This design comes from an exercise in tuning for small area, a short achievable clock period and few clock cycles per item on the open sky130 flow, not from production work.
The RTL was checked by simulation tests, not by an equivalence proof against the original design.
Not every run is shown, and edits may drop behaviour that the tests do not exercise.
Power figures rest on the tool's default switching activity, not on a simulated workload.

Figure 1. Full-chip view from the flow's report step (run 1).
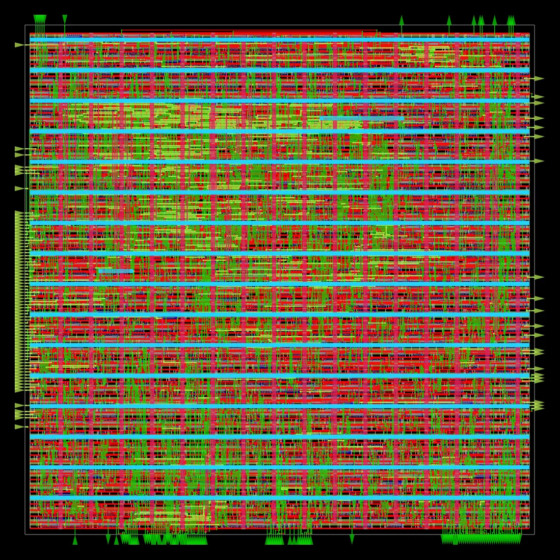
Figure 2. Signal metal coverage by tile (run 1).
23 x 23 tiles, from black (low) to pale yellow (high), scaled to the fullest tile. Values are wire area over tile area, all layers added.
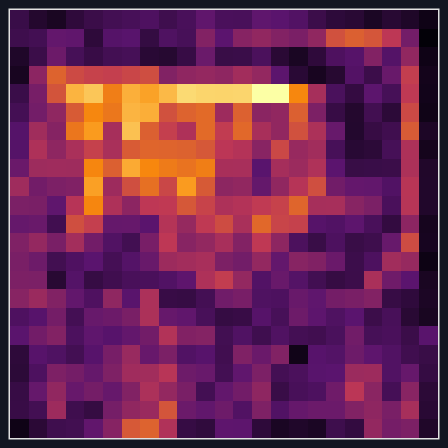
Figure 3. Pin placement (run 1).
Pins as bars across the die edge, other pins in grey.
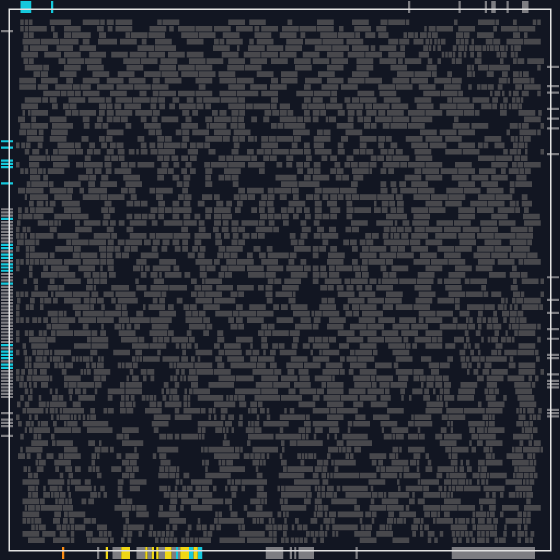
===== flow/run.sh =====
#!/bin/bash
# The standard layout, with the ports buffered by a plain buffer
# instead of the delay cell buffer_ports picks by default.
set -euo pipefail
bash standard.sh "BUFFER_PORTS_ARGS=-buffer_cell sky130_fd_sc_hd__buf_2" SETUP_SLACK_MARGIN=5.5 finish > standard.log 2>&1

===== standard.sh =====
#!/bin/bash
# synth_recipe.tcl (not shown) runs the flow's synth.tcl, then flattens the netlist and writes it again
# the make line also repeats each setting of config.mk as NAME=value (left out here)
make -C /OpenROAD-flow-scripts/flow DESIGN_CONFIG=/design/flow/config.mk WORK_HOME=/design/flow/orfs CLKGATE_MAP_FILE= SYNTH_SCRIPT=/design/flow/synth_recipe.tcl "${@:-finish}"

===== config.mk =====
export PLATFORM = sky130hd
export DESIGN_NAME = matrix_multiplier_v2
export DESIGN_NICKNAME = matrix_multiplier_v2
export VERILOG_FILES = /design/flow/design.v
export SDC_FILE = /design/flow/constraint.sdc
export NUM_CORES = 4
export LEC_CHECK = 0
export CAP_MARGIN = 20
export CORE_MARGIN = 2
export CORE_UTILIZATION = 60
export CTS_CLUSTER_DIAMETER = 100
export CTS_CLUSTER_SIZE = 20
export SLEW_MARGIN = 20
export SYNTH_HIERARCHICAL = 1
export SYNTH_MINIMUM_KEEP_SIZE = 0

===== constraint.sdc =====
create_clock -name core_clock -period 8.5 [get_ports {clk}]
set_input_delay 1.7000 -clock core_clock [delete_from_list [all_inputs] [get_ports {clk}]]
set_output_delay 1.7000 -clock core_clock [all_outputs]
set_load 0.01 [all_outputs]

===== design.v =====
`timescale 1ns / 1ps
module mul_pp_tree
(
    input  [31:0] A,
    input  [15:0] ONE,
    input  [15:0] TWO,
    input  [15:0] NEG,
    output [166:0] MID
);
wire pp0_0 = (ONE[0] & A[0]) ^ NEG[0];
wire pp0_1 = ((ONE[0] & A[1]) | (TWO[0] & A[0])) ^ NEG[0];
wire pp0_2 = ((ONE[0] & A[2]) | (TWO[0] & A[1])) ^ NEG[0];
wire pp0_3 = ((ONE[0] & A[3]) | (TWO[0] & A[2])) ^ NEG[0];
wire pp0_4 = ((ONE[0] & A[4]) | (TWO[0] & A[3])) ^ NEG[0];
wire pp0_5 = ((ONE[0] & A[5]) | (TWO[0] & A[4])) ^ NEG[0];
wire pp0_6 = ((ONE[0] & A[6]) | (TWO[0] & A[5])) ^ NEG[0];
wire pp0_7 = ((ONE[0] & A[7]) | (TWO[0] & A[6])) ^ NEG[0];
wire pp0_8 = ((ONE[0] & A[8]) | (TWO[0] & A[7])) ^ NEG[0];
wire pp0_9 = ((ONE[0] & A[9]) | (TWO[0] & A[8])) ^ NEG[0];
wire pp0_10 = ((ONE[0] & A[10]) | (TWO[0] & A[9])) ^ NEG[0];
wire pp0_11 = ((ONE[0] & A[11]) | (TWO[0] & A[10])) ^ NEG[0];
wire pp0_12 = ((ONE[0] & A[12]) | (TWO[0] & A[11])) ^ NEG[0];
wire pp0_13 = ((ONE[0] & A[13]) | (TWO[0] & A[12])) ^ NEG[0];
wire pp0_14 = ((ONE[0] & A[14]) | (TWO[0] & A[13])) ^ NEG[0];
wire pp0_15 = ((ONE[0] & A[15]) | (TWO[0] & A[14])) ^ NEG[0];
wire pp0_16 = ((ONE[0] & A[16]) | (TWO[0] & A[15])) ^ NEG[0];
wire pp0_17 = ((ONE[0] & A[17]) | (TWO[0] & A[16])) ^ NEG[0];
wire pp0_18 = ((ONE[0] & A[18]) | (TWO[0] & A[17])) ^ NEG[0];
wire pp0_19 = ((ONE[0] & A[19]) | (TWO[0] & A[18])) ^ NEG[0];
wire pp0_20 = ((ONE[0] & A[20]) | (TWO[0] & A[19])) ^ NEG[0];
wire pp0_21 = ((ONE[0] & A[21]) | (TWO[0] & A[20])) ^ NEG[0];
wire pp0_22 = ((ONE[0] & A[22]) | (TWO[0] & A[21])) ^ NEG[0];
wire pp0_23 = ((ONE[0] & A[23]) | (TWO[0] & A[22])) ^ NEG[0];
wire pp0_24 = ((ONE[0] & A[24]) | (TWO[0] & A[23])) ^ NEG[0];
wire pp0_25 = ((ONE[0] & A[25]) | (TWO[0] & A[24])) ^ NEG[0];
wire pp0_26 = ((ONE[0] & A[26]) | (TWO[0] & A[25])) ^ NEG[0];
wire pp0_27 = ((ONE[0] & A[27]) | (TWO[0] & A[26])) ^ NEG[0];
wire pp0_28 = ((ONE[0] & A[28]) | (TWO[0] & A[27])) ^ NEG[0];
wire pp0_29 = ((ONE[0] & A[29]) | (TWO[0] & A[28])) ^ NEG[0];
wire pp0_30 = ((ONE[0] & A[30]) | (TWO[0] & A[29])) ^ NEG[0];
wire pp0_31 = ((ONE[0] & A[31]) | (TWO[0] & A[30])) ^ NEG[0];
wire pp1_0 = (ONE[1] & A[0]) ^ NEG[1];
wire pp1_1 = ((ONE[1] & A[1]) | (TWO[1] & A[0])) ^ NEG[1];
wire pp1_2 = ((ONE[1] & A[2]) | (TWO[1] & A[1])) ^ NEG[1];
wire pp1_3 = ((ONE[1] & A[3]) | (TWO[1] & A[2])) ^ NEG[1];
wire pp1_4 = ((ONE[1] & A[4]) | (TWO[1] & A[3])) ^ NEG[1];
wire pp1_5 = ((ONE[1] & A[5]) | (TWO[1] & A[4])) ^ NEG[1];
wire pp1_6 = ((ONE[1] & A[6]) | (TWO[1] & A[5])) ^ NEG[1];
wire pp1_7 = ((ONE[1] & A[7]) | (TWO[1] & A[6])) ^ NEG[1];
wire pp1_8 = ((ONE[1] & A[8]) | (TWO[1] & A[7])) ^ NEG[1];
wire pp1_9 = ((ONE[1] & A[9]) | (TWO[1] & A[8])) ^ NEG[1];
wire pp1_10 = ((ONE[1] & A[10]) | (TWO[1] & A[9])) ^ NEG[1];
wire pp1_11 = ((ONE[1] & A[11]) | (TWO[1] & A[10])) ^ NEG[1];
wire pp1_12 = ((ONE[1] & A[12]) | (TWO[1] & A[11])) ^ NEG[1];
wire pp1_13 = ((ONE[1] & A[13]) | (TWO[1] & A[12])) ^ NEG[1];
wire pp1_14 = ((ONE[1] & A[14]) | (TWO[1] & A[13])) ^ NEG[1];
wire pp1_15 = ((ONE[1] & A[15]) | (TWO[1] & A[14])) ^ NEG[1];
wire pp1_16 = ((ONE[1] & A[16]) | (TWO[1] & A[15])) ^ NEG[1];
wire pp1_17 = ((ONE[1] & A[17]) | (TWO[1] & A[16])) ^ NEG[1];
wire pp1_18 = ((ONE[1] & A[18]) | (TWO[1] & A[17])) ^ NEG[1];
wire pp1_19 = ((ONE[1] & A[19]) | (TWO[1] & A[18])) ^ NEG[1];
wire pp1_20 = ((ONE[1] & A[20]) | (TWO[1] & A[19])) ^ NEG[1];
wire pp1_21 = ((ONE[1] & A[21]) | (TWO[1] & A[20])) ^ NEG[1];
wire pp1_22 = ((ONE[1] & A[22]) | (TWO[1] & A[21])) ^ NEG[1];
wire pp1_23 = ((ONE[1] & A[23]) | (TWO[1] & A[22])) ^ NEG[1];
wire pp1_24 = ((ONE[1] & A[24]) | (TWO[1] & A[23])) ^ NEG[1];
wire pp1_25 = ((ONE[1] & A[25]) | (TWO[1] & A[24])) ^ NEG[1];
wire pp1_26 = ((ONE[1] & A[26]) | (TWO[1] & A[25])) ^ NEG[1];
wire pp1_27 = ((ONE[1] & A[27]) | (TWO[1] & A[26])) ^ NEG[1];
wire pp1_28 = ((ONE[1] & A[28]) | (TWO[1] & A[27])) ^ NEG[1];
wire pp1_29 = ((ONE[1] & A[29]) | (TWO[1] & A[28])) ^ NEG[1];
wire pp2_0 = (ONE[2] & A[0]) ^ NEG[2];
wire pp2_1 = ((ONE[2] & A[1]) | (TWO[2] & A[0])) ^ NEG[2];
wire pp2_2 = ((ONE[2] & A[2]) | (TWO[2] & A[1])) ^ NEG[2];
wire pp2_3 = ((ONE[2] & A[3]) | (TWO[2] & A[2])) ^ NEG[2];
wire pp2_4 = ((ONE[2] & A[4]) | (TWO[2] & A[3])) ^ NEG[2];
wire pp2_5 = ((ONE[2] & A[5]) | (TWO[2] & A[4])) ^ NEG[2];
wire pp2_6 = ((ONE[2] & A[6]) | (TWO[2] & A[5])) ^ NEG[2];
wire pp2_7 = ((ONE[2] & A[7]) | (TWO[2] & A[6])) ^ NEG[2];
wire pp2_8 = ((ONE[2] & A[8]) | (TWO[2] & A[7])) ^ NEG[2];
wire pp2_9 = ((ONE[2] & A[9]) | (TWO[2] & A[8])) ^ NEG[2];
wire pp2_10 = ((ONE[2] & A[10]) | (TWO[2] & A[9])) ^ NEG[2];
wire pp2_11 = ((ONE[2] & A[11]) | (TWO[2] & A[10])) ^ NEG[2];
wire pp2_12 = ((ONE[2] & A[12]) | (TWO[2] & A[11])) ^ NEG[2];
wire pp2_13 = ((ONE[2] & A[13]) | (TWO[2] & A[12])) ^ NEG[2];
wire pp2_14 = ((ONE[2] & A[14]) | (TWO[2] & A[13])) ^ NEG[2];
wire pp2_15 = ((ONE[2] & A[15]) | (TWO[2] & A[14])) ^ NEG[2];
wire pp2_16 = ((ONE[2] & A[16]) | (TWO[2] & A[15])) ^ NEG[2];
wire pp2_17 = ((ONE[2] & A[17]) | (TWO[2] & A[16])) ^ NEG[2];
wire pp2_18 = ((ONE[2] & A[18]) | (TWO[2] & A[17])) ^ NEG[2];
wire pp2_19 = ((ONE[2] & A[19]) | (TWO[2] & A[18])) ^ NEG[2];
wire pp2_20 = ((ONE[2] & A[20]) | (TWO[2] & A[19])) ^ NEG[2];
wire pp2_21 = ((ONE[2] & A[21]) | (TWO[2] & A[20])) ^ NEG[2];
wire pp2_22 = ((ONE[2] & A[22]) | (TWO[2] & A[21])) ^ NEG[2];
wire pp2_23 = ((ONE[2] & A[23]) | (TWO[2] & A[22])) ^ NEG[2];
wire pp2_24 = ((ONE[2] & A[24]) | (TWO[2] & A[23])) ^ NEG[2];
wire pp2_25 = ((ONE[2] & A[25]) | (TWO[2] & A[24])) ^ NEG[2];
wire pp2_26 = ((ONE[2] & A[26]) | (TWO[2] & A[25])) ^ NEG[2];
wire pp2_27 = ((ONE[2] & A[27]) | (TWO[2] & A[26])) ^ NEG[2];
wire pp3_0 = (ONE[3] & A[0]) ^ NEG[3];
wire pp3_1 = ((ONE[3] & A[1]) | (TWO[3] & A[0])) ^ NEG[3];
wire pp3_2 = ((ONE[3] & A[2]) | (TWO[3] & A[1])) ^ NEG[3];
wire pp3_3 = ((ONE[3] & A[3]) | (TWO[3] & A[2])) ^ NEG[3];
wire pp3_4 = ((ONE[3] & A[4]) | (TWO[3] & A[3])) ^ NEG[3];
wire pp3_5 = ((ONE[3] & A[5]) | (TWO[3] & A[4])) ^ NEG[3];
wire pp3_6 = ((ONE[3] & A[6]) | (TWO[3] & A[5])) ^ NEG[3];
wire pp3_7 = ((ONE[3] & A[7]) | (TWO[3] & A[6])) ^ NEG[3];
wire pp3_8 = ((ONE[3] & A[8]) | (TWO[3] & A[7])) ^ NEG[3];
wire pp3_9 = ((ONE[3] & A[9]) | (TWO[3] & A[8])) ^ NEG[3];
wire pp3_10 = ((ONE[3] & A[10]) | (TWO[3] & A[9])) ^ NEG[3];
wire pp3_11 = ((ONE[3] & A[11]) | (TWO[3] & A[10])) ^ NEG[3];
wire pp3_12 = ((ONE[3] & A[12]) | (TWO[3] & A[11])) ^ NEG[3];
wire pp3_13 = ((ONE[3] & A[13]) | (TWO[3] & A[12])) ^ NEG[3];
wire pp3_14 = ((ONE[3] & A[14]) | (TWO[3] & A[13])) ^ NEG[3];
wire pp3_15 = ((ONE[3] & A[15]) | (TWO[3] & A[14])) ^ NEG[3];
wire pp3_16 = ((ONE[3] & A[16]) | (TWO[3] & A[15])) ^ NEG[3];
wire pp3_17 = ((ONE[3] & A[17]) | (TWO[3] & A[16])) ^ NEG[3];
wire pp3_18 = ((ONE[3] & A[18]) | (TWO[3] & A[17])) ^ NEG[3];
wire pp3_19 = ((ONE[3] & A[19]) | (TWO[3] & A[18])) ^ NEG[3];
wire pp3_20 = ((ONE[3] & A[20]) | (TWO[3] & A[19])) ^ NEG[3];
wire pp3_21 = ((ONE[3] & A[21]) | (TWO[3] & A[20])) ^ NEG[3];
wire pp3_22 = ((ONE[3] & A[22]) | (TWO[3] & A[21])) ^ NEG[3];
wire pp3_23 = ((ONE[3] & A[23]) | (TWO[3] & A[22])) ^ NEG[3];
wire pp3_24 = ((ONE[3] & A[24]) | (TWO[3] & A[23])) ^ NEG[3];
wire pp3_25 = ((ONE[3] & A[25]) | (TWO[3] & A[24])) ^ NEG[3];
wire pp4_0 = (ONE[4] & A[0]) ^ NEG[4];
wire pp4_1 = ((ONE[4] & A[1]) | (TWO[4] & A[0])) ^ NEG[4];
wire pp4_2 = ((ONE[4] & A[2]) | (TWO[4] & A[1])) ^ NEG[4];
wire pp4_3 = ((ONE[4] & A[3]) | (TWO[4] & A[2])) ^ NEG[4];
wire pp4_4 = ((ONE[4] & A[4]) | (TWO[4] & A[3])) ^ NEG[4];
wire pp4_5 = ((ONE[4] & A[5]) | (TWO[4] & A[4])) ^ NEG[4];
wire pp4_6 = ((ONE[4] & A[6]) | (TWO[4] & A[5])) ^ NEG[4];
wire pp4_7 = ((ONE[4] & A[7]) | (TWO[4] & A[6])) ^ NEG[4];
wire pp4_8 = ((ONE[4] & A[8]) | (TWO[4] & A[7])) ^ NEG[4];
wire pp4_9 = ((ONE[4] & A[9]) | (TWO[4] & A[8])) ^ NEG[4];
wire pp4_10 = ((ONE[4] & A[10]) | (TWO[4] & A[9])) ^ NEG[4];
wire pp4_11 = ((ONE[4] & A[11]) | (TWO[4] & A[10])) ^ NEG[4];
wire pp4_12 = ((ONE[4] & A[12]) | (TWO[4] & A[11])) ^ NEG[4];
wire pp4_13 = ((ONE[4] & A[13]) | (TWO[4] & A[12])) ^ NEG[4];
wire pp4_14 = ((ONE[4] & A[14]) | (TWO[4] & A[13])) ^ NEG[4];
wire pp4_15 = ((ONE[4] & A[15]) | (TWO[4] & A[14])) ^ NEG[4];
wire pp4_16 = ((ONE[4] & A[16]) | (TWO[4] & A[15])) ^ NEG[4];
wire pp4_17 = ((ONE[4] & A[17]) | (TWO[4] & A[16])) ^ NEG[4];
wire pp4_18 = ((ONE[4] & A[18]) | (TWO[4] & A[17])) ^ NEG[4];
wire pp4_19 = ((ONE[4] & A[19]) | (TWO[4] & A[18])) ^ NEG[4];
wire pp4_20 = ((ONE[4] & A[20]) | (TWO[4] & A[19])) ^ NEG[4];
wire pp4_21 = ((ONE[4] & A[21]) | (TWO[4] & A[20])) ^ NEG[4];
wire pp4_22 = ((ONE[4] & A[22]) | (TWO[4] & A[21])) ^ NEG[4];
wire pp4_23 = ((ONE[4] & A[23]) | (TWO[4] & A[22])) ^ NEG[4];
wire pp5_0 = (ONE[5] & A[0]) ^ NEG[5];
wire pp5_1 = ((ONE[5] & A[1]) | (TWO[5] & A[0])) ^ NEG[5];
wire pp5_2 = ((ONE[5] & A[2]) | (TWO[5] & A[1])) ^ NEG[5];
wire pp5_3 = ((ONE[5] & A[3]) | (TWO[5] & A[2])) ^ NEG[5];
wire pp5_4 = ((ONE[5] & A[4]) | (TWO[5] & A[3])) ^ NEG[5];
wire pp5_5 = ((ONE[5] & A[5]) | (TWO[5] & A[4])) ^ NEG[5];
wire pp5_6 = ((ONE[5] & A[6]) | (TWO[5] & A[5])) ^ NEG[5];
wire pp5_7 = ((ONE[5] & A[7]) | (TWO[5] & A[6])) ^ NEG[5];
wire pp5_8 = ((ONE[5] & A[8]) | (TWO[5] & A[7])) ^ NEG[5];
wire pp5_9 = ((ONE[5] & A[9]) | (TWO[5] & A[8])) ^ NEG[5];
wire pp5_10 = ((ONE[5] & A[10]) | (TWO[5] & A[9])) ^ NEG[5];
wire pp5_11 = ((ONE[5] & A[11]) | (TWO[5] & A[10])) ^ NEG[5];
wire pp5_12 = ((ONE[5] & A[12]) | (TWO[5] & A[11])) ^ NEG[5];
wire pp5_13 = ((ONE[5] & A[13]) | (TWO[5] & A[12])) ^ NEG[5];
wire pp5_14 = ((ONE[5] & A[14]) | (TWO[5] & A[13])) ^ NEG[5];
wire pp5_15 = ((ONE[5] & A[15]) | (TWO[5] & A[14])) ^ NEG[5];
wire pp5_16 = ((ONE[5] & A[16]) | (TWO[5] & A[15])) ^ NEG[5];
wire pp5_17 = ((ONE[5] & A[17]) | (TWO[5] & A[16])) ^ NEG[5];
wire pp5_18 = ((ONE[5] & A[18]) | (TWO[5] & A[17])) ^ NEG[5];
wire pp5_19 = ((ONE[5] & A[19]) | (TWO[5] & A[18])) ^ NEG[5];
wire pp5_20 = ((ONE[5] & A[20]) | (TWO[5] & A[19])) ^ NEG[5];
wire pp5_21 = ((ONE[5] & A[21]) | (TWO[5] & A[20])) ^ NEG[5];
wire pp6_0 = (ONE[6] & A[0]) ^ NEG[6];
wire pp6_1 = ((ONE[6] & A[1]) | (TWO[6] & A[0])) ^ NEG[6];
wire pp6_2 = ((ONE[6] & A[2]) | (TWO[6] & A[1])) ^ NEG[6];
wire pp6_3 = ((ONE[6] & A[3]) | (TWO[6] & A[2])) ^ NEG[6];
wire pp6_4 = ((ONE[6] & A[4]) | (TWO[6] & A[3])) ^ NEG[6];
wire pp6_5 = ((ONE[6] & A[5]) | (TWO[6] & A[4])) ^ NEG[6];
wire pp6_6 = ((ONE[6] & A[6]) | (TWO[6] & A[5])) ^ NEG[6];
wire pp6_7 = ((ONE[6] & A[7]) | (TWO[6] & A[6])) ^ NEG[6];
wire pp6_8 = ((ONE[6] & A[8]) | (TWO[6] & A[7])) ^ NEG[6];
wire pp6_9 = ((ONE[6] & A[9]) | (TWO[6] & A[8])) ^ NEG[6];
wire pp6_10 = ((ONE[6] & A[10]) | (TWO[6] & A[9])) ^ NEG[6];
wire pp6_11 = ((ONE[6] & A[11]) | (TWO[6] & A[10])) ^ NEG[6];
wire pp6_12 = ((ONE[6] & A[12]) | (TWO[6] & A[11])) ^ NEG[6];
wire pp6_13 = ((ONE[6] & A[13]) | (TWO[6] & A[12])) ^ NEG[6];
wire pp6_14 = ((ONE[6] & A[14]) | (TWO[6] & A[13])) ^ NEG[6];
wire pp6_15 = ((ONE[6] & A[15]) | (TWO[6] & A[14])) ^ NEG[6];
wire pp6_16 = ((ONE[6] & A[16]) | (TWO[6] & A[15])) ^ NEG[6];
wire pp6_17 = ((ONE[6] & A[17]) | (TWO[6] & A[16])) ^ NEG[6];
wire pp6_18 = ((ONE[6] & A[18]) | (TWO[6] & A[17])) ^ NEG[6];
wire pp6_19 = ((ONE[6] & A[19]) | (TWO[6] & A[18])) ^ NEG[6];
wire pp7_0 = (ONE[7] & A[0]) ^ NEG[7];
wire pp7_1 = ((ONE[7] & A[1]) | (TWO[7] & A[0])) ^ NEG[7];
wire pp7_2 = ((ONE[7] & A[2]) | (TWO[7] & A[1])) ^ NEG[7];
wire pp7_3 = ((ONE[7] & A[3]) | (TWO[7] & A[2])) ^ NEG[7];
wire pp7_4 = ((ONE[7] & A[4]) | (TWO[7] & A[3])) ^ NEG[7];
wire pp7_5 = ((ONE[7] & A[5]) | (TWO[7] & A[4])) ^ NEG[7];
wire pp7_6 = ((ONE[7] & A[6]) | (TWO[7] & A[5])) ^ NEG[7];
wire pp7_7 = ((ONE[7] & A[7]) | (TWO[7] & A[6])) ^ NEG[7];
wire pp7_8 = ((ONE[7] & A[8]) | (TWO[7] & A[7])) ^ NEG[7];
wire pp7_9 = ((ONE[7] & A[9]) | (TWO[7] & A[8])) ^ NEG[7];
wire pp7_10 = ((ONE[7] & A[10]) | (TWO[7] & A[9])) ^ NEG[7];
wire pp7_11 = ((ONE[7] & A[11]) | (TWO[7] & A[10])) ^ NEG[7];
wire pp7_12 = ((ONE[7] & A[12]) | (TWO[7] & A[11])) ^ NEG[7];
wire pp7_13 = ((ONE[7] & A[13]) | (TWO[7] & A[12])) ^ NEG[7];
wire pp7_14 = ((ONE[7] & A[14]) | (TWO[7] & A[13])) ^ NEG[7];
wire pp7_15 = ((ONE[7] & A[15]) | (TWO[7] & A[14])) ^ NEG[7];
wire pp7_16 = ((ONE[7] & A[16]) | (TWO[7] & A[15])) ^ NEG[7];
wire pp7_17 = ((ONE[7] & A[17]) | (TWO[7] & A[16])) ^ NEG[7];
wire pp8_0 = (ONE[8] & A[0]) ^ NEG[8];
wire pp8_1 = ((ONE[8] & A[1]) | (TWO[8] & A[0])) ^ NEG[8];
wire pp8_2 = ((ONE[8] & A[2]) | (TWO[8] & A[1])) ^ NEG[8];
wire pp8_3 = ((ONE[8] & A[3]) | (TWO[8] & A[2])) ^ NEG[8];
wire pp8_4 = ((ONE[8] & A[4]) | (TWO[8] & A[3])) ^ NEG[8];
wire pp8_5 = ((ONE[8] & A[5]) | (TWO[8] & A[4])) ^ NEG[8];
wire pp8_6 = ((ONE[8] & A[6]) | (TWO[8] & A[5])) ^ NEG[8];
wire pp8_7 = ((ONE[8] & A[7]) | (TWO[8] & A[6])) ^ NEG[8];
wire pp8_8 = ((ONE[8] & A[8]) | (TWO[8] & A[7])) ^ NEG[8];
wire pp8_9 = ((ONE[8] & A[9]) | (TWO[8] & A[8])) ^ NEG[8];
wire pp8_10 = ((ONE[8] & A[10]) | (TWO[8] & A[9])) ^ NEG[8];
wire pp8_11 = ((ONE[8] & A[11]) | (TWO[8] & A[10])) ^ NEG[8];
wire pp8_12 = ((ONE[8] & A[12]) | (TWO[8] & A[11])) ^ NEG[8];
wire pp8_13 = ((ONE[8] & A[13]) | (TWO[8] & A[12])) ^ NEG[8];
wire pp8_14 = ((ONE[8] & A[14]) | (TWO[8] & A[13])) ^ NEG[8];
wire pp8_15 = ((ONE[8] & A[15]) | (TWO[8] & A[14])) ^ NEG[8];
wire pp9_0 = (ONE[9] & A[0]) ^ NEG[9];
wire pp9_1 = ((ONE[9] & A[1]) | (TWO[9] & A[0])) ^ NEG[9];
wire pp9_2 = ((ONE[9] & A[2]) | (TWO[9] & A[1])) ^ NEG[9];
wire pp9_3 = ((ONE[9] & A[3]) | (TWO[9] & A[2])) ^ NEG[9];
wire pp9_4 = ((ONE[9] & A[4]) | (TWO[9] & A[3])) ^ NEG[9];
wire pp9_5 = ((ONE[9] & A[5]) | (TWO[9] & A[4])) ^ NEG[9];
wire pp9_6 = ((ONE[9] & A[6]) | (TWO[9] & A[5])) ^ NEG[9];
wire pp9_7 = ((ONE[9] & A[7]) | (TWO[9] & A[6])) ^ NEG[9];
wire pp9_8 = ((ONE[9] & A[8]) | (TWO[9] & A[7])) ^ NEG[9];
wire pp9_9 = ((ONE[9] & A[9]) | (TWO[9] & A[8])) ^ NEG[9];
wire pp9_10 = ((ONE[9] & A[10]) | (TWO[9] & A[9])) ^ NEG[9];
wire pp9_11 = ((ONE[9] & A[11]) | (TWO[9] & A[10])) ^ NEG[9];
wire pp9_12 = ((ONE[9] & A[12]) | (TWO[9] & A[11])) ^ NEG[9];
wire pp9_13 = ((ONE[9] & A[13]) | (TWO[9] & A[12])) ^ NEG[9];
wire pp10_0 = (ONE[10] & A[0]) ^ NEG[10];
wire pp10_1 = ((ONE[10] & A[1]) | (TWO[10] & A[0])) ^ NEG[10];
wire pp10_2 = ((ONE[10] & A[2]) | (TWO[10] & A[1])) ^ NEG[10];
wire pp10_3 = ((ONE[10] & A[3]) | (TWO[10] & A[2])) ^ NEG[10];
wire pp10_4 = ((ONE[10] & A[4]) | (TWO[10] & A[3])) ^ NEG[10];
wire pp10_5 = ((ONE[10] & A[5]) | (TWO[10] & A[4])) ^ NEG[10];
wire pp10_6 = ((ONE[10] & A[6]) | (TWO[10] & A[5])) ^ NEG[10];
wire pp10_7 = ((ONE[10] & A[7]) | (TWO[10] & A[6])) ^ NEG[10];
wire pp10_8 = ((ONE[10] & A[8]) | (TWO[10] & A[7])) ^ NEG[10];
wire pp10_9 = ((ONE[10] & A[9]) | (TWO[10] & A[8])) ^ NEG[10];
wire pp10_10 = ((ONE[10] & A[10]) | (TWO[10] & A[9])) ^ NEG[10];
wire pp10_11 = ((ONE[10] & A[11]) | (TWO[10] & A[10])) ^ NEG[10];
wire pp11_0 = (ONE[11] & A[0]) ^ NEG[11];
wire pp11_1 = ((ONE[11] & A[1]) | (TWO[11] & A[0])) ^ NEG[11];
wire pp11_2 = ((ONE[11] & A[2]) | (TWO[11] & A[1])) ^ NEG[11];
wire pp11_3 = ((ONE[11] & A[3]) | (TWO[11] & A[2])) ^ NEG[11];
wire pp11_4 = ((ONE[11] & A[4]) | (TWO[11] & A[3])) ^ NEG[11];
wire pp11_5 = ((ONE[11] & A[5]) | (TWO[11] & A[4])) ^ NEG[11];
wire pp11_6 = ((ONE[11] & A[6]) | (TWO[11] & A[5])) ^ NEG[11];
wire pp11_7 = ((ONE[11] & A[7]) | (TWO[11] & A[6])) ^ NEG[11];
wire pp11_8 = ((ONE[11] & A[8]) | (TWO[11] & A[7])) ^ NEG[11];
wire pp11_9 = ((ONE[11] & A[9]) | (TWO[11] & A[8])) ^ NEG[11];
wire pp12_0 = (ONE[12] & A[0]) ^ NEG[12];
wire pp12_1 = ((ONE[12] & A[1]) | (TWO[12] & A[0])) ^ NEG[12];
wire pp12_2 = ((ONE[12] & A[2]) | (TWO[12] & A[1])) ^ NEG[12];
wire pp12_3 = ((ONE[12] & A[3]) | (TWO[12] & A[2])) ^ NEG[12];
wire pp12_4 = ((ONE[12] & A[4]) | (TWO[12] & A[3])) ^ NEG[12];
wire pp12_5 = ((ONE[12] & A[5]) | (TWO[12] & A[4])) ^ NEG[12];
wire pp12_6 = ((ONE[12] & A[6]) | (TWO[12] & A[5])) ^ NEG[12];
wire pp12_7 = ((ONE[12] & A[7]) | (TWO[12] & A[6])) ^ NEG[12];
wire pp13_0 = (ONE[13] & A[0]) ^ NEG[13];
wire pp13_1 = ((ONE[13] & A[1]) | (TWO[13] & A[0])) ^ NEG[13];
wire pp13_2 = ((ONE[13] & A[2]) | (TWO[13] & A[1])) ^ NEG[13];
wire pp13_3 = ((ONE[13] & A[3]) | (TWO[13] & A[2])) ^ NEG[13];
wire pp13_4 = ((ONE[13] & A[4]) | (TWO[13] & A[3])) ^ NEG[13];
wire pp13_5 = ((ONE[13] & A[5]) | (TWO[13] & A[4])) ^ NEG[13];
wire pp14_0 = (ONE[14] & A[0]) ^ NEG[14];
wire pp14_1 = ((ONE[14] & A[1]) | (TWO[14] & A[0])) ^ NEG[14];
wire pp14_2 = ((ONE[14] & A[2]) | (TWO[14] & A[1])) ^ NEG[14];
wire pp14_3 = ((ONE[14] & A[3]) | (TWO[14] & A[2])) ^ NEG[14];
wire pp15_0 = (ONE[15] & A[0]) ^ NEG[15];
wire pp15_1 = ((ONE[15] & A[1]) | (TWO[15] & A[0])) ^ NEG[15];
wire m1, m2;
csa_ha u_m1 (.a(pp0_24), .b(pp1_22), .s(m1), .co(m2));
wire m3, m4;
csa_ha u_m3 (.a(pp0_25), .b(pp1_23), .s(m3), .co(m4));
wire m5, m6;
csa_fa u_m5 (.a(pp0_26), .b(pp1_24), .c(pp2_22), .s(m5), .co(m6));
wire m7, m8;
csa_ha u_m7 (.a(pp3_20), .b(pp4_18), .s(m7), .co(m8));
wire m9, m10;
csa_fa u_m9 (.a(pp0_27), .b(pp1_25), .c(pp2_23), .s(m9), .co(m10));
wire m11, m12;
csa_ha u_m11 (.a(pp3_21), .b(pp4_19), .s(m11), .co(m12));
wire m13, m14;
csa_fa u_m13 (.a(pp0_28), .b(pp1_26), .c(pp2_24), .s(m13), .co(m14));
wire m15, m16;
csa_fa u_m15 (.a(pp3_22), .b(pp4_20), .c(pp5_18), .s(m15), .co(m16));
wire m17, m18;
csa_ha u_m17 (.a(pp6_16), .b(pp7_14), .s(m17), .co(m18));
wire m19, m20;
csa_fa u_m19 (.a(pp0_29), .b(pp1_27), .c(pp2_25), .s(m19), .co(m20));
wire m21, m22;
csa_fa u_m21 (.a(pp3_23), .b(pp4_21), .c(pp5_19), .s(m21), .co(m22));
wire m23, m24;
csa_ha u_m23 (.a(pp6_17), .b(pp7_15), .s(m23), .co(m24));
wire m25, m26;
csa_fa u_m25 (.a(pp0_30), .b(pp1_28), .c(pp2_26), .s(m25), .co(m26));
wire m27, m28;
csa_fa u_m27 (.a(pp3_24), .b(pp4_22), .c(pp5_20), .s(m27), .co(m28));
wire m29, m30;
csa_fa u_m29 (.a(pp6_18), .b(pp7_16), .c(pp8_14), .s(m29), .co(m30));
wire m31, m32;
csa_ha u_m31 (.a(pp9_12), .b(pp10_10), .s(m31), .co(m32));
wire m33 = pp0_31 ^ pp1_29 ^ pp2_27;
wire m34 = pp3_25 ^ pp4_23 ^ pp5_21;
wire m35 = pp6_19 ^ pp7_17 ^ pp8_15;
wire m36 = pp9_13 ^ pp10_11;
wire m37, m38;
csa_ha u_m37 (.a(pp0_16), .b(pp1_14), .s(m37), .co(m38));
wire m39, m40;
csa_ha u_m39 (.a(pp0_17), .b(pp1_15), .s(m39), .co(m40));
wire m41, m42;
csa_fa u_m41 (.a(pp0_18), .b(pp1_16), .c(pp2_14), .s(m41), .co(m42));
wire m43, m44;
csa_ha u_m43 (.a(pp3_12), .b(pp4_10), .s(m43), .co(m44));
wire m45, m46;
csa_fa u_m45 (.a(pp0_19), .b(pp1_17), .c(pp2_15), .s(m45), .co(m46));
wire m47, m48;
csa_ha u_m47 (.a(pp3_13), .b(pp4_11), .s(m47), .co(m48));
wire m49, m50;
csa_fa u_m49 (.a(pp0_20), .b(pp1_18), .c(pp2_16), .s(m49), .co(m50));
wire m51, m52;
csa_fa u_m51 (.a(pp3_14), .b(pp4_12), .c(pp5_10), .s(m51), .co(m52));
wire m53, m54;
csa_ha u_m53 (.a(pp6_8), .b(pp7_6), .s(m53), .co(m54));
wire m55, m56;
csa_fa u_m55 (.a(pp0_21), .b(pp1_19), .c(pp2_17), .s(m55), .co(m56));
wire m57, m58;
csa_fa u_m57 (.a(pp3_15), .b(pp4_13), .c(pp5_11), .s(m57), .co(m58));
wire m59, m60;
csa_ha u_m59 (.a(pp6_9), .b(pp7_7), .s(m59), .co(m60));
wire m61, m62;
csa_fa u_m61 (.a(pp0_22), .b(pp1_20), .c(pp2_18), .s(m61), .co(m62));
wire m63, m64;
csa_fa u_m63 (.a(pp3_16), .b(pp4_14), .c(pp5_12), .s(m63), .co(m64));
wire m65, m66;
csa_fa u_m65 (.a(pp6_10), .b(pp7_8), .c(pp8_6), .s(m65), .co(m66));
wire m67, m68;
csa_ha u_m67 (.a(pp9_4), .b(pp10_2), .s(m67), .co(m68));
wire m69, m70;
csa_fa u_m69 (.a(pp0_23), .b(pp1_21), .c(pp2_19), .s(m69), .co(m70));
wire m71, m72;
csa_fa u_m71 (.a(pp3_17), .b(pp4_15), .c(pp5_13), .s(m71), .co(m72));
wire m73, m74;
csa_fa u_m73 (.a(pp6_11), .b(pp7_9), .c(pp8_7), .s(m73), .co(m74));
wire m75, m76;
csa_ha u_m75 (.a(pp9_5), .b(pp10_3), .s(m75), .co(m76));
wire m77, m78;
csa_fa u_m77 (.a(pp2_20), .b(pp3_18), .c(pp4_16), .s(m77), .co(m78));
wire m79, m80;
csa_fa u_m79 (.a(pp5_14), .b(pp6_12), .c(pp7_10), .s(m79), .co(m80));
wire m81, m82;
csa_fa u_m81 (.a(pp8_8), .b(pp9_6), .c(pp10_4), .s(m81), .co(m82));
wire m83, m84;
csa_fa u_m83 (.a(pp11_2), .b(pp12_0), .c(NEG[12]), .s(m83), .co(m84));
wire m85, m86;
csa_fa u_m85 (.a(pp2_21), .b(pp3_19), .c(pp4_17), .s(m85), .co(m86));
wire m87, m88;
csa_fa u_m87 (.a(pp5_15), .b(pp6_13), .c(pp7_11), .s(m87), .co(m88));
wire m89, m90;
csa_fa u_m89 (.a(pp8_9), .b(pp9_7), .c(pp10_5), .s(m89), .co(m90));
wire m91, m92;
csa_fa u_m91 (.a(pp11_3), .b(pp12_1), .c(m3), .s(m91), .co(m92));
wire m93, m94;
csa_fa u_m93 (.a(pp5_16), .b(pp6_14), .c(pp7_12), .s(m93), .co(m94));
wire m95, m96;
csa_fa u_m95 (.a(pp8_10), .b(pp9_8), .c(pp10_6), .s(m95), .co(m96));
wire m97, m98;
csa_fa u_m97 (.a(pp11_4), .b(pp12_2), .c(pp13_0), .s(m97), .co(m98));
wire m99, m100;
csa_fa u_m99 (.a(NEG[13]), .b(m5), .c(m7), .s(m99), .co(m100));
wire m101, m102;
csa_fa u_m101 (.a(pp5_17), .b(pp6_15), .c(pp7_13), .s(m101), .co(m102));
wire m103, m104;
csa_fa u_m103 (.a(pp8_11), .b(pp9_9), .c(pp10_7), .s(m103), .co(m104));
wire m105, m106;
csa_fa u_m105 (.a(pp11_5), .b(pp12_3), .c(pp13_1), .s(m105), .co(m106));
wire m107, m108;
csa_fa u_m107 (.a(m9), .b(m11), .c(m6), .s(m107), .co(m108));
wire m109, m110;
csa_fa u_m109 (.a(pp8_12), .b(pp9_10), .c(pp10_8), .s(m109), .co(m110));
wire m111, m112;
csa_fa u_m111 (.a(pp11_6), .b(pp12_4), .c(pp13_2), .s(m111), .co(m112));
wire m113, m114;
csa_fa u_m113 (.a(pp14_0), .b(NEG[14]), .c(m13), .s(m113), .co(m114));
wire m115, m116;
csa_fa u_m115 (.a(m15), .b(m17), .c(m10), .s(m115), .co(m116));
wire m117, m118;
csa_fa u_m117 (.a(pp8_13), .b(pp9_11), .c(pp10_9), .s(m117), .co(m118));
wire m119, m120;
csa_fa u_m119 (.a(pp11_7), .b(pp12_5), .c(pp13_3), .s(m119), .co(m120));
wire m121, m122;
csa_fa u_m121 (.a(pp14_1), .b(m19), .c(m21), .s(m121), .co(m122));
wire m123, m124;
csa_fa u_m123 (.a(m23), .b(m14), .c(m16), .s(m123), .co(m124));
wire m125, m126;
csa_fa u_m125 (.a(pp11_8), .b(pp12_6), .c(pp13_4), .s(m125), .co(m126));
wire m127, m128;
csa_fa u_m127 (.a(pp14_2), .b(pp15_0), .c(NEG[15]), .s(m127), .co(m128));
wire m129, m130;
csa_fa u_m129 (.a(m25), .b(m27), .c(m29), .s(m129), .co(m130));
wire m131, m132;
csa_fa u_m131 (.a(m31), .b(m20), .c(m22), .s(m131), .co(m132));
wire m133 = pp11_9 ^ pp12_7 ^ pp13_5;
wire m134 = pp14_3 ^ pp15_1 ^ m33;
wire m135 = m34 ^ m35 ^ m36;
wire m136 = m26 ^ m28 ^ m30;
wire m137, m138;
csa_ha u_m137 (.a(pp0_10), .b(pp1_8), .s(m137), .co(m138));
wire m139, m140;
csa_ha u_m139 (.a(pp0_11), .b(pp1_9), .s(m139), .co(m140));
wire m141, m142;
csa_fa u_m141 (.a(pp0_12), .b(pp1_10), .c(pp2_8), .s(m141), .co(m142));
wire m143, m144;
csa_ha u_m143 (.a(pp3_6), .b(pp4_4), .s(m143), .co(m144));
wire m145, m146;
csa_fa u_m145 (.a(pp0_13), .b(pp1_11), .c(pp2_9), .s(m145), .co(m146));
wire m147, m148;
csa_ha u_m147 (.a(pp3_7), .b(pp4_5), .s(m147), .co(m148));
wire m149, m150;
csa_fa u_m149 (.a(pp0_14), .b(pp1_12), .c(pp2_10), .s(m149), .co(m150));
wire m151, m152;
csa_fa u_m151 (.a(pp3_8), .b(pp4_6), .c(pp5_4), .s(m151), .co(m152));
wire m153, m154;
csa_ha u_m153 (.a(pp6_2), .b(pp7_0), .s(m153), .co(m154));
wire m155, m156;
csa_fa u_m155 (.a(pp0_15), .b(pp1_13), .c(pp2_11), .s(m155), .co(m156));
wire m157, m158;
csa_fa u_m157 (.a(pp3_9), .b(pp4_7), .c(pp5_5), .s(m157), .co(m158));
wire m159, m160;
csa_ha u_m159 (.a(pp6_3), .b(pp7_1), .s(m159), .co(m160));
wire m161, m162;
csa_fa u_m161 (.a(pp2_12), .b(pp3_10), .c(pp4_8), .s(m161), .co(m162));
wire m163, m164;
csa_fa u_m163 (.a(pp5_6), .b(pp6_4), .c(pp7_2), .s(m163), .co(m164));
wire m165, m166;
csa_fa u_m165 (.a(pp8_0), .b(NEG[8]), .c(m37), .s(m165), .co(m166));
wire m167, m168;
csa_fa u_m167 (.a(pp2_13), .b(pp3_11), .c(pp4_9), .s(m167), .co(m168));
wire m169, m170;
csa_fa u_m169 (.a(pp5_7), .b(pp6_5), .c(pp7_3), .s(m169), .co(m170));
wire m171, m172;
csa_fa u_m171 (.a(pp8_1), .b(m39), .c(m38), .s(m171), .co(m172));
wire m173, m174;
csa_fa u_m173 (.a(pp5_8), .b(pp6_6), .c(pp7_4), .s(m173), .co(m174));
wire m175, m176;
csa_fa u_m175 (.a(pp8_2), .b(pp9_0), .c(NEG[9]), .s(m175), .co(m176));
wire m177, m178;
csa_fa u_m177 (.a(m41), .b(m43), .c(m40), .s(m177), .co(m178));
wire m179, m180;
csa_fa u_m179 (.a(pp5_9), .b(pp6_7), .c(pp7_5), .s(m179), .co(m180));
wire m181, m182;
csa_fa u_m181 (.a(pp8_3), .b(pp9_1), .c(m45), .s(m181), .co(m182));
wire m183, m184;
csa_fa u_m183 (.a(m47), .b(m42), .c(m44), .s(m183), .co(m184));
wire m185, m186;
csa_fa u_m185 (.a(pp8_4), .b(pp9_2), .c(pp10_0), .s(m185), .co(m186));
wire m187, m188;
csa_fa u_m187 (.a(NEG[10]), .b(m49), .c(m51), .s(m187), .co(m188));
wire m189, m190;
csa_fa u_m189 (.a(m53), .b(m46), .c(m48), .s(m189), .co(m190));
wire m191, m192;
csa_fa u_m191 (.a(pp8_5), .b(pp9_3), .c(pp10_1), .s(m191), .co(m192));
wire m193, m194;
csa_fa u_m193 (.a(m55), .b(m57), .c(m59), .s(m193), .co(m194));
wire m195, m196;
csa_fa u_m195 (.a(m50), .b(m52), .c(m54), .s(m195), .co(m196));
wire m197, m198;
csa_fa u_m197 (.a(pp11_0), .b(NEG[11]), .c(m61), .s(m197), .co(m198));
wire m199, m200;
csa_fa u_m199 (.a(m63), .b(m65), .c(m67), .s(m199), .co(m200));
wire m201, m202;
csa_fa u_m201 (.a(m56), .b(m58), .c(m60), .s(m201), .co(m202));
wire m203, m204;
csa_fa u_m203 (.a(pp11_1), .b(m69), .c(m71), .s(m203), .co(m204));
wire m205, m206;
csa_fa u_m205 (.a(m73), .b(m75), .c(m62), .s(m205), .co(m206));
wire m207, m208;
csa_fa u_m207 (.a(m64), .b(m66), .c(m68), .s(m207), .co(m208));
wire m209, m210;
csa_fa u_m209 (.a(m1), .b(m77), .c(m79), .s(m209), .co(m210));
wire m211, m212;
csa_fa u_m211 (.a(m81), .b(m83), .c(m70), .s(m211), .co(m212));
wire m213, m214;
csa_fa u_m213 (.a(m72), .b(m74), .c(m76), .s(m213), .co(m214));
wire m215, m216;
csa_fa u_m215 (.a(m2), .b(m85), .c(m87), .s(m215), .co(m216));
wire m217, m218;
csa_fa u_m217 (.a(m89), .b(m91), .c(m78), .s(m217), .co(m218));
wire m219, m220;
csa_fa u_m219 (.a(m80), .b(m82), .c(m84), .s(m219), .co(m220));
wire m221, m222;
csa_fa u_m221 (.a(m4), .b(m93), .c(m95), .s(m221), .co(m222));
wire m223, m224;
csa_fa u_m223 (.a(m97), .b(m99), .c(m86), .s(m223), .co(m224));
wire m225, m226;
csa_fa u_m225 (.a(m88), .b(m90), .c(m92), .s(m225), .co(m226));
wire m227, m228;
csa_fa u_m227 (.a(m8), .b(m101), .c(m103), .s(m227), .co(m228));
wire m229, m230;
csa_fa u_m229 (.a(m105), .b(m107), .c(m94), .s(m229), .co(m230));
wire m231, m232;
csa_fa u_m231 (.a(m96), .b(m98), .c(m100), .s(m231), .co(m232));
wire m233, m234;
csa_fa u_m233 (.a(m12), .b(m109), .c(m111), .s(m233), .co(m234));
wire m235, m236;
csa_fa u_m235 (.a(m113), .b(m115), .c(m102), .s(m235), .co(m236));
wire m237, m238;
csa_fa u_m237 (.a(m104), .b(m106), .c(m108), .s(m237), .co(m238));
wire m239, m240;
csa_fa u_m239 (.a(m18), .b(m117), .c(m119), .s(m239), .co(m240));
wire m241, m242;
csa_fa u_m241 (.a(m121), .b(m123), .c(m110), .s(m241), .co(m242));
wire m243, m244;
csa_fa u_m243 (.a(m112), .b(m114), .c(m116), .s(m243), .co(m244));
wire m245, m246;
csa_fa u_m245 (.a(m24), .b(m125), .c(m127), .s(m245), .co(m246));
wire m247, m248;
csa_fa u_m247 (.a(m129), .b(m131), .c(m118), .s(m247), .co(m248));
wire m249, m250;
csa_fa u_m249 (.a(m120), .b(m122), .c(m124), .s(m249), .co(m250));
wire m251 = m32 ^ m133 ^ m134;
wire m252 = m135 ^ m136 ^ m126;
wire m253 = m128 ^ m130 ^ m132;
assign MID = {m250, m248, m246, m253, m252, m251, m244, m242, m240, m249, m247, m245, m238, m236, m234, m243, m241, m239, m232, m230, m228, m237, m235, m233, m226, m224, m222, m231, m229, m227, m220, m218, m216, m225, m223, m221, m214, m212, m210, m219, m217, m215, m208, m206, m204, m213, m211, m209, m202, m200, m198, m207, m205, m203, m196, m194, m192, m201, m199, m197, m190, m188, m186, m195, m193, m191, m184, m182, m180, m189, m187, m185, m178, m176, m174, m183, m181, m179, m172, m170, m168, m177, m175, m173, m166, m164, m162, m171, m169, m167, m160, m158, m156, m165, m163, m161, m154, m152, m150, m159, m157, m155, m148, m146, m153, m151, m149, NEG[7], m144, m142, m147, m145, pp6_1, pp5_3, m140, m143, m141, NEG[6], pp6_0, pp5_2, m138, m139, pp5_1, pp4_3, pp3_5, pp2_7, m137, NEG[5], pp5_0, pp4_2, pp3_4, pp2_6, pp4_1, pp3_3, pp2_5, pp1_7, pp0_9, NEG[4], pp4_0, pp3_2, pp2_4, pp1_6, pp0_8, pp3_1, pp2_3, pp1_5, pp0_7, NEG[3], pp3_0, pp2_2, pp1_4, pp0_6, pp2_1, pp1_3, pp0_5, NEG[2], pp2_0, pp1_2, pp0_4, pp1_1, pp0_3, NEG[1], pp1_0, pp0_2, pp0_1, NEG[0], pp0_0};
endmodule
module mac_tree
(
    input  [166:0] MID,
    input  [31:0] ACC,
    input  [31:0] ACC2,
    output [31:0] S,
    output [31:0] C
);
wire k1, k2;
csa_ha u_k1 (.a(MID[15]), .b(MID[16]), .s(k1), .co(k2));
wire k3, k4;
csa_ha u_k3 (.a(MID[20]), .b(MID[21]), .s(k3), .co(k4));
wire k5, k6;
csa_fa u_k5 (.a(MID[24]), .b(MID[25]), .c(MID[26]), .s(k5), .co(k6));
wire k7, k8;
csa_ha u_k7 (.a(MID[27]), .b(MID[28]), .s(k7), .co(k8));
wire k9, k10;
csa_fa u_k9 (.a(MID[30]), .b(MID[31]), .c(MID[32]), .s(k9), .co(k10));
wire k11, k12;
csa_ha u_k11 (.a(MID[33]), .b(MID[34]), .s(k11), .co(k12));
wire k13, k14;
csa_fa u_k13 (.a(MID[35]), .b(MID[36]), .c(MID[37]), .s(k13), .co(k14));
wire k15, k16;
csa_fa u_k15 (.a(MID[38]), .b(MID[39]), .c(MID[40]), .s(k15), .co(k16));
wire k17, k18;
csa_fa u_k17 (.a(MID[41]), .b(MID[42]), .c(MID[43]), .s(k17), .co(k18));
wire k19, k20;
csa_fa u_k19 (.a(MID[44]), .b(MID[45]), .c(MID[46]), .s(k19), .co(k20));
wire k21, k22;
csa_fa u_k21 (.a(MID[47]), .b(MID[48]), .c(MID[49]), .s(k21), .co(k22));
wire k23, k24;
csa_fa u_k23 (.a(MID[50]), .b(MID[51]), .c(MID[52]), .s(k23), .co(k24));
wire k25, k26;
csa_fa u_k25 (.a(MID[53]), .b(MID[54]), .c(MID[55]), .s(k25), .co(k26));
wire k27, k28;
csa_fa u_k27 (.a(MID[56]), .b(MID[57]), .c(MID[58]), .s(k27), .co(k28));
wire k29, k30;
csa_fa u_k29 (.a(MID[59]), .b(MID[60]), .c(MID[61]), .s(k29), .co(k30));
wire k31, k32;
csa_fa u_k31 (.a(MID[62]), .b(MID[63]), .c(MID[64]), .s(k31), .co(k32));
wire k33, k34;
csa_fa u_k33 (.a(MID[65]), .b(MID[66]), .c(MID[67]), .s(k33), .co(k34));
wire k35, k36;
csa_fa u_k35 (.a(MID[68]), .b(MID[69]), .c(MID[70]), .s(k35), .co(k36));
wire k37, k38;
csa_fa u_k37 (.a(MID[71]), .b(MID[72]), .c(MID[73]), .s(k37), .co(k38));
wire k39, k40;
csa_fa u_k39 (.a(MID[74]), .b(MID[75]), .c(MID[76]), .s(k39), .co(k40));
wire k41, k42;
csa_fa u_k41 (.a(MID[77]), .b(MID[78]), .c(MID[79]), .s(k41), .co(k42));
wire k43, k44;
csa_fa u_k43 (.a(MID[80]), .b(MID[81]), .c(MID[82]), .s(k43), .co(k44));
wire k45, k46;
csa_fa u_k45 (.a(MID[83]), .b(MID[84]), .c(MID[85]), .s(k45), .co(k46));
wire k47, k48;
csa_fa u_k47 (.a(MID[86]), .b(MID[87]), .c(MID[88]), .s(k47), .co(k48));
wire k49, k50;
csa_fa u_k49 (.a(MID[89]), .b(MID[90]), .c(MID[91]), .s(k49), .co(k50));
wire k51, k52;
csa_fa u_k51 (.a(MID[92]), .b(MID[93]), .c(MID[94]), .s(k51), .co(k52));
wire k53, k54;
csa_fa u_k53 (.a(MID[95]), .b(MID[96]), .c(MID[97]), .s(k53), .co(k54));
wire k55, k56;
csa_fa u_k55 (.a(MID[98]), .b(MID[99]), .c(MID[100]), .s(k55), .co(k56));
wire k57, k58;
csa_fa u_k57 (.a(MID[101]), .b(MID[102]), .c(MID[103]), .s(k57), .co(k58));
wire k59, k60;
csa_fa u_k59 (.a(MID[104]), .b(MID[105]), .c(MID[106]), .s(k59), .co(k60));
wire k61, k62;
csa_fa u_k61 (.a(MID[107]), .b(MID[108]), .c(MID[109]), .s(k61), .co(k62));
wire k63, k64;
csa_fa u_k63 (.a(MID[110]), .b(MID[111]), .c(MID[112]), .s(k63), .co(k64));
wire k65, k66;
csa_fa u_k65 (.a(MID[113]), .b(MID[114]), .c(MID[115]), .s(k65), .co(k66));
wire k67, k68;
csa_fa u_k67 (.a(MID[116]), .b(MID[117]), .c(MID[118]), .s(k67), .co(k68));
wire k69, k70;
csa_fa u_k69 (.a(MID[119]), .b(MID[120]), .c(MID[121]), .s(k69), .co(k70));
wire k71, k72;
csa_fa u_k71 (.a(MID[122]), .b(MID[123]), .c(MID[124]), .s(k71), .co(k72));
wire k73, k74;
csa_fa u_k73 (.a(MID[125]), .b(MID[126]), .c(MID[127]), .s(k73), .co(k74));
wire k75, k76;
csa_fa u_k75 (.a(MID[128]), .b(MID[129]), .c(MID[130]), .s(k75), .co(k76));
wire k77, k78;
csa_fa u_k77 (.a(MID[131]), .b(MID[132]), .c(MID[133]), .s(k77), .co(k78));
wire k79, k80;
csa_fa u_k79 (.a(MID[134]), .b(MID[135]), .c(MID[136]), .s(k79), .co(k80));
wire k81, k82;
csa_fa u_k81 (.a(MID[137]), .b(MID[138]), .c(MID[139]), .s(k81), .co(k82));
wire k83, k84;
csa_fa u_k83 (.a(MID[140]), .b(MID[141]), .c(MID[142]), .s(k83), .co(k84));
wire k85, k86;
csa_fa u_k85 (.a(MID[143]), .b(MID[144]), .c(MID[145]), .s(k85), .co(k86));
wire k87, k88;
csa_fa u_k87 (.a(MID[146]), .b(MID[147]), .c(MID[148]), .s(k87), .co(k88));
wire k89, k90;
csa_fa u_k89 (.a(MID[149]), .b(MID[150]), .c(MID[151]), .s(k89), .co(k90));
wire k91, k92;
csa_fa u_k91 (.a(MID[152]), .b(MID[153]), .c(MID[154]), .s(k91), .co(k92));
wire k93, k94;
csa_fa u_k93 (.a(MID[155]), .b(MID[156]), .c(MID[157]), .s(k93), .co(k94));
wire k95, k96;
csa_fa u_k95 (.a(MID[158]), .b(MID[159]), .c(MID[160]), .s(k95), .co(k96));
wire k97 = MID[161] ^ MID[162] ^ MID[163];
wire k98 = MID[164] ^ MID[165] ^ MID[166];
wire k99, k100;
csa_ha u_k99 (.a(MID[3]), .b(MID[4]), .s(k99), .co(k100));
wire k101, k102;
csa_ha u_k101 (.a(MID[6]), .b(MID[7]), .s(k101), .co(k102));
wire k103, k104;
csa_fa u_k103 (.a(MID[8]), .b(MID[9]), .c(MID[10]), .s(k103), .co(k104));
wire k105, k106;
csa_ha u_k105 (.a(MID[11]), .b(ACC[4]), .s(k105), .co(k106));
wire k107, k108;
csa_fa u_k107 (.a(MID[12]), .b(MID[13]), .c(MID[14]), .s(k107), .co(k108));
wire k109, k110;
csa_ha u_k109 (.a(ACC[5]), .b(ACC2[5]), .s(k109), .co(k110));
wire k111, k112;
csa_fa u_k111 (.a(MID[17]), .b(MID[18]), .c(MID[19]), .s(k111), .co(k112));
wire k113, k114;
csa_fa u_k113 (.a(ACC[6]), .b(ACC2[6]), .c(k1), .s(k113), .co(k114));
wire k115, k116;
csa_fa u_k115 (.a(MID[22]), .b(MID[23]), .c(ACC[7]), .s(k115), .co(k116));
wire k117, k118;
csa_fa u_k117 (.a(ACC2[7]), .b(k3), .c(k2), .s(k117), .co(k118));
wire k119, k120;
csa_fa u_k119 (.a(MID[29]), .b(ACC[8]), .c(ACC2[8]), .s(k119), .co(k120));
wire k121, k122;
csa_fa u_k121 (.a(k5), .b(k7), .c(k4), .s(k121), .co(k122));
wire k123, k124;
csa_fa u_k123 (.a(ACC[9]), .b(ACC2[9]), .c(k9), .s(k123), .co(k124));
wire k125, k126;
csa_fa u_k125 (.a(k11), .b(k6), .c(k8), .s(k125), .co(k126));
wire k127, k128;
csa_fa u_k127 (.a(ACC[10]), .b(ACC2[10]), .c(k13), .s(k127), .co(k128));
wire k129, k130;
csa_fa u_k129 (.a(k15), .b(k10), .c(k12), .s(k129), .co(k130));
wire k131, k132;
csa_fa u_k131 (.a(ACC[11]), .b(ACC2[11]), .c(k17), .s(k131), .co(k132));
wire k133, k134;
csa_fa u_k133 (.a(k19), .b(k14), .c(k16), .s(k133), .co(k134));
wire k135, k136;
csa_fa u_k135 (.a(ACC[12]), .b(ACC2[12]), .c(k21), .s(k135), .co(k136));
wire k137, k138;
csa_fa u_k137 (.a(k23), .b(k18), .c(k20), .s(k137), .co(k138));
wire k139, k140;
csa_fa u_k139 (.a(ACC[13]), .b(ACC2[13]), .c(k25), .s(k139), .co(k140));
wire k141, k142;
csa_fa u_k141 (.a(k27), .b(k22), .c(k24), .s(k141), .co(k142));
wire k143, k144;
csa_fa u_k143 (.a(ACC[14]), .b(ACC2[14]), .c(k29), .s(k143), .co(k144));
wire k145, k146;
csa_fa u_k145 (.a(k31), .b(k26), .c(k28), .s(k145), .co(k146));
wire k147, k148;
csa_fa u_k147 (.a(ACC[15]), .b(ACC2[15]), .c(k33), .s(k147), .co(k148));
wire k149, k150;
csa_fa u_k149 (.a(k35), .b(k30), .c(k32), .s(k149), .co(k150));
wire k151, k152;
csa_fa u_k151 (.a(ACC[16]), .b(ACC2[16]), .c(k37), .s(k151), .co(k152));
wire k153, k154;
csa_fa u_k153 (.a(k39), .b(k34), .c(k36), .s(k153), .co(k154));
wire k155, k156;
csa_fa u_k155 (.a(ACC[17]), .b(ACC2[17]), .c(k41), .s(k155), .co(k156));
wire k157, k158;
csa_fa u_k157 (.a(k43), .b(k38), .c(k40), .s(k157), .co(k158));
wire k159, k160;
csa_fa u_k159 (.a(ACC[18]), .b(ACC2[18]), .c(k45), .s(k159), .co(k160));
wire k161, k162;
csa_fa u_k161 (.a(k47), .b(k42), .c(k44), .s(k161), .co(k162));
wire k163, k164;
csa_fa u_k163 (.a(ACC[19]), .b(ACC2[19]), .c(k49), .s(k163), .co(k164));
wire k165, k166;
csa_fa u_k165 (.a(k51), .b(k46), .c(k48), .s(k165), .co(k166));
wire k167, k168;
csa_fa u_k167 (.a(ACC[20]), .b(ACC2[20]), .c(k53), .s(k167), .co(k168));
wire k169, k170;
csa_fa u_k169 (.a(k55), .b(k50), .c(k52), .s(k169), .co(k170));
wire k171, k172;
csa_fa u_k171 (.a(ACC[21]), .b(ACC2[21]), .c(k57), .s(k171), .co(k172));
wire k173, k174;
csa_fa u_k173 (.a(k59), .b(k54), .c(k56), .s(k173), .co(k174));
wire k175, k176;
csa_fa u_k175 (.a(ACC[22]), .b(ACC2[22]), .c(k61), .s(k175), .co(k176));
wire k177, k178;
csa_fa u_k177 (.a(k63), .b(k58), .c(k60), .s(k177), .co(k178));
wire k179, k180;
csa_fa u_k179 (.a(ACC[23]), .b(ACC2[23]), .c(k65), .s(k179), .co(k180));
wire k181, k182;
csa_fa u_k181 (.a(k67), .b(k62), .c(k64), .s(k181), .co(k182));
wire k183, k184;
csa_fa u_k183 (.a(ACC[24]), .b(ACC2[24]), .c(k69), .s(k183), .co(k184));
wire k185, k186;
csa_fa u_k185 (.a(k71), .b(k66), .c(k68), .s(k185), .co(k186));
wire k187, k188;
csa_fa u_k187 (.a(ACC[25]), .b(ACC2[25]), .c(k73), .s(k187), .co(k188));
wire k189, k190;
csa_fa u_k189 (.a(k75), .b(k70), .c(k72), .s(k189), .co(k190));
wire k191, k192;
csa_fa u_k191 (.a(ACC[26]), .b(ACC2[26]), .c(k77), .s(k191), .co(k192));
wire k193, k194;
csa_fa u_k193 (.a(k79), .b(k74), .c(k76), .s(k193), .co(k194));
wire k195, k196;
csa_fa u_k195 (.a(ACC[27]), .b(ACC2[27]), .c(k81), .s(k195), .co(k196));
wire k197, k198;
csa_fa u_k197 (.a(k83), .b(k78), .c(k80), .s(k197), .co(k198));
wire k199, k200;
csa_fa u_k199 (.a(ACC[28]), .b(ACC2[28]), .c(k85), .s(k199), .co(k200));
wire k201, k202;
csa_fa u_k201 (.a(k87), .b(k82), .c(k84), .s(k201), .co(k202));
wire k203, k204;
csa_fa u_k203 (.a(ACC[29]), .b(ACC2[29]), .c(k89), .s(k203), .co(k204));
wire k205, k206;
csa_fa u_k205 (.a(k91), .b(k86), .c(k88), .s(k205), .co(k206));
wire k207, k208;
csa_fa u_k207 (.a(ACC[30]), .b(ACC2[30]), .c(k93), .s(k207), .co(k208));
wire k209, k210;
csa_fa u_k209 (.a(k95), .b(k90), .c(k92), .s(k209), .co(k210));
wire k211 = ACC[31] ^ ACC2[31] ^ k97;
wire k212 = k98 ^ k94 ^ k96;
wire k213, k214;
csa_ha u_k213 (.a(MID[0]), .b(MID[1]), .s(k213), .co(k214));
wire k215, k216;
csa_ha u_k215 (.a(MID[2]), .b(ACC[1]), .s(k215), .co(k216));
wire k217, k218;
csa_fa u_k217 (.a(MID[5]), .b(ACC[2]), .c(ACC2[2]), .s(k217), .co(k218));
wire k219, k220;
csa_fa u_k219 (.a(ACC[3]), .b(ACC2[3]), .c(k101), .s(k219), .co(k220));
wire k221, k222;
csa_fa u_k221 (.a(ACC2[4]), .b(k103), .c(k105), .s(k221), .co(k222));
wire k223, k224;
csa_fa u_k223 (.a(k107), .b(k109), .c(k104), .s(k223), .co(k224));
wire k225, k226;
csa_fa u_k225 (.a(k111), .b(k113), .c(k108), .s(k225), .co(k226));
wire k227, k228;
csa_fa u_k227 (.a(k115), .b(k117), .c(k112), .s(k227), .co(k228));
wire k229, k230;
csa_fa u_k229 (.a(k119), .b(k121), .c(k116), .s(k229), .co(k230));
wire k231, k232;
csa_fa u_k231 (.a(k123), .b(k125), .c(k120), .s(k231), .co(k232));
wire k233, k234;
csa_fa u_k233 (.a(k127), .b(k129), .c(k124), .s(k233), .co(k234));
wire k235, k236;
csa_fa u_k235 (.a(k131), .b(k133), .c(k128), .s(k235), .co(k236));
wire k237, k238;
csa_fa u_k237 (.a(k135), .b(k137), .c(k132), .s(k237), .co(k238));
wire k239, k240;
csa_fa u_k239 (.a(k139), .b(k141), .c(k136), .s(k239), .co(k240));
wire k241, k242;
csa_fa u_k241 (.a(k143), .b(k145), .c(k140), .s(k241), .co(k242));
wire k243, k244;
csa_fa u_k243 (.a(k147), .b(k149), .c(k144), .s(k243), .co(k244));
wire k245, k246;
csa_fa u_k245 (.a(k151), .b(k153), .c(k148), .s(k245), .co(k246));
wire k247, k248;
csa_fa u_k247 (.a(k155), .b(k157), .c(k152), .s(k247), .co(k248));
wire k249, k250;
csa_fa u_k249 (.a(k159), .b(k161), .c(k156), .s(k249), .co(k250));
wire k251, k252;
csa_fa u_k251 (.a(k163), .b(k165), .c(k160), .s(k251), .co(k252));
wire k253, k254;
csa_fa u_k253 (.a(k167), .b(k169), .c(k164), .s(k253), .co(k254));
wire k255, k256;
csa_fa u_k255 (.a(k171), .b(k173), .c(k168), .s(k255), .co(k256));
wire k257, k258;
csa_fa u_k257 (.a(k175), .b(k177), .c(k172), .s(k257), .co(k258));
wire k259, k260;
csa_fa u_k259 (.a(k179), .b(k181), .c(k176), .s(k259), .co(k260));
wire k261, k262;
csa_fa u_k261 (.a(k183), .b(k185), .c(k180), .s(k261), .co(k262));
wire k263, k264;
csa_fa u_k263 (.a(k187), .b(k189), .c(k184), .s(k263), .co(k264));
wire k265, k266;
csa_fa u_k265 (.a(k191), .b(k193), .c(k188), .s(k265), .co(k266));
wire k267, k268;
csa_fa u_k267 (.a(k195), .b(k197), .c(k192), .s(k267), .co(k268));
wire k269, k270;
csa_fa u_k269 (.a(k199), .b(k201), .c(k196), .s(k269), .co(k270));
wire k271, k272;
csa_fa u_k271 (.a(k203), .b(k205), .c(k200), .s(k271), .co(k272));
wire k273, k274;
csa_fa u_k273 (.a(k207), .b(k209), .c(k204), .s(k273), .co(k274));
wire k275 = k211 ^ k212 ^ k208;
wire k276, k277;
csa_ha u_k276 (.a(ACC[0]), .b(ACC2[0]), .s(k276), .co(k277));
wire k278, k279;
csa_fa u_k278 (.a(ACC2[1]), .b(k215), .c(k214), .s(k278), .co(k279));
wire k280, k281;
csa_fa u_k280 (.a(k99), .b(k217), .c(k216), .s(k280), .co(k281));
wire k282, k283;
csa_fa u_k282 (.a(k100), .b(k219), .c(k218), .s(k282), .co(k283));
wire k284, k285;
csa_fa u_k284 (.a(k102), .b(k221), .c(k220), .s(k284), .co(k285));
wire k286, k287;
csa_fa u_k286 (.a(k106), .b(k223), .c(k222), .s(k286), .co(k287));
wire k288, k289;
csa_fa u_k288 (.a(k110), .b(k225), .c(k224), .s(k288), .co(k289));
wire k290, k291;
csa_fa u_k290 (.a(k114), .b(k227), .c(k226), .s(k290), .co(k291));
wire k292, k293;
csa_fa u_k292 (.a(k118), .b(k229), .c(k228), .s(k292), .co(k293));
wire k294, k295;
csa_fa u_k294 (.a(k122), .b(k231), .c(k230), .s(k294), .co(k295));
wire k296, k297;
csa_fa u_k296 (.a(k126), .b(k233), .c(k232), .s(k296), .co(k297));
wire k298, k299;
csa_fa u_k298 (.a(k130), .b(k235), .c(k234), .s(k298), .co(k299));
wire k300, k301;
csa_fa u_k300 (.a(k134), .b(k237), .c(k236), .s(k300), .co(k301));
wire k302, k303;
csa_fa u_k302 (.a(k138), .b(k239), .c(k238), .s(k302), .co(k303));
wire k304, k305;
csa_fa u_k304 (.a(k142), .b(k241), .c(k240), .s(k304), .co(k305));
wire k306, k307;
csa_fa u_k306 (.a(k146), .b(k243), .c(k242), .s(k306), .co(k307));
wire k308, k309;
csa_fa u_k308 (.a(k150), .b(k245), .c(k244), .s(k308), .co(k309));
wire k310, k311;
csa_fa u_k310 (.a(k154), .b(k247), .c(k246), .s(k310), .co(k311));
wire k312, k313;
csa_fa u_k312 (.a(k158), .b(k249), .c(k248), .s(k312), .co(k313));
wire k314, k315;
csa_fa u_k314 (.a(k162), .b(k251), .c(k250), .s(k314), .co(k315));
wire k316, k317;
csa_fa u_k316 (.a(k166), .b(k253), .c(k252), .s(k316), .co(k317));
wire k318, k319;
csa_fa u_k318 (.a(k170), .b(k255), .c(k254), .s(k318), .co(k319));
wire k320, k321;
csa_fa u_k320 (.a(k174), .b(k257), .c(k256), .s(k320), .co(k321));
wire k322, k323;
csa_fa u_k322 (.a(k178), .b(k259), .c(k258), .s(k322), .co(k323));
wire k324, k325;
csa_fa u_k324 (.a(k182), .b(k261), .c(k260), .s(k324), .co(k325));
wire k326, k327;
csa_fa u_k326 (.a(k186), .b(k263), .c(k262), .s(k326), .co(k327));
wire k328, k329;
csa_fa u_k328 (.a(k190), .b(k265), .c(k264), .s(k328), .co(k329));
wire k330, k331;
csa_fa u_k330 (.a(k194), .b(k267), .c(k266), .s(k330), .co(k331));
wire k332, k333;
csa_fa u_k332 (.a(k198), .b(k269), .c(k268), .s(k332), .co(k333));
wire k334, k335;
csa_fa u_k334 (.a(k202), .b(k271), .c(k270), .s(k334), .co(k335));
wire k336, k337;
csa_fa u_k336 (.a(k206), .b(k273), .c(k272), .s(k336), .co(k337));
wire k338 = k210 ^ k275 ^ k274;
wire [31:0] ra = {k338, k336, k334, k332, k330, k328, k326, k324, k322, k320, k318, k316, k314, k312, k310, k308, k306, k304, k302, k300, k298, k296, k294, k292, k290, k288, k286, k284, k282, k280, k278, k213};
wire [31:0] rb = {k337, k335, k333, k331, k329, k327, k325, k323, k321, k319, k317, k315, k313, k311, k309, k307, k305, k303, k301, k299, k297, k295, k293, k291, k289, k287, k285, k283, k281, k279, k277, k276};
assign S = ra;
assign C = rb;
endmodule
module csa_fa (input a, input b, input c, output s, output co);
assign s = a ^ b ^ c;
assign co = (a & b) | (a & c) | (b & c);
endmodule
module csa_ha (input a, input b, output s, output co);
assign s = a ^ b;
assign co = a & b;
endmodule
`timescale 1ns / 1ps
module matrix_multiplier_v2
# (
    parameter ADDR_WIDTH = 17,
    parameter DATA_WIDTH = 32
)
(
    input clk,
    input rst,
    input start,
    input [DATA_WIDTH - 1 : 0] x_data,
    input [DATA_WIDTH - 1 : 0] y_data,
    input [ADDR_WIDTH - 1 : 0] x_rows,
    input [ADDR_WIDTH - 1 : 0] y_cols,
    input [ADDR_WIDTH - 1 : 0] x_cols_y_rows,
    output reg [ADDR_WIDTH - 1 : 0] x_addr,
    output reg [ADDR_WIDTH - 1 : 0] y_addr,
    output reg [ADDR_WIDTH - 1 : 0] z_addr,
    output reg [DATA_WIDTH - 1 : 0] z_data,
    output reg z_wen,
    output reg busy
);
localparam AW = ADDR_WIDTH;
localparam DW = DATA_WIDTH;
localparam MW = 167;
localparam ND = 16;
reg          act;        
reg          kz;         
reg          k1, c1;     
reg          fst;        
reg          lk, lc, lr; 
reg [AW-1:0] kcnt;       
reg [AW-1:0] ccnt;       
reg [AW-1:0] rcnt;       
reg [AW-1:0] col;        
reg [AW-1:0] rowbase;    
wire [AW-1:0] col_inc = col + 1'b1;
wire [AW-1:0] x_inc   = x_addr + 1'b1;
always @(posedge clk) begin
    if (rst)
        act <= 1'b0;
    else if (start)
        act <= (x_rows != 0) && (y_cols != 0);
    else if (lk && lc && lr)
        act <= 1'b0;
end
always @(posedge clk) begin
    if (start) begin
        kz      <= (x_cols_y_rows == 0);
        k1      <= (x_cols_y_rows == 1);
        c1      <= (y_cols == 1);
        lk      <= (x_cols_y_rows == 0) || (x_cols_y_rows == 1);
        lc      <= (y_cols == 1);
        lr      <= (x_rows == 1);
        kcnt    <= x_cols_y_rows;
        ccnt    <= y_cols;
        rcnt    <= x_rows;
        col     <= {AW{1'b0}};
        rowbase <= {AW{1'b0}};
        x_addr  <= {AW{1'b0}};
        y_addr  <= {AW{1'b0}};
        fst     <= 1'b1;
    end else begin
        fst <= lk;
        if (!lk) begin
            kcnt   <= kcnt - 1'b1;
            lk     <= (kcnt == 2);
            x_addr <= x_inc;
            y_addr <= y_addr + y_cols;
        end else begin
            kcnt <= x_cols_y_rows;
            lk   <= kz | k1;
            if (!lc) begin
                ccnt   <= ccnt - 1'b1;
                lc     <= (ccnt == 2);
                col    <= col_inc;
                y_addr <= col_inc;
                x_addr <= rowbase;
            end else begin
                ccnt    <= y_cols;
                lc      <= c1;
                col     <= {AW{1'b0}};
                y_addr  <= {AW{1'b0}};
                rcnt    <= rcnt - 1'b1;
                lr      <= (rcnt == 2);
                rowbase <= x_inc;
                x_addr  <= x_inc;
            end
        end
    end
end
reg v1, f1, l1;                      
reg v2, f2, l2;                      
reg [DW-1:0] a_r;
reg [ND-1:0] one_r, two_r, neg_r;    
reg v3, f3, l3;                      
reg [MW-1:0] mid_r;
reg v4, l4;                          
reg [DW-1:0] acc_s, acc_c;
wire [MW-1:0] mid;
wire [DW-1:0] nxt_s, nxt_c;
mul_pp_tree mul_pp_tree
(
    .A(a_r),
    .ONE(one_r),
    .TWO(two_r),
    .NEG(neg_r),
    .MID(mid)
);
mac_tree mac_tree
(
    .MID(mid_r),
    .ACC(f3 ? {DW{1'b0}} : acc_s),
    .ACC2(f3 ? {DW{1'b0}} : acc_c),
    .S(nxt_s),
    .C(nxt_c)
);
always @(posedge clk) begin
    if (rst) begin
        v1 <= 1'b0; v2 <= 1'b0; v3 <= 1'b0; v4 <= 1'b0;
        z_wen <= 1'b0;
        busy  <= 1'b0;
    end else begin
        v1 <= act;
        v2 <= v1;
        v3 <= v2;
        v4 <= v3;
        z_wen <= v4 & l4;
        busy  <= (start & (x_rows != 0) & (y_cols != 0)) | act | v1 | v2 | v3 | v4;
    end
end
wire [DW:0] yb = {y_data, 1'b0};
integer i;
always @(posedge clk) begin
    for (i = 0; i < ND; i = i + 1) begin
        one_r[i] <= yb[2*i+1] ^ yb[2*i];
        two_r[i] <= (yb[2*i+2] ^ yb[2*i+1]) & ~(yb[2*i+1] ^ yb[2*i]);
        neg_r[i] <= yb[2*i+2] & ~(yb[2*i+1] & yb[2*i]);
    end
end
always @(posedge clk) begin
    f1 <= fst;    l1 <= lk;
    f2 <= f1;     l2 <= l1;
    f3 <= f2;     l3 <= l2;
    l4 <= l3;
    a_r <= kz ? {DW{1'b0}} : x_data;
    mid_r <= mid;
    acc_s <= nxt_s;
    acc_c <= nxt_c;
    z_data <= acc_s + acc_c;
end
always @(posedge clk) begin
    if (start)
        z_addr <= {AW{1'b0}};
    else if (z_wen)
        z_addr <= z_addr + 1'b1;
end
endmodule

==> results.sh, run 1 <==
export IMPL_status="complete, no violations"
export IMPL_nets=3150
export IMPL_power_leader="combinational cells"
export IMPL_drv_slew=0
export IMPL_placed_area_um2=29500
export IMPL_p_sw_uw=4160
export IMPL_whs_path_depth=0
export IMPL_power_internal_uw=6470
export IMPL_nFillCells=4056
export IMPL_required_ns=8.95
export IMPL_ant_nets=0
export IMPL_yosys_area_top_type="dfxtp_1"
export IMPL_start_kind="input port"
export IMPL_signal_buffers=238
export IMPL_cts_path_max_buffers=3
export IMPL_ys_seq_elements=500
export IMPL_p_per_area_nw_per_um2=348
export IMPL_pwr_share_seq_pct=33.4
export IMPL_post_cts_setup_buffers=1
export IMPL_clock_latency_ns=0.61
export IMPL_holdPathEnd="f1"
export IMPL_fmax_ghz=0.335
export IMPL_combPwrFrac_pct=52.5
export IMPL_powerComb_uw=5580
export IMPL_nNonClkInverters=25
export IMPL_numCtsBuffers=30
export IMPL_sh_seq_area_pct=34.2
export IMPL_grt_ovfl_total=0
export IMPL_path_clk_slew_ns=0.09
export IMPL_grt_pass1_wl_mm=113
export IMPL_worstRegToRegCells=10
export IMPL_pg_seq_uw=3550
export IMPL_multi_input_comb_cells=1877
export IMPL_drtIter0Drc=1732
export IMPL_core_um2=49000
export IMPL_rsz0062_at_grt="true"
export IMPL_syn_avg_cell_area_um2=10.6
export IMPL_cts_sinks=500
export IMPL_diodes=1
export IMPL_synth_flop_cell="dfxtp_1"
export IMPL_remaining_drc_errors=0
export IMPL_hold_path_startpoint="fst"
export IMPL_dpl_hpwl_mm=51.9
export IMPL_synth_area_um2=29800
export IMPL_ff_latch_area_um2=10400
export IMPL_fp_row_count=81
export IMPL_cts_tree="built"
export IMPL_ys_async_sr_fraction_pct=0
export IMPL_fin_crit_ns=2.99
export IMPL_finalCritPeriodShare_pct=35.2
export IMPL_synth_cell_type_count=65
export IMPL_syn_nets=3299
export IMPL_area_growth_pct=2.41
export IMPL_final_clk_cell_share_pct=2.87
export IMPL_nWellTaps=664
export IMPL_yosys_warnings=7
export IMPL_via_per_inst=5.84
export IMPL_crit_path_max_fanout=4
export IMPL_antenna_found_initial=4
export IMPL_multi_input_area_share_pct=55.5
export IMPL_r2r_slack_ns=5.57
export IMPL_finalPower_uw=10600
export IMPL_p_sw_share_pct=39.1
export IMPL_crit_end="y_addr[16]"
export IMPL_hold_buffers=0
export IMPL_synth_seq_area_share_pct=34.9
export IMPL_grt_max_degree=99
export IMPL_worstPathArrival_ns=3.44
export IMPL_root_buffer="clkbuf_16"
export IMPL_synth_most_common_cell="dfxtp_1"
export IMPL_critPathKind="input port to flop"
export IMPL_dr_pass1_iters=6
export IMPL_worst_pin_slew_ns=1.09
export IMPL_finalHoldViolations=0
export IMPL_cts_htree_levels=1
export IMPL_max_cap_violations=0
export IMPL_first_global_vias=19900
export IMPL_endpoint_kind="flop"
export IMPL_netlist_area_leader_share_pct=31.0
export IMPL_yosys_top_cells_area="dfxtp_1 31%, fa_1 17%, xnor2_1 11%"
export IMPL_r2r_end="z_data[24]"
export IMPL_r2r_start="acc_s[0]"
export IMPL_p_leak_uw=0.0119
export IMPL_start_util_pct=60.9
export IMPL_synthTopCellsByCount="461 x dfxtp_1, 367 x xnor2_1, 257 x fa_1"
export IMPL_place_congestion=0.900
export IMPL_multi_input_area_um2=16900
export IMPL_synth_edff_count=39
export IMPL_pwr_share_clk_pct=14.1
export IMPL_relSlewSlack_pct=26.9
export IMPL_synthesis_instances=2821
export IMPL_fin_skew_ns=0.0219
export IMPL_final_setup_viol_count=0
export IMPL_clk_power_uw=1500
export IMPL_signal_buffer_area_fraction_pct=4.32
export IMPL_seq_cells=500
export IMPL_hold_class="flop to flop"
export IMPL_post_cts_resized=24
export IMPL_ir_drop_mv=0.246
export IMPL_setup_tns_ns=0
export IMPL_final_area_um2=30500
export IMPL_largestClassByArea="multi-input gates"
export IMPL_cp_startpoint="y_cols[0]"
export IMPL_drive_above_1_share_pct=12.7
export IMPL_clock_buffer_count=39
export IMPL_io_buffers=202
Testbench counts for the RTL of run 1, summed over its fixed seeds: cycles 9,759, items 95.
Notes on Figure 1 above:
I/O pin count: 203
chip width: 227 um
Chip Height: 227 um
Die Area: 51500 um^2
Final Core Density: 62.3%

Notes on Figure 2 above:
mean over tiles: 0.23
nearly empty tiles: 0.20%
tiles over half the peak: 17%
total global-route track usage: 28.6%
routed len/inst: 21.6 um
vias: 19600
final WL: 72.5 mm

Notes on Figure 3 above:
[`start`] orange | pins: 1 | direction: input | edge: south
[`y_cols`] yellow | pins: 17 | direction: input | edge: south
[`x_data`] cyan | pins: 32 | direction: input | edge: 21 west, 6 north, 5 south
all pins by edge: 96 south, 71 west, 21 east, 15 north

[run 1: Yosys stat by module (local to each module, per instance)]
module / copies in the design / flops+latches / cells inside / cell area (um^2)
csa_ha: 32 / 0 / 1 / 12.5
mul_pp_tree: 1 / 0 / 861 / 6380
csa_fa: 255 / 0 / 1 / 20.0
mac_tree: 1 / 0 / 73 / 601
matrix_multiplier_v2: 1 / 500 / 1600 / 17300
[run 1: critical path, cell delays in order]
cell and delay [ns]:
buf_8 0.11, ha_4 0.16, fa_2 0.36, a211oi_4 0.27
o21a_2 0.21, nor3_4 0.07, o21ai_4 0.18, a31oi_1 0.12
xnor2_1 0.18, o22ai_1 0.08
[run 1: through the flow]
step | setup slack, ns | std cells | hold WS, ns
floorplan | 5.16 | 2821 | 0.310
finish | 5.51 | 3348 | 0.329
CTS | 5.50 | 3344 | 0.330
detailed placement | 4.54 | 3300 | 0.312
global route | 5.45 | 3348 | 0.336
global placement | 4.61 | 3300 | 0.312
[run 1: cells in the final DEF, fill, tap and decap left out, types with 8 or more instances in the layout]
cell,n
dfxtp_1,432
xnor2_1,367
fa_1,256
a22oi_1,256
buf_2,201
nand2_1,140
nor2_1,128
nor2b_1,117
ha_1,97
o21ai_0,84
xor2_1,63
a21oi_1,40
edfxtp_1,39
a211oi_1,37
clkbuf_16,31
buf_4,31
dfxtp_2,26
inv_1,24
nand3_1,24
nor4_1,24
a21o_1,22
nor3_1,20
nand4_1,19
and3_1,16
a31oi_1,14
o22ai_1,14
o21ai_1,8
clkbuf_1,8
[run 1: registers in the layout, summed over array words and instances (netlist names), 16 cells and up]
signal   count
ccnt        17
kcnt        17
x_addr      17
z_addr      17
one_r       16
a_r         32
two_r       16
acc_c       32
mid_r      167
y_addr      17
z_data      32
rowbase     17
col         17
neg_r       16
rcnt        17
acc_s       32
[run 1: kinds of logic (layout without fill, tap and decap cells)]
logic type	after synthesis	in the layout	synth area share (%)
and+or+nand+nor	536	536	8.92
xor gates and xnor gates	438	438	13.2
muxes	6	6	0.202
other	0	1	0
DFF	500	500	34.9
buffers and inverters	444	306	8.72
adders and majority gates	360	360	21.6
AOI/OAI and AO/OA	537	537	12.4
[run 1: routing by layer]
layer	wire (um)	track usage (%)	share of wire, %	vias to the layer above
met4	2200	8.96	3.0	4
met1	32100	40.3	44	9574
met3	5830	5.35	8.0	141
li1	-	-	-	9030
met5	49	0.684	0.068	-
met2	32300	44.7	45	814
==> run 2, diff against run 1 <==
--- a/config.mk
+++ b/config.mk
@@ -9,5 +9,4 @@
 export CORE_MARGIN = 2
-export CORE_UTILIZATION = 60
-export CTS_CLUSTER_DIAMETER = 100
-export CTS_CLUSTER_SIZE = 20
+export CORE_UTILIZATION = 40
+export SETUP_SLACK_MARGIN = 5
 export SLEW_MARGIN = 20
==> run 2 against run 1 <==
- count of clock-buffer cells in the layout increased by 33
- routed wire length increased by 6.0%
- flip-flop and latch count unchanged
- total power increased by 11%
- first-iteration DRC count decreased by 0.87%
- critical path depth unchanged
- via count increased by 2.5%
- design area increased by 4.8%
- combinational power increased by 1%
- sequential share of layout area decreased by 1.6 points
- setup slack got worse by 0.025 ns
==> results.sh, run 2 <==
export IMPL_status="complete, no violations"
export IMPL_setup_tns_ns=0
export IMPL_drive_above_1_share_pct=14.3
export IMPL_required_ns=8.98
export IMPL_worst_pin_slew_ns=1.09
export IMPL_syn_avg_cell_area_um2=10.6
export IMPL_synthesis_instances=2821
export IMPL_relSlewSlack_pct=27.5
export IMPL_endpoint_kind="flop"
export IMPL_yosys_top_cells_area="dfxtp_1 31%, fa_1 17%, xnor2_1 11%"
export IMPL_synth_flop_cell="dfxtp_1"
export IMPL_hold_ws_ns=0.323
export IMPL_synthTopCellsByCount="461 x dfxtp_1, 367 x xnor2_1, 257 x fa_1"
export IMPL_clock_latency_ns=0.62
export IMPL_p_per_area_nw_per_um2=368
export IMPL_netlist_area_leader_share_pct=31.0
export IMPL_yosys_area_top_type="dfxtp_1"
export IMPL_synth_area_um2=29800
export IMPL_start_util_pct=40.2
export IMPL_final_cell_mix="436 x dfxtp_1, 367 x xnor2_1, 256 x fa_1, 256 x a22oi_1, 201 x buf_2"
export IMPL_cp_startpoint="y_cols[0]"
export IMPL_root_buffer="clkbuf_16"
export IMPL_cts_tree="built"
export IMPL_regMostFlops="mid_r"
export IMPL_synth_edff_count=39
export IMPL_hold_class="flop to flop"
export IMPL_ys_seq_elements=500
export IMPL_ant_nets=0
export IMPL_syn_nets=3299
export IMPL_core_um2=74100
export IMPL_place_congestion=0.872
export IMPL_p_leak_uw=0.0124
export IMPL_synth_seq_area_share_pct=34.9
export IMPL_crit_path_max_fanout=4
export IMPL_ir_drop_mv=0.210
export IMPL_r2r_start="two_r[7]"
export IMPL_yosys_warnings=7
export IMPL_largest_reg_flops=167
export IMPL_numCtsBuffers=53
export IMPL_cts_htree_levels=2
export IMPL_nets=3174
export IMPL_synth_most_common_cell="dfxtp_1"
export IMPL_crit_buf_inv=1
export IMPL_fin_skew_ns=0.0218
export IMPL_start_kind="input port"
export IMPL_fin_crit_ns=3.01
export IMPL_crit_end="y_addr[16]"
export IMPL_crit_chain="buf_8 -> ha_4 -> fa_2 -> a211oi_4 -> o21a_1 -> nor3_2 -> o21ai_2 -> a31oi_2 -> xnor2_1 -> o22ai_1"
export IMPL_r2r_slack_ns=5.53
export IMPL_via_per_inst=5.40
export IMPL_slowest_delay_ns=0.41
export IMPL_worstPathArrival_ns=3.50
export IMPL_cp_slowest_cell="fa_2"
export IMPL_path_clk_slew_ns=0.06
export IMPL_dr_pass1_iters=6
export IMPL_critPathKind="input port to flop"
export IMPL_max_cap_violations=0
export IMPL_ys_async_sr_fraction_pct=0
export IMPL_die_x_um=277
export IMPL_grt_ovfl_total=0
export IMPL_cts_sinks=500
export IMPL_finalHoldViolations=0
export IMPL_layout_cells_most_common="dfxtp_1"
export IMPL_antenna_found_initial=7
export IMPL_io_buffers=202
export IMPL_nFillCells=7035
export IMPL_grt_pass1_wl_mm=120
export IMPL_fmax_ghz=0.332
export IMPL_synth_cell_type_count=65
export IMPL_crit_cells=10
export IMPL_final_setup_viol_count=0
export IMPL_finalPower_uw=11800
export IMPL_die_h_um=277
export IMPL_crit_family="compound AO/OA/AOI/OAI gates"
export IMPL_worstRegToRegCells=7
export IMPL_remaining_drc_errors=0
export IMPL_drtIter0Drc=1717
export IMPL_dpl_hpwl_mm=54.4
export IMPL_grt_max_degree=99
export IMPL_area_growth_pct=7.37
export IMPL_first_global_vias=21000
export IMPL_finalCritPeriodShare_pct=35.5
export IMPL_r2r_end="mid_r[162]"
export IMPL_drv_slew=0
export IMPL_cts_path_max_buffers=3
export IMPL_io_pins=203
export IMPL_rsz0062_at_grt="true"
-- run 2: cell counts after synthesis --
No cell type changed its count.
-- run 2: worst min path at each step --
stage	startpoint	slack [ns]	to	depth (start not counted)
floorplan	fst	0.31	f1	0
global placement	l1	0.31	l2	0
detailed placement	l1	0.32	l2	0
CTS	fst	0.32	f1	0
global route	l2	0.33	l3	0
finish	l2	0.32	l3	0
-- run 2: report_power, final --
group | internal, uW | total [uW] | switching, uW | leakage (uW)
sequential | 3120 | 3540 | 416 | 0.00424
combinational | 2650 | 5660 | 3010 | 0.00720
clock | 1550 | 2570 | 1010 | 0.000969
-- run 2: area by class of cell --
cell class                      instances  area (um^2)  share of cell area [%]
Multi-Input combinational cell       1877        16900                    53.0
Sequential cell                       500        10400                    32.6
Clock inverter                         27          433                    1.35
Timing Repair Buffer                  239         1310                    4.11
Clock buffer                           72         1540                    4.81
Inverter                               25         98.8                   0.309
Tap cell                              969         1210                    3.79
Antenna cell                            6         15.0                  0.0469
-- run 2: timing repair --
item,in CTS,in global routing
hold endpoints to repair,0,0
endpoints found under the setup margin,69,23
gates resized for setup,13,23
pin swaps,1,7
setup buffers,0,2
hold buffers,0,0
-- run 2: logic make-up after synthesis --
family / after synthesis / synth area share (%)
AOI/OAI and AO/OA: 537 / 12.4
adders and majority gates: 360 / 21.6
xor gates and xnor gates: 438 / 13.2
buffers and inverters: 444 / 8.72
and+or+nand+nor: 536 / 8.92
DFF: 500 / 34.9
muxes: 6 / 0.202
-- run 2: Yosys stat by module (local to each module, per instance) --
module                area [um^2]  copies in the design
matrix_multiplier_v2        17300                     1
mul_pp_tree                  6380                     1
mac_tree                      601                     1
csa_fa                       20.0                   255
csa_ha                       12.5                    32
-- run 2: layer usage --
metal,global-route usage (%),part of all wire (%)
met1,26.3,43
met2,32.6,47
met3,2.91,6.4
met4,7.16,3.4
met5,0,0.016
-- run 2: per-stage QoR --
step / setup slack [ns] / utilization, % / cells / area [um^2]
after floorplan: 5.16 / - / 2821 / 29900
after detailed placement: 4.35 / 40.3 / 3608 / 29900
after CTS: 5.51 / 43.1 / 3707 / 31900
after global routing: 5.38 / 43.2 / 3715 / 32000
final: 5.49 / 43.2 / 3715 / 32000
after global placement: 4.47 / 40.3 / 3608 / 29900
Figure 4. Sequential cells grouped by signal name (run 2).
Other sequential cells in the stronger grey, the rest of the logic in the fainter grey.
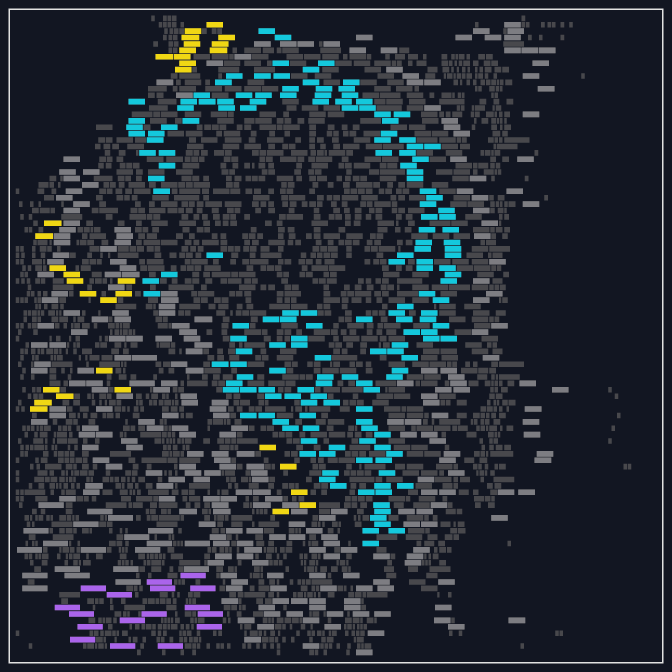
[`mid_r`] cyan | sequential cells: 167
[`a_r`] yellow | sequential cells: 32
[`rcnt`] purple | sequential cells: 17 | where: south-west
not coloured: 284
Seq. pwr: 3540 uW
sequential share of cell area: 32.6%
Final Core Density: 43.2%
Register Area: 10400 um^2

Figure 5. Full-chip view from the flow's report step (run 2).
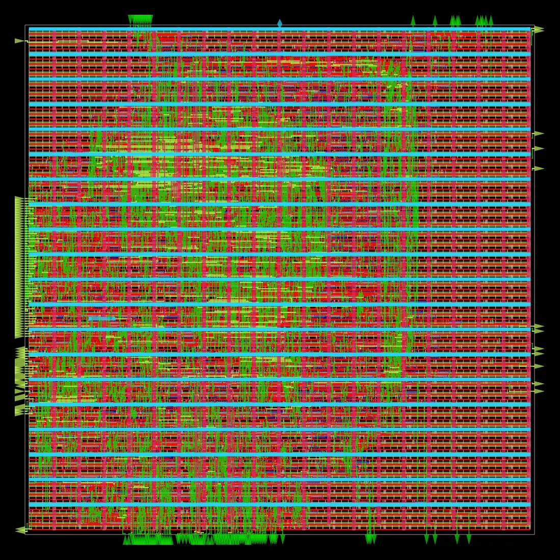
Die Area: 76700 um^2
row count: 100

Figure 6. Signal metal coverage by tile (run 2).
28 x 28 tiles, from black (low) to pale yellow (high), scaled to the fullest tile. Values are wire area over tile area, all layers added.
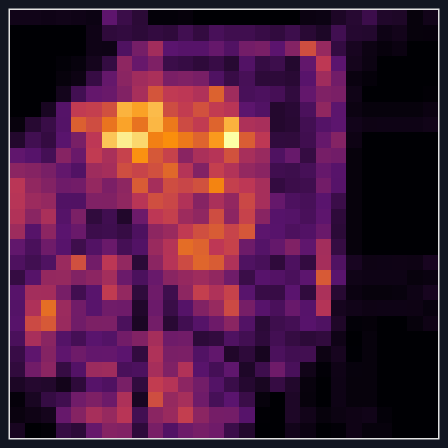
nearly empty tiles: 21%
fullest tile: 0.72
emptiest ninth of the die: south-east
vias: 20100
routed len/inst: 20.7 um
total global-route track usage: 19.7%
final WL: 76.8 mm

Figure 7. Pin placement (run 2).
Pins as bars across the die edge, other pins in grey.
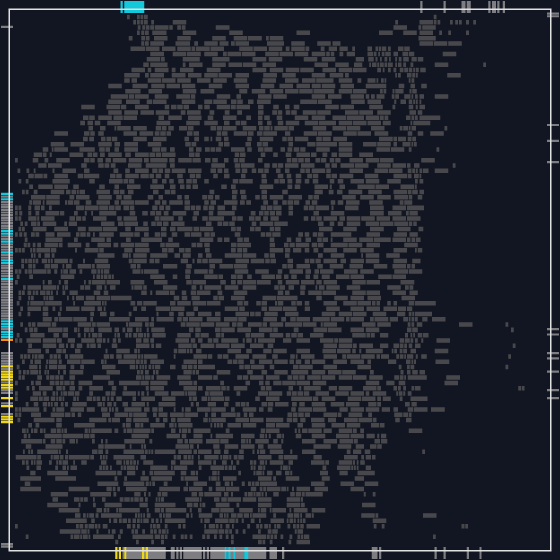
[`x_data`] cyan | pins: 32 | direction: input | edge: 15 west, 12 north, 5 south
[`start`] orange | pins: 1 | direction: input | edge: west
[`y_cols`] yellow | pins: 17 | direction: input | edge: 12 west, 5 south
all pins by edge: 86 south, 82 west, 23 north, 12 east

==> run 3, diff against run 2 <==
==> flow/run.sh (replaced) <==
#!/bin/bash
# The standard layout, with the ports buffered by a plain buffer
# instead of the delay cell buffer_ports picks by default.
set -euo pipefail
bash standard.sh "BUFFER_PORTS_ARGS=-buffer_cell sky130_fd_sc_hd__buf_2" SETUP_SLACK_MARGIN=5.8 finish > standard.log 2>&1
--- a/config.mk
+++ b/config.mk
@@ -9,4 +9,5 @@
 export CORE_MARGIN = 2
-export CORE_UTILIZATION = 40
-export SETUP_SLACK_MARGIN = 5
+export CORE_UTILIZATION = 60
+export CTS_CLUSTER_DIAMETER = 100
+export CTS_CLUSTER_SIZE = 20
 export SLEW_MARGIN = 20
==> run 3 against run 2 <==
- design area grew 0.27%
- core utilization grew 22 points
- critical path type unchanged
- die area shrank 33%
- highest routed layer unchanged
- total power shrank 7.7%
==> results.sh, run 3 <==
export IMPL_status="complete, no violations"
export IMPL_synthesis_instances=2821
export IMPL_crit_family="compound AO/OA/AOI/OAI gates"
export IMPL_cts_htree_levels=1
export IMPL_dpl_hpwl_mm=52.0
export IMPL_worst_pin_slew_ns=0.856
export IMPL_p_per_area_nw_per_um2=338
export IMPL_start_kind="input port"
export IMPL_core_um2=49000
export IMPL_drtIter0Drc=1749
export IMPL_ys_seq_elements=500
export IMPL_worstPathArrival_ns=3.44
export IMPL_cts_sinks=500
export IMPL_io_pins=203
export IMPL_synth_area_um2=29800
export IMPL_ys_async_sr_fraction_pct=0
export IMPL_grt_most_used_layer="met2"
export IMPL_remaining_drc_errors=0
export IMPL_syn_avg_cell_area_um2=10.6
export IMPL_numCtsBuffers=30
export IMPL_required_ns=8.97
export IMPL_first_global_vias=20500
export IMPL_grt_ovfl_total=0
export IMPL_whs_path_depth=0
export IMPL_hold_class="flop to flop"
export IMPL_yosys_warnings=7
export IMPL_netlist_area_leader_share_pct=31.0
export IMPL_largest_reg_flops=167
export IMPL_synth_flop_cell="dfxtp_1"
export IMPL_final_cell_mix="365 x xnor2_1, 357 x dfxtp_1, 256 x a22oi_1, 255 x fa_1, 140 x nand2_1"
export IMPL_via_per_inst=5.90
export IMPL_path_clk_slew_ns=0.08
export IMPL_start_util_pct=60.9
export IMPL_cts_path_max_buffers=3
export IMPL_vias=20200
export IMPL_root_buffer="clkbuf_16"
export IMPL_fmax_ghz=0.337
export IMPL_synthTopCellsByCount="461 x dfxtp_1, 367 x xnor2_1, 257 x fa_1"
export IMPL_ant_nets=0
export IMPL_cp_slowest_cell="fa_2"
export IMPL_synth_edff_count=39
export IMPL_crit_chain="buf_8 -> ha_4 -> fa_2 -> a211oi_4 -> o21a_2 -> nor3_4 -> o21ai_2 -> a21oi_1 -> xnor2_1 -> o22ai_1"
export IMPL_max_cap_violations=0
export IMPL_relSlewSlack_pct=42.9
export IMPL_synth_seq_area_share_pct=34.9
export IMPL_cts_tree="built"
export IMPL_fin_skew_ns=0.0181
export IMPL_die_h_um=227
export IMPL_fin_crit_ns=2.97
export IMPL_crit_path_max_fanout=3
export IMPL_use_met1_pct=40.8
export IMPL_slowest_delay_ns=0.41
export IMPL_hold_path_startpoint="f2"
export IMPL_yosys_top_cells_area="dfxtp_1 31%, fa_1 17%, xnor2_1 11%"
export IMPL_crit_buf_inv=1
export IMPL_met2_usage_pct=46.4
export IMPL_grt_max_degree=99
export IMPL_synth_most_common_cell="dfxtp_1"
export IMPL_wl_per_cell_um=21.8
export IMPL_clock_latency_ns=0.61
export IMPL_p_leak_uw=0.0125
export IMPL_dr_pass1_iters=6
export IMPL_synth_cell_type_count=65
export IMPL_holdPathEnd="f3"
export IMPL_yosys_area_top_type="dfxtp_1"
export IMPL_finalCritPeriodShare_pct=34.9
export IMPL_endpoint_kind="flop"
export IMPL_regMostFlops="mid_r"
export IMPL_drv_slew=0
export IMPL_setup_tns_ns=0
export IMPL_r2r_slack_ns=5.84
export IMPL_antenna_found_initial=4
export IMPL_use_met3_pct=5.75
export IMPL_track_usage_pct=29.4
export IMPL_critPathKind="input port to flop"
export IMPL_r2r_start="two_r[10]"
export IMPL_r2r_end="mid_r[156]"
export IMPL_place_congestion=0.920
export IMPL_worstRegToRegCells=5
export IMPL_nets=3227
export IMPL_ir_drop_mv=0.216
export IMPL_finalHoldViolations=0
export IMPL_final_setup_viol_count=0
export IMPL_area_growth_pct=7.66
export IMPL_drive_above_1_share_pct=18.6
export IMPL_syn_nets=3299
export IMPL_grt_pass1_wl_mm=117
export IMPL_die_x_um=227
export IMPL_rsz0062_at_grt="true"
## run 3: cell type report
class / count / area (um^2)
clock buffer: 36 / 795
antenna: 2 / 5.00
tap: 664 / 831
fill: 3825 / 16900
timing repair buffer: 315 / 2530
clock inverter: 4 / 75.1
sequential: 500 / 10600
multi-input combinational: 1877 / 17100
inverter: 25 / 106
## run 3: how the worst max path moves through the flow
stage	start	endpoint	slack [ns]	cells after the start
floorplan	y_cols[0]	y_addr[16]	5.16	9
global placement	start	col[12]	4.46	6
detailed placement	start	col[12]	4.37	6
CTS	y_cols[9]	y_addr[16]	5.54	9
global route	y_cols[7]	y_addr[16]	5.45	9
finish	y_cols[0]	y_addr[14]	5.53	10
## run 3: per-layer routing
layer  share of wire (%)  vias up
met2                  45      825
met1                  44    10000
met4                 3.3        2
li1                    -     9195
met5              0.0094        -
met3                 7.6      151
## run 3: through the flow
stage,worst slack [ns],instance area [um^2],total power (uW),hold slack [ns],instances
floorplan,5.16,29900,9790,0.310,2821
global placement,4.46,29500,8960,0.312,3299
detailed placement,4.37,29500,9170,0.312,3299
CTS,5.54,31500,10800,0.335,3389
global route,5.45,32100,11900,0.340,3423
finish,5.53,32100,10900,0.332,3423
## run 3: Yosys stat by module, one instance, submodules excluded
module	copies in the design	area [um^2]
csa_fa	255	20.0
csa_ha	32	12.5
mac_tree	1	601
matrix_multiplier_v2	1	17300
mul_pp_tree	1	6380
## run 3: worst register-to-register path, cell delays in order (launching register included)
cell     delay (ns)
dfxtp_1        0.72
a22oi_1        0.17
xnor2_1        0.18
ha_1           0.34
fa_1           0.67
fa_1           0.45
## run 3: cells by family (layout without fill, tap and decap cells)
logic type | Yosys count | after routing | share of synthesized area, %
XOR/XNOR | 438 | 438 | 13.2
buffers and inverters | 444 | 380 | 8.72
AND/OR/NAND/NOR | 536 | 536 | 8.92
adder cells (fa/ha/maj) | 360 | 360 | 21.6
other | 0 | 2 | 0
multiplexers | 6 | 6 | 0.202
AO/OA/AOI/OAI | 537 | 537 | 12.4
flip-flops | 500 | 500 | 34.9
## run 3: timing repair
item,in CTS,in global routing
buffers inserted,50,31
setup endpoints to repair,231,116
resized for setup,229,83
pin swaps,24,19
hold buffers,0,0
hold endpoints to repair,0,0
## run 3: where the power goes
part / total [uW] / internal (uW) / switching, uW
registers: 3550 / 3130 / 421
logic: 5800 / 2810 / 2990
clock network: 1510 / 696 / 810
Figure 8. Pin placement (run 3).
Pins as bars across the die edge, other pins in grey.
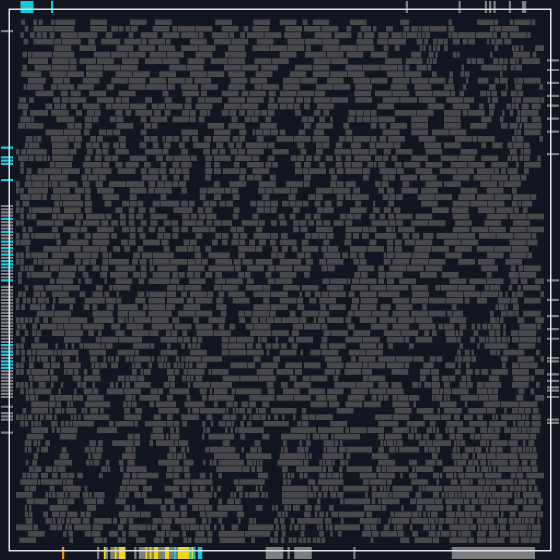
[`start`] orange | pins: 1 | direction: input | edge: south
[`x_data`] cyan | pins: 32 | direction: input | edge: 20 west, 7 north, 5 south
[`y_cols`] yellow | pins: 17 | direction: input | edge: south
port buffer count: 202

Figure 9. Gate families picked out (run 3).
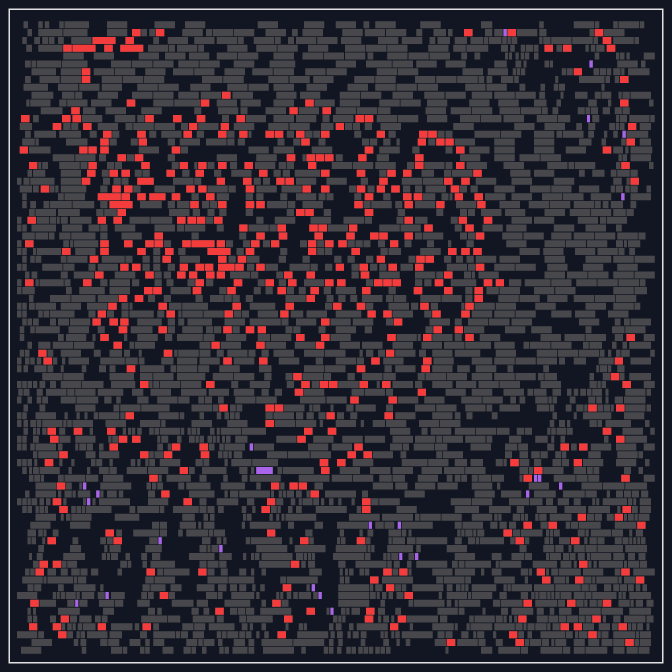
[xor and xnor cells] red | cells: 438 | most used: xnor2_1 | where: all over the die
[inv cells] purple | cells: 25 | most used: inv_1 | where: all over the die
fraction of area in multi-input gates: 53.3%
most common cell after layout, fill and taps aside: xnor2_1
final non-filler cell total: 3423

Figure 10. Sequential cells grouped by signal name (run 3).
Other sequential cells in the stronger grey, the rest of the logic in the fainter grey.
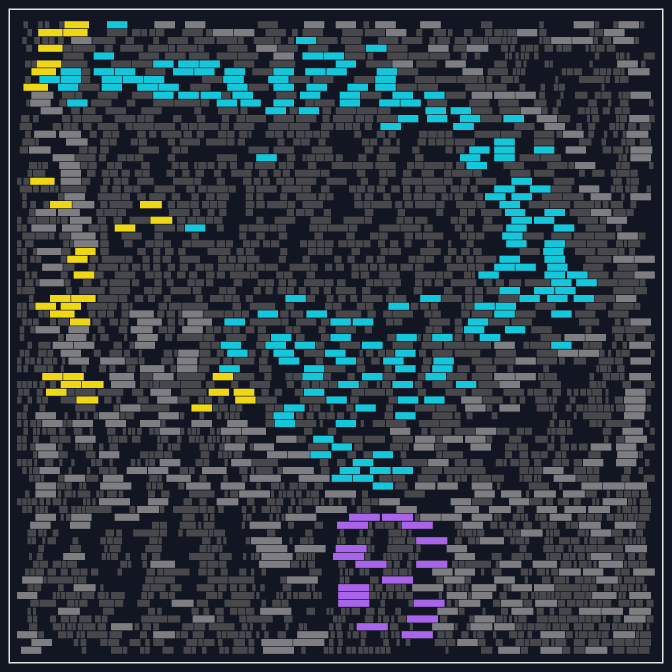
[`mid_r`] cyan | sequential cells: 167
[`a_r`] yellow | sequential cells: 32
[`rcnt`] purple | sequential cells: 17 | where: south
not coloured: 284

Figure 11. Full-chip view from the flow's report step (run 3).
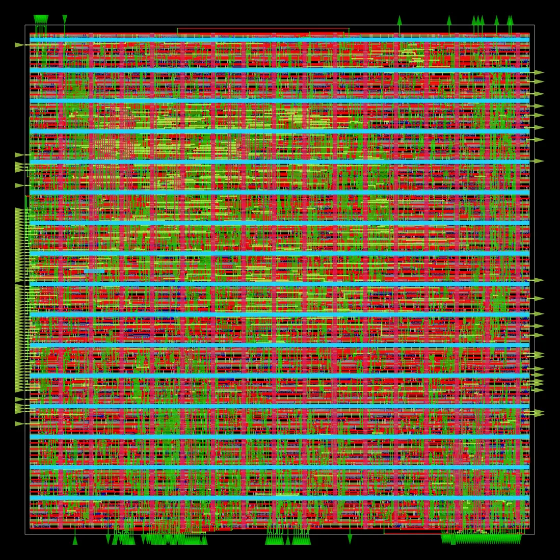
Final Core Density: 65.5%
design area: 32100 um^2
row count: 81
Die Area: 51500 um^2
final WL: 74.5 mm

==> run 4, diff against run 3 <==
--- a/design.v
+++ b/design.v
@@ -927,3 +927,3 @@
 reg [AW-1:0] kcnt;       
-reg [AW-1:0] ccnt;       
+reg [AW-1:0] cm1;        
 reg [AW-1:0] rcnt;       
@@ -950,3 +950,3 @@
         kcnt    <= x_cols_y_rows;
-        ccnt    <= y_cols;
+        cm1     <= y_cols - 1'b1;
         rcnt    <= x_rows;
@@ -963,3 +963,3 @@
             x_addr <= x_inc;
-            y_addr <= y_addr + y_cols;
+            y_addr <= y_addr + cm1 + 1'b1;
         end else begin
@@ -968,4 +968,3 @@
             if (!lc) begin
-                ccnt   <= ccnt - 1'b1;
-                lc     <= (ccnt == 2);
+                lc     <= (col_inc == cm1);
                 col    <= col_inc;
@@ -974,3 +973,2 @@
             end else begin
-                ccnt    <= y_cols;
                 lc      <= c1;
==> flow/run.sh (replaced) <==
#!/bin/bash
# The standard layout, with the ports buffered by a plain buffer
# instead of the delay cell buffer_ports picks by default.
set -euo pipefail
bash standard.sh "BUFFER_PORTS_ARGS=-buffer_cell sky130_fd_sc_hd__buf_2" SETUP_SLACK_MARGIN=5.5 finish > standard.log 2>&1
==> run 4 against run 3 <==
- non-clock buffer count down 65
- die area fell by 0.27%
- via count shrank 4.6%
- worst hold slack worse by 0.00052 ns
- critical path type is now flop to primary output
- largest cell class unchanged
- largest power group unchanged
==> results.sh, run 4 <==
export IMPL_worstPathArrival_ns=1.22
export IMPL_post_cts_resized=10
export IMPL_relSlewSlack_pct=27.2
export IMPL_fp_row_count=81
export IMPL_die_h_um=227
export IMPL_combPwrFrac_pct=52.6
export IMPL_fmax_ghz=0.342
export IMPL_yosys_top_cells_area="dfxtp_1 31%, fa_1 17%, xnor2_1 11%"
export IMPL_start_kind="flop"
export IMPL_cp_slowest_cell="dfxtp_1"
export IMPL_synth_seq_area_share_pct=35.0
export IMPL_fin_crit_ns=2.92
export IMPL_critPathKind="flop to primary output"
export IMPL_layout_cells_most_common="dfxtp_1"
export IMPL_cts_path_max_buffers=3
export IMPL_grt_max_degree=94
export IMPL_slowest_delay_ns=0.43
export IMPL_synth_cell_type_count=69
export IMPL_place_congestion=0.875
export IMPL_p_leak_uw=0.0118
export IMPL_ir_drop_mv=0.225
export IMPL_regMostFlops="mid_r"
export IMPL_drv_slew=0
export IMPL_ant_nets=0
export IMPL_required_ns=6.80
export IMPL_place_ws_ns=4.80
export IMPL_finalCritPeriodShare_pct=34.4
export IMPL_clock_latency_ns=0.62
export IMPL_max_cap_violations=0
export IMPL_rsz0062_at_grt="true"
export IMPL_status="complete, no violations"
export IMPL_crit_chain="buf_2"
export IMPL_syn_avg_cell_area_um2=10.7
export IMPL_crit_path_max_fanout=6
export IMPL_area_growth_pct=2.39
export IMPL_path_clk_slew_ns=0.08
export IMPL_cts_sinks=500
export IMPL_remaining_drc_errors=0
export IMPL_pwr_share_seq_pct=33.5
export IMPL_pwr_share_clk_pct=13.9
export IMPL_core_um2=49000
export IMPL_netlist_area_leader_share_pct=31.1
export IMPL_drt_wl_total_mm=71.5
export IMPL_post_cts_setup_buffers=2
export IMPL_cts_htree_levels=1
export IMPL_crit_buf_inv=1
export IMPL_nets=3140
export IMPL_track_usage_pct=28.6
export IMPL_fin_skew_ns=0.0319
export IMPL_largest_reg_flops=167
export IMPL_vias=19300
export IMPL_ys_seq_elements=500
export IMPL_wl_per_cell_um=21.4
export IMPL_yosys_area_top_type="dfxtp_1"
export IMPL_endpoint_kind="primary output"
export IMPL_first_global_vias=20100
export IMPL_drive_above_1_share_pct=12.3
export IMPL_synth_most_common_cell="dfxtp_1"
export IMPL_syn_nets=3268
export IMPL_hold_buffers=0
export IMPL_p_sw_share_pct=38.7
export IMPL_crit_family="flip-flops"
export IMPL_grt_ovfl_total=0
export IMPL_p_sw_uw=4030
export IMPL_final_cell_mix="444 x dfxtp_1, 377 x xnor2_1, 257 x a22oi_1, 256 x fa_1, 201 x buf_2"
export IMPL_worst_pin_slew_ns=1.09
export IMPL_synth_flop_cell="dfxtp_1"
export IMPL_cts_tree="built"
export IMPL_synth_area_um2=29700
export IMPL_final_setup_viol_count=0
export IMPL_dpl_hpwl_mm=51.5
export IMPL_power_internal_uw=6380
export IMPL_nFillCells=4098
export IMPL_finalHoldViolations=0
export IMPL_p_per_area_nw_per_um2=342
export IMPL_start_util_pct=60.7
export IMPL_synth_edff_count=39
export IMPL_synthesis_instances=2789
export IMPL_setup_slack_ns=5.58
export IMPL_drtIter0Drc=1526
export IMPL_dr_pass1_iters=7
export IMPL_io_pins=203
export IMPL_hold_class="flop to flop"
export IMPL_synthTopCellsByCount="461 x dfxtp_1, 377 x xnor2_1, 257 x a22oi_1, 257 x fa_1, 234 x buf_4"
export IMPL_die_x_um=227
export IMPL_io_buffers=202
export IMPL_yosys_warnings=7
export IMPL_grt_pass1_wl_mm=113
export IMPL_via_per_inst=5.76
export IMPL_numCtsBuffers=29
export IMPL_setup_tns_ns=0
export IMPL_root_buffer="clkbuf_16"
export IMPL_ys_async_sr_fraction_pct=0
export IMPL_antenna_found_initial=25
Testbench counts for the RTL of run 4, summed over its fixed seeds: cycles 9,759, items 95.
## run 4: logic make-up (layout without fill, tap and decap cells)
logic type,Yosys count,in the layout,share of synthesized area [%]
flops,500,500,35.0
other cells,0,16,0
simple gates,525,525,8.85
xor+xnor,456,456,13.8
buf+inv,447,326,8.76
mux,5,5,0.168
fa+ha+maj,361,361,21.7
compound gates,495,495,11.7
## run 4: worst paths after layout
path	startpoint	end	slack, ns	cells after the start
worst max-delay path	z_addr[5]	z_addr[5]	5.58	1
worst min-delay path	f1	f2	0.33	0
worst max register to register	two_r[8]	mid_r[162]	5.58	7
worst min register to register	f1	f2	0.33	0
## run 4: layout make-up
cell class / count / area (um^2) / area share, %
clock inverters: 3 / 66.3 / 0.218
multi-input cells: 1842 / 16800 / 55.2
flip-flops and latches: 500 / 10400 / 34.3
repair buffers: 250 / 1380 / 4.53
diodes: 16 / 40.0 / 0.132
clock buffers: 35 / 748 / 2.46
well taps: 664 / 831 / 2.73
repair inverters: 1 / 5.00 / 0.0165
inverters: 37 / 143 / 0.469
## run 4: power by group through the flow
stage / clock (uW) / sequential (uW) / combinational (uW)
2_1_floorplan: 0 / 3470 / 6210
3_3_place_gp: 0 / 3530 / 5320
3_5_place_dp: 0 / 3540 / 5490
4_1_cts: 1490 / 3490 / 5530
5_1_grt: 1580 / 3560 / 6320
6_report: 1450 / 3490 / 5470
## run 4: per-stage QoR
stage	hold slack (ns)	util [%]	area [um^2]	total power, uW	cells
after floorplan	0.310	-	29700	9680	2789
after global placement	0.311	60.1	29400	8850	3289
after detailed placement	0.312	60.1	29400	9030	3289
after CTS	0.332	61.9	30300	10500	3330
after global routing	0.337	62.1	30400	11500	3340
final	0.332	62.1	30400	10400	3348
## run 4: per-module statistics from Yosys (local to each module, per instance)
| module | copies in the design | cells |
|---|---|---|
| mac_tree | 1 | 73 |
| csa_fa | 255 | 1 |
| matrix_multiplier_v2 | 1 | 1568 |
| csa_ha | 32 | 1 |
| mul_pp_tree | 1 | 861 |
## run 4: routing by layer
metal | part of all wire [%] | vias to the layer above | GRT usage (%)
met3 | 6.9 | 143 | 5.31
met4 | 3.3 | 18 | 10.2
li1 | - | 8971 | -
met2 | 50 | 669 | 49.7
met5 | 0.18 | - | 0
met1 | 40 | 9472 | 35.5
Figure 12. Gate families picked out (run 4).
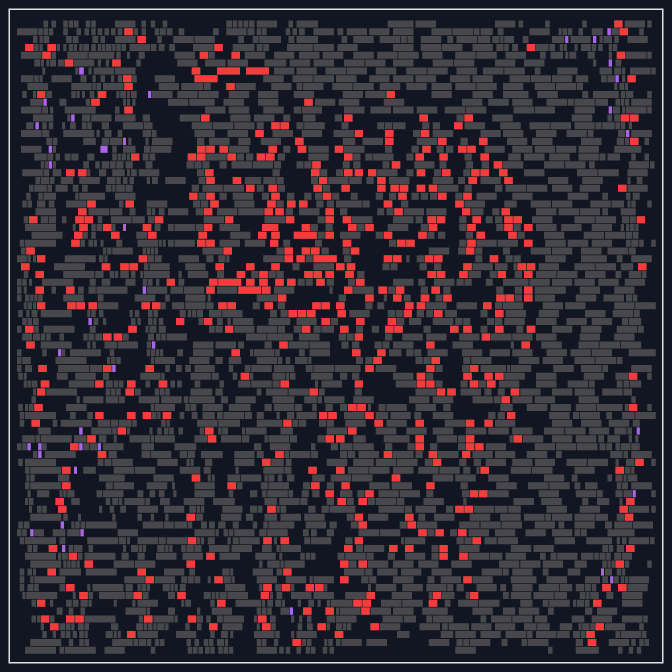
[xor and xnor cells] red | cells: 456 | most used: xnor2_1 | where: all over the die
[inv cells] purple | cells: 38 | most used: inv_1 | where: all over the die

Figure 13. Full-chip view from the flow's report step (run 4).
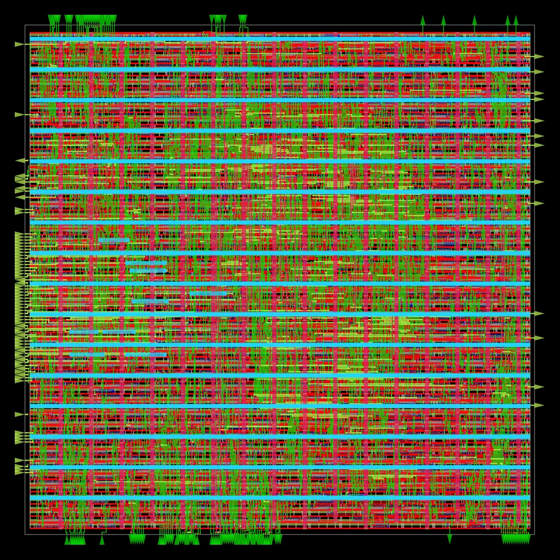
Die Area: 51300 um^2
design area: 30400 um^2
final non-filler cell total: 3348

Figure 14. Signal metal coverage by tile (run 4).
23 x 23 tiles, from black (low) to pale yellow (high), scaled to the fullest tile. Values are wire area over tile area, all layers added.
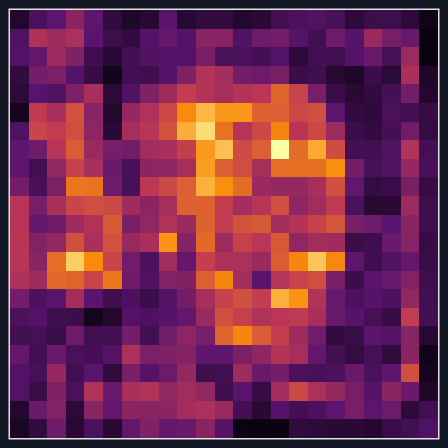
tiles over half the peak: 20%
densest ninth of the die: centre
mean over tiles: 0.23
fullest tile: 0.67

Figure 15. Sequential cells grouped by signal name (run 4).
Other sequential cells in the stronger grey, the rest of the logic in the fainter grey.
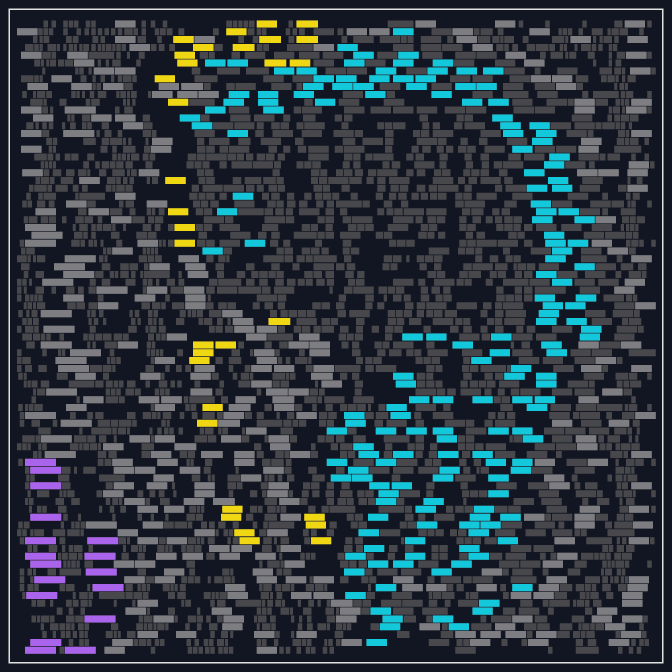
[`a_r`] yellow | sequential cells: 32
[`rcnt`] purple | sequential cells: 17 | where: south-west
[`mid_r`] cyan | sequential cells: 167

==> run 5, diff against run 4 <==
==> flow/run.sh (replaced) <==
#!/bin/bash
# The standard layout, with the ports buffered by a plain buffer
# instead of the delay cell buffer_ports picks by default.
set -euo pipefail
bash standard.sh "BUFFER_PORTS_ARGS=-buffer_cell sky130_fd_sc_hd__buf_1" SETUP_SLACK_MARGIN=5.5 finish > standard.log 2>&1
==> run 5 against run 4 <==
- still clean
- final cell count stayed put
- die area stayed put
- design area decreased by 0.83%
- sequential share of layout area increased by 0.28 points
- routed wire length is 0.96% higher
- clock skew decreased by 0.0098 ns
- critical endpoint is now z_data[28]
==> results.sh, run 5 <==
export IMPL_yosys_area_top_type="dfxtp_1"
export IMPL_drive_above_1_share_pct=4.80
export IMPL_synth_edff_count=39
export IMPL_drtIter0Drc=1469
export IMPL_p_leak_uw=0.0112
export IMPL_fp_row_count=81
export IMPL_area_growth_pct=1.55
export IMPL_cp_slowest_cell="fa_1"
export IMPL_first_global_vias=20400
export IMPL_cts_tree="built"
export IMPL_io_pins=203
export IMPL_placed_area_um2=29200
export IMPL_regMostFlops="mid_r"
export IMPL_wl_per_cell_um=21.6
export IMPL_ant_nets=0
export IMPL_path_clk_slew_ns=0.08
export IMPL_via_per_inst=5.80
export IMPL_required_ns=8.99
export IMPL_synth_most_common_cell="dfxtp_1"
export IMPL_grt_ovfl_total=0
export IMPL_track_usage_pct=28.8
export IMPL_p_per_area_nw_per_um2=346
export IMPL_finalHoldViolations=0
export IMPL_worstPathArrival_ns=3.47
export IMPL_place_ws_ns=4.78
export IMPL_grt_pass1_wl_mm=114
export IMPL_crit_buf_inv=0
export IMPL_clock_latency_ns=0.61
export IMPL_final_cell_mix="445 x dfxtp_1, 377 x xnor2_1, 257 x a22oi_1, 257 x fa_1, 201 x buf_1"
export IMPL_cts_path_max_buffers=3
export IMPL_nets=3138
export IMPL_antenna_found_initial=26
export IMPL_start_kind="flop"
export IMPL_slowest_delay_ns=0.42
export IMPL_hold_ws_ns=0.332
export IMPL_crit_family="compound AO/OA/AOI/OAI gates"
export IMPL_place_congestion=0.853
export IMPL_drv_slew=0
export IMPL_crit_chain="ha_1 -> fa_1 -> a21o_1 -> a221oi_2 -> nand3_1 -> a31o_4 -> o2111ai_4 -> a31oi_2 -> o2111a_1 -> a311o_1"
export IMPL_final_setup_viol_count=0
export IMPL_cts_htree_levels=1
export IMPL_relSlewSlack_pct=33.2
export IMPL_synthesis_instances=2789
export IMPL_synth_seq_area_share_pct=35.0
export IMPL_max_cap_violations=0
export IMPL_root_buffer="clkbuf_16"
export IMPL_final_cells=3348
export IMPL_hold_buffers=0
export IMPL_hold_class="flop to flop"
export IMPL_synth_cell_type_count=69
export IMPL_ir_drop_mv=0.194
export IMPL_fin_skew_ns=0.0221
export IMPL_ys_seq_elements=500
export IMPL_netlist_area_leader_share_pct=31.1
export IMPL_endpoint_kind="flop"
export IMPL_io_buffers=202
export IMPL_finalCritPeriodShare_pct=35.1
export IMPL_final_area_um2=30200
export IMPL_start_util_pct=60.7
export IMPL_die_area_um2=51300
export IMPL_synth_area_um2=29700
export IMPL_vias=19400
export IMPL_status="complete, no violations"
export IMPL_core_um2=49000
export IMPL_numCtsBuffers=29
export IMPL_layout_cells_most_common="dfxtp_1"
export IMPL_yosys_warnings=7
export IMPL_synth_flop_cell="dfxtp_1"
export IMPL_worst_pin_slew_ns=1.00
export IMPL_critPathKind="flop to flop"
export IMPL_dp_cells=3288
export IMPL_fmax_ghz=0.335
export IMPL_setup_slack_ns=5.52
export IMPL_remaining_drc_errors=0
export IMPL_dr_pass1_iters=7
export IMPL_yosys_top_cells_area="dfxtp_1 31%, fa_1 17%, xnor2_1 11%"
export IMPL_finalPower_uw=10400
export IMPL_cts_sinks=500
export IMPL_syn_avg_cell_area_um2=10.7
export IMPL_grt_max_degree=100
export IMPL_largest_reg_flops=167
export IMPL_syn_nets=3268
export IMPL_rsz0062_at_grt="true"
export IMPL_crit_path_max_fanout=4
export IMPL_dpl_hpwl_mm=51.7
export IMPL_synthTopCellsByCount="461 x dfxtp_1, 377 x xnor2_1, 257 x a22oi_1, 257 x fa_1, 234 x buf_4"
export IMPL_ys_async_sr_fraction_pct=0
export IMPL_setup_tns_ns=0
export IMPL_fin_crit_ns=2.98
-- run 5: modules after synthesis, one instance, submodules excluded --
module / cells / flops+latches / times used / cell area (um^2)
csa_fa: 1 / 0 / 255 / 20.0
csa_ha: 1 / 0 / 32 / 12.5
mac_tree: 73 / 0 / 1 / 601
matrix_multiplier_v2: 1568 / 500 / 1 / 17200
mul_pp_tree: 861 / 0 / 1 / 6380
-- run 5: worst reg2reg max path: cells and delay by family, from the launching register on --
family / cells / cell delay (ns)
AO/OA/AOI/OAI: 7 / 1.74
flip-flops: 1 / 0.32
AND/OR/NAND/NOR: 1 / 0.14
adder cells (fa/ha/maj): 2 / 0.66
-- run 5: area by class of cell --
| class | instances | area [um^2] |
|---|---|---|
| fill | 4116 | 18800 |
| multi-input combinational | 1842 | 16800 |
| sequential | 500 | 10400 |
| timing repair buffer | 248 | 1110 |
| tap | 664 | 831 |
| clock buffer | 35 | 768 |
| inverter | 37 | 143 |
| clock inverter | 3 | 55.1 |
| antenna | 18 | 45.0 |
| timing repair inverter | 1 | 5.00 |
-- run 5: where the power goes --
part	switching, uW	internal [uW]
clock network	787	667
logic	2890	2590
registers	387	3110
total	4060	6370
-- run 5: repair_timing --
action	4_1_cts	5_1_grt
gates resized for setup	12	13
setup buffers	2	1
gates cloned	1	0
endpoints found under the setup margin	25	11
pin swaps	1	1
-- run 5: cells by family (layout without fill, tap and decap cells) --
kind of cell             count (synthesis)  count (layout)  synth area share (%)
buffers and inverters                  447             324                  8.76
adder cells (fa/ha/maj)                361             361                  21.7
AND/OR/NAND/NOR                        525             525                  8.85
XOR/XNOR                               456             456                  13.8
multiplexers                             5               5                 0.168
flip-flops                             500             500                  35.0
AO/OA/AOI/OAI                          495             495                  11.7
other                                    0              18                     0
-- run 5: metal layers --
metal  wire length (um)  GRT usage, %  vias to the layer above
li1                   -             -                     8955
met4               2540          10.5                       16
met3               4760          5.75                      163
met2              35600          49.6                      650
met1              29200          35.9                     9619
met5                107             0                        -
-- run 5: worst paths after layout --
path                            slack (ns)      from          to  cells past startpoint
worst min-delay path                  0.33        f2          f3                      0
worst max register to register        5.52  acc_s[0]  z_data[28]                     10
worst max-delay path                  5.52  acc_s[0]  z_data[28]                     10
worst min register to register        0.33        f2          f3                      0
Figure 16. Full-chip view from the flow's report step (run 5).
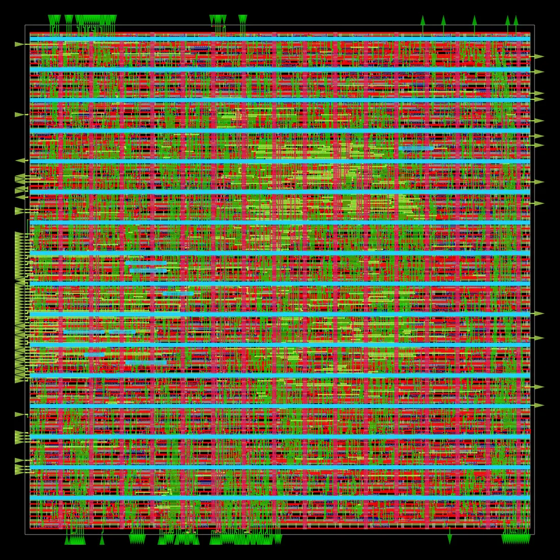
chip width: 227 um
Final Core Density: 61.6%
final WL: 72.2 mm
Chip Height: 227 um

Figure 17. Sequential cells grouped by signal name (run 5).
Other sequential cells in the stronger grey, the rest of the logic in the fainter grey.
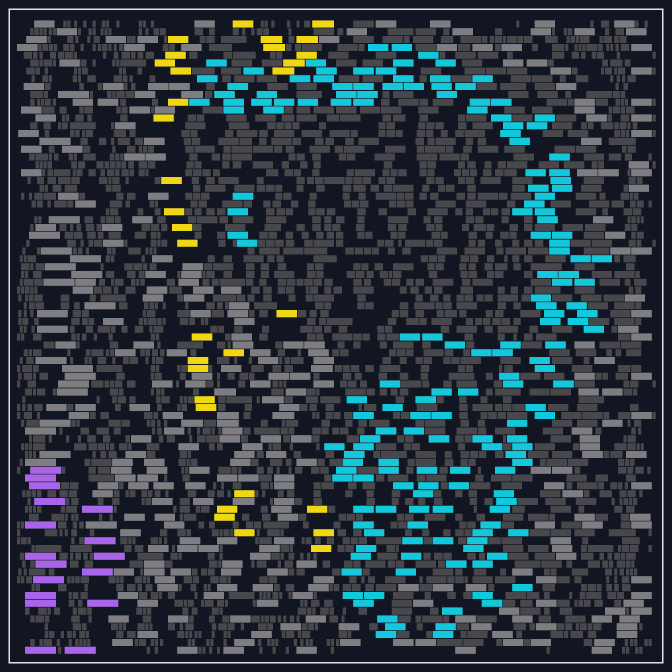
[`a_r`] yellow | sequential cells: 32
[`rcnt`] purple | sequential cells: 17 | where: south-west
[`mid_r`] cyan | sequential cells: 167
not coloured: 284
Seq. pwr: 3500 uW
Register Area: 10400 um^2

Figure 18. Gate families picked out (run 5).
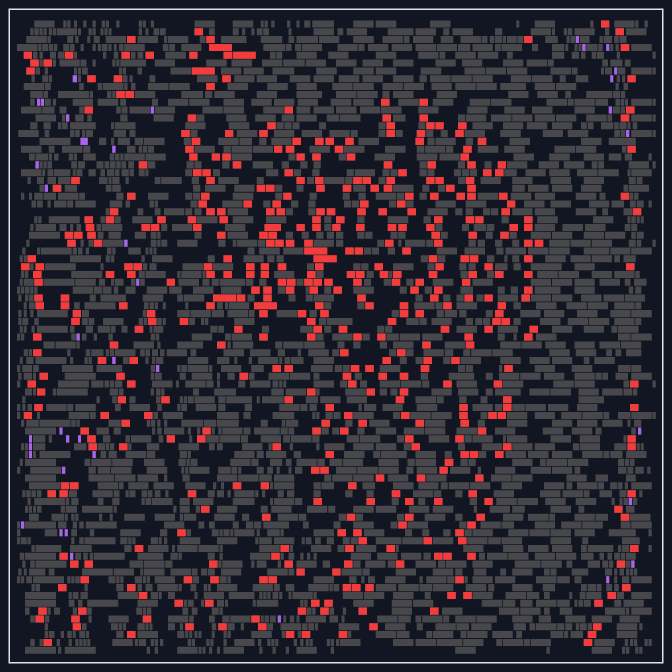
[inv cells] purple | cells: 38 | most used: inv_1 | where: all over the die
[xor and xnor cells] red | cells: 456 | most used: xnor2_1 | where: all over the die

Figure 19. Pin placement (run 5).
Pins as bars across the die edge, other pins in grey.
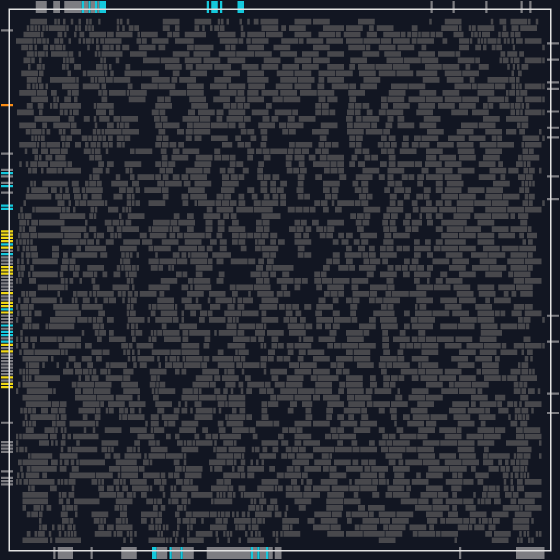
[`start`] orange | pins: 1 | direction: input | edge: west
[`y_cols`] yellow | pins: 17 | direction: input | edge: west
[`x_data`] cyan | pins: 32 | direction: input | edge: 14 north, 11 west, 7 south
all pins by edge: 81 south, 69 west, 40 north, 13 east

==> run 6, diff against run 5 <==
--- a/config.mk
+++ b/config.mk
@@ -9,3 +9,3 @@
 export CORE_MARGIN = 2
-export CORE_UTILIZATION = 60
+export CORE_UTILIZATION = 75
 export CTS_CLUSTER_DIAMETER = 100
==> run 6 against run 5 <==
- synthesized cell count unchanged
- clock power fell by 6%
- synthesized area unchanged
- critical endpoint is now x_addr[2]
- still clean
- critical path type is now flop to primary output
- largest power group unchanged
- die area decreased by 20%
- global-route usage is 4.5 points higher
==> results.sh, run 6 <==
export IMPL_p_sw_uw=4060
export IMPL_netlist_area_leader_share_pct=31.1
export IMPL_ant_nets=0
export IMPL_track_usage_pct=33.3
export IMPL_drtIter0Drc=2069
export IMPL_io_buffers=202
export IMPL_pwr_share_clk_pct=13.1
export IMPL_post_cts_resized=11
export IMPL_nFillCells=2664
export IMPL_yosys_top_cells_area="dfxtp_1 31%, fa_1 17%, xnor2_1 11%"
export IMPL_io_pins=203
export IMPL_crit_chain="buf_1"
export IMPL_grt_ovfl_total=0
export IMPL_cts_htree_levels=1
export IMPL_cts_tree="built"
export IMPL_ir_drop_mv=0.274
export IMPL_grt_max_degree=93
export IMPL_synth_seq_area_share_pct=35.0
export IMPL_worstPathArrival_ns=1.24
export IMPL_largest_reg_flops=167
export IMPL_crit_buf_inv=1
export IMPL_hold_ws_ns=0.305
export IMPL_synth_area_um2=29700
export IMPL_required_ns=6.80
export IMPL_pwr_share_seq_pct=34.3
export IMPL_finalCritPeriodShare_pct=34.6
export IMPL_combPwrFrac_pct=52.6
export IMPL_synthesis_instances=2789
export IMPL_first_global_vias=20200
export IMPL_worst_pin_slew_ns=1.06
export IMPL_dr_pass1_iters=10
export IMPL_setup_tns_ns=0
export IMPL_dpl_hpwl_mm=48.8
export IMPL_synth_most_common_cell="dfxtp_1"
export IMPL_ys_seq_elements=500
export IMPL_via_per_inst=6.22
export IMPL_p_leak_uw=0.0111
export IMPL_antenna_found_initial=0
export IMPL_crit_family="flip-flops"
export IMPL_grt_pass1_wl_mm=108
export IMPL_fin_skew_ns=0.0499
export IMPL_cts_path_max_buffers=3
export IMPL_hold_buffers=0
export IMPL_final_setup_viol_count=0
export IMPL_post_cts_setup_buffers=1
export IMPL_die_area_um2=41200
export IMPL_area_growth_pct=0.261
export IMPL_final_cell_mix="435 x dfxtp_1, 377 x xnor2_1, 257 x a22oi_1, 256 x fa_1, 201 x buf_1"
export IMPL_die_x_um=203
export IMPL_status="complete, no violations"
export IMPL_synth_flop_cell="dfxtp_1"
export IMPL_synth_cell_type_count=69
export IMPL_root_buffer="clkbuf_16"
export IMPL_synth_edff_count=39
export IMPL_remaining_drc_errors=0
export IMPL_critPathKind="flop to primary output"
export IMPL_fin_crit_ns=2.94
export IMPL_finalHoldViolations=0
export IMPL_p_sw_share_pct=39.2
export IMPL_yosys_area_top_type="dfxtp_1"
export IMPL_relSlewSlack_pct=29.6
export IMPL_die_h_um=203
export IMPL_ys_async_sr_fraction_pct=0
export IMPL_p_per_area_nw_per_um2=348
export IMPL_yosys_warnings=7
export IMPL_nets=3124
export IMPL_core_um2=38900
export IMPL_syn_avg_cell_area_um2=10.7
export IMPL_synthTopCellsByCount="461 x dfxtp_1, 377 x xnor2_1, 257 x a22oi_1, 257 x fa_1, 234 x buf_4"
export IMPL_cts_sinks=500
export IMPL_max_cap_violations=0
export IMPL_cp_slowest_cell="dfxtp_1"
export IMPL_place_congestion=0.990
export IMPL_drv_slew=0
export IMPL_rsz0062_at_grt="false"
export IMPL_slowest_delay_ns=0.41
export IMPL_diodes=0
export IMPL_drive_above_1_share_pct=4.45
export IMPL_regMostFlops="mid_r"
export IMPL_power_internal_uw=6300
export IMPL_drt_wl_total_mm=67.8
export IMPL_fmax_ghz=0.340
export IMPL_endpoint_kind="primary output"
export IMPL_clock_latency_ns=0.61
export IMPL_path_clk_slew_ns=0.08
export IMPL_syn_nets=3268
export IMPL_numCtsBuffers=28
export IMPL_hold_class="flop to flop"
export IMPL_start_util_pct=76.3
export IMPL_start_kind="flop"
export IMPL_crit_path_max_fanout=5
## run 6: final timing paths
check	start	to	slack, ns	depth (start not counted)
hold / removal	l3	l4	0.30	0
hold reg to reg	l3	l4	0.30	0
setup / recovery	x_addr[2]	x_addr[2]	5.56	1
setup reg to reg	acc_s[0]	z_data[28]	5.60	10
## run 6: Yosys stat by module (local to each module, per instance)
| module | flip-flops and latches | times used | cells inside |
|---|---|---|---|
| mul_pp_tree | 0 | 1 | 861 |
| matrix_multiplier_v2 | 500 | 1 | 1568 |
| csa_fa | 0 | 255 | 1 |
| csa_ha | 0 | 32 | 1 |
| mac_tree | 0 | 1 | 73 |
## run 6: cell type report
class / instances / area (um^2) / share of cell area (%)
clock inverter: 1 / 16.3 / 0.0546
multi-input combinational: 1842 / 16800 / 56.4
inverter: 37 / 139 / 0.466
tap: 518 / 648 / 2.18
sequential: 500 / 10400 / 35.0
clock buffer: 33 / 719 / 2.42
timing repair buffer: 236 / 1040 / 3.49
## run 6: kinds of logic after synthesis
logic type	share of synthesized area, %
adder cells (fa/ha/maj)	21.7
AND/OR/NAND/NOR	8.85
buffers and inverters	8.76
multiplexers	0.168
XOR/XNOR	13.8
flip-flops	35.0
AO/OA/AOI/OAI	11.7
## run 6: metal layers
| metal | share of wire [%] | global-route usage (%) |
|---|---|---|
| met3 | 8.5 | 5.52 |
| met4 | 3.4 | 10.9 |
| met1 | 42 | 47.3 |
| met5 | 0 | 0 |
| met2 | 46 | 52.5 |
## run 6: metrics by stage
| stage | setup WS, ns | power [uW] | cells | utilization (%) | area, um^2 |
|---|---|---|---|---|---|
| 4_1_cts | 5.50 | 10400 | 3164 | 76.2 | 29700 |
| 6_report | 5.56 | 10400 | 3167 | 76.5 | 29800 |
| 5_1_grt | 5.51 | 11300 | 3167 | 76.5 | 29800 |
| 2_1_floorplan | 5.56 | 9680 | 2789 | - | 29700 |
| 3_5_place_dp | 4.79 | 9020 | 3129 | 74.2 | 28900 |
| 3_3_place_gp | 4.85 | 8650 | 3129 | 74.2 | 28900 |
## run 6: power groups by stage
stage                     registers (uW)  clock network, uW  logic, uW
after CTS                           3550               1370       5460
final                               3560               1360       5450
after detailed placement            3600                  0       5420
after global placement              3570                  0       5080
after global routing                3610               1460       6210
after floorplan                     3470                  0       6210
Figure 20. Sequential cells grouped by signal name (run 6).
Other sequential cells in the stronger grey, the rest of the logic in the fainter grey.
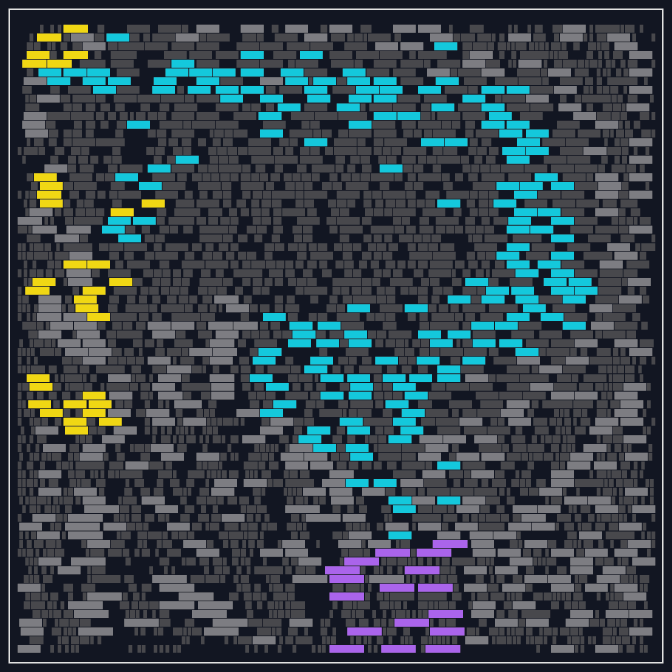
[`rcnt`] purple | sequential cells: 17 | where: south
[`mid_r`] cyan | sequential cells: 167
[`a_r`] yellow | sequential cells: 32
not coloured: 284

Figure 21. Full-chip view from the flow's report step (run 6).
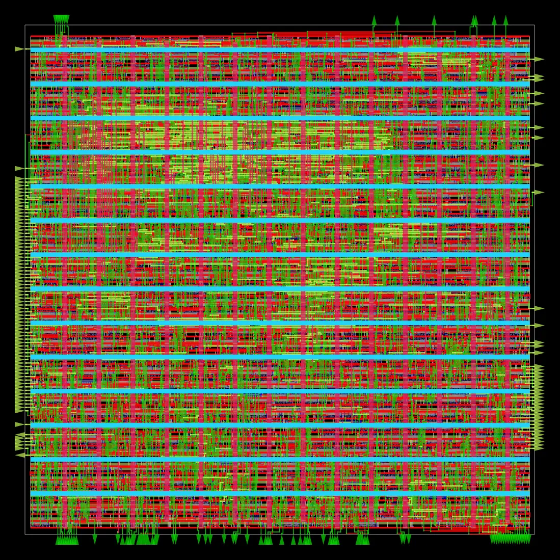
Final Core Density: 76.5%
row count: 72

Figure 22. Signal metal coverage by tile (run 6).
20 x 20 tiles, from black (low) to pale yellow (high), scaled to the fullest tile. Values are wire area over tile area, all layers added.
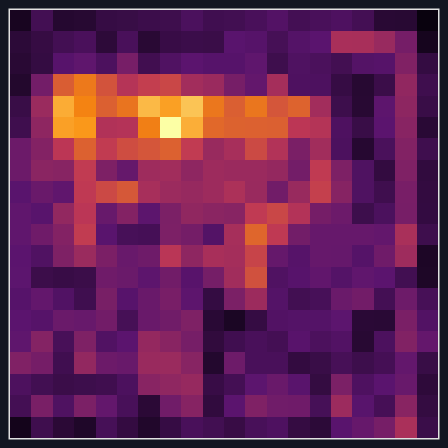
fullest tile: 0.90
mean over tiles: 0.27
tiles over half the peak: 12%
vias: 19700
routed len/inst: 21.4 um

Figure 23. Gate families picked out (run 6).
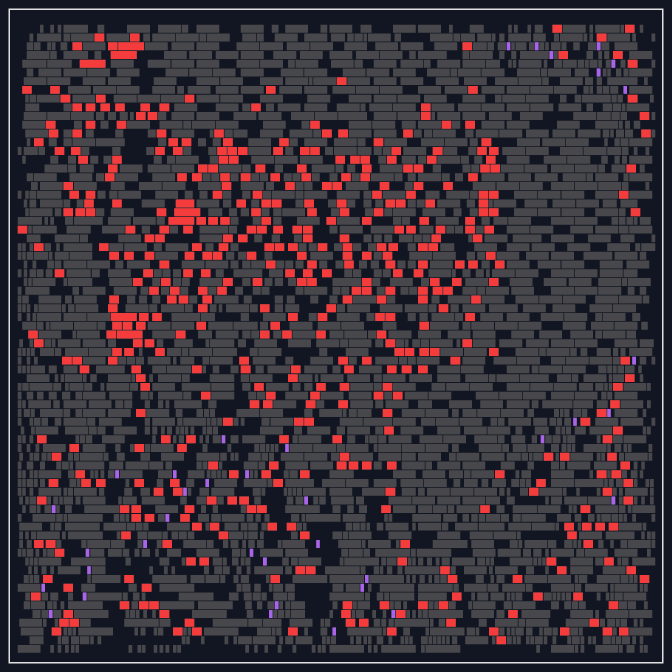
[inv cells] purple | cells: 37 | most used: inv_1 | where: all over the die
[xor and xnor cells] red | cells: 456 | most used: xnor2_1 | where: all over the die
final non-filler cell total: 3167
most common cell after layout, fill and taps aside: dfxtp_1
fraction of area in multi-input gates: 56.4%

==> run 7, diff against run 6 <==
==> flow/run.sh (replaced) <==
#!/bin/bash
# The standard layout, with the ports buffered by a plain buffer
# instead of the delay cell buffer_ports picks by default.
set -euo pipefail
bash standard.sh "BUFFER_PORTS_ARGS=-buffer_cell sky130_fd_sc_hd__buf_1" SETUP_SLACK_MARGIN=5.65 finish > standard.log 2>&1
==> run 7 against run 6 <==
- core utilization increased by 1.2 points
- fmax increased by 3.8%
- die area did not move
- critical endpoint is now z_data[31]
- count of clock-buffer cells in the layout is 1 higher
- setup slack improved by 0.11 ns
- synthesized area stayed put
- clock power about the same
- sequential share of layout area down 0.22 points
- register-to-register slack improved by 0.06 ns
- routed wire length increased by 2.9%
- combinational power grew 3%
- first-iteration DRC count fell by 7.2%
==> results.sh, run 7 <==
export IMPL_relSlewSlack_pct=38.3
export IMPL_synth_area_um2=29700
export IMPL_worstPathArrival_ns=3.34
export IMPL_grt_ovfl_total=0
export IMPL_synth_flop_cell="dfxtp_1"
export IMPL_nFillCells=2581
export IMPL_pwr_share_seq_pct=33.7
export IMPL_diodes=0
export IMPL_drtIter0Drc=1919
export IMPL_max_cap_violations=0
export IMPL_pwr_share_clk_pct=12.9
export IMPL_ant_nets=0
export IMPL_nets=3144
export IMPL_finalHoldViolations=0
export IMPL_synth_cell_type_count=69
export IMPL_synth_edff_count=39
export IMPL_cts_tree="built"
export IMPL_final_cells=3188
export IMPL_setup_tns_ns=0
export IMPL_remaining_drc_errors=0
export IMPL_synthesis_instances=2789
export IMPL_dp_cells=3131
export IMPL_io_pins=203
export IMPL_syn_nets=3268
export IMPL_cts_htree_levels=1
export IMPL_rsz0062_at_grt="true"
export IMPL_drv_slew=0
export IMPL_yosys_warnings=7
export IMPL_fmax_ghz=0.353
export IMPL_cts_sinks=500
export IMPL_path_clk_slew_ns=0.09
export IMPL_synth_seq_area_share_pct=35.0
export IMPL_cp_slowest_cell="a221o_1"
export IMPL_place_congestion=0.922
export IMPL_ys_seq_elements=500
export IMPL_grt_max_degree=96
export IMPL_root_buffer="clkbuf_16"
export IMPL_dpl_hpwl_mm=48.8
export IMPL_yosys_top_cells_area="dfxtp_1 31%, fa_1 17%, xnor2_1 11%"
export IMPL_p_leak_uw=0.0115
export IMPL_start_util_pct=76.3
export IMPL_ir_drop_mv=0.206
export IMPL_required_ns=9.00
export IMPL_p_sw_uw=4180
export IMPL_synth_most_common_cell="dfxtp_1"
export IMPL_layout_cells_most_common="dfxtp_1"
export IMPL_synthTopCellsByCount="461 x dfxtp_1, 377 x xnor2_1, 257 x a22oi_1, 257 x fa_1, 234 x buf_4"
export IMPL_regMostFlops="mid_r"
export IMPL_die_x_um=203
export IMPL_syn_avg_cell_area_um2=10.7
export IMPL_largest_reg_flops=167
export IMPL_cp_startpoint="acc_s[16]"
export IMPL_start_kind="flop"
export IMPL_place_ws_ns=4.49
export IMPL_finalCritPeriodShare_pct=33.4
export IMPL_yosys_area_top_type="dfxtp_1"
export IMPL_crit_chain="ha_1 -> and2_1 -> a221o_1 -> a221oi_4 -> o22ai_1 -> o21a_1 -> a22o_1 -> mux2i_1 -> a211oi_2"
export IMPL_final_cell_mix="392 x dfxtp_1, 376 x xnor2_1, 257 x a22oi_1, 256 x fa_1, 151 x buf_1"
export IMPL_power_internal_uw=6380
export IMPL_combPwrFrac_pct=53.4
export IMPL_drive_above_1_share_pct=9.10
export IMPL_fin_skew_ns=0.0330
export IMPL_clock_latency_ns=0.61
export IMPL_via_per_inst=6.28
export IMPL_p_per_area_nw_per_um2=349
export IMPL_cts_path_max_buffers=3
export IMPL_fin_crit_ns=2.84
export IMPL_final_setup_viol_count=0
export IMPL_r2r_start="acc_s[16]"
export IMPL_grt_pass1_wl_mm=111
export IMPL_fp_row_count=72
export IMPL_core_um2=38900
export IMPL_first_global_vias=20600
export IMPL_worst_pin_slew_ns=0.925
export IMPL_status="complete, no violations"
export IMPL_hold_class="flop to flop"
export IMPL_area_growth_pct=1.87
export IMPL_placed_area_um2=28900
export IMPL_slowest_delay_ns=0.41
export IMPL_whs_path_depth=0
export IMPL_endpoint_kind="flop"
export IMPL_hold_ws_ns=0.319
export IMPL_die_h_um=203
export IMPL_io_buffers=202
export IMPL_worstRegToRegCells=9
export IMPL_crit_path_max_fanout=4
export IMPL_finalPower_uw=10600
export IMPL_crit_end="z_data[31]"
export IMPL_r2r_slack_ns=5.66
export IMPL_r2r_end="z_data[31]"
export IMPL_numCtsBuffers=28
export IMPL_dr_pass1_iters=9
export IMPL_p_sw_share_pct=39.6
export IMPL_critPathKind="flop to flop"
export IMPL_ys_async_sr_fraction_pct=0
export IMPL_netlist_area_leader_share_pct=31.1
[run 7: per-layer routing]
layer	track usage [%]	up-vias	share of wire (%)
met1	47.9	9767	42
met2	53.6	1121	45
met4	11.5	0	3.6
met3	7.22	174	9.8
li1	-	8945	-
met5	0	-	0
[run 7: Yosys stat by module (local to each module, per instance)]
module,cells,flip-flops and latches,times used
matrix_multiplier_v2,1568,500,1
mul_pp_tree,861,0,1
mac_tree,73,0,1
csa_fa,1,0,255
csa_ha,1,0,32
[run 7: cell families (layout without fill, tap and decap cells)]
| logic type | count (synthesis) | after routing | synth area share [%] |
|---|---|---|---|
| DFF | 500 | 500 | 35.0 |
| xor gates and xnor gates | 456 | 456 | 13.8 |
| and+or+nand+nor | 525 | 525 | 8.85 |
| muxes | 5 | 5 | 0.168 |
| buffers and inverters | 447 | 328 | 8.76 |
| adders and majority gates | 361 | 361 | 21.7 |
| AOI/OAI and AO/OA | 495 | 495 | 11.7 |
[run 7: what timing repair did]
action                                 4_1_cts  5_1_grt
setup endpoints to repair                  110       54
endpoints found under the hold margin        0        0
setup buffers                                7       14
hold buffers                                 0        0
gates resized for setup                    112       66
pin swaps                                    4       13
[run 7: area by class of cell]
cell class	count	area (um^2)	area share, %
clock buffer	34	723	2.39
clock inverter	1	16.3	0.0537
inverter	37	139	0.459
multi-input combinational	1842	16900	55.9
sequential	500	10500	34.8
tap	518	648	2.14
timing repair buffer	256	1290	4.26
[run 7: power by group through the flow]
stage | Clock (uW) | Combinational [uW] | Sequential [uW]
after CTS | 1380 | 5580 | 3550
after floorplan | 0 | 6210 | 3470
final | 1360 | 5640 | 3550
after global placement | 0 | 5100 | 3570
after detailed placement | 0 | 5410 | 3590
after global routing | 1460 | 6410 | 3610
[run 7: critical path, delay by kind of cell (launching register included)]
kind / cells / cell delay, ns
AOI/OAI and AO/OA: 6 / 1.70
adders and majority gates: 1 / 0.34
DFF: 1 / 0.32
muxes: 1 / 0.16
and+or+nand+nor: 1 / 0.21
[run 7: how the worst min path moves through the flow]
stage	startpoint	endpoint	slack, ns
after floorplan	fst	f1	0.31
after global placement	l2	l3	0.31
after detailed placement	f2	f3	0.31
after CTS	l3	l4	0.31
after global routing	l3	l4	0.33
final	l3	l4	0.32
Figure 24. Full-chip view from the flow's report step (run 7).
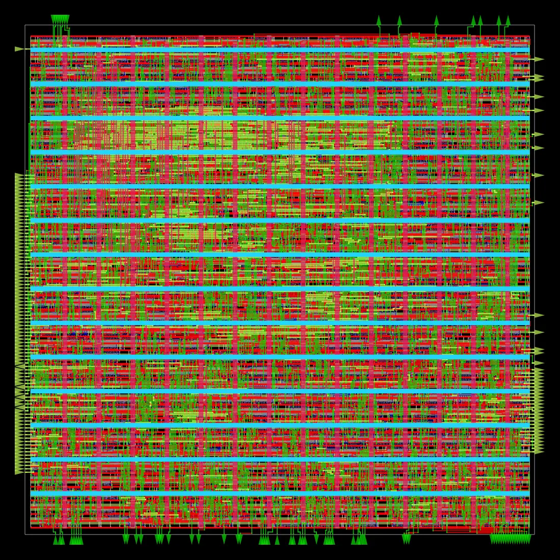
Die Area: 41200 um^2
Final Core Density: 77.8%
design area: 30300 um^2

Figure 25. Sequential cells grouped by signal name (run 7).
Other sequential cells in the stronger grey, the rest of the logic in the fainter grey.
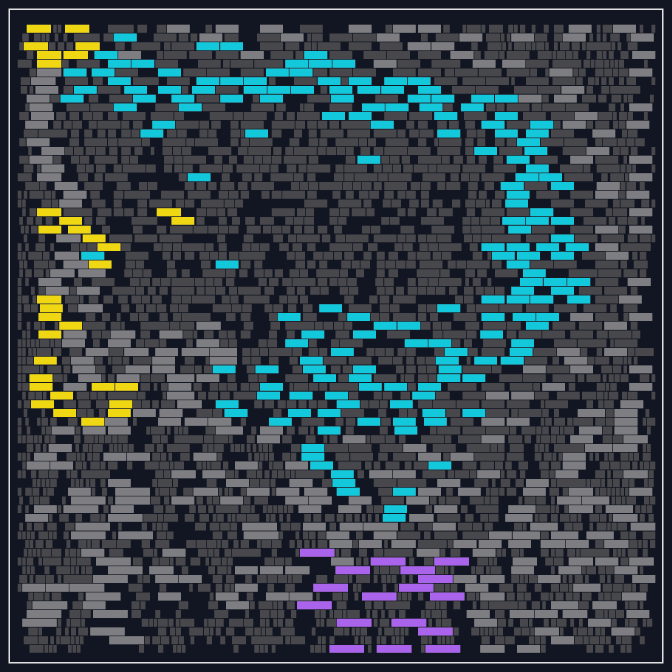
[`a_r`] yellow | sequential cells: 32
[`rcnt`] purple | sequential cells: 17 | where: south
[`mid_r`] cyan | sequential cells: 167
sequential share of cell area: 34.8%
Seq. pwr: 3550 uW
Register Area: 10500 um^2

Figure 26. Signal metal coverage by tile (run 7).
20 x 20 tiles, from black (low) to pale yellow (high), scaled to the fullest tile. Values are wire area over tile area, all layers added.
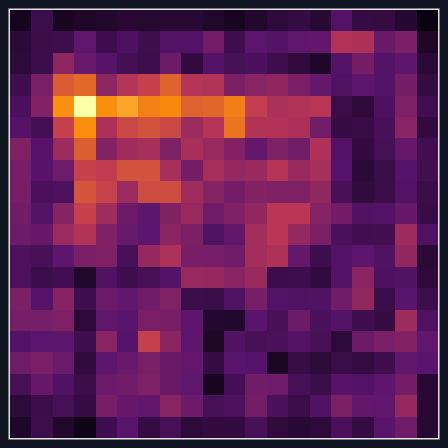
tiles over half the peak: 7.7%
mean over tiles: 0.29
fullest tile: 0.99
total global-route track usage: 34.3%
routed len/inst: 21.9 um
vias: 20000
final WL: 69.7 mm

Figure 27. Pin placement (run 7).
Pins as bars across the die edge, other pins in grey.
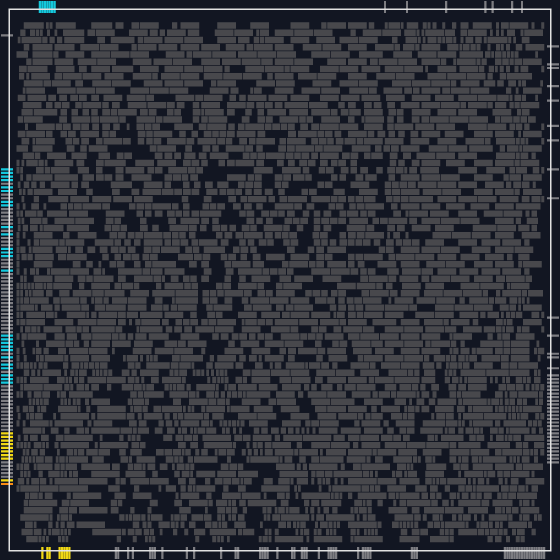
[`start`] orange | pins: 1 | direction: input | edge: west
[`x_data`] cyan | pins: 32 | direction: input | edge: 25 west, 7 north
[`y_cols`] yellow | pins: 17 | direction: input | edge: 9 west, 8 south
all pins by edge: 89 west, 61 south, 39 east, 14 north

==> run 8, diff against run 7 <==
--- a/config.mk
+++ b/config.mk
@@ -7,2 +7,3 @@
 export LEC_CHECK = 0
+export ABC_AREA = 1
 export CAP_MARGIN = 20
==> run 8 against run 7 <==
- sequential share of layout area is 1.4 points lower
- critical endpoint is now mid_r[156]
- register-to-register slack worse by 0.08 ns
- global-route usage is 2.6 points higher
- flip-flop and latch count stayed put
- count of clock-buffer cells in the layout is 1 higher
- fmax is 2.6% lower
- total power is 1.1% higher
- sequential power hardly changed
- largest power group unchanged
- routed wire length is 12% higher
- clock power hardly changed
- still clean on timing, DRC and antenna
==> results.sh, run 8 <==
export IMPL_setup_slack_ns=5.59
export IMPL_ant_nets=0
export IMPL_synth_most_common_cell="dfxtp_1"
export IMPL_largest_reg_flops=167
export IMPL_r2r_start="one_r[8]"
export IMPL_cts_sinks=500
export IMPL_post_cts_resized=106
export IMPL_layout_cells_most_common="nand2_1"
export IMPL_numCtsBuffers=28
export IMPL_netlist_area_leader_share_pct=29.9
export IMPL_hold_class="flop to flop"
export IMPL_synthTopCellsByCount="461 x dfxtp_1, 420 x nand2_1, 377 x inv_1"
export IMPL_io_pins=203
export IMPL_finalCritPeriodShare_pct=34.3
export IMPL_syn_nets=3895
export IMPL_root_buffer="clkbuf_16"
export IMPL_ys_seq_elements=500
export IMPL_grt_pass1_wl_mm=123
export IMPL_whs_path_depth=0
export IMPL_start_kind="flop"
export IMPL_finalPower_uw=10700
export IMPL_final_cell_mix="418 x nand2_1, 406 x dfxtp_1, 359 x inv_1, 306 x xor2_1, 270 x o22ai_1"
export IMPL_hold_buffers=0
export IMPL_drt_wl_total_mm=78.0
export IMPL_track_usage_pct=36.9
export IMPL_dr_pass1_iters=7
export IMPL_drv_slew=0
export IMPL_area_growth_pct=2.20
export IMPL_pwr_share_clk_pct=12.9
export IMPL_pwr_share_seq_pct=33.0
export IMPL_die_area_um2=42700
export IMPL_first_global_vias=23400
export IMPL_start_util_pct=75.6
export IMPL_synth_edff_count=39
export IMPL_final_cells=3886
export IMPL_grt_ovfl_total=0
export IMPL_dpl_hpwl_mm=56.4
export IMPL_crit_path_max_fanout=8
export IMPL_power_internal_uw=6150
export IMPL_yosys_top_cells_area="dfxtp_1 30%, fa_1 17%, xor2_1 8.7%"
export IMPL_yosys_area_top_type="dfxtp_1"
export IMPL_finalHoldViolations=0
export IMPL_hold_ws_ns=0.327
export IMPL_drtIter0Drc=2551
export IMPL_combPwrFrac_pct=54.1
export IMPL_io_buffers=202
export IMPL_cp_slowest_cell="fa_2"
export IMPL_place_congestion=0.981
export IMPL_yosys_warnings=7
export IMPL_fmax_ghz=0.343
export IMPL_post_cts_setup_buffers=12
export IMPL_worst_pin_slew_ns=1.06
export IMPL_worstPathArrival_ns=3.39
export IMPL_final_setup_viol_count=0
export IMPL_remaining_drc_errors=0
export IMPL_yosys_mux_area_fraction_pct=0.0325
export IMPL_setup_tns_ns=0
export IMPL_endpoint_kind="flop"
export IMPL_drive_above_1_share_pct=9.05
export IMPL_required_ns=8.98
export IMPL_hold_path_startpoint="f2"
export IMPL_crit_chain="clkinvlp_4 -> o22ai_1 -> xor2_1 -> fa_1 -> fa_2 -> fa_1"
export IMPL_synthAdderAreaFrac_pct=20.9
export IMPL_synth_compound_area_share_pct=9.62
export IMPL_synth_flop_cell="dfxtp_1"
export IMPL_placed_area_um2=30100
export IMPL_fp_row_count=74
export IMPL_synth_top_family_by_area="adder cells"
export IMPL_synth_cell_type_count=54
export IMPL_cts_htree_levels=1
export IMPL_synth_xor_area_share_pct=10.3
export IMPL_status="complete, no violations"
export IMPL_path_clk_slew_ns=0.09
export IMPL_p_leak_uw=0.0141
export IMPL_p_per_area_nw_per_um2=339
export IMPL_nets=3821
export IMPL_p_sw_uw=4530
export IMPL_fin_util_pct=77.3
export IMPL_vias=23400
export IMPL_fin_skew_ns=0.0253
export IMPL_antenna_found_initial=5
export IMPL_fin_crit_ns=2.91
export IMPL_cts_tree="built"
export IMPL_slowest_delay_ns=0.62
export IMPL_grt_max_degree=65
export IMPL_ir_drop_mv=0.327
export IMPL_synth_area_um2=30800
export IMPL_core_um2=40700
export IMPL_p_sw_share_pct=42.4
export IMPL_synthesis_instances=3416
export IMPL_rsz0062_at_grt="true"
export IMPL_synth_simple_gate_area_share_pct=12.9
export IMPL_cts_path_max_buffers=3
export IMPL_final_area_um2=31500
export IMPL_worstRegToRegCells=6
export IMPL_critPathKind="flop to flop"
export IMPL_place_ws_ns=4.70
export IMPL_clock_latency_ns=0.61
export IMPL_wl_per_cell_um=20.1
export IMPL_cp_startpoint="one_r[8]"
export IMPL_via_per_inst=6.02
export IMPL_synth_seq_area_share_pct=33.7
export IMPL_dp_cells=3802
export IMPL_crit_top_cell="fa_1"
export IMPL_syn_avg_cell_area_um2=9.02
export IMPL_regMostFlops="mid_r"
export IMPL_relSlewSlack_pct=29.2
export IMPL_ys_async_sr_fraction_pct=0
export IMPL_max_cap_violations=0
## run 8: cell count changes after synthesis, sizes merged, moves of 30 or more
cell	change
a211oi	-35
a21oi	+42
a22oi	-256
buf	+30
clkbuf	-75
inv	+351
nand2	+319
nand3	+87
nor2	+145
nor2b	-119
o21ai	+36
o22ai	+257
xnor2	-323
xor2	+236
## run 8: layout make-up
| class | instances | area [um^2] |
|---|---|---|
| multi-input combinational | 2146 | 16600 |
| sequential | 500 | 10500 |
| fill | 2808 | 9240 |
| inverter | 405 | 1650 |
| timing repair buffer | 250 | 1230 |
| clock buffer | 35 | 727 |
| tap | 532 | 666 |
| timing repair inverter | 11 | 55.1 |
| clock inverter | 1 | 16.3 |
| antenna | 6 | 15.0 |
## run 8: final timing paths
check                                   to  slack [ns]
worst max-delay path            mid_r[156]        5.59
worst min-delay path                    f3        0.33
worst min register to register          f3        0.33
worst max register to register  mid_r[156]        5.59
## run 8: logic make-up (layout without fill, tap and decap cells)
logic type | after synthesis | count (layout)
AND/OR/NAND/NOR | 921 | 921
buffers and inverters | 770 | 702
AO/OA/AOI/OAI | 501 | 501
flip-flops | 500 | 500
XOR/XNOR | 362 | 362
adder cells (fa/ha/maj) | 361 | 361
multiplexers | 1 | 1
other | 0 | 6
## run 8: per-module statistics from Yosys, one instance, submodules excluded
module                cells  copies in the design  flops+latches  area, um^2
csa_fa                    1                   255              0        20.0
csa_ha                    1                    32              0        12.5
mac_tree                116                     1              0         728
matrix_multiplier_v2   1993                     1            500       18000
mul_pp_tree            1020                     1              0        6550
## run 8: routing by layer
| metal | track usage (%) | up-vias | wire length [um] |
|---|---|---|---|
| li1 | - | 10600 | - |
| met1 | 48.3 | 11000 | 30400 |
| met2 | 58.3 | 1423 | 35100 |
| met3 | 8.16 | 362 | 8320 |
| met4 | 18.3 | 0 | 4250 |
| met5 | 0 | - | 0 |
## run 8: worst max-delay path: cells and delay by family (launching register included)
family,cells,cell delay (ns)
adders and majority gates,3,1.48
DFF,1,0.53
buffers and inverters,1,0.34
xor gates and xnor gates,1,0.22
AOI/OAI and AO/OA,1,0.21
## run 8: power by group through the flow
stage	registers, uW	clock network (uW)	logic [uW]
finish	3520	1380	5780
global route	3580	1470	6620
CTS	3510	1390	5760
detailed placement	3550	0	5690
global placement	3520	0	5200
floorplan	3480	0	6180
Figure 28. Pin placement (run 8).
Pins as bars across the die edge, other pins in grey.
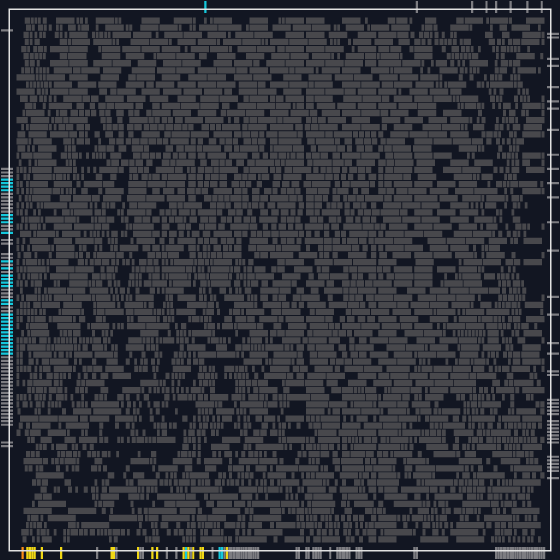
[`x_data`] cyan | pins: 32 | direction: input | edge: 28 west, 3 south, 1 north
[`start`] orange | pins: 1 | direction: input | edge: south
[`y_cols`] yellow | pins: 17 | direction: input | edge: south
all pins by edge: 84 south, 73 west, 38 east, 8 north
chip width: 207 um
Chip Height: 207 um

Figure 29. Gate families picked out (run 8).
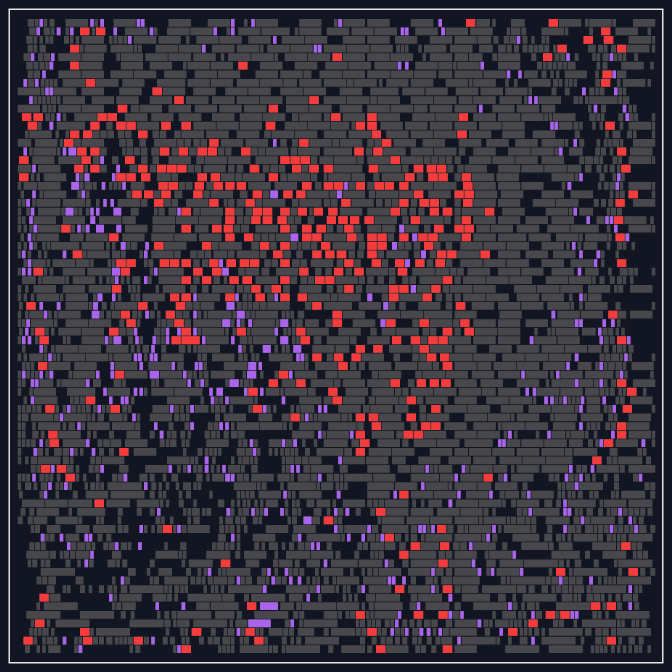
[xor and xnor cells] red | cells: 362 | most used: xor2_1 | where: all over the die
[inv cells] purple | cells: 416 | most used: inv_1 | where: all over the die

Figure 30. Sequential cells grouped by signal name (run 8).
Other sequential cells in the stronger grey, the rest of the logic in the fainter grey.
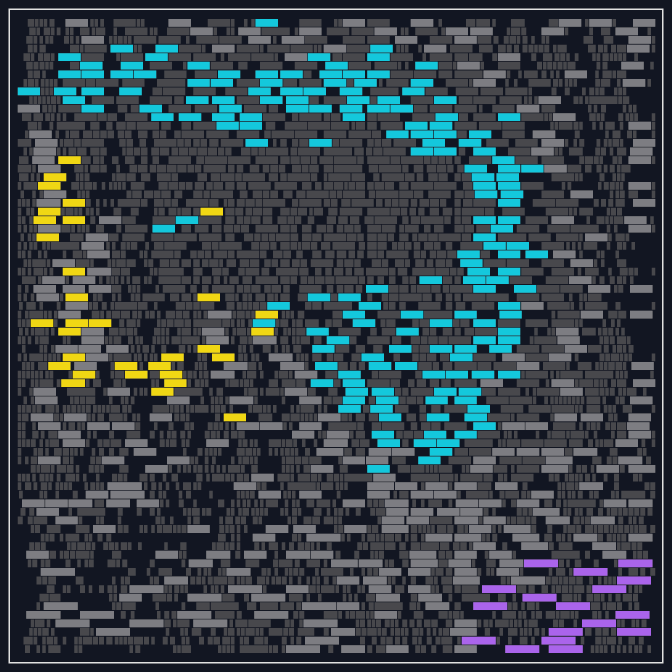
[`a_r`] yellow | sequential cells: 32 | where: west
[`mid_r`] cyan | sequential cells: 167
[`rcnt`] purple | sequential cells: 17 | where: south-east
not coloured: 284

Figure 31. Signal metal coverage by tile (run 8).
21 x 21 tiles, from black (low) to pale yellow (high), scaled to the fullest tile. Values are wire area over tile area, all layers added.
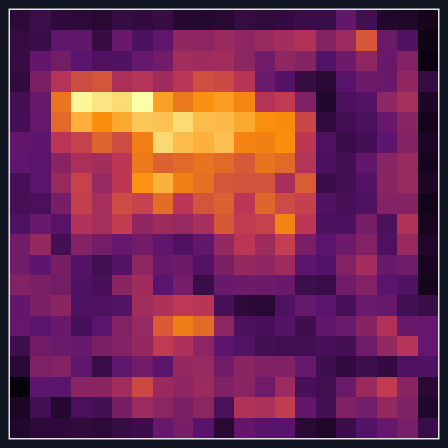
tiles over half the peak: 18%
fullest tile: 0.91
nearly empty tiles: 0.20%

==> run 9, diff against run 8 <==
--- a/config.mk
+++ b/config.mk
@@ -7,3 +7,3 @@
 export LEC_CHECK = 0
-export ABC_AREA = 1
+export ABC_CLOCK_PERIOD_IN_PS = 2800
 export CAP_MARGIN = 20
==> run 9 against run 8 <==
- critical path type unchanged
- total power is 1.1% lower
- via count down 15%
- critical path depth is 3 higher
- sequential power is essentially flat
- synthesized area fell by 3.6%
- flip-flop and latch count did not move
- first-iteration DRC count down 25%
- largest cell class unchanged
- worst hold slack got worse by 0.0077 ns
- design area shrank 3.9%
- non-clock buffer count rose by 6
==> results.sh, run 9 <==
export IMPL_finalCritPeriodShare_pct=33.4
export IMPL_io_pins=203
export IMPL_yosys_warnings=7
export IMPL_syn_nets=3268
export IMPL_layout_cells_most_common="dfxtp_1"
export IMPL_place_congestion=0.922
export IMPL_crit_family="compound AO/OA/AOI/OAI gates"
export IMPL_setup_tns_ns=0
export IMPL_grt_max_degree=96
export IMPL_crit_buf_inv=0
export IMPL_cts_htree_levels=1
export IMPL_drive_above_1_share_pct=9.10
export IMPL_fmax_ghz=0.353
export IMPL_ys_seq_elements=500
export IMPL_nets=3144
export IMPL_antenna_found_initial=0
export IMPL_crit_chain="ha_1 -> and2_1 -> a221o_1 -> a221oi_4 -> o22ai_1 -> o21a_1 -> a22o_1 -> mux2i_1 -> a211oi_2"
export IMPL_synth_area_um2=29700
export IMPL_ant_nets=0
export IMPL_largest_reg_flops=167
export IMPL_synthAdderAreaFrac_pct=21.7
export IMPL_endpoint_kind="flop"
export IMPL_synth_seq_area_share_pct=35.0
export IMPL_final_setup_viol_count=0
export IMPL_max_cap_violations=0
export IMPL_fin_skew_ns=0.0330
export IMPL_area_growth_pct=1.87
export IMPL_grt_ovfl_total=0
export IMPL_synth_simple_gate_area_share_pct=8.85
export IMPL_cp_startpoint="acc_s[16]"
export IMPL_root_buffer="clkbuf_16"
export IMPL_start_kind="flop"
export IMPL_worstPathArrival_ns=3.34
export IMPL_synth_compound_area_share_pct=11.7
export IMPL_start_util_pct=76.3
export IMPL_synth_flop_cell="dfxtp_1"
export IMPL_finalHoldViolations=0
export IMPL_synth_xor_area_share_pct=13.8
export IMPL_die_area_um2=41200
export IMPL_synth_edff_count=39
export IMPL_remaining_drc_errors=0
export IMPL_synth_cell_type_count=69
export IMPL_status="complete, no violations"
export IMPL_hold_path_startpoint="l3"
export IMPL_wl_per_cell_um=21.9
export IMPL_die_h_um=203
export IMPL_rsz0062_at_grt="true"
export IMPL_critPathKind="flop to flop"
export IMPL_grt_most_used_layer="met2"
export IMPL_diodes=0
export IMPL_required_ns=9.00
export IMPL_regMostFlops="mid_r"
export IMPL_hold_class="flop to flop"
export IMPL_yosys_area_top_type="dfxtp_1"
export IMPL_vias=20000
export IMPL_fp_row_count=72
export IMPL_drtIter0Drc=1919
export IMPL_numCtsBuffers=28
export IMPL_yosys_top_cells_area="dfxtp_1 31%, fa_1 17%, xnor2_1 11%"
export IMPL_slowest_delay_ns=0.41
export IMPL_first_global_vias=20600
export IMPL_netlist_area_leader_share_pct=31.1
export IMPL_grt_pass1_wl_mm=111
export IMPL_synthesis_instances=2789
export IMPL_clock_latency_ns=0.61
export IMPL_dp_cells=3131
export IMPL_syn_avg_cell_area_um2=10.7
export IMPL_final_cells=3188
export IMPL_synth_most_common_cell="dfxtp_1"
export IMPL_cts_path_max_buffers=3
export IMPL_worst_pin_slew_ns=0.925
export IMPL_use_met1_pct=47.9
export IMPL_dr_pass1_iters=9
export IMPL_final_cell_mix="392 x dfxtp_1, 376 x xnor2_1, 257 x a22oi_1, 256 x fa_1, 151 x buf_1"
export IMPL_cts_sinks=500
export IMPL_track_usage_pct=34.3
export IMPL_io_buffers=202
export IMPL_drt_wl_total_mm=69.7
run 9: changes by cell type after synthesis, moves of 236 or more:
cell     delta
xor2_1    -236
inv_1     -340
o22ai_1   -257
a22oi_1   +256
xnor2_1   +322
nand2_1   -301
run 9: worst paths after layout:
| kind | endpoint | slack [ns] | depth (start not counted) |
|---|---|---|---|
| worst min register to register | l4 | 0.32 | 0 |
| worst max register to register | z_data[31] | 5.66 | 9 |
| worst min-delay path | l4 | 0.32 | 0 |
| worst max-delay path | z_data[31] | 5.66 | 9 |
run 9: cell families after synthesis:
group | after synthesis
flops | 500
compound gates | 495
buf+inv | 447
simple gates | 525
xor+xnor | 456
fa+ha+maj | 361
mux | 5
run 9: area by class of cell:
class	instances	area, um^2	share of cell area [%]
inverters	37	139	0.459
clock inverters	1	16.3	0.0537
multi-input cells	1842	16900	55.9
clock buffers	34	723	2.39
well taps	518	648	2.14
repair buffers	256	1290	4.26
flip-flops and latches	500	10500	34.8
run 9: per-module statistics from Yosys, one instance, submodules excluded:
module | times used | area [um^2] | flip-flops and latches | cells
matrix_multiplier_v2 | 1 | 17200 | 500 | 1568
csa_fa | 255 | 20.0 | 0 | 1
mul_pp_tree | 1 | 6380 | 0 | 861
csa_ha | 32 | 12.5 | 0 | 1
mac_tree | 1 | 601 | 0 | 73
run 9: per-layer routing:
metal  vias to the layer above  part of all wire [%]
met1                      9767                    42
met5                         -                     0
li1                       8945                     -
met4                         0                   3.6
met2                      1121                    45
met3                       174                   9.8
run 9: repair_timing:
| item | in CTS | in global routing |
|---|---|---|
| cloned | 0 | 0 |
| endpoints found under the setup margin | 110 | 54 |
| pin swaps | 4 | 13 |
| gates resized for setup | 112 | 66 |
| hold buffers | 0 | 0 |
| setup buffers | 7 | 14 |
run 9: per-stage QoR:
step	hold WS [ns]	worst slack, ns	cell area [um^2]	total power [uW]
2_1_floorplan	0.310	5.60	29700	9680
3_3_place_gp	0.310	4.57	28900	8670
3_5_place_dp	0.313	4.49	28900	9000
4_1_cts	0.313	5.65	29900	10500
5_1_grt	0.331	5.49	30300	11500
6_report	0.319	5.66	30300	10600
run 9: report_power, final:
part	internal [uW]	switching [uW]	leakage [uW]	total, uW
Combinational	2670	2970	0.00685	5640
Clock	598	763	0.000359	1360
Sequential	3110	441	0.00426	3550
Figure 32. Gate families picked out (run 9).
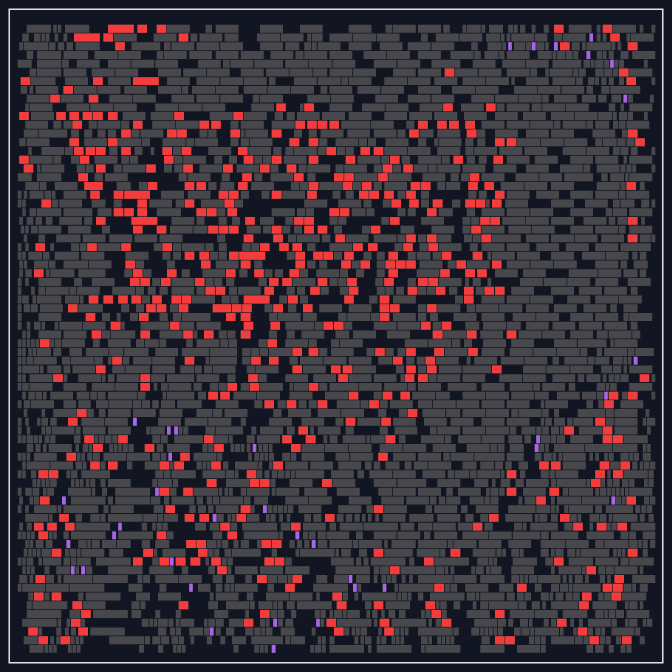
[xor and xnor cells] red | cells: 456 | most used: xnor2_1 | where: all over the die
[inv cells] purple | cells: 37 | most used: inv_1 | where: all over the die

==> run 10, diff against run 9 <==
--- a/config.mk
+++ b/config.mk
@@ -7,6 +7,5 @@
 export LEC_CHECK = 0
-export ABC_CLOCK_PERIOD_IN_PS = 2800
 export CAP_MARGIN = 20
 export CORE_MARGIN = 2
-export CORE_UTILIZATION = 75
+export CORE_UTILIZATION = 85
 export CTS_CLUSTER_DIAMETER = 100
==> run 10 against run 9 <==
- largest power group unchanged
- fmax is 4.0% lower
- highest routed layer unchanged
- combinational power rose by 8.7%
- critical path depth decreased by 4
==> results.sh, run 10 <==
export IMPL_syn_avg_cell_area_um2=10.7
export IMPL_clock_latency_ns=0.61
export IMPL_synthesis_instances=2789
export IMPL_grt_ovfl_total=0
export IMPL_multi_input_area_um2=16900
export IMPL_hold_class="flop to flop"
export IMPL_start_util_pct=86.2
export IMPL_synth_area_um2=29700
export IMPL_yosys_top_cells_area="dfxtp_1 31%, fa_1 17%, xnor2_1 11%"
export IMPL_r2r_slack_ns=5.54
export IMPL_io_pins=203
export IMPL_numCtsBuffers=28
export IMPL_largest_reg_flops=167
export IMPL_crit_family="adder cells"
export IMPL_fin_skew_ns=0.0317
export IMPL_antenna_found_initial=1
export IMPL_cts_htree_levels=1
export IMPL_crit_chain="a22oi_1 -> xnor2_1 -> ha_1 -> fa_1 -> fa_1"
export IMPL_endpoint_kind="flop"
export IMPL_critPathKind="flop to flop"
export IMPL_netlist_area_leader_share_pct=31.1
export IMPL_layout_cells_most_common="dfxtp_1"
export IMPL_hold_path_startpoint="fst"
export IMPL_grt_pass1_wl_mm=119
export IMPL_drive_above_1_share_pct=8.72
export IMPL_slowest_delay_ns=0.91
export IMPL_final_cell_mix="397 x dfxtp_1, 377 x xnor2_1, 257 x a22oi_1, 254 x fa_1, 155 x buf_1"
export IMPL_worstPathArrival_ns=3.43
export IMPL_drtIter0Drc=2779
export IMPL_syn_nets=3268
export IMPL_synth_flop_cell="dfxtp_1"
export IMPL_synth_edff_count=39
export IMPL_crit_end="mid_r[156]"
export IMPL_final_setup_viol_count=0
export IMPL_io_buffers=202
export IMPL_place_congestion=0.958
export IMPL_required_ns=8.97
export IMPL_cts_sinks=500
export IMPL_worst_pin_slew_ns=1.13
export IMPL_crit_buf_inv=0
export IMPL_wl_per_cell_um=25.6
export IMPL_regMostFlops="mid_r"
export IMPL_nets=3136
export IMPL_status="complete, no violations"
export IMPL_ys_seq_elements=500
export IMPL_setup_tns_ns=0
export IMPL_synth_seq_area_share_pct=35.0
export IMPL_rsz0062_at_grt="true"
export IMPL_fmax_ghz=0.338
export IMPL_yosys_warnings=7
export IMPL_path_clk_slew_ns=0.08
export IMPL_remaining_drc_errors=0
export IMPL_vias=21300
export IMPL_crit_cells=5
export IMPL_max_cap_violations=0
export IMPL_cp_startpoint="one_r[9]"
export IMPL_hold_buffers=0
export IMPL_yosys_area_top_type="dfxtp_1"
export IMPL_finalCritPeriodShare_pct=34.8
export IMPL_dr_pass1_iters=12
export IMPL_cts_path_max_buffers=3
export IMPL_worstRegToRegCells=5
export IMPL_ff_latch_area_um2=10500
export IMPL_ant_nets=0
==> run 10: worst min path at each step <==
stage               to  slack (ns)  cells after the start
global placement    l3        0.31                      0
finish              f1        0.33                      0
detailed placement  f1        0.31                      0
global route        f1        0.34                      0
floorplan           f1        0.31                      0
CTS                 f1        0.33                      0
==> run 10: area by class of cell <==
class	instances	share of cell area [%]
repair buffers	248	4.27
diodes	1	0.00828
well taps	455	1.88
flip-flops and latches	500	34.9
multi-input cells	1842	56.1
inverters	37	0.460
clock inverters	1	0.0538
clock buffers	34	2.39
==> run 10: power by group <==
group / switching [uW] / internal, uW / total (uW)
combinational: 3350 / 2770 / 6130
clock: 768 / 598 / 1370
sequential: 488 / 3110 / 3600
total: 4610 / 6490 / 11100
==> run 10: what timing repair did <==
action | CTS | global route
setup buffers | 4 | 9
pin swaps | 10 | 14
hold endpoints to repair | 0 | 0
gates cloned | 0 | 2
gates resized for setup | 86 | 103
endpoints found under the setup margin | 162 | 71
==> run 10: cell families (layout without fill, tap and decap cells) <==
family / after synthesis / count (layout) / synth area share (%)
muxes: 5 / 5 / 0.168
and+or+nand+nor: 525 / 525 / 8.85
AOI/OAI and AO/OA: 495 / 495 / 11.7
other: 0 / 1 / 0
DFF: 500 / 500 / 35.0
adders and majority gates: 361 / 361 / 21.7
xor gates and xnor gates: 456 / 456 / 13.8
buffers and inverters: 447 / 320 / 8.76
==> run 10: metrics by stage <==
step	instance area, um^2	cells	power, uW	hold WS (ns)	setup slack, ns
after floorplan	29700	2789	9680	0.310	5.60
after global placement	28800	3067	8560	0.311	4.57
after detailed placement	28800	3067	9150	0.314	4.44
after CTS	29800	3106	10700	0.332	5.62
after global routing	30200	3118	11800	0.344	5.51
final	30200	3118	11100	0.333	5.54
==> run 10: per-layer routing <==
metal	part of all wire (%)	vias to the layer above	GRT usage, %	routed length [um]
li1	-	8940	-	-
met1	35	10300	53.6	28200
met2	46	1698	68.0	36800
met3	12	448	11.0	9630
met4	6.4	0	25.0	5080
met5	0	-	0.549	0
==> run 10: per-module statistics from Yosys, one instance, submodules excluded <==
module                cell area (um^2)  flops+latches
csa_fa                            20.0              0
csa_ha                            12.5              0
mac_tree                           601              0
matrix_multiplier_v2             17200            500
mul_pp_tree                       6380              0
Figure 33. Gate families picked out (run 10).
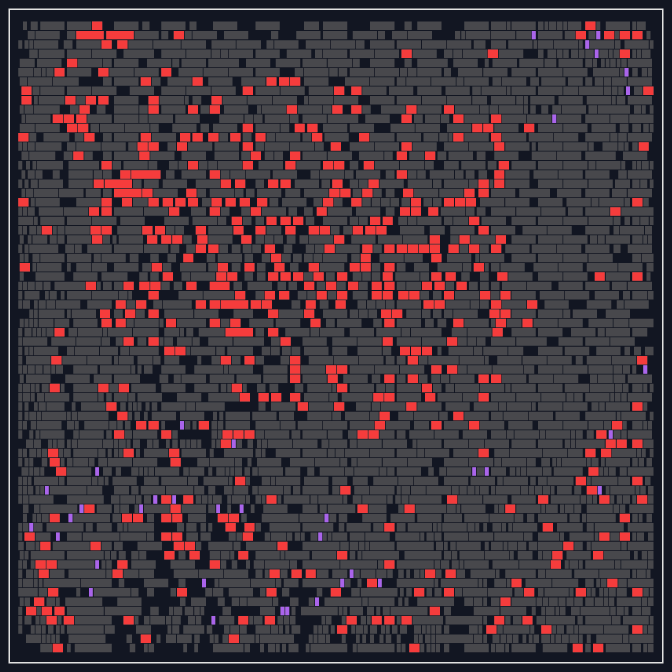
[xor and xnor cells] red | cells: 456 | most used: xnor2_1 | where: all over the die
[inv cells] purple | cells: 37 | most used: inv_1 | where: all over the die
fraction of area in multi-input gates: 56.1%
final non-filler cell total: 3118

Figure 34. Sequential cells grouped by signal name (run 10).
Other sequential cells in the stronger grey, the rest of the logic in the fainter grey.
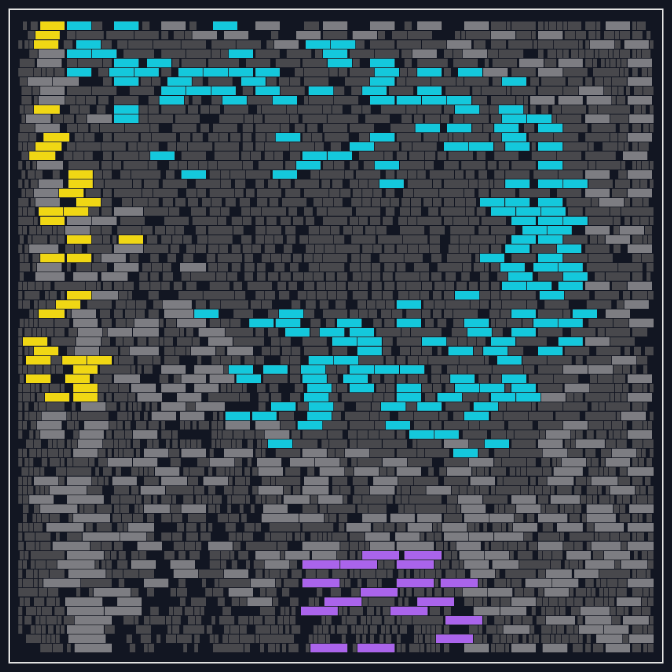
[`a_r`] yellow | sequential cells: 32
[`mid_r`] cyan | sequential cells: 167
[`rcnt`] purple | sequential cells: 17 | where: south
not coloured: 284

Figure 35. Signal metal coverage by tile (run 10).
38 x 38 tiles, from black (low) to pale yellow (high), scaled to the fullest tile. Values are wire area over tile area, all layers added.
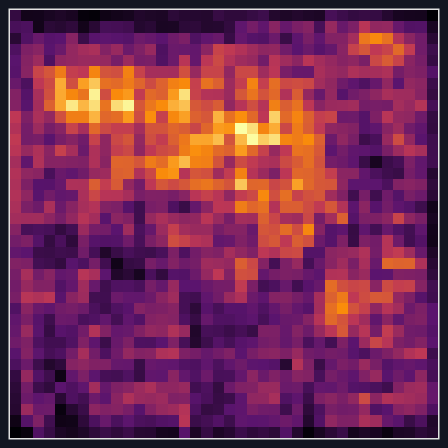
tiles over half the peak: 21%
fullest tile: 1.1
nearly empty tiles: 0.30%
mean over tiles: 0.39

Figure 36. Full-chip view from the flow's report step (run 10).
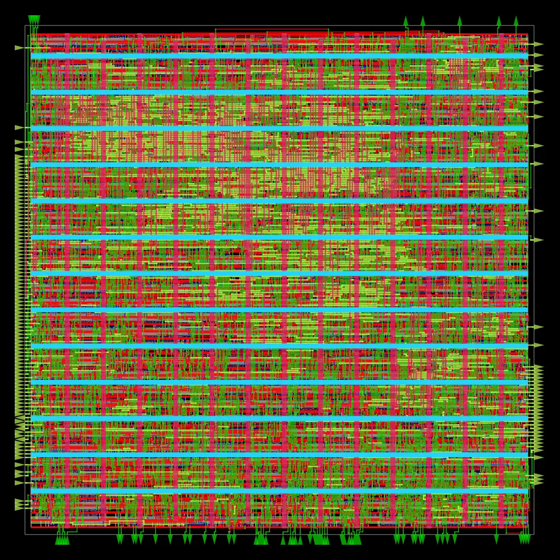
Die Area: 36500 um^2
final WL: 79.7 mm
chip width: 191 um
Final Core Density: 87.7%
row count: 68

==> run 11, diff against run 10 <==
--- a/config.mk
+++ b/config.mk
@@ -9,5 +9,5 @@
 export CORE_MARGIN = 2
-export CORE_UTILIZATION = 85
+export CORE_UTILIZATION = 75
 export CTS_CLUSTER_DIAMETER = 100
-export CTS_CLUSTER_SIZE = 20
+export CTS_CLUSTER_SIZE = 28
 export SLEW_MARGIN = 20
==> run 11 against run 10 <==
- synthesized cell count is the same
- sequential share of layout area barely moved
- clock skew down 0.0077 ns
- sequential power fell by 1%
- first-iteration DRC count shrank 23%
- worst hold slack lost 0.0012 ns
- synthesized area did not move
- critical endpoint is now mid_r[162]
- total power fell by 5.9%
==> results.sh, run 11 <==
export IMPL_cts_sinks=500
export IMPL_rsz0062_at_grt="true"
export IMPL_drive_above_1_share_pct=7.91
export IMPL_nets=3129
export IMPL_fp_row_count=72
export IMPL_yosys_warnings=7
export IMPL_crit_chain="a22oi_1 -> xnor2_1 -> fa_1 -> xnor2_1 -> xnor2_2 -> xnor3_1 -> xnor3_1"
export IMPL_required_ns=8.96
export IMPL_cts_path_max_buffers=3
export IMPL_worstPathArrival_ns=3.30
export IMPL_area_growth_pct=1.37
export IMPL_fmax_ghz=0.353
export IMPL_dpl_hpwl_mm=48.8
export IMPL_final_cell_mix="394 x dfxtp_1, 376 x xnor2_1, 257 x a22oi_1, 256 x fa_1, 175 x buf_1"
export IMPL_ys_async_sr_fraction_pct=0
export IMPL_core_um2=38900
export IMPL_crit_buf_inv=0
export IMPL_place_congestion=0.922
export IMPL_track_usage_pct=34.2
export IMPL_cp_slowest_cell="dfxtp_1"
export IMPL_clock_latency_ns=0.57
export IMPL_syn_avg_cell_area_um2=10.7
export IMPL_hold_buffers=0
export IMPL_crit_family="XOR/XNOR gates"
export IMPL_grt_ovfl_total=0
export IMPL_remaining_drc_errors=0
export IMPL_worst_pin_slew_ns=1.13
export IMPL_drtIter0Drc=2134
export IMPL_synth_edff_count=39
export IMPL_place_ws_ns=4.49
export IMPL_hold_class="flop to flop"
export IMPL_synth_area_um2=29700
export IMPL_synth_seq_area_share_pct=35.0
export IMPL_regMostFlops="mid_r"
export IMPL_r2r_slack_ns=5.66
export IMPL_final_setup_viol_count=0
export IMPL_path_clk_slew_ns=0.11
export IMPL_finalCritPeriodShare_pct=33.4
export IMPL_slowest_delay_ns=0.67
export IMPL_cts_htree_levels=1
export IMPL_ant_nets=0
export IMPL_critPathKind="flop to flop"
export IMPL_endpoint_kind="flop"
export IMPL_yosys_area_top_type="dfxtp_1"
export IMPL_io_buffers=202
export IMPL_wl_per_cell_um=21.9
export IMPL_netlist_area_leader_share_pct=31.1
export IMPL_ys_seq_elements=500
export IMPL_finalPower_uw=10400
export IMPL_status="complete, no violations"
export IMPL_antenna_found_initial=0
export IMPL_synthesis_instances=2789
export IMPL_grt_pass1_wl_mm=111
export IMPL_io_pins=203
export IMPL_max_cap_violations=0
export IMPL_finalHoldViolations=0
export IMPL_numCtsBuffers=22
export IMPL_synth_cell_type_count=69
export IMPL_setup_tns_ns=0
export IMPL_yosys_top_cells_area="dfxtp_1 31%, fa_1 17%, xnor2_1 11%"
export IMPL_layout_cells_most_common="dfxtp_1"
export IMPL_post_cts_setup_buffers=5
export IMPL_die_x_um=203
export IMPL_synth_flop_cell="dfxtp_1"
export IMPL_post_cts_resized=80
export IMPL_die_h_um=203
export IMPL_diodes=0
export IMPL_synth_most_common_cell="dfxtp_1"
export IMPL_largest_reg_flops=167
export IMPL_vias=19900
export IMPL_syn_nets=3268
export IMPL_nFillCells=2610
export IMPL_dr_pass1_iters=6
export IMPL_start_util_pct=76.3
export IMPL_die_area_um2=41200
export IMPL_setup_slack_ns=5.66
export IMPL_fin_skew_ns=0.0240
## run 11: cell types whose count changed in the layout (fill, tap and decap cells not counted), moves of 4 or more
cell / delta
buf_1: +20
clkbuf_2: -18
dfxtp_2: +12
dfxtp_4: -9
buf_6: +7
clkbuf_16: -6
ha_1: -4
## run 11: stage by stage
step / instances / area (um^2) / hold slack (ns) / util [%]
finish: 3174 / 30100 / 0.331 / 77.4
CTS: 3166 / 29800 / 0.332 / 76.5
global placement: 3131 / 28900 / 0.310 / 74.3
floorplan: 2789 / 29700 / 0.310 / -
detailed placement: 3131 / 28900 / 0.313 / 74.3
global route: 3174 / 30100 / 0.337 / 77.4
## run 11: cell type report
type / count / area (um^2) / area share (%)
Multi-Input combinational cell: 1842 / 17000 / 56.3
Inverter: 37 / 139 / 0.461
Clock buffer: 27 / 591 / 1.96
Tap cell: 518 / 648 / 2.15
Timing Repair Buffer: 247 / 1210 / 4.03
Sequential cell: 500 / 10500 / 34.9
Clock inverter: 3 / 43.8 / 0.145
## run 11: layer usage
| metal | track usage (%) | vias up | part of all wire, % |
|---|---|---|---|
| li1 | - | 8902 | - |
| met1 | 48.0 | 9733 | 42 |
| met2 | 54.3 | 1058 | 45 |
| met3 | 6.84 | 157 | 9.1 |
| met4 | 9.65 | 0 | 3.2 |
| met5 | 0 | - | 0 |
## run 11: where the power goes
group	internal, uW	total (uW)	switching [uW]
Clock	505	1250	744
Combinational	2680	5630	2950
Sequential	3110	3560	445
Total	6300	10400	4140
## run 11: kinds of logic (layout without fill, tap and decap cells)
kind of cell             count (synthesis)  in the layout  share of synthesized area, %
AO/OA/AOI/OAI                          495            495                          11.7
XOR/XNOR                               456            456                          13.8
adder cells (fa/ha/maj)                361            361                          21.7
buffers and inverters                  447            314                          8.76
flip-flops                             500            500                          35.0
multiplexers                             5              5                         0.168
AND/OR/NAND/NOR                        525            525                          8.85
## run 11: modules after synthesis, one instance, submodules excluded
| module | area (um^2) | flops+latches | copies in the design |
|---|---|---|---|
| mul_pp_tree | 6380 | 0 | 1 |
| mac_tree | 601 | 0 | 1 |
| csa_fa | 20.0 | 0 | 255 |
| csa_ha | 12.5 | 0 | 32 |
| matrix_multiplier_v2 | 17200 | 500 | 1 |
## run 11: path summary, 6_finish.rpt
path,start,to,cells after the start
worst max register to register,two_r[11],mid_r[162],7
worst min-delay path,f2,f3,0
worst max-delay path,two_r[11],mid_r[162],7
worst min register to register,f2,f3,0
Figure 37. Full-chip view from the flow's report step (run 11).
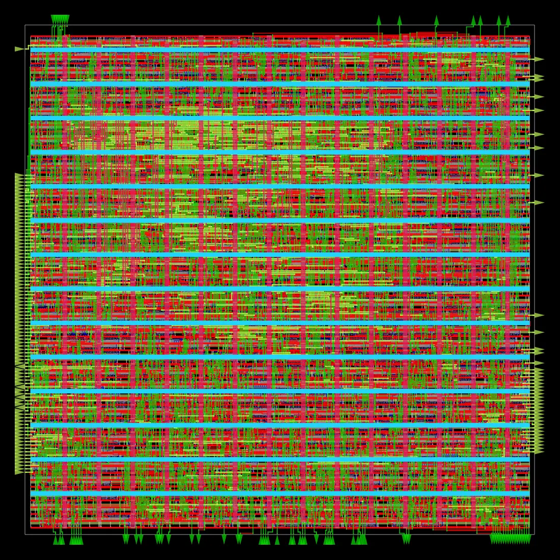
design area: 30100 um^2
final WL: 69.6 mm

Figure 38. Pin placement (run 11).
Pins as bars across the die edge, other pins in grey.
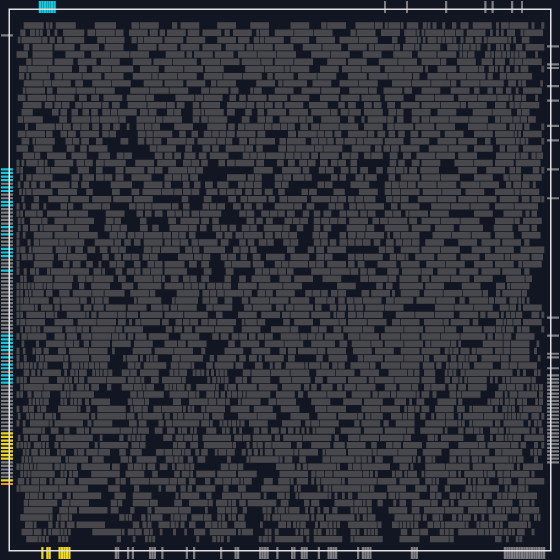
[`x_data`] cyan | pins: 32 | direction: input | edge: 25 west, 7 north
[`y_cols`] yellow | pins: 17 | direction: input | edge: 9 west, 8 south
[`start`] orange | pins: 1 | direction: input | edge: west
all pins by edge: 89 west, 61 south, 39 east, 14 north

Figure 39. Sequential cells grouped by signal name (run 11).
Other sequential cells in the stronger grey, the rest of the logic in the fainter grey.
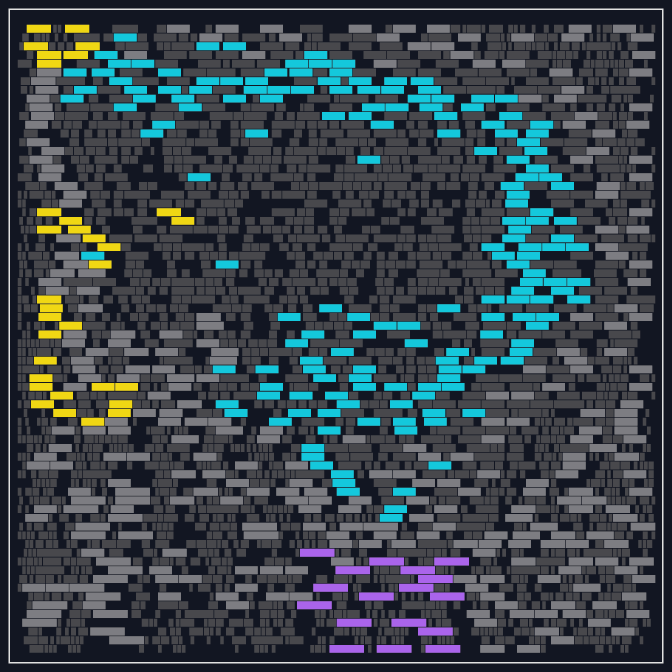
[`a_r`] yellow | sequential cells: 32
[`mid_r`] cyan | sequential cells: 167
[`rcnt`] purple | sequential cells: 17 | where: south
not coloured: 284

Figure 40. Gate families picked out (run 11).
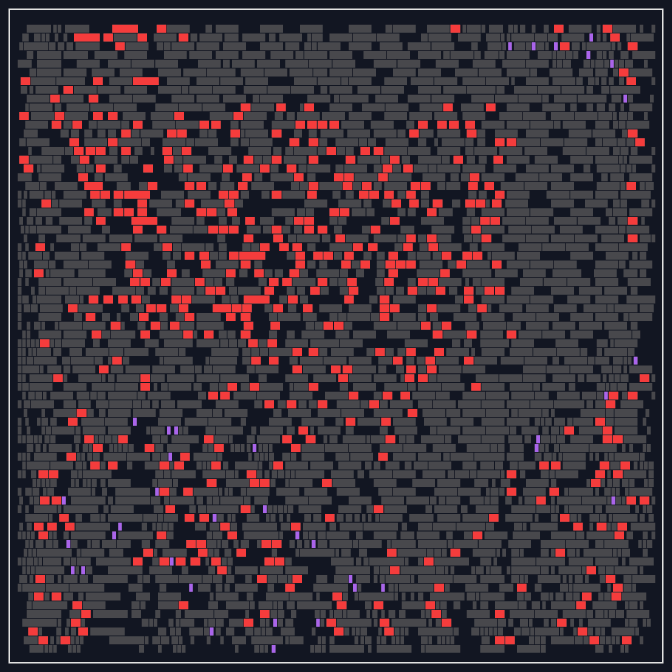
[inv cells] purple | cells: 37 | most used: inv_1 | where: all over the die
[xor and xnor cells] red | cells: 456 | most used: xnor2_1 | where: all over the die

==> run 12, diff against run 11 <==
--- a/config.mk
+++ b/config.mk
@@ -12,2 +12,3 @@
 export CTS_CLUSTER_SIZE = 28
+export GPL_TIMING_DRIVEN = 0
 export SLEW_MARGIN = 20
==> run 12 against run 11 <==
- flip-flop and latch count unchanged
- core utilization increased by 6.1 points
- fmax decreased by 4.3%
- design area increased by 7.8%
- largest power group unchanged
- count of clock-buffer cells in the layout decreased by 1
- still clean on timing, DRC and antenna
- critical endpoint is now z_data[29]
- die area unchanged
- via count increased by 13%
- setup slack got worse by 0.13 ns
- register-to-register slack got worse by 0.13 ns
==> results.sh, run 12 <==
export IMPL_finalHoldViolations=0
export IMPL_dr_pass1_iters=8
export IMPL_synth_cell_type_count=69
export IMPL_setup_tns_ns=0
export IMPL_synth_most_common_cell="dfxtp_1"
export IMPL_path_clk_slew_ns=0.11
export IMPL_syn_avg_cell_area_um2=10.7
export IMPL_regMostFlops="mid_r"
export IMPL_grt_max_degree=30
export IMPL_fin_skew_ns=0.0169
export IMPL_yosys_area_top_type="dfxtp_1"
export IMPL_place_congestion=1.02
export IMPL_core_um2=38900
export IMPL_io_pins=203
export IMPL_slowest_delay_ns=0.50
export IMPL_finalPower_uw=13300
export IMPL_antenna_found_initial=1
export IMPL_ys_async_sr_fraction_pct=0
export IMPL_netlist_area_leader_share_pct=31.1
export IMPL_yosys_top_cells_area="dfxtp_1 31%, fa_1 17%, xnor2_1 11%"
export IMPL_crit_path_max_fanout=5
export IMPL_yosys_warnings=7
export IMPL_start_kind="flop"
export IMPL_synth_seq_area_share_pct=35.0
export IMPL_largest_reg_flops=167
export IMPL_status="complete, no violations"
export IMPL_finalCritPeriodShare_pct=34.9
export IMPL_root_buffer="clkbuf_16"
export IMPL_nFillCells=2148
export IMPL_clock_latency_ns=0.58
export IMPL_placed_area_um2=31100
export IMPL_endpoint_kind="flop"
export IMPL_cts_sinks=500
export IMPL_synth_flop_cell="dfxtp_1"
export IMPL_whs_path_depth=0
export IMPL_io_buffers=202
export IMPL_start_util_pct=76.3
export IMPL_synthTopCellsByCount="461 x dfxtp_1, 377 x xnor2_1, 257 x a22oi_1, 257 x fa_1, 234 x buf_4"
export IMPL_area_growth_pct=9.31
export IMPL_drtIter0Drc=2903
export IMPL_ir_drop_mv=0.289
export IMPL_synth_edff_count=39
export IMPL_hold_buffers=0
export IMPL_syn_nets=3268
export IMPL_ant_nets=0
export IMPL_hold_ws_ns=0.326
export IMPL_relSlewSlack_pct=47.5
export IMPL_cts_tree="built"
export IMPL_worstRegToRegCells=10
export IMPL_grt_ovfl_total=0
export IMPL_final_setup_viol_count=0
export IMPL_first_global_vias=23000
export IMPL_synthesis_instances=2789
export IMPL_numCtsBuffers=21
export IMPL_r2r_slack_ns=5.54
export IMPL_cts_htree_levels=1
export IMPL_track_usage_pct=41.0
export IMPL_p_leak_uw=0.0128
export IMPL_ys_seq_elements=500
export IMPL_final_cells=3547
export IMPL_critPathKind="flop to flop"
export IMPL_dpl_hpwl_mm=63.3
export IMPL_layout_cells_most_common="dfxtp_1"
export IMPL_nets=3502
export IMPL_crit_cells=10
export IMPL_vias=22500
export IMPL_crit_chain="ha_1 -> nand2_1 -> o311ai_2 -> a221oi_4 -> buf_12 -> o221ai_1 -> nand2_1 -> or3_1 -> o211ai_1 -> xor2_1"
export IMPL_worstPathArrival_ns=3.47
export IMPL_wl_per_cell_um=24.1
export IMPL_synth_area_um2=29700
export IMPL_drive_above_1_share_pct=16.9
export IMPL_worst_pin_slew_ns=0.788
export IMPL_remaining_drc_errors=0
export IMPL_max_cap_violations=0
export IMPL_dp_cells=3509
export IMPL_fmax_ghz=0.337
export IMPL_cp_slowest_cell="o311ai_2"
export IMPL_hold_class="flop to flop"
export IMPL_crit_family="compound AO/OA/AOI/OAI gates"
export IMPL_drv_slew=0
export IMPL_via_per_inst=6.35
export IMPL_grt_pass1_wl_mm=129
export IMPL_fin_crit_ns=2.96
export IMPL_final_cell_mix="415 x dfxtp_1, 374 x xnor2_1, 254 x a22oi_1, 252 x fa_1, 251 x buf_4"
export IMPL_p_per_area_nw_per_um2=410
export IMPL_crit_top_cell="nand2_1"
export IMPL_rsz0062_at_grt="true"
export IMPL_cts_path_max_buffers=3
export IMPL_required_ns=9.01
export IMPL_crit_buf_inv=1
-- run 12: cell counts after synthesis --
No cell type changed its count.
-- run 12: what timing repair did --
| action | in CTS | in global routing |
|---|---|---|
| resized for setup | 185 | 136 |
| pin swaps | 12 | 16 |
| buffers inserted | 5 | 4 |
| endpoints found under the setup margin | 310 | 135 |
-- run 12: layout make-up --
cell class	instances	area, um^2	area share, %
multi-input cells	1842	17000	52.3
flip-flops and latches	500	10500	32.3
plain buffers	410	2770	8.54
repair buffers	211	872	2.69
well taps	518	648	2.00
clock buffers	26	566	1.74
inverters	37	139	0.428
clock inverters	1	8.76	0.0270
diodes	2	5.00	0.0154
-- run 12: layer usage --
layer / GRT usage, % / wire length, um / up-vias / share of wire [%]
li1: - / - / 9666 / -
met1: 54.7 / 32700 / 10900 / 38
met2: 64.9 / 38700 / 1589 / 45
met3: 9.31 / 9460 / 355 / 11
met4: 17.4 / 4620 / 0 / 5.4
met5: 0 / 0 / - / 0
-- run 12: final timing paths --
check | startpoint | endpoint
worst max-delay path | acc_c[4] | z_data[29]
worst min-delay path | l3 | l4
worst max register to register | acc_c[4] | z_data[29]
worst min register to register | l3 | l4
-- run 12: modules after synthesis (local to each module, per instance) --
| module | flops+latches | copies in the design | cell area, um^2 |
|---|---|---|---|
| csa_ha | 0 | 32 | 12.5 |
| matrix_multiplier_v2 | 500 | 1 | 17200 |
| mul_pp_tree | 0 | 1 | 6380 |
| mac_tree | 0 | 1 | 601 |
| csa_fa | 0 | 255 | 20.0 |
-- run 12: report_power, final --
part | internal (uW) | leakage [uW] | switching, uW
Combinational | 4660 | 0.00826 | 3970
Clock | 476 | 0.000280 | 727
Sequential | 3120 | 0.00425 | 369
Total | 8260 | 0.0128 | 5070
-- run 12: cells by family after synthesis --
group | Yosys count | share of synthesized area (%)
AOI/OAI and AO/OA | 495 | 11.7
xor gates and xnor gates | 456 | 13.8
adders and majority gates | 361 | 21.7
buffers and inverters | 447 | 8.76
DFF | 500 | 35.0
muxes | 5 | 0.168
and+or+nand+nor | 525 | 8.85
-- run 12: metrics by stage --
step / setup slack [ns] / util [%]
after floorplan: 5.60 / -
after global placement: 4.21 / 80.0
after detailed placement: 4.09 / 80.0
after CTS: 5.58 / 82.7
after global routing: 5.47 / 83.4
final: 5.54 / 83.4
Figure 41. Pin placement (run 12).
Pins as bars across the die edge, other pins in grey.
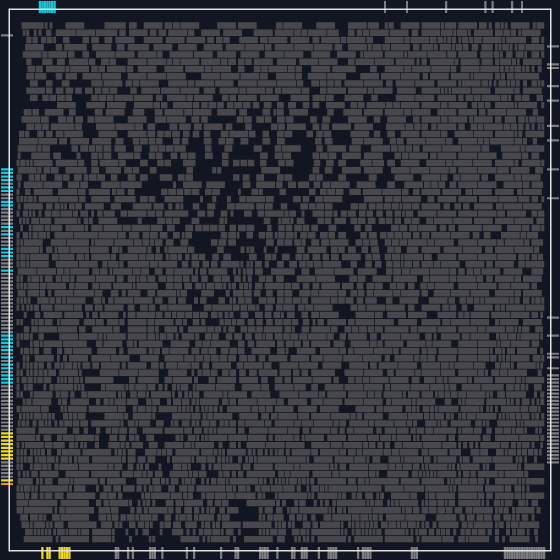
[`x_data`] cyan | pins: 32 | direction: input | edge: 25 west, 7 north
[`y_cols`] yellow | pins: 17 | direction: input | edge: 9 west, 8 south
[`start`] orange | pins: 1 | direction: input | edge: west
all pins by edge: 89 west, 61 south, 39 east, 14 north
chip width: 203 um
Chip Height: 203 um

Figure 42. Signal metal coverage by tile (run 12).
20 x 20 tiles, from black (low) to pale yellow (high), scaled to the fullest tile. Values are wire area over tile area, all layers added.
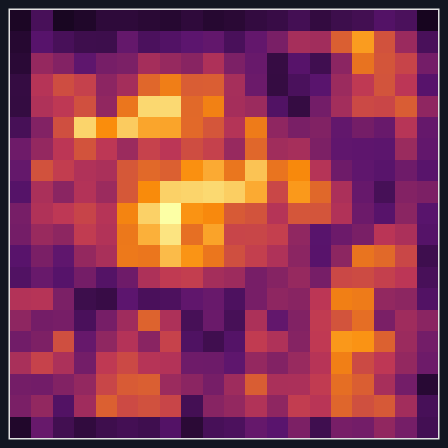
mean over tiles: 0.36
tiles over half the peak: 32%
fullest tile: 0.85
densest ninth of the die: centre

Figure 43. Sequential cells grouped by signal name (run 12).
Other sequential cells in the stronger grey, the rest of the logic in the fainter grey.
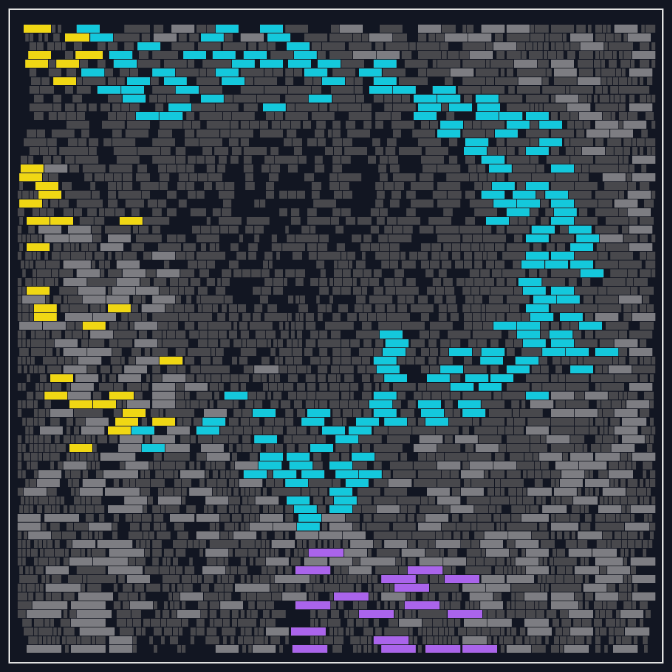
[`rcnt`] purple | sequential cells: 17 | where: south
[`mid_r`] cyan | sequential cells: 167
[`a_r`] yellow | sequential cells: 32
not coloured: 284
sequential share of cell area: 32.3%
Seq. pwr: 3490 uW
Final Core Density: 83.4%
Register Area: 10500 um^2

Figure 44. Full-chip view from the flow's report step (run 12).
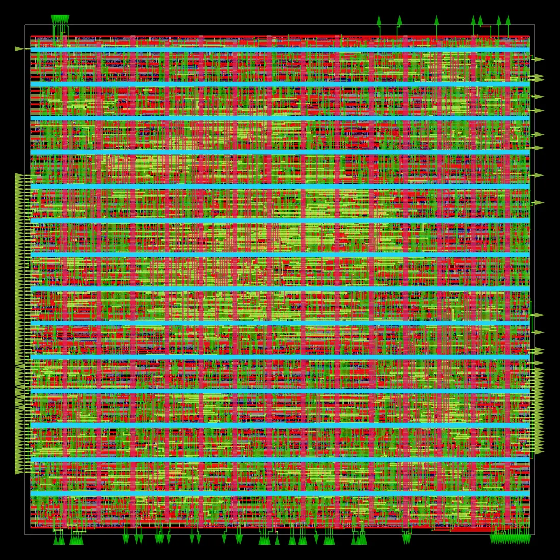
design area: 32500 um^2
row count: 72
final WL: 85.5 mm
Die Area: 41200 um^2

==> run 13, diff against run 12 <==
==> flow/run.sh (replaced) <==
#!/bin/bash
# The standard layout, with the ports buffered by a plain buffer
# instead of the delay cell buffer_ports picks by default.
set -euo pipefail
bash standard.sh "BUFFER_PORTS_ARGS=-buffer_cell sky130_fd_sc_hd__buf_1" SETUP_SLACK_MARGIN=5.6 finish > standard.log 2>&1
--- a/config.mk
+++ b/config.mk
@@ -12,3 +12,2 @@
 export CTS_CLUSTER_SIZE = 28
-export GPL_TIMING_DRIVEN = 0
 export SLEW_MARGIN = 20
==> run 13 against run 12 <==
- design area shrank 8.1%
- largest cell class unchanged
- fmax grew 3.4%
- total power shrank 23%
- sequential share of layout area grew 2.8 points
- still clean on timing, DRC and antenna
- final cell count shrank 11%
- flip-flop and latch count is the same
- largest power group unchanged
- non-clock buffer count shrank 382
- core utilization shrank 6.8 points
- synthesized cell count is the same
- count of clock-buffer cells in the layout grew 1
- via count shrank 12%
- synthesized area is the same
==> results.sh, run 13 <==
export IMPL_status="complete, no violations"
export IMPL_place_congestion=0.954
export IMPL_grt_pass1_wl_mm=109
export IMPL_p_leak_uw=0.0111
export IMPL_area_growth_pct=0.417
export IMPL_hold_path_startpoint="f2"
export IMPL_crit_chain="buf_1"
export IMPL_post_cts_setup_buffers=1
export IMPL_r2r_end="z_data[31]"
export IMPL_layout_cells_most_common="dfxtp_1"
export IMPL_final_setup_viol_count=0
export IMPL_netlist_area_leader_share_pct=31.1
export IMPL_synthTopCellsByCount="461 x dfxtp_1, 377 x xnor2_1, 257 x a22oi_1, 257 x fa_1, 234 x buf_4"
export IMPL_fmax_ghz=0.349
export IMPL_placed_area_um2=28900
export IMPL_crit_family="flip-flops"
export IMPL_dp_cells=3130
export IMPL_ant_nets=0
export IMPL_synth_seq_area_share_pct=35.0
export IMPL_hold_class="flop to flop"
export IMPL_whs_path_depth=0
export IMPL_path_clk_slew_ns=0.10
export IMPL_dr_pass1_iters=7
export IMPL_vias=19800
export IMPL_critPathKind="flop to primary output"
export IMPL_worstPathArrival_ns=1.17
export IMPL_relSlewSlack_pct=28.8
export IMPL_fin_skew_ns=0.0237
export IMPL_diodes=0
export IMPL_ys_async_sr_fraction_pct=0
export IMPL_cts_htree_levels=1
export IMPL_cts_sinks=500
export IMPL_io_pins=203
export IMPL_start_kind="flop"
export IMPL_synth_cell_type_count=69
export IMPL_root_buffer="clkbuf_16"
export IMPL_slowest_delay_ns=0.43
export IMPL_die_area_um2=41200
export IMPL_syn_nets=3268
export IMPL_fp_row_count=72
export IMPL_finalCritPeriodShare_pct=33.7
export IMPL_grt_ovfl_total=0
export IMPL_dpl_hpwl_mm=48.5
export IMPL_io_buffers=202
export IMPL_numCtsBuffers=22
export IMPL_nets=3121
export IMPL_yosys_top_cells_area="dfxtp_1 31%, fa_1 17%, xnor2_1 11%"
export IMPL_cts_tree="built"
export IMPL_hold_buffers=0
export IMPL_yosys_warnings=7
export IMPL_synthesis_instances=2789
export IMPL_post_cts_resized=38
export IMPL_die_h_um=203
export IMPL_final_cell_mix="417 x dfxtp_1, 377 x xnor2_1, 257 x a22oi_1, 256 x fa_1, 196 x buf_1"
export IMPL_core_um2=38900
export IMPL_syn_avg_cell_area_um2=10.7
export IMPL_synth_area_um2=29700
export IMPL_required_ns=6.80
export IMPL_finalPower_uw=10300
export IMPL_drv_slew=0
export IMPL_crit_buf_inv=1
export IMPL_cts_path_max_buffers=3
export IMPL_holdPathEnd="f3"
export IMPL_final_area_um2=29800
export IMPL_yosys_area_top_type="dfxtp_1"
export IMPL_drtIter0Drc=1970
export IMPL_crit_path_max_fanout=7
export IMPL_r2r_slack_ns=5.64
export IMPL_fin_crit_ns=2.87
export IMPL_worst_pin_slew_ns=1.07
export IMPL_clock_latency_ns=0.58
export IMPL_max_cap_violations=0
export IMPL_remaining_drc_errors=0
export IMPL_endpoint_kind="primary output"
export IMPL_synth_edff_count=39
export IMPL_start_util_pct=76.3
export IMPL_regMostFlops="mid_r"
export IMPL_synth_flop_cell="dfxtp_1"
export IMPL_cp_slowest_cell="dfxtp_2"
export IMPL_antenna_found_initial=0
export IMPL_ir_drop_mv=0.223
export IMPL_largest_reg_flops=167
export IMPL_r2r_start="acc_s[1]"
export IMPL_rsz0062_at_grt="true"
export IMPL_track_usage_pct=33.7
export IMPL_drive_above_1_share_pct=5.51
export IMPL_wl_per_cell_um=21.8
export IMPL_die_x_um=203
export IMPL_ys_seq_elements=500
export IMPL_finalHoldViolations=0
export IMPL_nFillCells=2657
export IMPL_first_global_vias=20300
export IMPL_setup_tns_ns=0
export IMPL_synth_most_common_cell="dfxtp_1"
export IMPL_via_per_inst=6.25
export IMPL_p_per_area_nw_per_um2=346
export IMPL_grt_max_degree=96
export IMPL_worstRegToRegCells=9
run 13: cell counts after synthesis:
No cell type changed its count.
run 13: final cells by class:
class	count	area [um^2]	area share [%]
Clock inverter	3	38.8	0.130
Sequential cell	500	10500	35.1
Clock buffer	27	591	1.98
Inverter	37	139	0.466
Multi-Input combinational cell	1842	16800	56.4
Timing Repair Buffer	239	1120	3.77
Tap cell	518	648	2.17
run 13: how the worst max path moves through the flow:
stage	startpoint	endpoint	slack (ns)	depth (start not counted)
2_1_floorplan	y_cols[3]	cm1[12]	5.57	7
3_3_place_gp	start	y_addr[11]	4.55	6
3_5_place_dp	start	y_addr[11]	4.48	6
4_1_cts	z_addr[5]	z_addr[5]	5.61	1
5_1_grt	acc_s[0]	z_data[28]	5.50	10
6_report	z_wen	z_wen	5.63	1
run 13: through the flow:
step	hold slack [ns]	utilization [%]	setup slack, ns
6_report	0.329	76.7	5.63
5_1_grt	0.340	76.7	5.50
4_1_cts	0.337	76.2	5.61
3_5_place_dp	0.315	74.3	4.48
3_3_place_gp	0.310	74.3	4.55
2_1_floorplan	0.310	-	5.57
run 13: per-module statistics from Yosys (local to each module, per instance):
module | cells | cell area, um^2 | times used | flops+latches
mac_tree | 73 | 601 | 1 | 0
matrix_multiplier_v2 | 1568 | 17200 | 1 | 500
csa_fa | 1 | 20.0 | 255 | 0
mul_pp_tree | 861 | 6380 | 1 | 0
csa_ha | 1 | 12.5 | 32 | 0
run 13: logic make-up (layout without fill, tap and decap cells):
family          count (synthesis)  count (layout)  share of synthesized area, %
fa+ha+maj                     361             361                          21.7
xor+xnor                      456             456                          13.8
buf+inv                       447             306                          8.76
compound gates                495             495                          11.7
simple gates                  525             525                          8.85
mux                             5               5                         0.168
flops                         500             500                          35.0
run 13: metal layers:
| layer | track usage [%] | wire [um] | part of all wire [%] |
|---|---|---|---|
| met1 | 46.5 | 28800 | 42 |
| met2 | 54.0 | 31700 | 46 |
| met3 | 6.71 | 6460 | 9.3 |
| met4 | 11.0 | 2170 | 3.1 |
| met5 | 0 | 0 | 0 |
run 13: power by group:
part	total, uW	switching [uW]	leakage, uW	internal (uW)
combinational	5510	2900	0.00656	2610
sequential	3550	442	0.00425	3110
clock	1250	747	0.000307	504
total	10300	4090	0.0111	6230
Figure 45. Sequential cells grouped by signal name (run 13).
Other sequential cells in the stronger grey, the rest of the logic in the fainter grey.
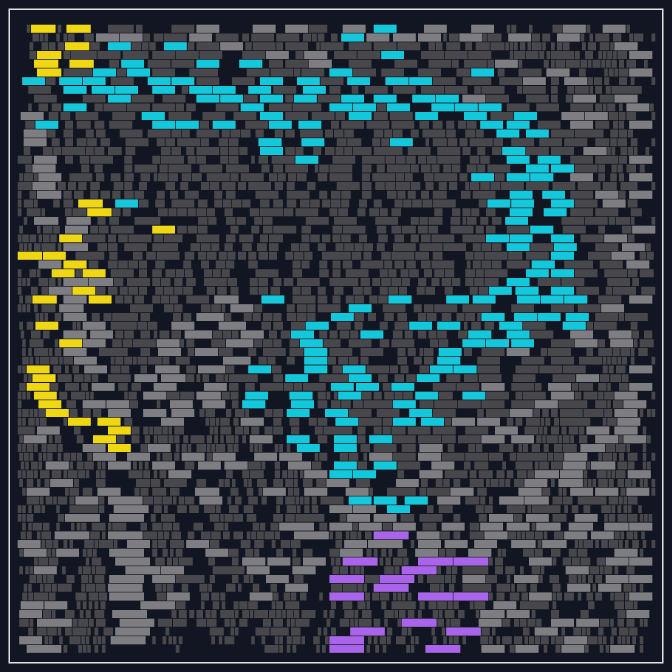
[`rcnt`] purple | sequential cells: 17 | where: south
[`a_r`] yellow | sequential cells: 32
[`mid_r`] cyan | sequential cells: 167
not coloured: 284
Seq. pwr: 3550 uW
sequential share of cell area: 35.1%

Figure 46. Pin placement (run 13).
Pins as bars across the die edge, other pins in grey.
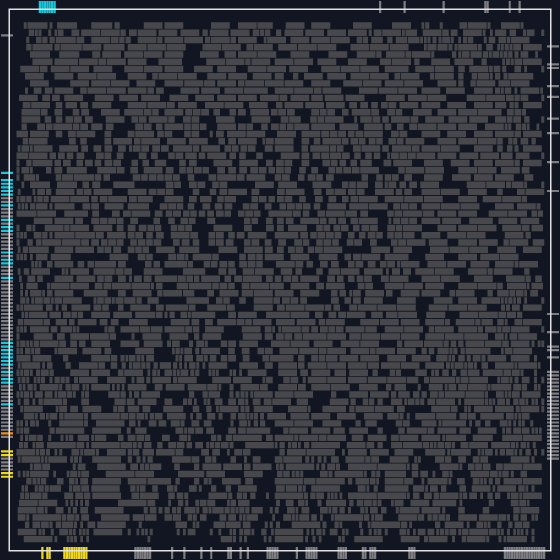
[`x_data`] cyan | pins: 32 | direction: input | edge: 25 west, 7 north
[`y_cols`] yellow | pins: 17 | direction: input | edge: 13 south, 4 west
[`start`] orange | pins: 1 | direction: input | edge: west

Figure 47. Full-chip view from the flow's report step (run 13).
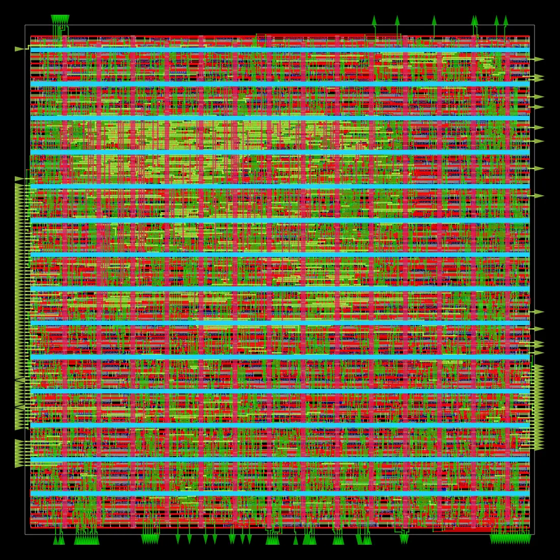
final WL: 69.1 mm
final non-filler cell total: 3166
Final Core Density: 76.7%

Figure 48. Gate families picked out (run 13).
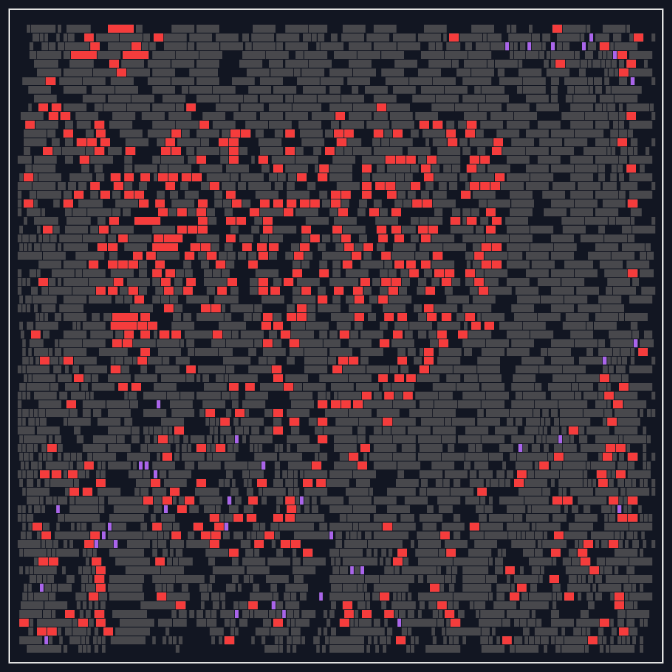
[xor and xnor cells] red | cells: 456 | most used: xnor2_1 | where: all over the die
[inv cells] purple | cells: 37 | most used: inv_1 | where: all over the die
fraction of area in multi-input gates: 56.4%

==> run 14, diff against run 13 <==
--- a/config.mk
+++ b/config.mk
@@ -9,5 +9,5 @@
 export CORE_MARGIN = 2
-export CORE_UTILIZATION = 75
+export CORE_UTILIZATION = 60
 export CTS_CLUSTER_DIAMETER = 100
-export CTS_CLUSTER_SIZE = 28
+export CTS_CLUSTER_SIZE = 20
 export SLEW_MARGIN = 20
==> run 14 against run 13 <==
- synthesized area is the same
- still clean on timing, DRC and antenna
- via count shrank 1.6%
- first-iteration DRC count shrank 27%
- core utilization shrank 14 points
- register-to-register slack is essentially flat
==> results.sh, run 14 <==
export IMPL_fp_row_count=81
export IMPL_antenna_found_initial=12
export IMPL_final_setup_viol_count=0
export IMPL_crit_path_max_fanout=6
export IMPL_regMostFlops="mid_r"
export IMPL_finalHoldViolations=0
export IMPL_p_per_area_nw_per_um2=342
export IMPL_die_x_um=227
export IMPL_final_cell_mix="409 x dfxtp_1, 377 x xnor2_1, 257 x a22oi_1, 256 x fa_1, 183 x buf_1"
export IMPL_path_clk_slew_ns=0.08
export IMPL_io_buffers=202
export IMPL_setup_tns_ns=0
export IMPL_p_leak_uw=0.0114
export IMPL_max_cap_violations=0
export IMPL_required_ns=6.80
export IMPL_cts_sinks=500
export IMPL_crit_chain="buf_1"
export IMPL_nets=3146
export IMPL_yosys_top_cells_area="dfxtp_1 31%, fa_1 17%, xnor2_1 11%"
export IMPL_grt_max_degree=103
export IMPL_ir_drop_mv=0.199
export IMPL_numCtsBuffers=29
export IMPL_drv_slew=0
export IMPL_clock_latency_ns=0.60
export IMPL_synth_most_common_cell="dfxtp_1"
export IMPL_track_usage_pct=29.1
export IMPL_syn_nets=3268
export IMPL_wl_per_cell_um=22.0
export IMPL_nFillCells=4131
export IMPL_relSlewSlack_pct=40.7
export IMPL_grt_pass1_wl_mm=115
export IMPL_synth_seq_area_share_pct=35.0
export IMPL_die_h_um=227
export IMPL_slowest_delay_ns=0.39
export IMPL_start_kind="flop"
export IMPL_netlist_area_leader_share_pct=31.1
export IMPL_worst_pin_slew_ns=0.888
export IMPL_yosys_warnings=7
export IMPL_cts_tree="built"
export IMPL_worstPathArrival_ns=1.16
export IMPL_cts_path_max_buffers=3
export IMPL_p_sw_uw=4060
export IMPL_start_util_pct=60.7
export IMPL_synth_cell_type_count=69
export IMPL_ys_seq_elements=500
export IMPL_core_um2=49000
export IMPL_root_buffer="clkbuf_16"
export IMPL_hold_class="flop to flop"
export IMPL_first_global_vias=20300
export IMPL_synth_edff_count=39
export IMPL_combPwrFrac_pct=52.7
export IMPL_drt_wl_total_mm=73.5
export IMPL_largest_reg_flops=167
export IMPL_power_internal_uw=6380
export IMPL_finalCritPeriodShare_pct=33.6
export IMPL_fin_skew_ns=0.0180
export IMPL_io_pins=203
export IMPL_vias=19500
export IMPL_cp_slowest_cell="dfxtp_2"
export IMPL_fin_crit_ns=2.86
export IMPL_drive_above_1_share_pct=7.29
export IMPL_grt_ovfl_total=0
export IMPL_hold_ws_ns=0.329
export IMPL_crit_family="flip-flops"
export IMPL_synth_flop_cell="dfxtp_1"
export IMPL_synth_area_um2=29700
export IMPL_p_sw_share_pct=38.9
export IMPL_area_growth_pct=2.56
export IMPL_ant_nets=0
export IMPL_remaining_drc_errors=0
export IMPL_place_congestion=0.877
export IMPL_drtIter0Drc=1443
export IMPL_fmax_ghz=0.350
export IMPL_status="complete, no violations"
export IMPL_synthTopCellsByCount="461 x dfxtp_1, 377 x xnor2_1, 257 x a22oi_1, 257 x fa_1, 234 x buf_4"
export IMPL_yosys_area_top_type="dfxtp_1"
export IMPL_endpoint_kind="primary output"
==> run 14: metrics by stage <==
stage,utilization [%],total power (uW),area [um^2]
after CTS,61.6,10500,30100
after global routing,62.2,11500,30500
after global placement,59.6,8830,29200
after detailed placement,59.6,9010,29200
final,62.2,10400,30500
after floorplan,-,9680,29700
==> run 14: final cells by class <==
| class | instances | area (um^2) | area share [%] |
|---|---|---|---|
| antenna | 5 | 12.5 | 0.0411 |
| clock buffer | 35 | 779 | 2.56 |
| clock inverter | 3 | 26.3 | 0.0862 |
| inverter | 37 | 143 | 0.468 |
| multi-input combinational | 1842 | 16900 | 55.3 |
| sequential | 500 | 10500 | 34.4 |
| tap | 664 | 831 | 2.73 |
| timing repair buffer | 257 | 1350 | 4.41 |
==> run 14: what timing repair did <==
action	CTS	global route
pin swaps	2	14
setup endpoints to repair	83	37
resized for setup	52	73
gates cloned	0	1
endpoints found under the hold margin	0	0
hold buffers	0	0
setup buffers	2	8
==> run 14: kinds of logic (layout without fill, tap and decap cells) <==
kind of cell             after synthesis  after routing  synth area share, %
AND/OR/NAND/NOR                      525            525                 8.85
flip-flops                           500            500                 35.0
AO/OA/AOI/OAI                        495            495                 11.7
XOR/XNOR                             456            456                 13.8
buffers and inverters                447            332                 8.76
adder cells (fa/ha/maj)              361            361                 21.7
multiplexers                           5              5                0.168
other                                  0              5                    0
==> run 14: Yosys stat by module (local to each module, per instance) <==
module                flip-flops and latches  cells
mul_pp_tree                                0    861
matrix_multiplier_v2                     500   1568
csa_ha                                     0      1
csa_fa                                     0      1
mac_tree                                   0     73
==> run 14: power by group through the flow <==
stage	Combinational (uW)	Clock, uW	Sequential, uW
after CTS	5530	1470	3500
after global placement	5300	0	3540
after detailed placement	5460	0	3550
after floorplan	6210	0	3470
after global routing	6340	1560	3570
final	5500	1430	3500
==> run 14: path summary, 6_finish.rpt <==
| check | slack (ns) | from | endpoint | cells past startpoint |
|---|---|---|---|---|
| setup / recovery | 5.64 | z_addr[9] | z_addr[9] | 1 |
| hold / removal | 0.33 | f2 | f3 | 0 |
| setup reg to reg | 5.65 | acc_s[0] | z_data[28] | 10 |
| hold reg to reg | 0.33 | f2 | f3 | 0 |
==> run 14: metal layers <==
metal  track usage (%)  vias up  share of wire (%)
met1              36.4     9656                 41
li1                  -     8959                  -
met4              11.3       14                4.1
met5                 0        -               0.11
met3              5.44      179                6.1
met2              50.0      648                 49
Figure 49. Full-chip view from the flow's report step (run 14).
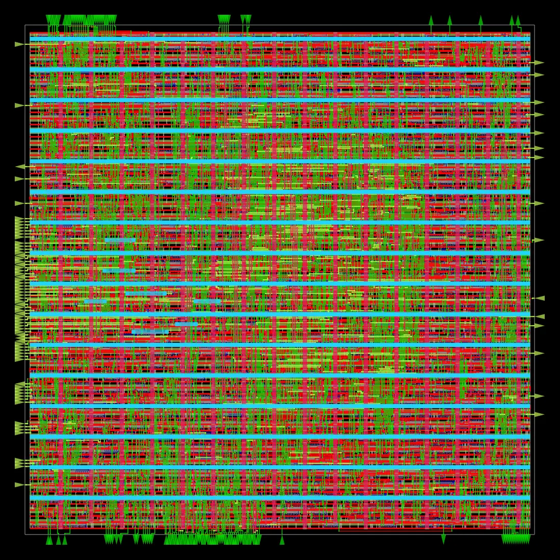
Final Core Density: 62.2%
Die Area: 51300 um^2

Figure 50. Gate families picked out (run 14).
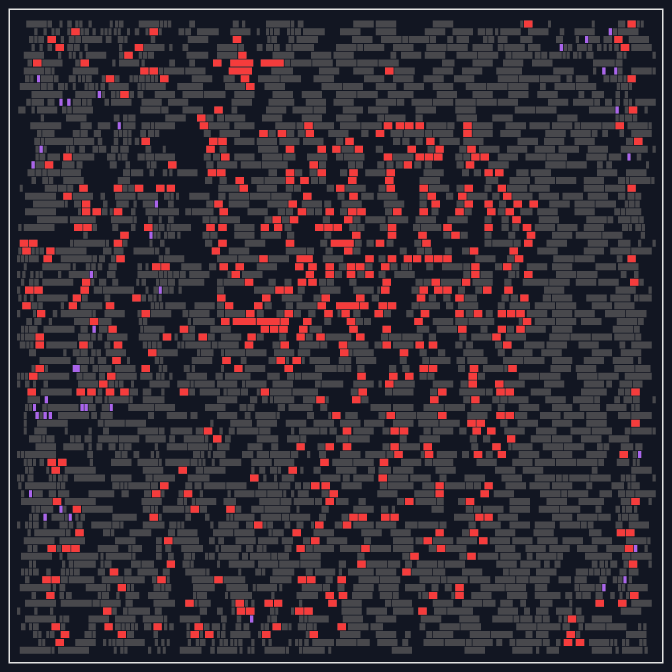
[inv cells] purple | cells: 37 | most used: inv_1 | where: all over the die
[xor and xnor cells] red | cells: 456 | most used: xnor2_1 | where: all over the die
final non-filler cell total: 3343
fraction of area in multi-input gates: 55.3%

Figure 51. Signal metal coverage by tile (run 14).
23 x 23 tiles, from black (low) to pale yellow (high), scaled to the fullest tile. Values are wire area over tile area, all layers added.
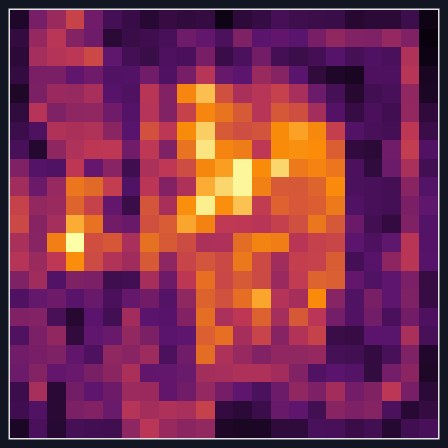
densest ninth of the die: centre
fullest tile: 0.63
mean over tiles: 0.24
tiles over half the peak: 23%

Figure 52. Pin placement (run 14).
Pins as bars across the die edge, other pins in grey.
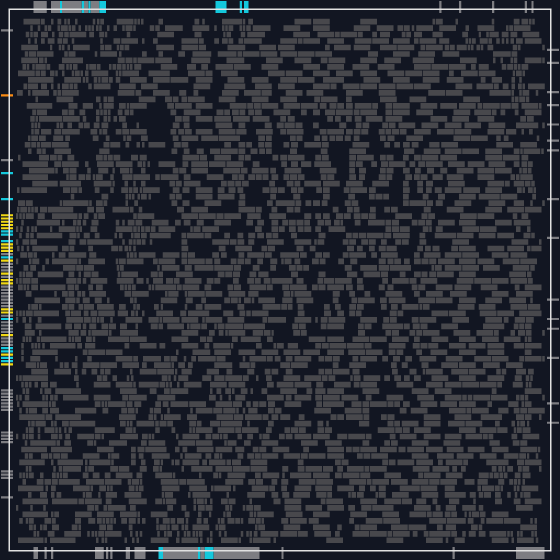
[`x_data`] cyan | pins: 32 | direction: input | edge: 14 north, 11 west, 7 south
[`y_cols`] yellow | pins: 17 | direction: input | edge: west
[`start`] orange | pins: 1 | direction: input | edge: west
all pins by edge: 78 south, 66 west, 44 north, 15 east

==> run 15, diff against run 14 <==
==> flow/run.sh (replaced) <==
#!/bin/bash
# The standard layout, with the ports buffered by a plain buffer
# instead of the delay cell buffer_ports picks by default.
set -euo pipefail
bash standard.sh "BUFFER_PORTS_ARGS=-buffer_cell sky130_fd_sc_hd__buf_1" SETUP_SLACK_MARGIN=5.3 finish > standard.log 2>&1
==> run 15 against run 14 <==
- sequential share of layout area increased by 0.26 points
- sequential power barely moved
- clock skew is 0.0099 ns higher
- routed wire length shrank 3.3%
- critical path type is now flop to flop
- critical endpoint is now z_data[28]
- setup slack got worse by 0.19 ns
- global-route usage decreased by 0.92 points
- synthesized cell count unchanged
- largest power group unchanged
- still clean
- total power decreased by 0.36%
- critical path depth increased by 9
- core utilization shrank 0.87 points
- final cell count down 0.18%
==> results.sh, run 15 <==
export IMPL_yosys_top_cells_area="dfxtp_1 31%, fa_1 17%, xnor2_1 11%"
export IMPL_cts_path_max_buffers=3
export IMPL_holdPathEnd="f3"
export IMPL_worstRegToRegCells=10
export IMPL_crit_path_max_fanout=4
export IMPL_drtIter0Drc=1376
export IMPL_synth_edff_count=39
export IMPL_cts_tree="built"
export IMPL_final_setup_viol_count=0
export IMPL_yosys_area_top_type="dfxtp_1"
export IMPL_first_global_vias=19800
export IMPL_hold_buffers=0
export IMPL_layout_cells_most_common="dfxtp_1"
export IMPL_path_clk_slew_ns=0.08
export IMPL_ys_seq_elements=500
export IMPL_fin_skew_ns=0.0279
export IMPL_max_cap_violations=0
export IMPL_fin_crit_ns=3.05
export IMPL_ys_async_sr_fraction_pct=0
export IMPL_p_leak_uw=0.0112
export IMPL_cts_sinks=500
export IMPL_grt_max_degree=92
export IMPL_critPathKind="flop to flop"
export IMPL_crit_buf_inv=0
export IMPL_start_kind="flop"
export IMPL_yosys_warnings=7
export IMPL_endpoint_kind="flop"
export IMPL_track_usage_pct=28.2
export IMPL_synthesis_instances=2789
export IMPL_finalHoldViolations=0
export IMPL_synth_area_um2=29700
export IMPL_place_congestion=0.871
export IMPL_clock_latency_ns=0.62
export IMPL_setup_tns_ns=0
export IMPL_nFillCells=4215
export IMPL_slowest_delay_ns=0.42
export IMPL_fp_row_count=81
export IMPL_syn_nets=3268
export IMPL_crit_family="compound AO/OA/AOI/OAI gates"
export IMPL_vias=19400
export IMPL_drive_above_1_share_pct=3.98
export IMPL_cp_slowest_cell="fa_1"
export IMPL_rsz0062_at_grt="false"
export IMPL_status="complete, no violations"
export IMPL_io_pins=203
export IMPL_dpl_hpwl_mm=50.8
export IMPL_regMostFlops="mid_r"
export IMPL_r2r_start="acc_s[0]"
export IMPL_ant_nets=0
export IMPL_synth_most_common_cell="dfxtp_1"
export IMPL_synth_seq_area_share_pct=35.0
export IMPL_area_growth_pct=1.12
export IMPL_via_per_inst=5.80
export IMPL_p_per_area_nw_per_um2=346
export IMPL_synth_flop_cell="dfxtp_1"
export IMPL_core_um2=49000
export IMPL_synth_cell_type_count=69
export IMPL_worstPathArrival_ns=3.54
export IMPL_largest_reg_flops=167
export IMPL_r2r_slack_ns=5.45
export IMPL_nets=3136
export IMPL_hold_class="flop to flop"
export IMPL_hold_ws_ns=0.331
export IMPL_die_area_um2=51300
export IMPL_worst_pin_slew_ns=1.03
export IMPL_whs_path_depth=0
export IMPL_drv_slew=0
export IMPL_hold_path_startpoint="f2"
export IMPL_finalCritPeriodShare_pct=35.9
export IMPL_required_ns=8.99
export IMPL_antenna_found_initial=16
export IMPL_synthTopCellsByCount="461 x dfxtp_1, 377 x xnor2_1, 257 x a22oi_1, 257 x fa_1, 234 x buf_4"
export IMPL_crit_chain="ha_1 -> fa_1 -> a21o_1 -> a221oi_2 -> nand3_1 -> a31o_4 -> o2111ai_2 -> a31oi_1 -> o2111a_1 -> a311o_1"
export IMPL_start_util_pct=60.7
export IMPL_relSlewSlack_pct=31.5
export IMPL_grt_pass1_wl_mm=111
export IMPL_fmax_ghz=0.328
export IMPL_remaining_drc_errors=0
export IMPL_syn_avg_cell_area_um2=10.7
export IMPL_cts_htree_levels=1
export IMPL_ir_drop_mv=0.217
export IMPL_dr_pass1_iters=5
export IMPL_netlist_area_leader_share_pct=31.1
export IMPL_grt_ovfl_total=0
export IMPL_r2r_end="z_data[28]"
export IMPL_root_buffer="clkbuf_16"
export IMPL_final_cell_mix="454 x dfxtp_1, 377 x xnor2_1, 257 x a22oi_1, 257 x fa_1, 201 x buf_1"
export IMPL_numCtsBuffers=29
export IMPL_io_buffers=202
## run 15: cell counts after synthesis
No cell type changed its count.
## run 15: per-layer routing
layer	share of wire, %	GRT usage, %	wire length, um
met5	0.16	0	113
met1	41	35.8	29200
met4	3.3	10.5	2310
met3	7.4	5.77	5290
met2	48	47.6	34200
## run 15: modules after synthesis (local to each module, per instance)
module,copies in the design,cells,cell area (um^2)
csa_ha,32,1,12.5
mul_pp_tree,1,861,6380
matrix_multiplier_v2,1,1568,17200
mac_tree,1,73,601
csa_fa,255,1,20.0
## run 15: metrics by stage
step	util, %	instances	power (uW)	cell area (um^2)	worst slack, ns
6_report	61.4	3337	10400	30000	5.45
5_1_grt	61.4	3333	11400	30000	5.31
4_1_cts	61.3	3328	10600	30000	5.42
3_5_place_dp	59.6	3289	9050	29200	4.97
3_3_place_gp	59.6	3289	8830	29200	5.04
2_1_floorplan	-	2789	9680	29700	5.37
## run 15: logic make-up after synthesis
group,Yosys count,synth area share [%]
adder cells (fa/ha/maj),361,21.7
XOR/XNOR,456,13.8
AO/OA/AOI/OAI,495,11.7
multiplexers,5,0.168
AND/OR/NAND/NOR,525,8.85
flip-flops,500,35.0
buffers and inverters,447,8.76
## run 15: how the worst max path moves through the flow
stage               slack (ns)    endpoint  cells after the start      start
global route              5.31  z_data[31]                      9   acc_s[1]
finish                    5.45  z_data[28]                     10   acc_s[0]
floorplan                 5.37     cm1[12]                      7  y_cols[3]
global placement          5.04          lc                      5      start
CTS                       5.42  mid_r[162]                      8   two_r[0]
detailed placement        4.97     cm1[12]                      8  y_cols[3]
## run 15: report_power, final
group	leakage [uW]	internal [uW]	total (uW)	switching, uW
combinational	0.00654	2580	5460	2880
clock	0.000409	670	1460	789
sequential	0.00423	3110	3480	369
total	0.0112	6360	10400	4040
## run 15: repair_timing
item	4_1_cts	5_1_grt
hold endpoints to repair	0	0
endpoints found under the setup margin	0	3
setup buffers	0	1
gates resized for setup	0	3
## run 15: layout make-up
cell class                      count  area [um^2]  area share (%)
Multi-Input combinational cell   1842        16700            55.6
Clock inverter                      5         85.1           0.283
Inverter                           37          139           0.462
Antenna cell                        8         20.0          0.0666
Timing Repair Buffer              247         1100            3.66
Clock buffer                       34          744            2.48
Sequential cell                   500        10400            34.6
Tap cell                          664          831            2.77
Figure 53. Signal metal coverage by tile (run 15).
23 x 23 tiles, from black (low) to pale yellow (high), scaled to the fullest tile. Values are wire area over tile area, all layers added.
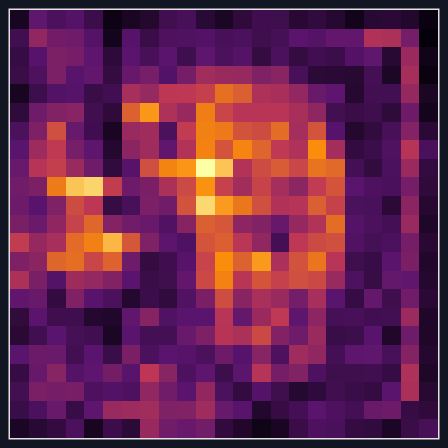
fullest tile: 0.73
densest ninth of the die: centre
nearly empty tiles: 0.20%
mean over tiles: 0.23
tiles over half the peak: 16%
final WL: 71.1 mm
routed len/inst: 21.3 um

Figure 54. Sequential cells grouped by signal name (run 15).
Other sequential cells in the stronger grey, the rest of the logic in the fainter grey.
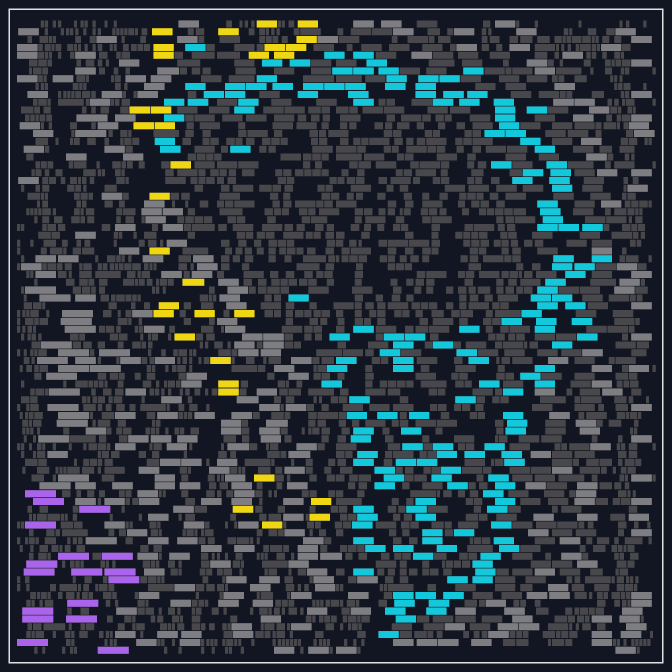
[`rcnt`] purple | sequential cells: 17 | where: south-west
[`a_r`] yellow | sequential cells: 32
[`mid_r`] cyan | sequential cells: 167
not coloured: 284

Figure 55. Gate families picked out (run 15).
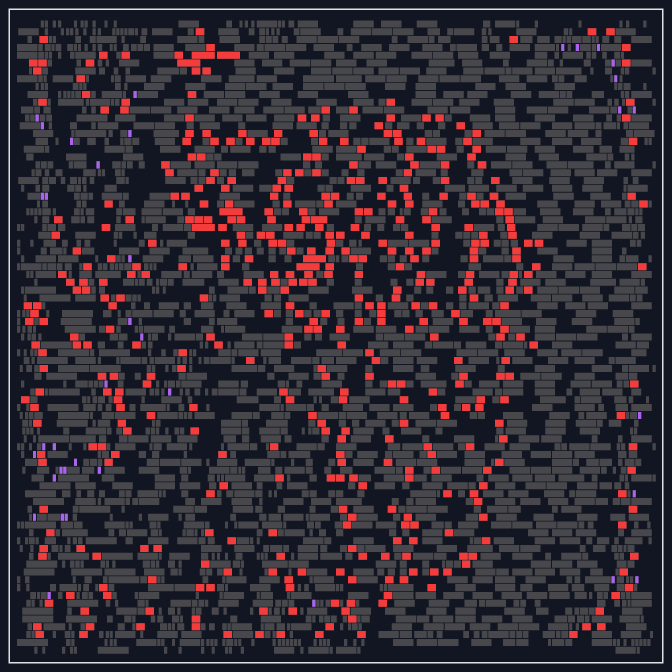
[xor and xnor cells] red | cells: 456 | most used: xnor2_1 | where: all over the die
[inv cells] purple | cells: 37 | most used: inv_1 | where: all over the die
fraction of area in multi-input gates: 55.6%
final non-filler cell total: 3337

Figure 56. Full-chip view from the flow's report step (run 15).
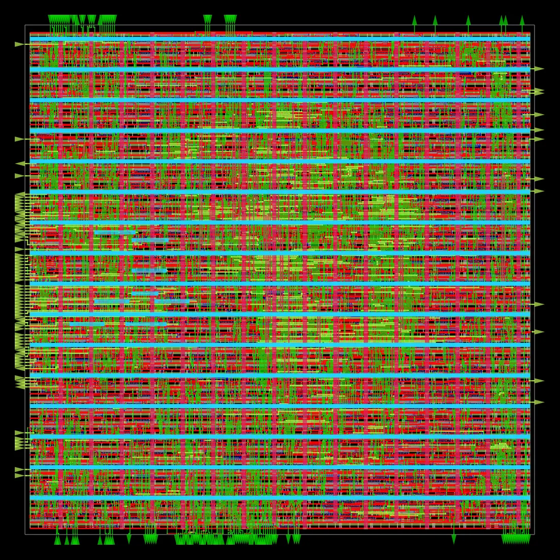
chip width: 227 um
Final Core Density: 61.4%
design area: 30000 um^2
Chip Height: 227 um

==> run 16, diff against run 15 <==
==> flow/run.sh (replaced) <==
#!/bin/bash
# The standard layout, with the ports buffered by a plain buffer
# instead of the delay cell buffer_ports picks by default.
set -euo pipefail
bash standard.sh "BUFFER_PORTS_ARGS=-buffer_cell sky130_fd_sc_hd__buf_1" SETUP_SLACK_MARGIN=5.75 finish > standard.log 2>&1
==> run 16 against run 15 <==
- still clean
- die area is the same
- via count is 2.3% higher
- routed wire length rose by 5.2%
- flip-flop and latch count stayed put
- synthesized cell count stayed put
- clock power shrank 3%
- setup slack improved by 0.25 ns
- highest routed layer unchanged
==> results.sh, run 16 <==
export IMPL_ant_nets=0
export IMPL_dr_pass1_iters=7
export IMPL_worstRegToRegCells=10
export IMPL_ys_seq_elements=500
export IMPL_cts_sinks=500
export IMPL_nFillCells=3995
export IMPL_track_usage_pct=29.5
export IMPL_r2r_start="acc_s[0]"
export IMPL_synth_most_common_cell="dfxtp_1"
export IMPL_grt_max_degree=98
export IMPL_synth_flop_cell="dfxtp_1"
export IMPL_drt_wl_total_mm=74.9
export IMPL_clock_latency_ns=0.62
export IMPL_crit_chain="buf_6"
export IMPL_worstPathArrival_ns=1.10
export IMPL_first_global_vias=20400
export IMPL_drtIter0Drc=1449
export IMPL_nets=3192
export IMPL_netlist_area_leader_share_pct=31.1
export IMPL_root_buffer="clkbuf_16"
export IMPL_ys_async_sr_fraction_pct=0
export IMPL_fmax_ghz=0.358
export IMPL_antenna_found_initial=5
export IMPL_r2r_end="z_data[28]"
export IMPL_numCtsBuffers=29
export IMPL_placed_area_um2=29200
export IMPL_vias=19800
export IMPL_grt_ovfl_total=0
export IMPL_drv_slew=0
export IMPL_dr_wl_met2_mm=35.8
export IMPL_fin_skew_ns=0.0241
export IMPL_die_area_um2=51300
export IMPL_max_cap_violations=0
export IMPL_yosys_warnings=7
export IMPL_wl_met3_mm=5.18
export IMPL_finalHoldViolations=0
export IMPL_status="complete, no violations"
export IMPL_remaining_drc_errors=0
export IMPL_p_leak_uw=0.0120
export IMPL_largest_reg_flops=167
export IMPL_synth_seq_area_share_pct=35.0
export IMPL_start_kind="flop"
export IMPL_via_per_inst=5.85
export IMPL_endpoint_kind="primary output"
export IMPL_path_clk_slew_ns=0.08
export IMPL_rsz0062_at_grt="true"
export IMPL_setup_tns_ns=0
export IMPL_dpl_hpwl_mm=50.9
export IMPL_crit_cells=1
export IMPL_hold_path_startpoint="f2"
export IMPL_wl_per_cell_um=22.1
export IMPL_hold_class="flop to flop"
export IMPL_yosys_area_top_type="dfxtp_1"
export IMPL_final_setup_viol_count=0
export IMPL_start_util_pct=60.7
export IMPL_ir_drop_mv=0.198
export IMPL_cp_startpoint="z_addr[11]"
export IMPL_hold_buffers=0
export IMPL_io_buffers=202
export IMPL_io_pins=203
export IMPL_wl_met1_mm=30.5
export IMPL_worst_pin_slew_ns=0.944
export IMPL_relSlewSlack_pct=37.0
export IMPL_regMostFlops="mid_r"
export IMPL_syn_avg_cell_area_um2=10.7
export IMPL_slowest_delay_ns=0.37
export IMPL_drive_above_1_share_pct=13.7
export IMPL_yosys_top_cells_area="dfxtp_1 31%, fa_1 17%, xnor2_1 11%"
export IMPL_syn_nets=3268
export IMPL_top_layer="met5"
export IMPL_critPathKind="flop to primary output"
export IMPL_synth_edff_count=39
export IMPL_final_area_um2=31500
export IMPL_core_um2=49000
export IMPL_crit_buf_inv=1
export IMPL_crit_family="flip-flops"
export IMPL_finalCritPeriodShare_pct=32.9
export IMPL_crit_path_max_fanout=4
export IMPL_r2r_slack_ns=5.73
export IMPL_area_growth_pct=6.05
export IMPL_fin_crit_ns=2.80
export IMPL_grt_pass1_wl_mm=116
export IMPL_cts_tree="built"
export IMPL_p_per_area_nw_per_um2=340
export IMPL_cts_path_max_buffers=3
export IMPL_synth_cell_type_count=69
export IMPL_crit_end="z_addr[11]"
export IMPL_die_x_um=227
export IMPL_die_h_um=227
export IMPL_required_ns=6.80
export IMPL_final_cell_mix="377 x xnor2_1, 369 x dfxtp_1, 256 x a22oi_1, 253 x fa_1, 133 x nor2_1"
export IMPL_synth_area_um2=29700
export IMPL_synthTopCellsByCount="461 x dfxtp_1, 377 x xnor2_1, 257 x a22oi_1, 257 x fa_1, 234 x buf_4"
export IMPL_cts_htree_levels=1
export IMPL_synthesis_instances=2789
export IMPL_cp_slowest_cell="dfxtp_4"
export IMPL_place_congestion=0.861
export IMPL_dp_cells=3289
run 16: modules after synthesis, one instance, submodules excluded:
module	flip-flops and latches	cells	cell area, um^2
csa_fa	0	1	20.0
matrix_multiplier_v2	500	1568	17200
mac_tree	0	73	601
mul_pp_tree	0	861	6380
csa_ha	0	1	12.5
run 16: worst min-delay path by stage:
stage	cells after the start	to
2_1_floorplan	0	f1
3_3_place_gp	0	l2
3_5_place_dp	0	l3
4_1_cts	0	f3
5_1_grt	0	l3
6_report	0	f3
run 16: final cells by class:
| cell class | count | area (um^2) | area share, % |
|---|---|---|---|
| inverters | 37 | 141 | 0.449 |
| well taps | 664 | 831 | 2.64 |
| repair buffers | 302 | 2180 | 6.91 |
| multi-input cells | 1843 | 17000 | 54.0 |
| clock buffers | 35 | 748 | 2.37 |
| clock inverters | 4 | 36.3 | 0.115 |
| diodes | 2 | 5.00 | 0.0159 |
| flip-flops and latches | 500 | 10500 | 33.5 |
run 16: logic make-up after synthesis:
kind of cell,synth area share (%)
buffers and inverters,8.76
AO/OA/AOI/OAI,11.7
flip-flops,35.0
multiplexers,0.168
XOR/XNOR,13.8
AND/OR/NAND/NOR,8.85
adder cells (fa/ha/maj),21.7
run 16: metal layers:
layer  up-vias  GRT usage, %
met2       799          48.7
met1      9770          38.4
met5         -             0
li1       9043             -
met3       197          5.13
met4         6          12.5
run 16: stage by stage:
step / setup slack (ns) / hold WS (ns) / total power (uW)
floorplan: 5.66 / 0.310 / 9680
global placement: 4.63 / 0.315 / 8840
detailed placement: 4.63 / 0.312 / 9060
CTS: 5.63 / 0.332 / 10700
global route: 5.65 / 0.339 / 11700
finish: 5.70 / 0.329 / 10700
run 16: power by group:
group / switching [uW] / internal [uW] / total (uW)
sequential: 393 / 3130 / 3520
combinational: 2990 / 2780 / 5770
clock: 791 / 624 / 1410
total: 4170 / 6520 / 10700
run 16: repair_timing:
item / CTS / global route
setup endpoints to repair: 132 / 130
pin swaps: 14 / 11
gates resized for setup: 259 / 81
gates cloned: 1 / 1
buffers inserted: 42 / 13
endpoints found under the hold margin: 0 / 0
Figure 57. Full-chip view from the flow's report step (run 16).
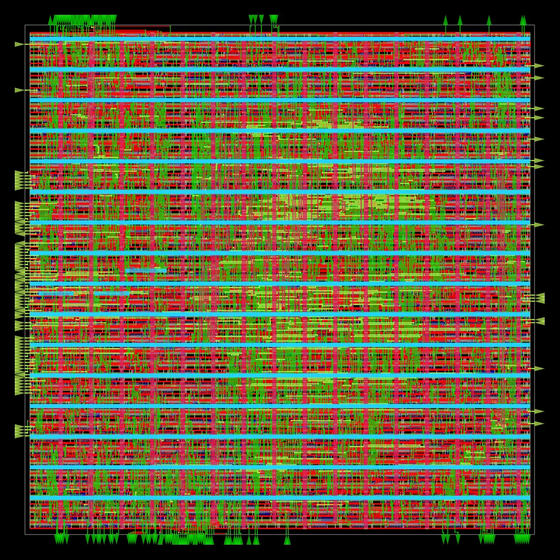
final non-filler cell total: 3387
row count: 81

Figure 58. Pin placement (run 16).
Pins as bars across the die edge, other pins in grey.
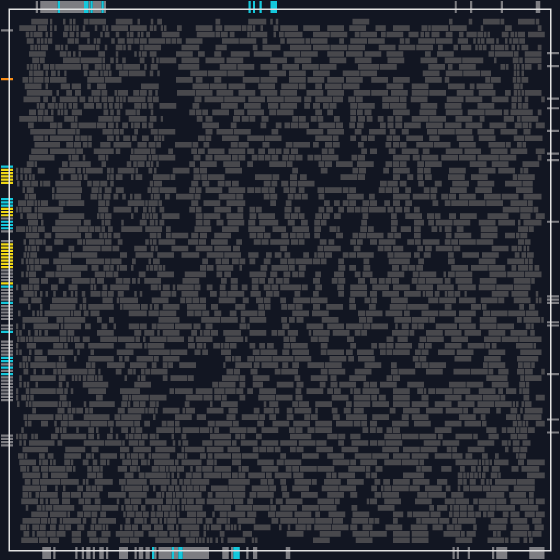
[`x_data`] cyan | pins: 32 | direction: input | edge: 14 west, 11 north, 7 south
[`y_cols`] yellow | pins: 17 | direction: input | edge: west
[`start`] orange | pins: 1 | direction: input | edge: west

Figure 59. Gate families picked out (run 16).
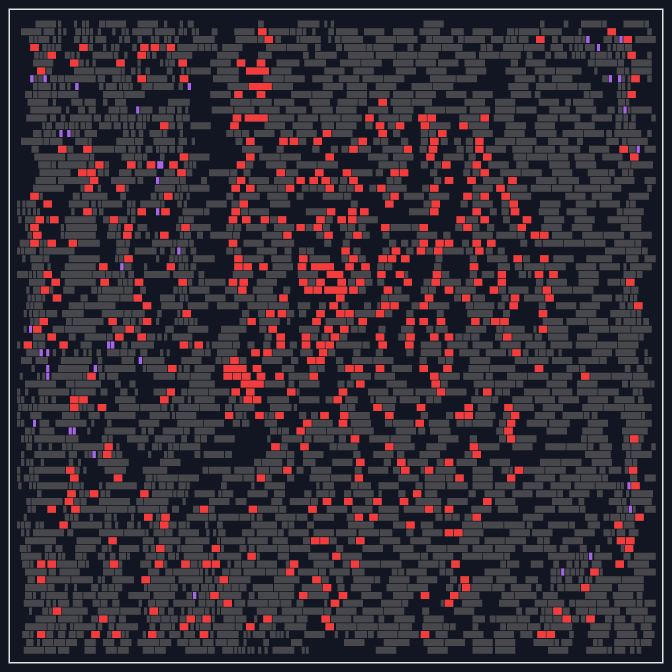
[xor and xnor cells] red | cells: 456 | most used: xnor2_1 | where: all over the die
[inv cells] purple | cells: 37 | most used: inv_1 | where: all over the die
most common cell after layout, fill and taps aside: xnor2_1
fraction of area in multi-input gates: 54.0%

Figure 60. Sequential cells grouped by signal name (run 16).
Other sequential cells in the stronger grey, the rest of the logic in the fainter grey.
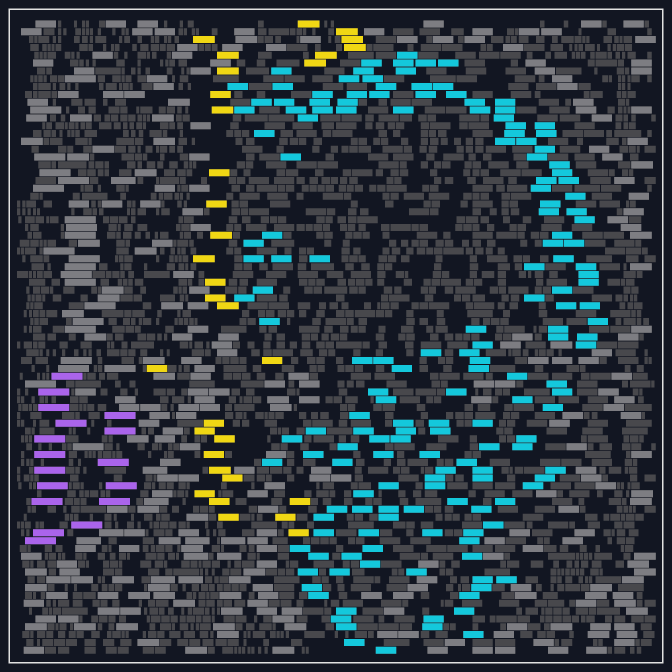
[`mid_r`] cyan | sequential cells: 167
[`a_r`] yellow | sequential cells: 32
[`rcnt`] purple | sequential cells: 17
Final Core Density: 64.4%
Seq. pwr: 3520 uW

==> run 17, diff against run 16 <==
--- a/config.mk
+++ b/config.mk
@@ -9,5 +9,5 @@
 export CORE_MARGIN = 2
-export CORE_UTILIZATION = 60
+export CORE_UTILIZATION = 75
 export CTS_CLUSTER_DIAMETER = 100
-export CTS_CLUSTER_SIZE = 20
+export CTS_CLUSTER_SIZE = 28
 export SLEW_MARGIN = 20
==> run 17 against run 16 <==
- still clean on timing, DRC and antenna
- count of clock-buffer cells in the layout fell by 8
- final cell count fell by 4.7%
- fmax fell by 0.20%
- register-to-register slack got worse by 0.03 ns
- non-clock buffer count fell by 1
- sequential power rose by 2%
- routed wire length fell by 2.3%
- via count rose by 3.9%
- worst hold slack improved by 0.0034 ns
- highest routed layer is now met4
==> results.sh, run 17 <==
export IMPL_clock_latency_ns=0.56
export IMPL_synth_seq_area_share_pct=35.0
export IMPL_syn_avg_cell_area_um2=10.7
export IMPL_root_buffer="clkbuf_16"
export IMPL_dr_pass1_iters=10
export IMPL_cts_tree="built"
export IMPL_path_clk_slew_ns=0.11
export IMPL_finalPower_uw=10500
export IMPL_cts_sinks=500
export IMPL_final_setup_viol_count=0
export IMPL_endpoint_kind="flop"
export IMPL_dp_cells=3130
export IMPL_io_buffers=202
export IMPL_fin_crit_ns=2.80
export IMPL_critPathKind="flop to flop"
export IMPL_crit_family="compound AO/OA/AOI/OAI gates"
export IMPL_area_growth_pct=4.85
export IMPL_diodes=0
export IMPL_synth_area_um2=29700
export IMPL_syn_nets=3268
export IMPL_p_leak_uw=0.0119
export IMPL_place_congestion=0.961
export IMPL_cp_slowest_cell="dfxtp_2"
export IMPL_drtIter0Drc=2125
export IMPL_status="complete, no violations"
export IMPL_antenna_found_initial=0
export IMPL_drv_slew=0
export IMPL_r2r_end="z_data[28]"
export IMPL_slowest_delay_ns=0.35
export IMPL_setup_tns_ns=0
export IMPL_largest_reg_flops=167
export IMPL_core_um2=38900
export IMPL_finalCritPeriodShare_pct=33.0
export IMPL_layout_cells_most_common="xnor2_1"
export IMPL_ant_nets=0
export IMPL_p_per_area_nw_per_um2=338
export IMPL_crit_cells=10
export IMPL_grt_max_degree=65
export IMPL_r2r_slack_ns=5.70
export IMPL_hold_buffers=0
export IMPL_start_util_pct=76.3
export IMPL_use_met1_pct=48.5
export IMPL_synthTopCellsByCount="461 x dfxtp_1, 377 x xnor2_1, 257 x a22oi_1, 257 x fa_1, 234 x buf_4"
export IMPL_fmax_ghz=0.357
export IMPL_synth_cell_type_count=69
export IMPL_worstRegToRegCells=10
export IMPL_yosys_warnings=7
export IMPL_regMostFlops="mid_r"
export IMPL_remaining_drc_errors=0
export IMPL_cts_path_max_buffers=3
export IMPL_rsz0062_at_grt="true"
export IMPL_track_usage_pct=34.8
export IMPL_relSlewSlack_pct=37.4
export IMPL_synthesis_instances=2789
export IMPL_ir_drop_mv=0.250
export IMPL_synth_xor_area_share_pct=13.8
export IMPL_crit_chain="ha_4 -> fa_2 -> a21o_1 -> a221oi_2 -> nand3_1 -> a31o_4 -> o2111ai_4 -> a31oi_4 -> o2111a_1 -> a311o_1"
export IMPL_final_cell_mix="376 x xnor2_1, 355 x dfxtp_1, 257 x a22oi_1, 254 x fa_1, 134 x nor2_1"
export IMPL_crit_buf_inv=0
export IMPL_r2r_start="acc_s[0]"
export IMPL_yosys_top_cells_area="dfxtp_1 31%, fa_1 17%, xnor2_1 11%"
export IMPL_finalHoldViolations=0
export IMPL_nets=3183
export IMPL_yosys_mux_area_fraction_pct=0.168
export IMPL_synth_compound_area_share_pct=11.7
export IMPL_required_ns=8.96
export IMPL_io_pins=203
export IMPL_start_kind="flop"
export IMPL_dpl_hpwl_mm=48.5
export IMPL_grt_ovfl_total=0
export IMPL_fin_skew_ns=0.0180
export IMPL_synth_top_family_by_area="adder cells"
export IMPL_hold_class="flop to flop"
export IMPL_setup_slack_ns=5.70
export IMPL_ys_seq_elements=500
export IMPL_nFillCells=2379
export IMPL_crit_end="z_data[28]"
export IMPL_grt_pass1_wl_mm=113
export IMPL_cts_htree_levels=1
export IMPL_use_met3_pct=6.34
export IMPL_via_per_inst=6.38
export IMPL_cp_startpoint="acc_s[0]"
export IMPL_synth_most_common_cell="dfxtp_1"
export IMPL_synthAdderAreaFrac_pct=21.7
export IMPL_numCtsBuffers=21
export IMPL_yosys_area_top_type="dfxtp_1"
export IMPL_ys_async_sr_fraction_pct=0
export IMPL_synth_simple_gate_area_share_pct=8.85
export IMPL_worstPathArrival_ns=3.26
export IMPL_synth_flop_cell="dfxtp_1"
export IMPL_grt_most_used_layer="met2"
export IMPL_crit_path_max_fanout=4
export IMPL_drive_above_1_share_pct=13.9
export IMPL_fp_row_count=72
export IMPL_synth_edff_count=39
export IMPL_max_cap_violations=0
export IMPL_met2_usage_pct=55.2
export IMPL_worst_pin_slew_ns=0.938
export IMPL_netlist_area_leader_share_pct=31.1
export IMPL_place_ws_ns=4.44
export IMPL_first_global_vias=20900
## run 17: cell count changes in the layout (fill, tap and decap cells not counted), moves of 3 or more
cell       previous run  this run
dfxtp_4              12        29
dfxtp_1             369       355
buf_6                82        71
clkbuf_16            30        22
clkbuf_2              0         6
buf_8                 3         7
buf_2                19        16
buf_4                77        80
dfxtp_2              80        77
## run 17: where the power goes
group	internal [uW]	total [uW]	leakage, uW	switching (uW)
Clock	476	1190	0.000282	715
Combinational	2790	5750	0.00731	2960
Sequential	3120	3580	0.00427	454
Total	6390	10500	0.0119	4130
## run 17: routing by layer
metal	up-vias	wire length (um)
met5	-	0
met4	0	2910
met3	233	7150
met2	1266	33300
met1	10100	29800
li1	9022	-
## run 17: modules after synthesis, one instance, submodules excluded
module / copies in the design / flops+latches / area (um^2)
csa_ha: 32 / 0 / 12.5
mul_pp_tree: 1 / 0 / 6380
matrix_multiplier_v2: 1 / 500 / 17200
csa_fa: 255 / 0 / 20.0
mac_tree: 1 / 0 / 601
## run 17: area by class of cell
cell class              count  area, um^2  share of cell area, %
flip-flops and latches    500       10600                   34.0
well taps                 518         648                   2.08
clock buffers              27         568                   1.82
inverters                  37         141                  0.454
clock inverters             1        8.76                 0.0281
multi-input cells        1843       17000                   54.6
repair buffers            301        2170                   6.96
## run 17: cells by family after synthesis
kind of cell | count (synthesis)
fa+ha+maj | 361
buf+inv | 447
compound gates | 495
xor+xnor | 456
flops | 500
mux | 5
simple gates | 525
## run 17: per-stage QoR
stage	area, um^2	utilization (%)	hold WS [ns]
4_1_cts	30500	78.4	0.336
3_3_place_gp	29000	74.4	0.312
5_1_grt	31200	80.0	0.342
3_5_place_dp	29000	74.4	0.313
6_report	31200	80.0	0.332
2_1_floorplan	29800	-	0.310
## run 17: worst min-delay path by stage
stage / depth (start not counted) / startpoint / endpoint / slack [ns]
final: 0 / f1 / f2 / 0.33
after global routing: 0 / l2 / l3 / 0.34
after CTS: 0 / f2 / f3 / 0.34
after detailed placement: 0 / l1 / l2 / 0.31
after global placement: 0 / l1 / l2 / 0.31
after floorplan: 0 / fst / f1 / 0.31
## run 17: what timing repair did
item                                    CTS  global route
endpoints found under the setup margin  194            93
gates cloned                              2             1
buffers inserted                         43            22
hold endpoints to repair                  0             0
pin swaps                                17            26
resized for setup                       240           115
Figure 61. Full-chip view from the flow's report step (run 17).
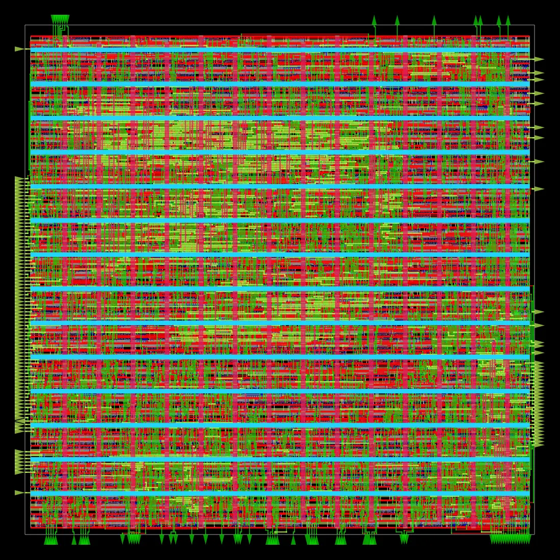
Die Area: 41200 um^2
Final Core Density: 80.0%
chip width: 203 um
final non-filler cell total: 3227

Figure 62. Pin placement (run 17).
Pins as bars across the die edge, other pins in grey.
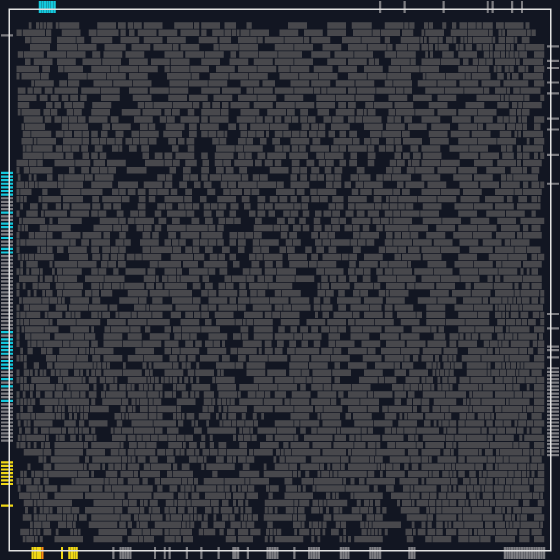
[`x_data`] cyan | pins: 32 | direction: input | edge: 25 west, 7 north
[`y_cols`] yellow | pins: 17 | direction: input | edge: 9 south, 8 west
[`start`] orange | pins: 1 | direction: input | edge: south
all pins by edge: 84 west, 66 south, 39 east, 14 north
Chip Height: 203 um

Figure 63. Signal metal coverage by tile (run 17).
20 x 20 tiles, from black (low) to pale yellow (high), scaled to the fullest tile. Values are wire area over tile area, all layers added.
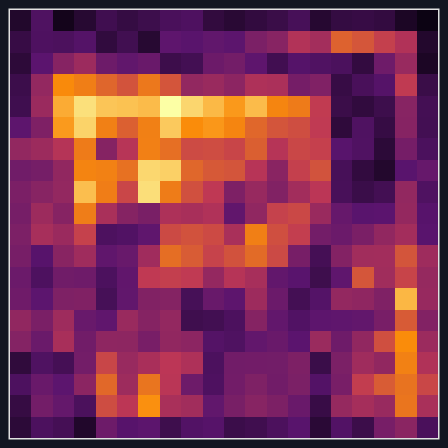
densest ninth of the die: centre
tiles over half the peak: 25%
fullest tile: 0.78
routed len/inst: 22.7 um
vias: 20600
final WL: 73.1 mm

Figure 64. Sequential cells grouped by signal name (run 17).
Other sequential cells in the stronger grey, the rest of the logic in the fainter grey.
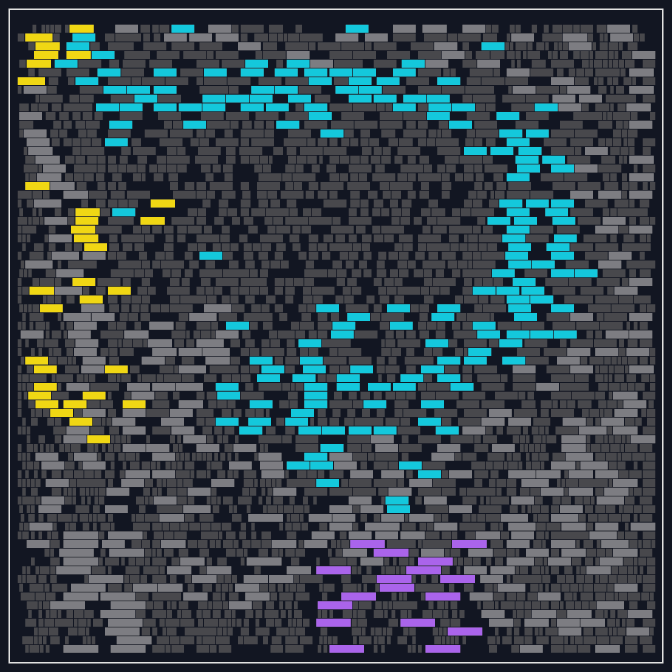
[`rcnt`] purple | sequential cells: 17 | where: south
[`a_r`] yellow | sequential cells: 32
[`mid_r`] cyan | sequential cells: 167


==> gallery <==
Pin placement.
Pins as bars across the die edge, other pins in grey.
panel A
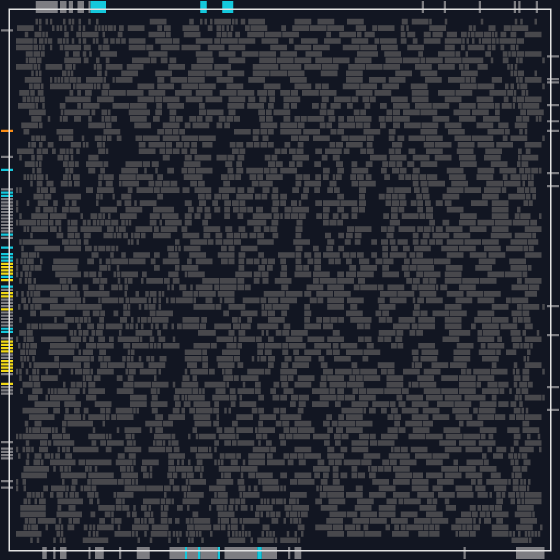
panel B
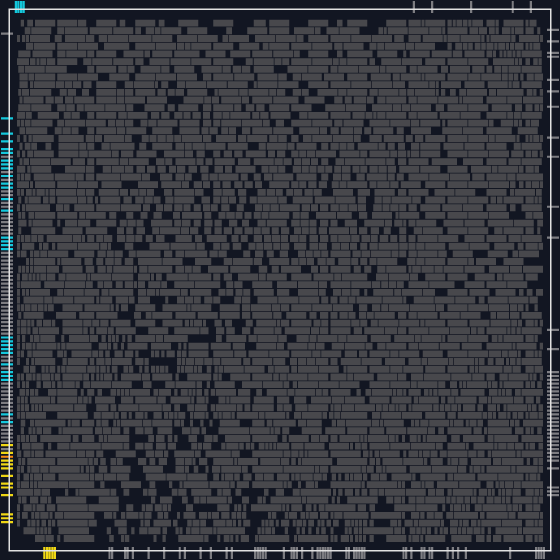
run 15: panel A
run 10: panel B

Key to panel B:
[`start`] orange | pins: 1 | direction: input | edge: west
[`y_cols`] yellow | pins: 17 | direction: input | edge: 12 west, 5 south
[`x_data`] cyan | pins: 32 | direction: input | edge: 28 west, 4 north


==> notes/layouts.md <==
Pictures saved along the way, in no particular order.

Gate families picked out.
shot_01.png
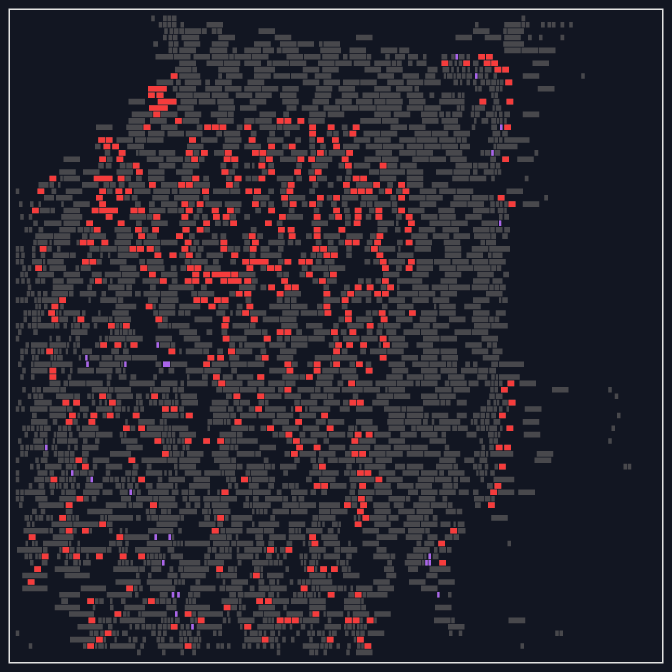
shot_02.png
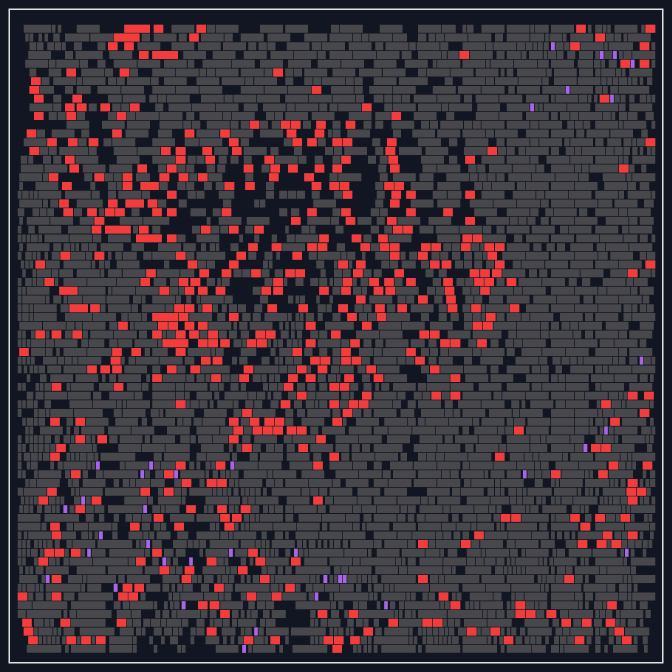
shot_03.png
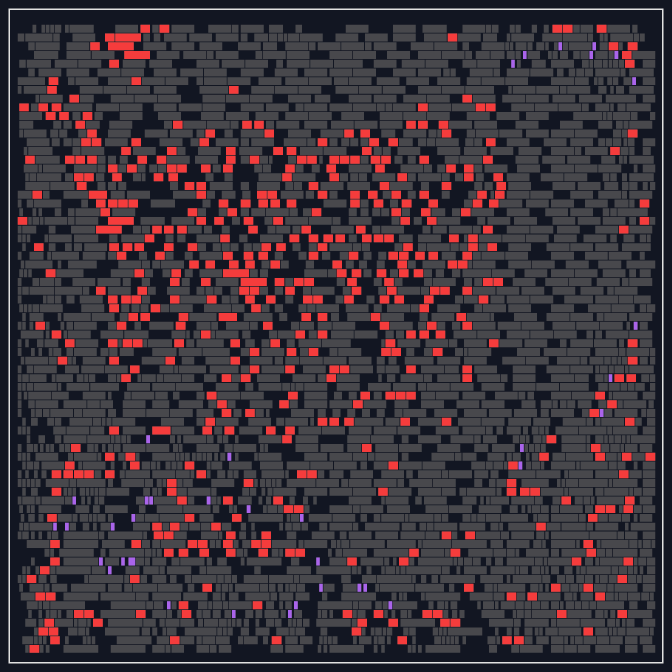
shot_04.png
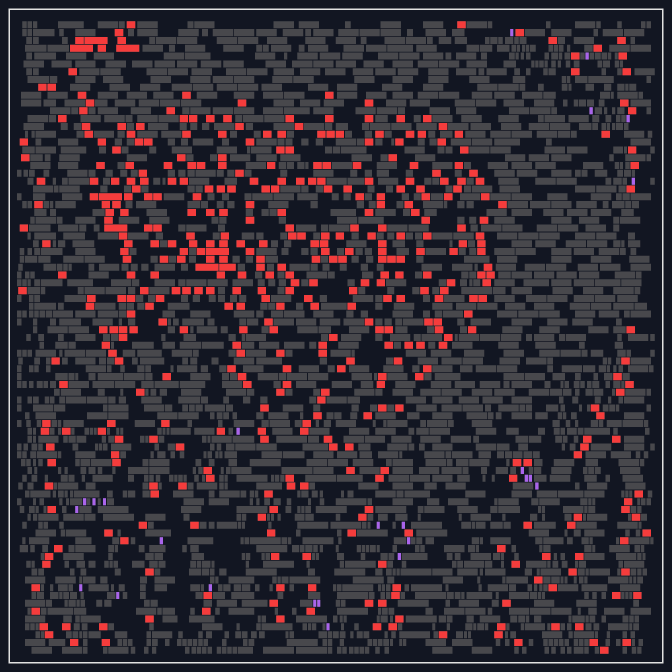
shot_04.png is run 1.
shot_02.png is run 12.
shot_03.png is run 17.
shot_01.png is run 2.

## afterwards: timing with drivers on the ports
No port has a modelled driver above. Below, the same layouts with a new extraction and two added sets of constraints. Step 1 assumes that a clkbuf_16 drives the clock port and a buf_2 every other input. Step 2 adds t to the input delays and takes it off the output delays; t is the mean of the earliest and latest rising clock arrival at the registers after step 1. Input paths then give back, and output paths get back, about the clock's delay inside the block. Slacks: ideal ports / drivers / drivers and shift; pairs: ideal ports / drivers.
run | t (ns) | setup WS [ns] | worst setup path after step 2 | latest minus earliest clock arrival (ns)
run 1 | 0.660 | 5.512 / 5.509 / 4.872 | input to register | 0.026 / 0.026
run 2 | 0.674 | 5.487 / 5.489 / 4.815 | input to register | 0.025 / 0.024
run 3 | 0.664 | 5.531 / 5.552 / 4.888 | input to register | 0.020 / 0.020
run 4 | 0.670 | 5.576 / 5.512 / 5.025 | input to register | 0.038 / 0.037
run 5 | 0.663 | 5.516 / 5.494 / 4.996 | input to register | 0.029 / 0.028
run 6 | 0.644 | 5.555 / 5.500 / 5.042 | input to register | 0.050 / 0.050
run 7 | 0.651 | 5.663 / 5.615 / 5.075 | input to register | 0.033 / 0.033
run 8 | 0.656 | 5.588 / 5.588 / 5.153 | input to register | 0.029 / 0.028
run 9 | 0.651 | 5.663 / 5.615 / 5.075 | input to register | 0.033 / 0.033
run 10 | 0.661 | 5.544 / 5.544 / 5.095 | input to register | 0.032 / 0.032
run 11 | 0.617 | 5.664 / 5.632 / 5.152 | input to register | 0.027 / 0.027
run 12 | 0.628 | 5.537 / 5.537 / 5.109 | input to register | 0.020 / 0.020
run 13 | 0.623 | 5.634 / 5.576 / 5.239 | input to register | 0.024 / 0.023
run 14 | 0.648 | 5.642 / 5.580 / 5.048 | input to register | 0.018 / 0.018
run 15 | 0.671 | 5.450 / 5.428 / 4.939 | input to register | 0.028 / 0.028
run 16 | 0.665 | 5.704 / 5.641 / 5.223 | input to register | 0.031 / 0.031
run 17 | 0.613 | 5.699 / 5.677 / 5.219 | input to register | 0.020 / 0.019
After both steps every run listed still meets setup and hold. For run 2, which loses most, drivers alone change the setup slack by +0.002 ns; drivers and shift together by -0.672 ns.
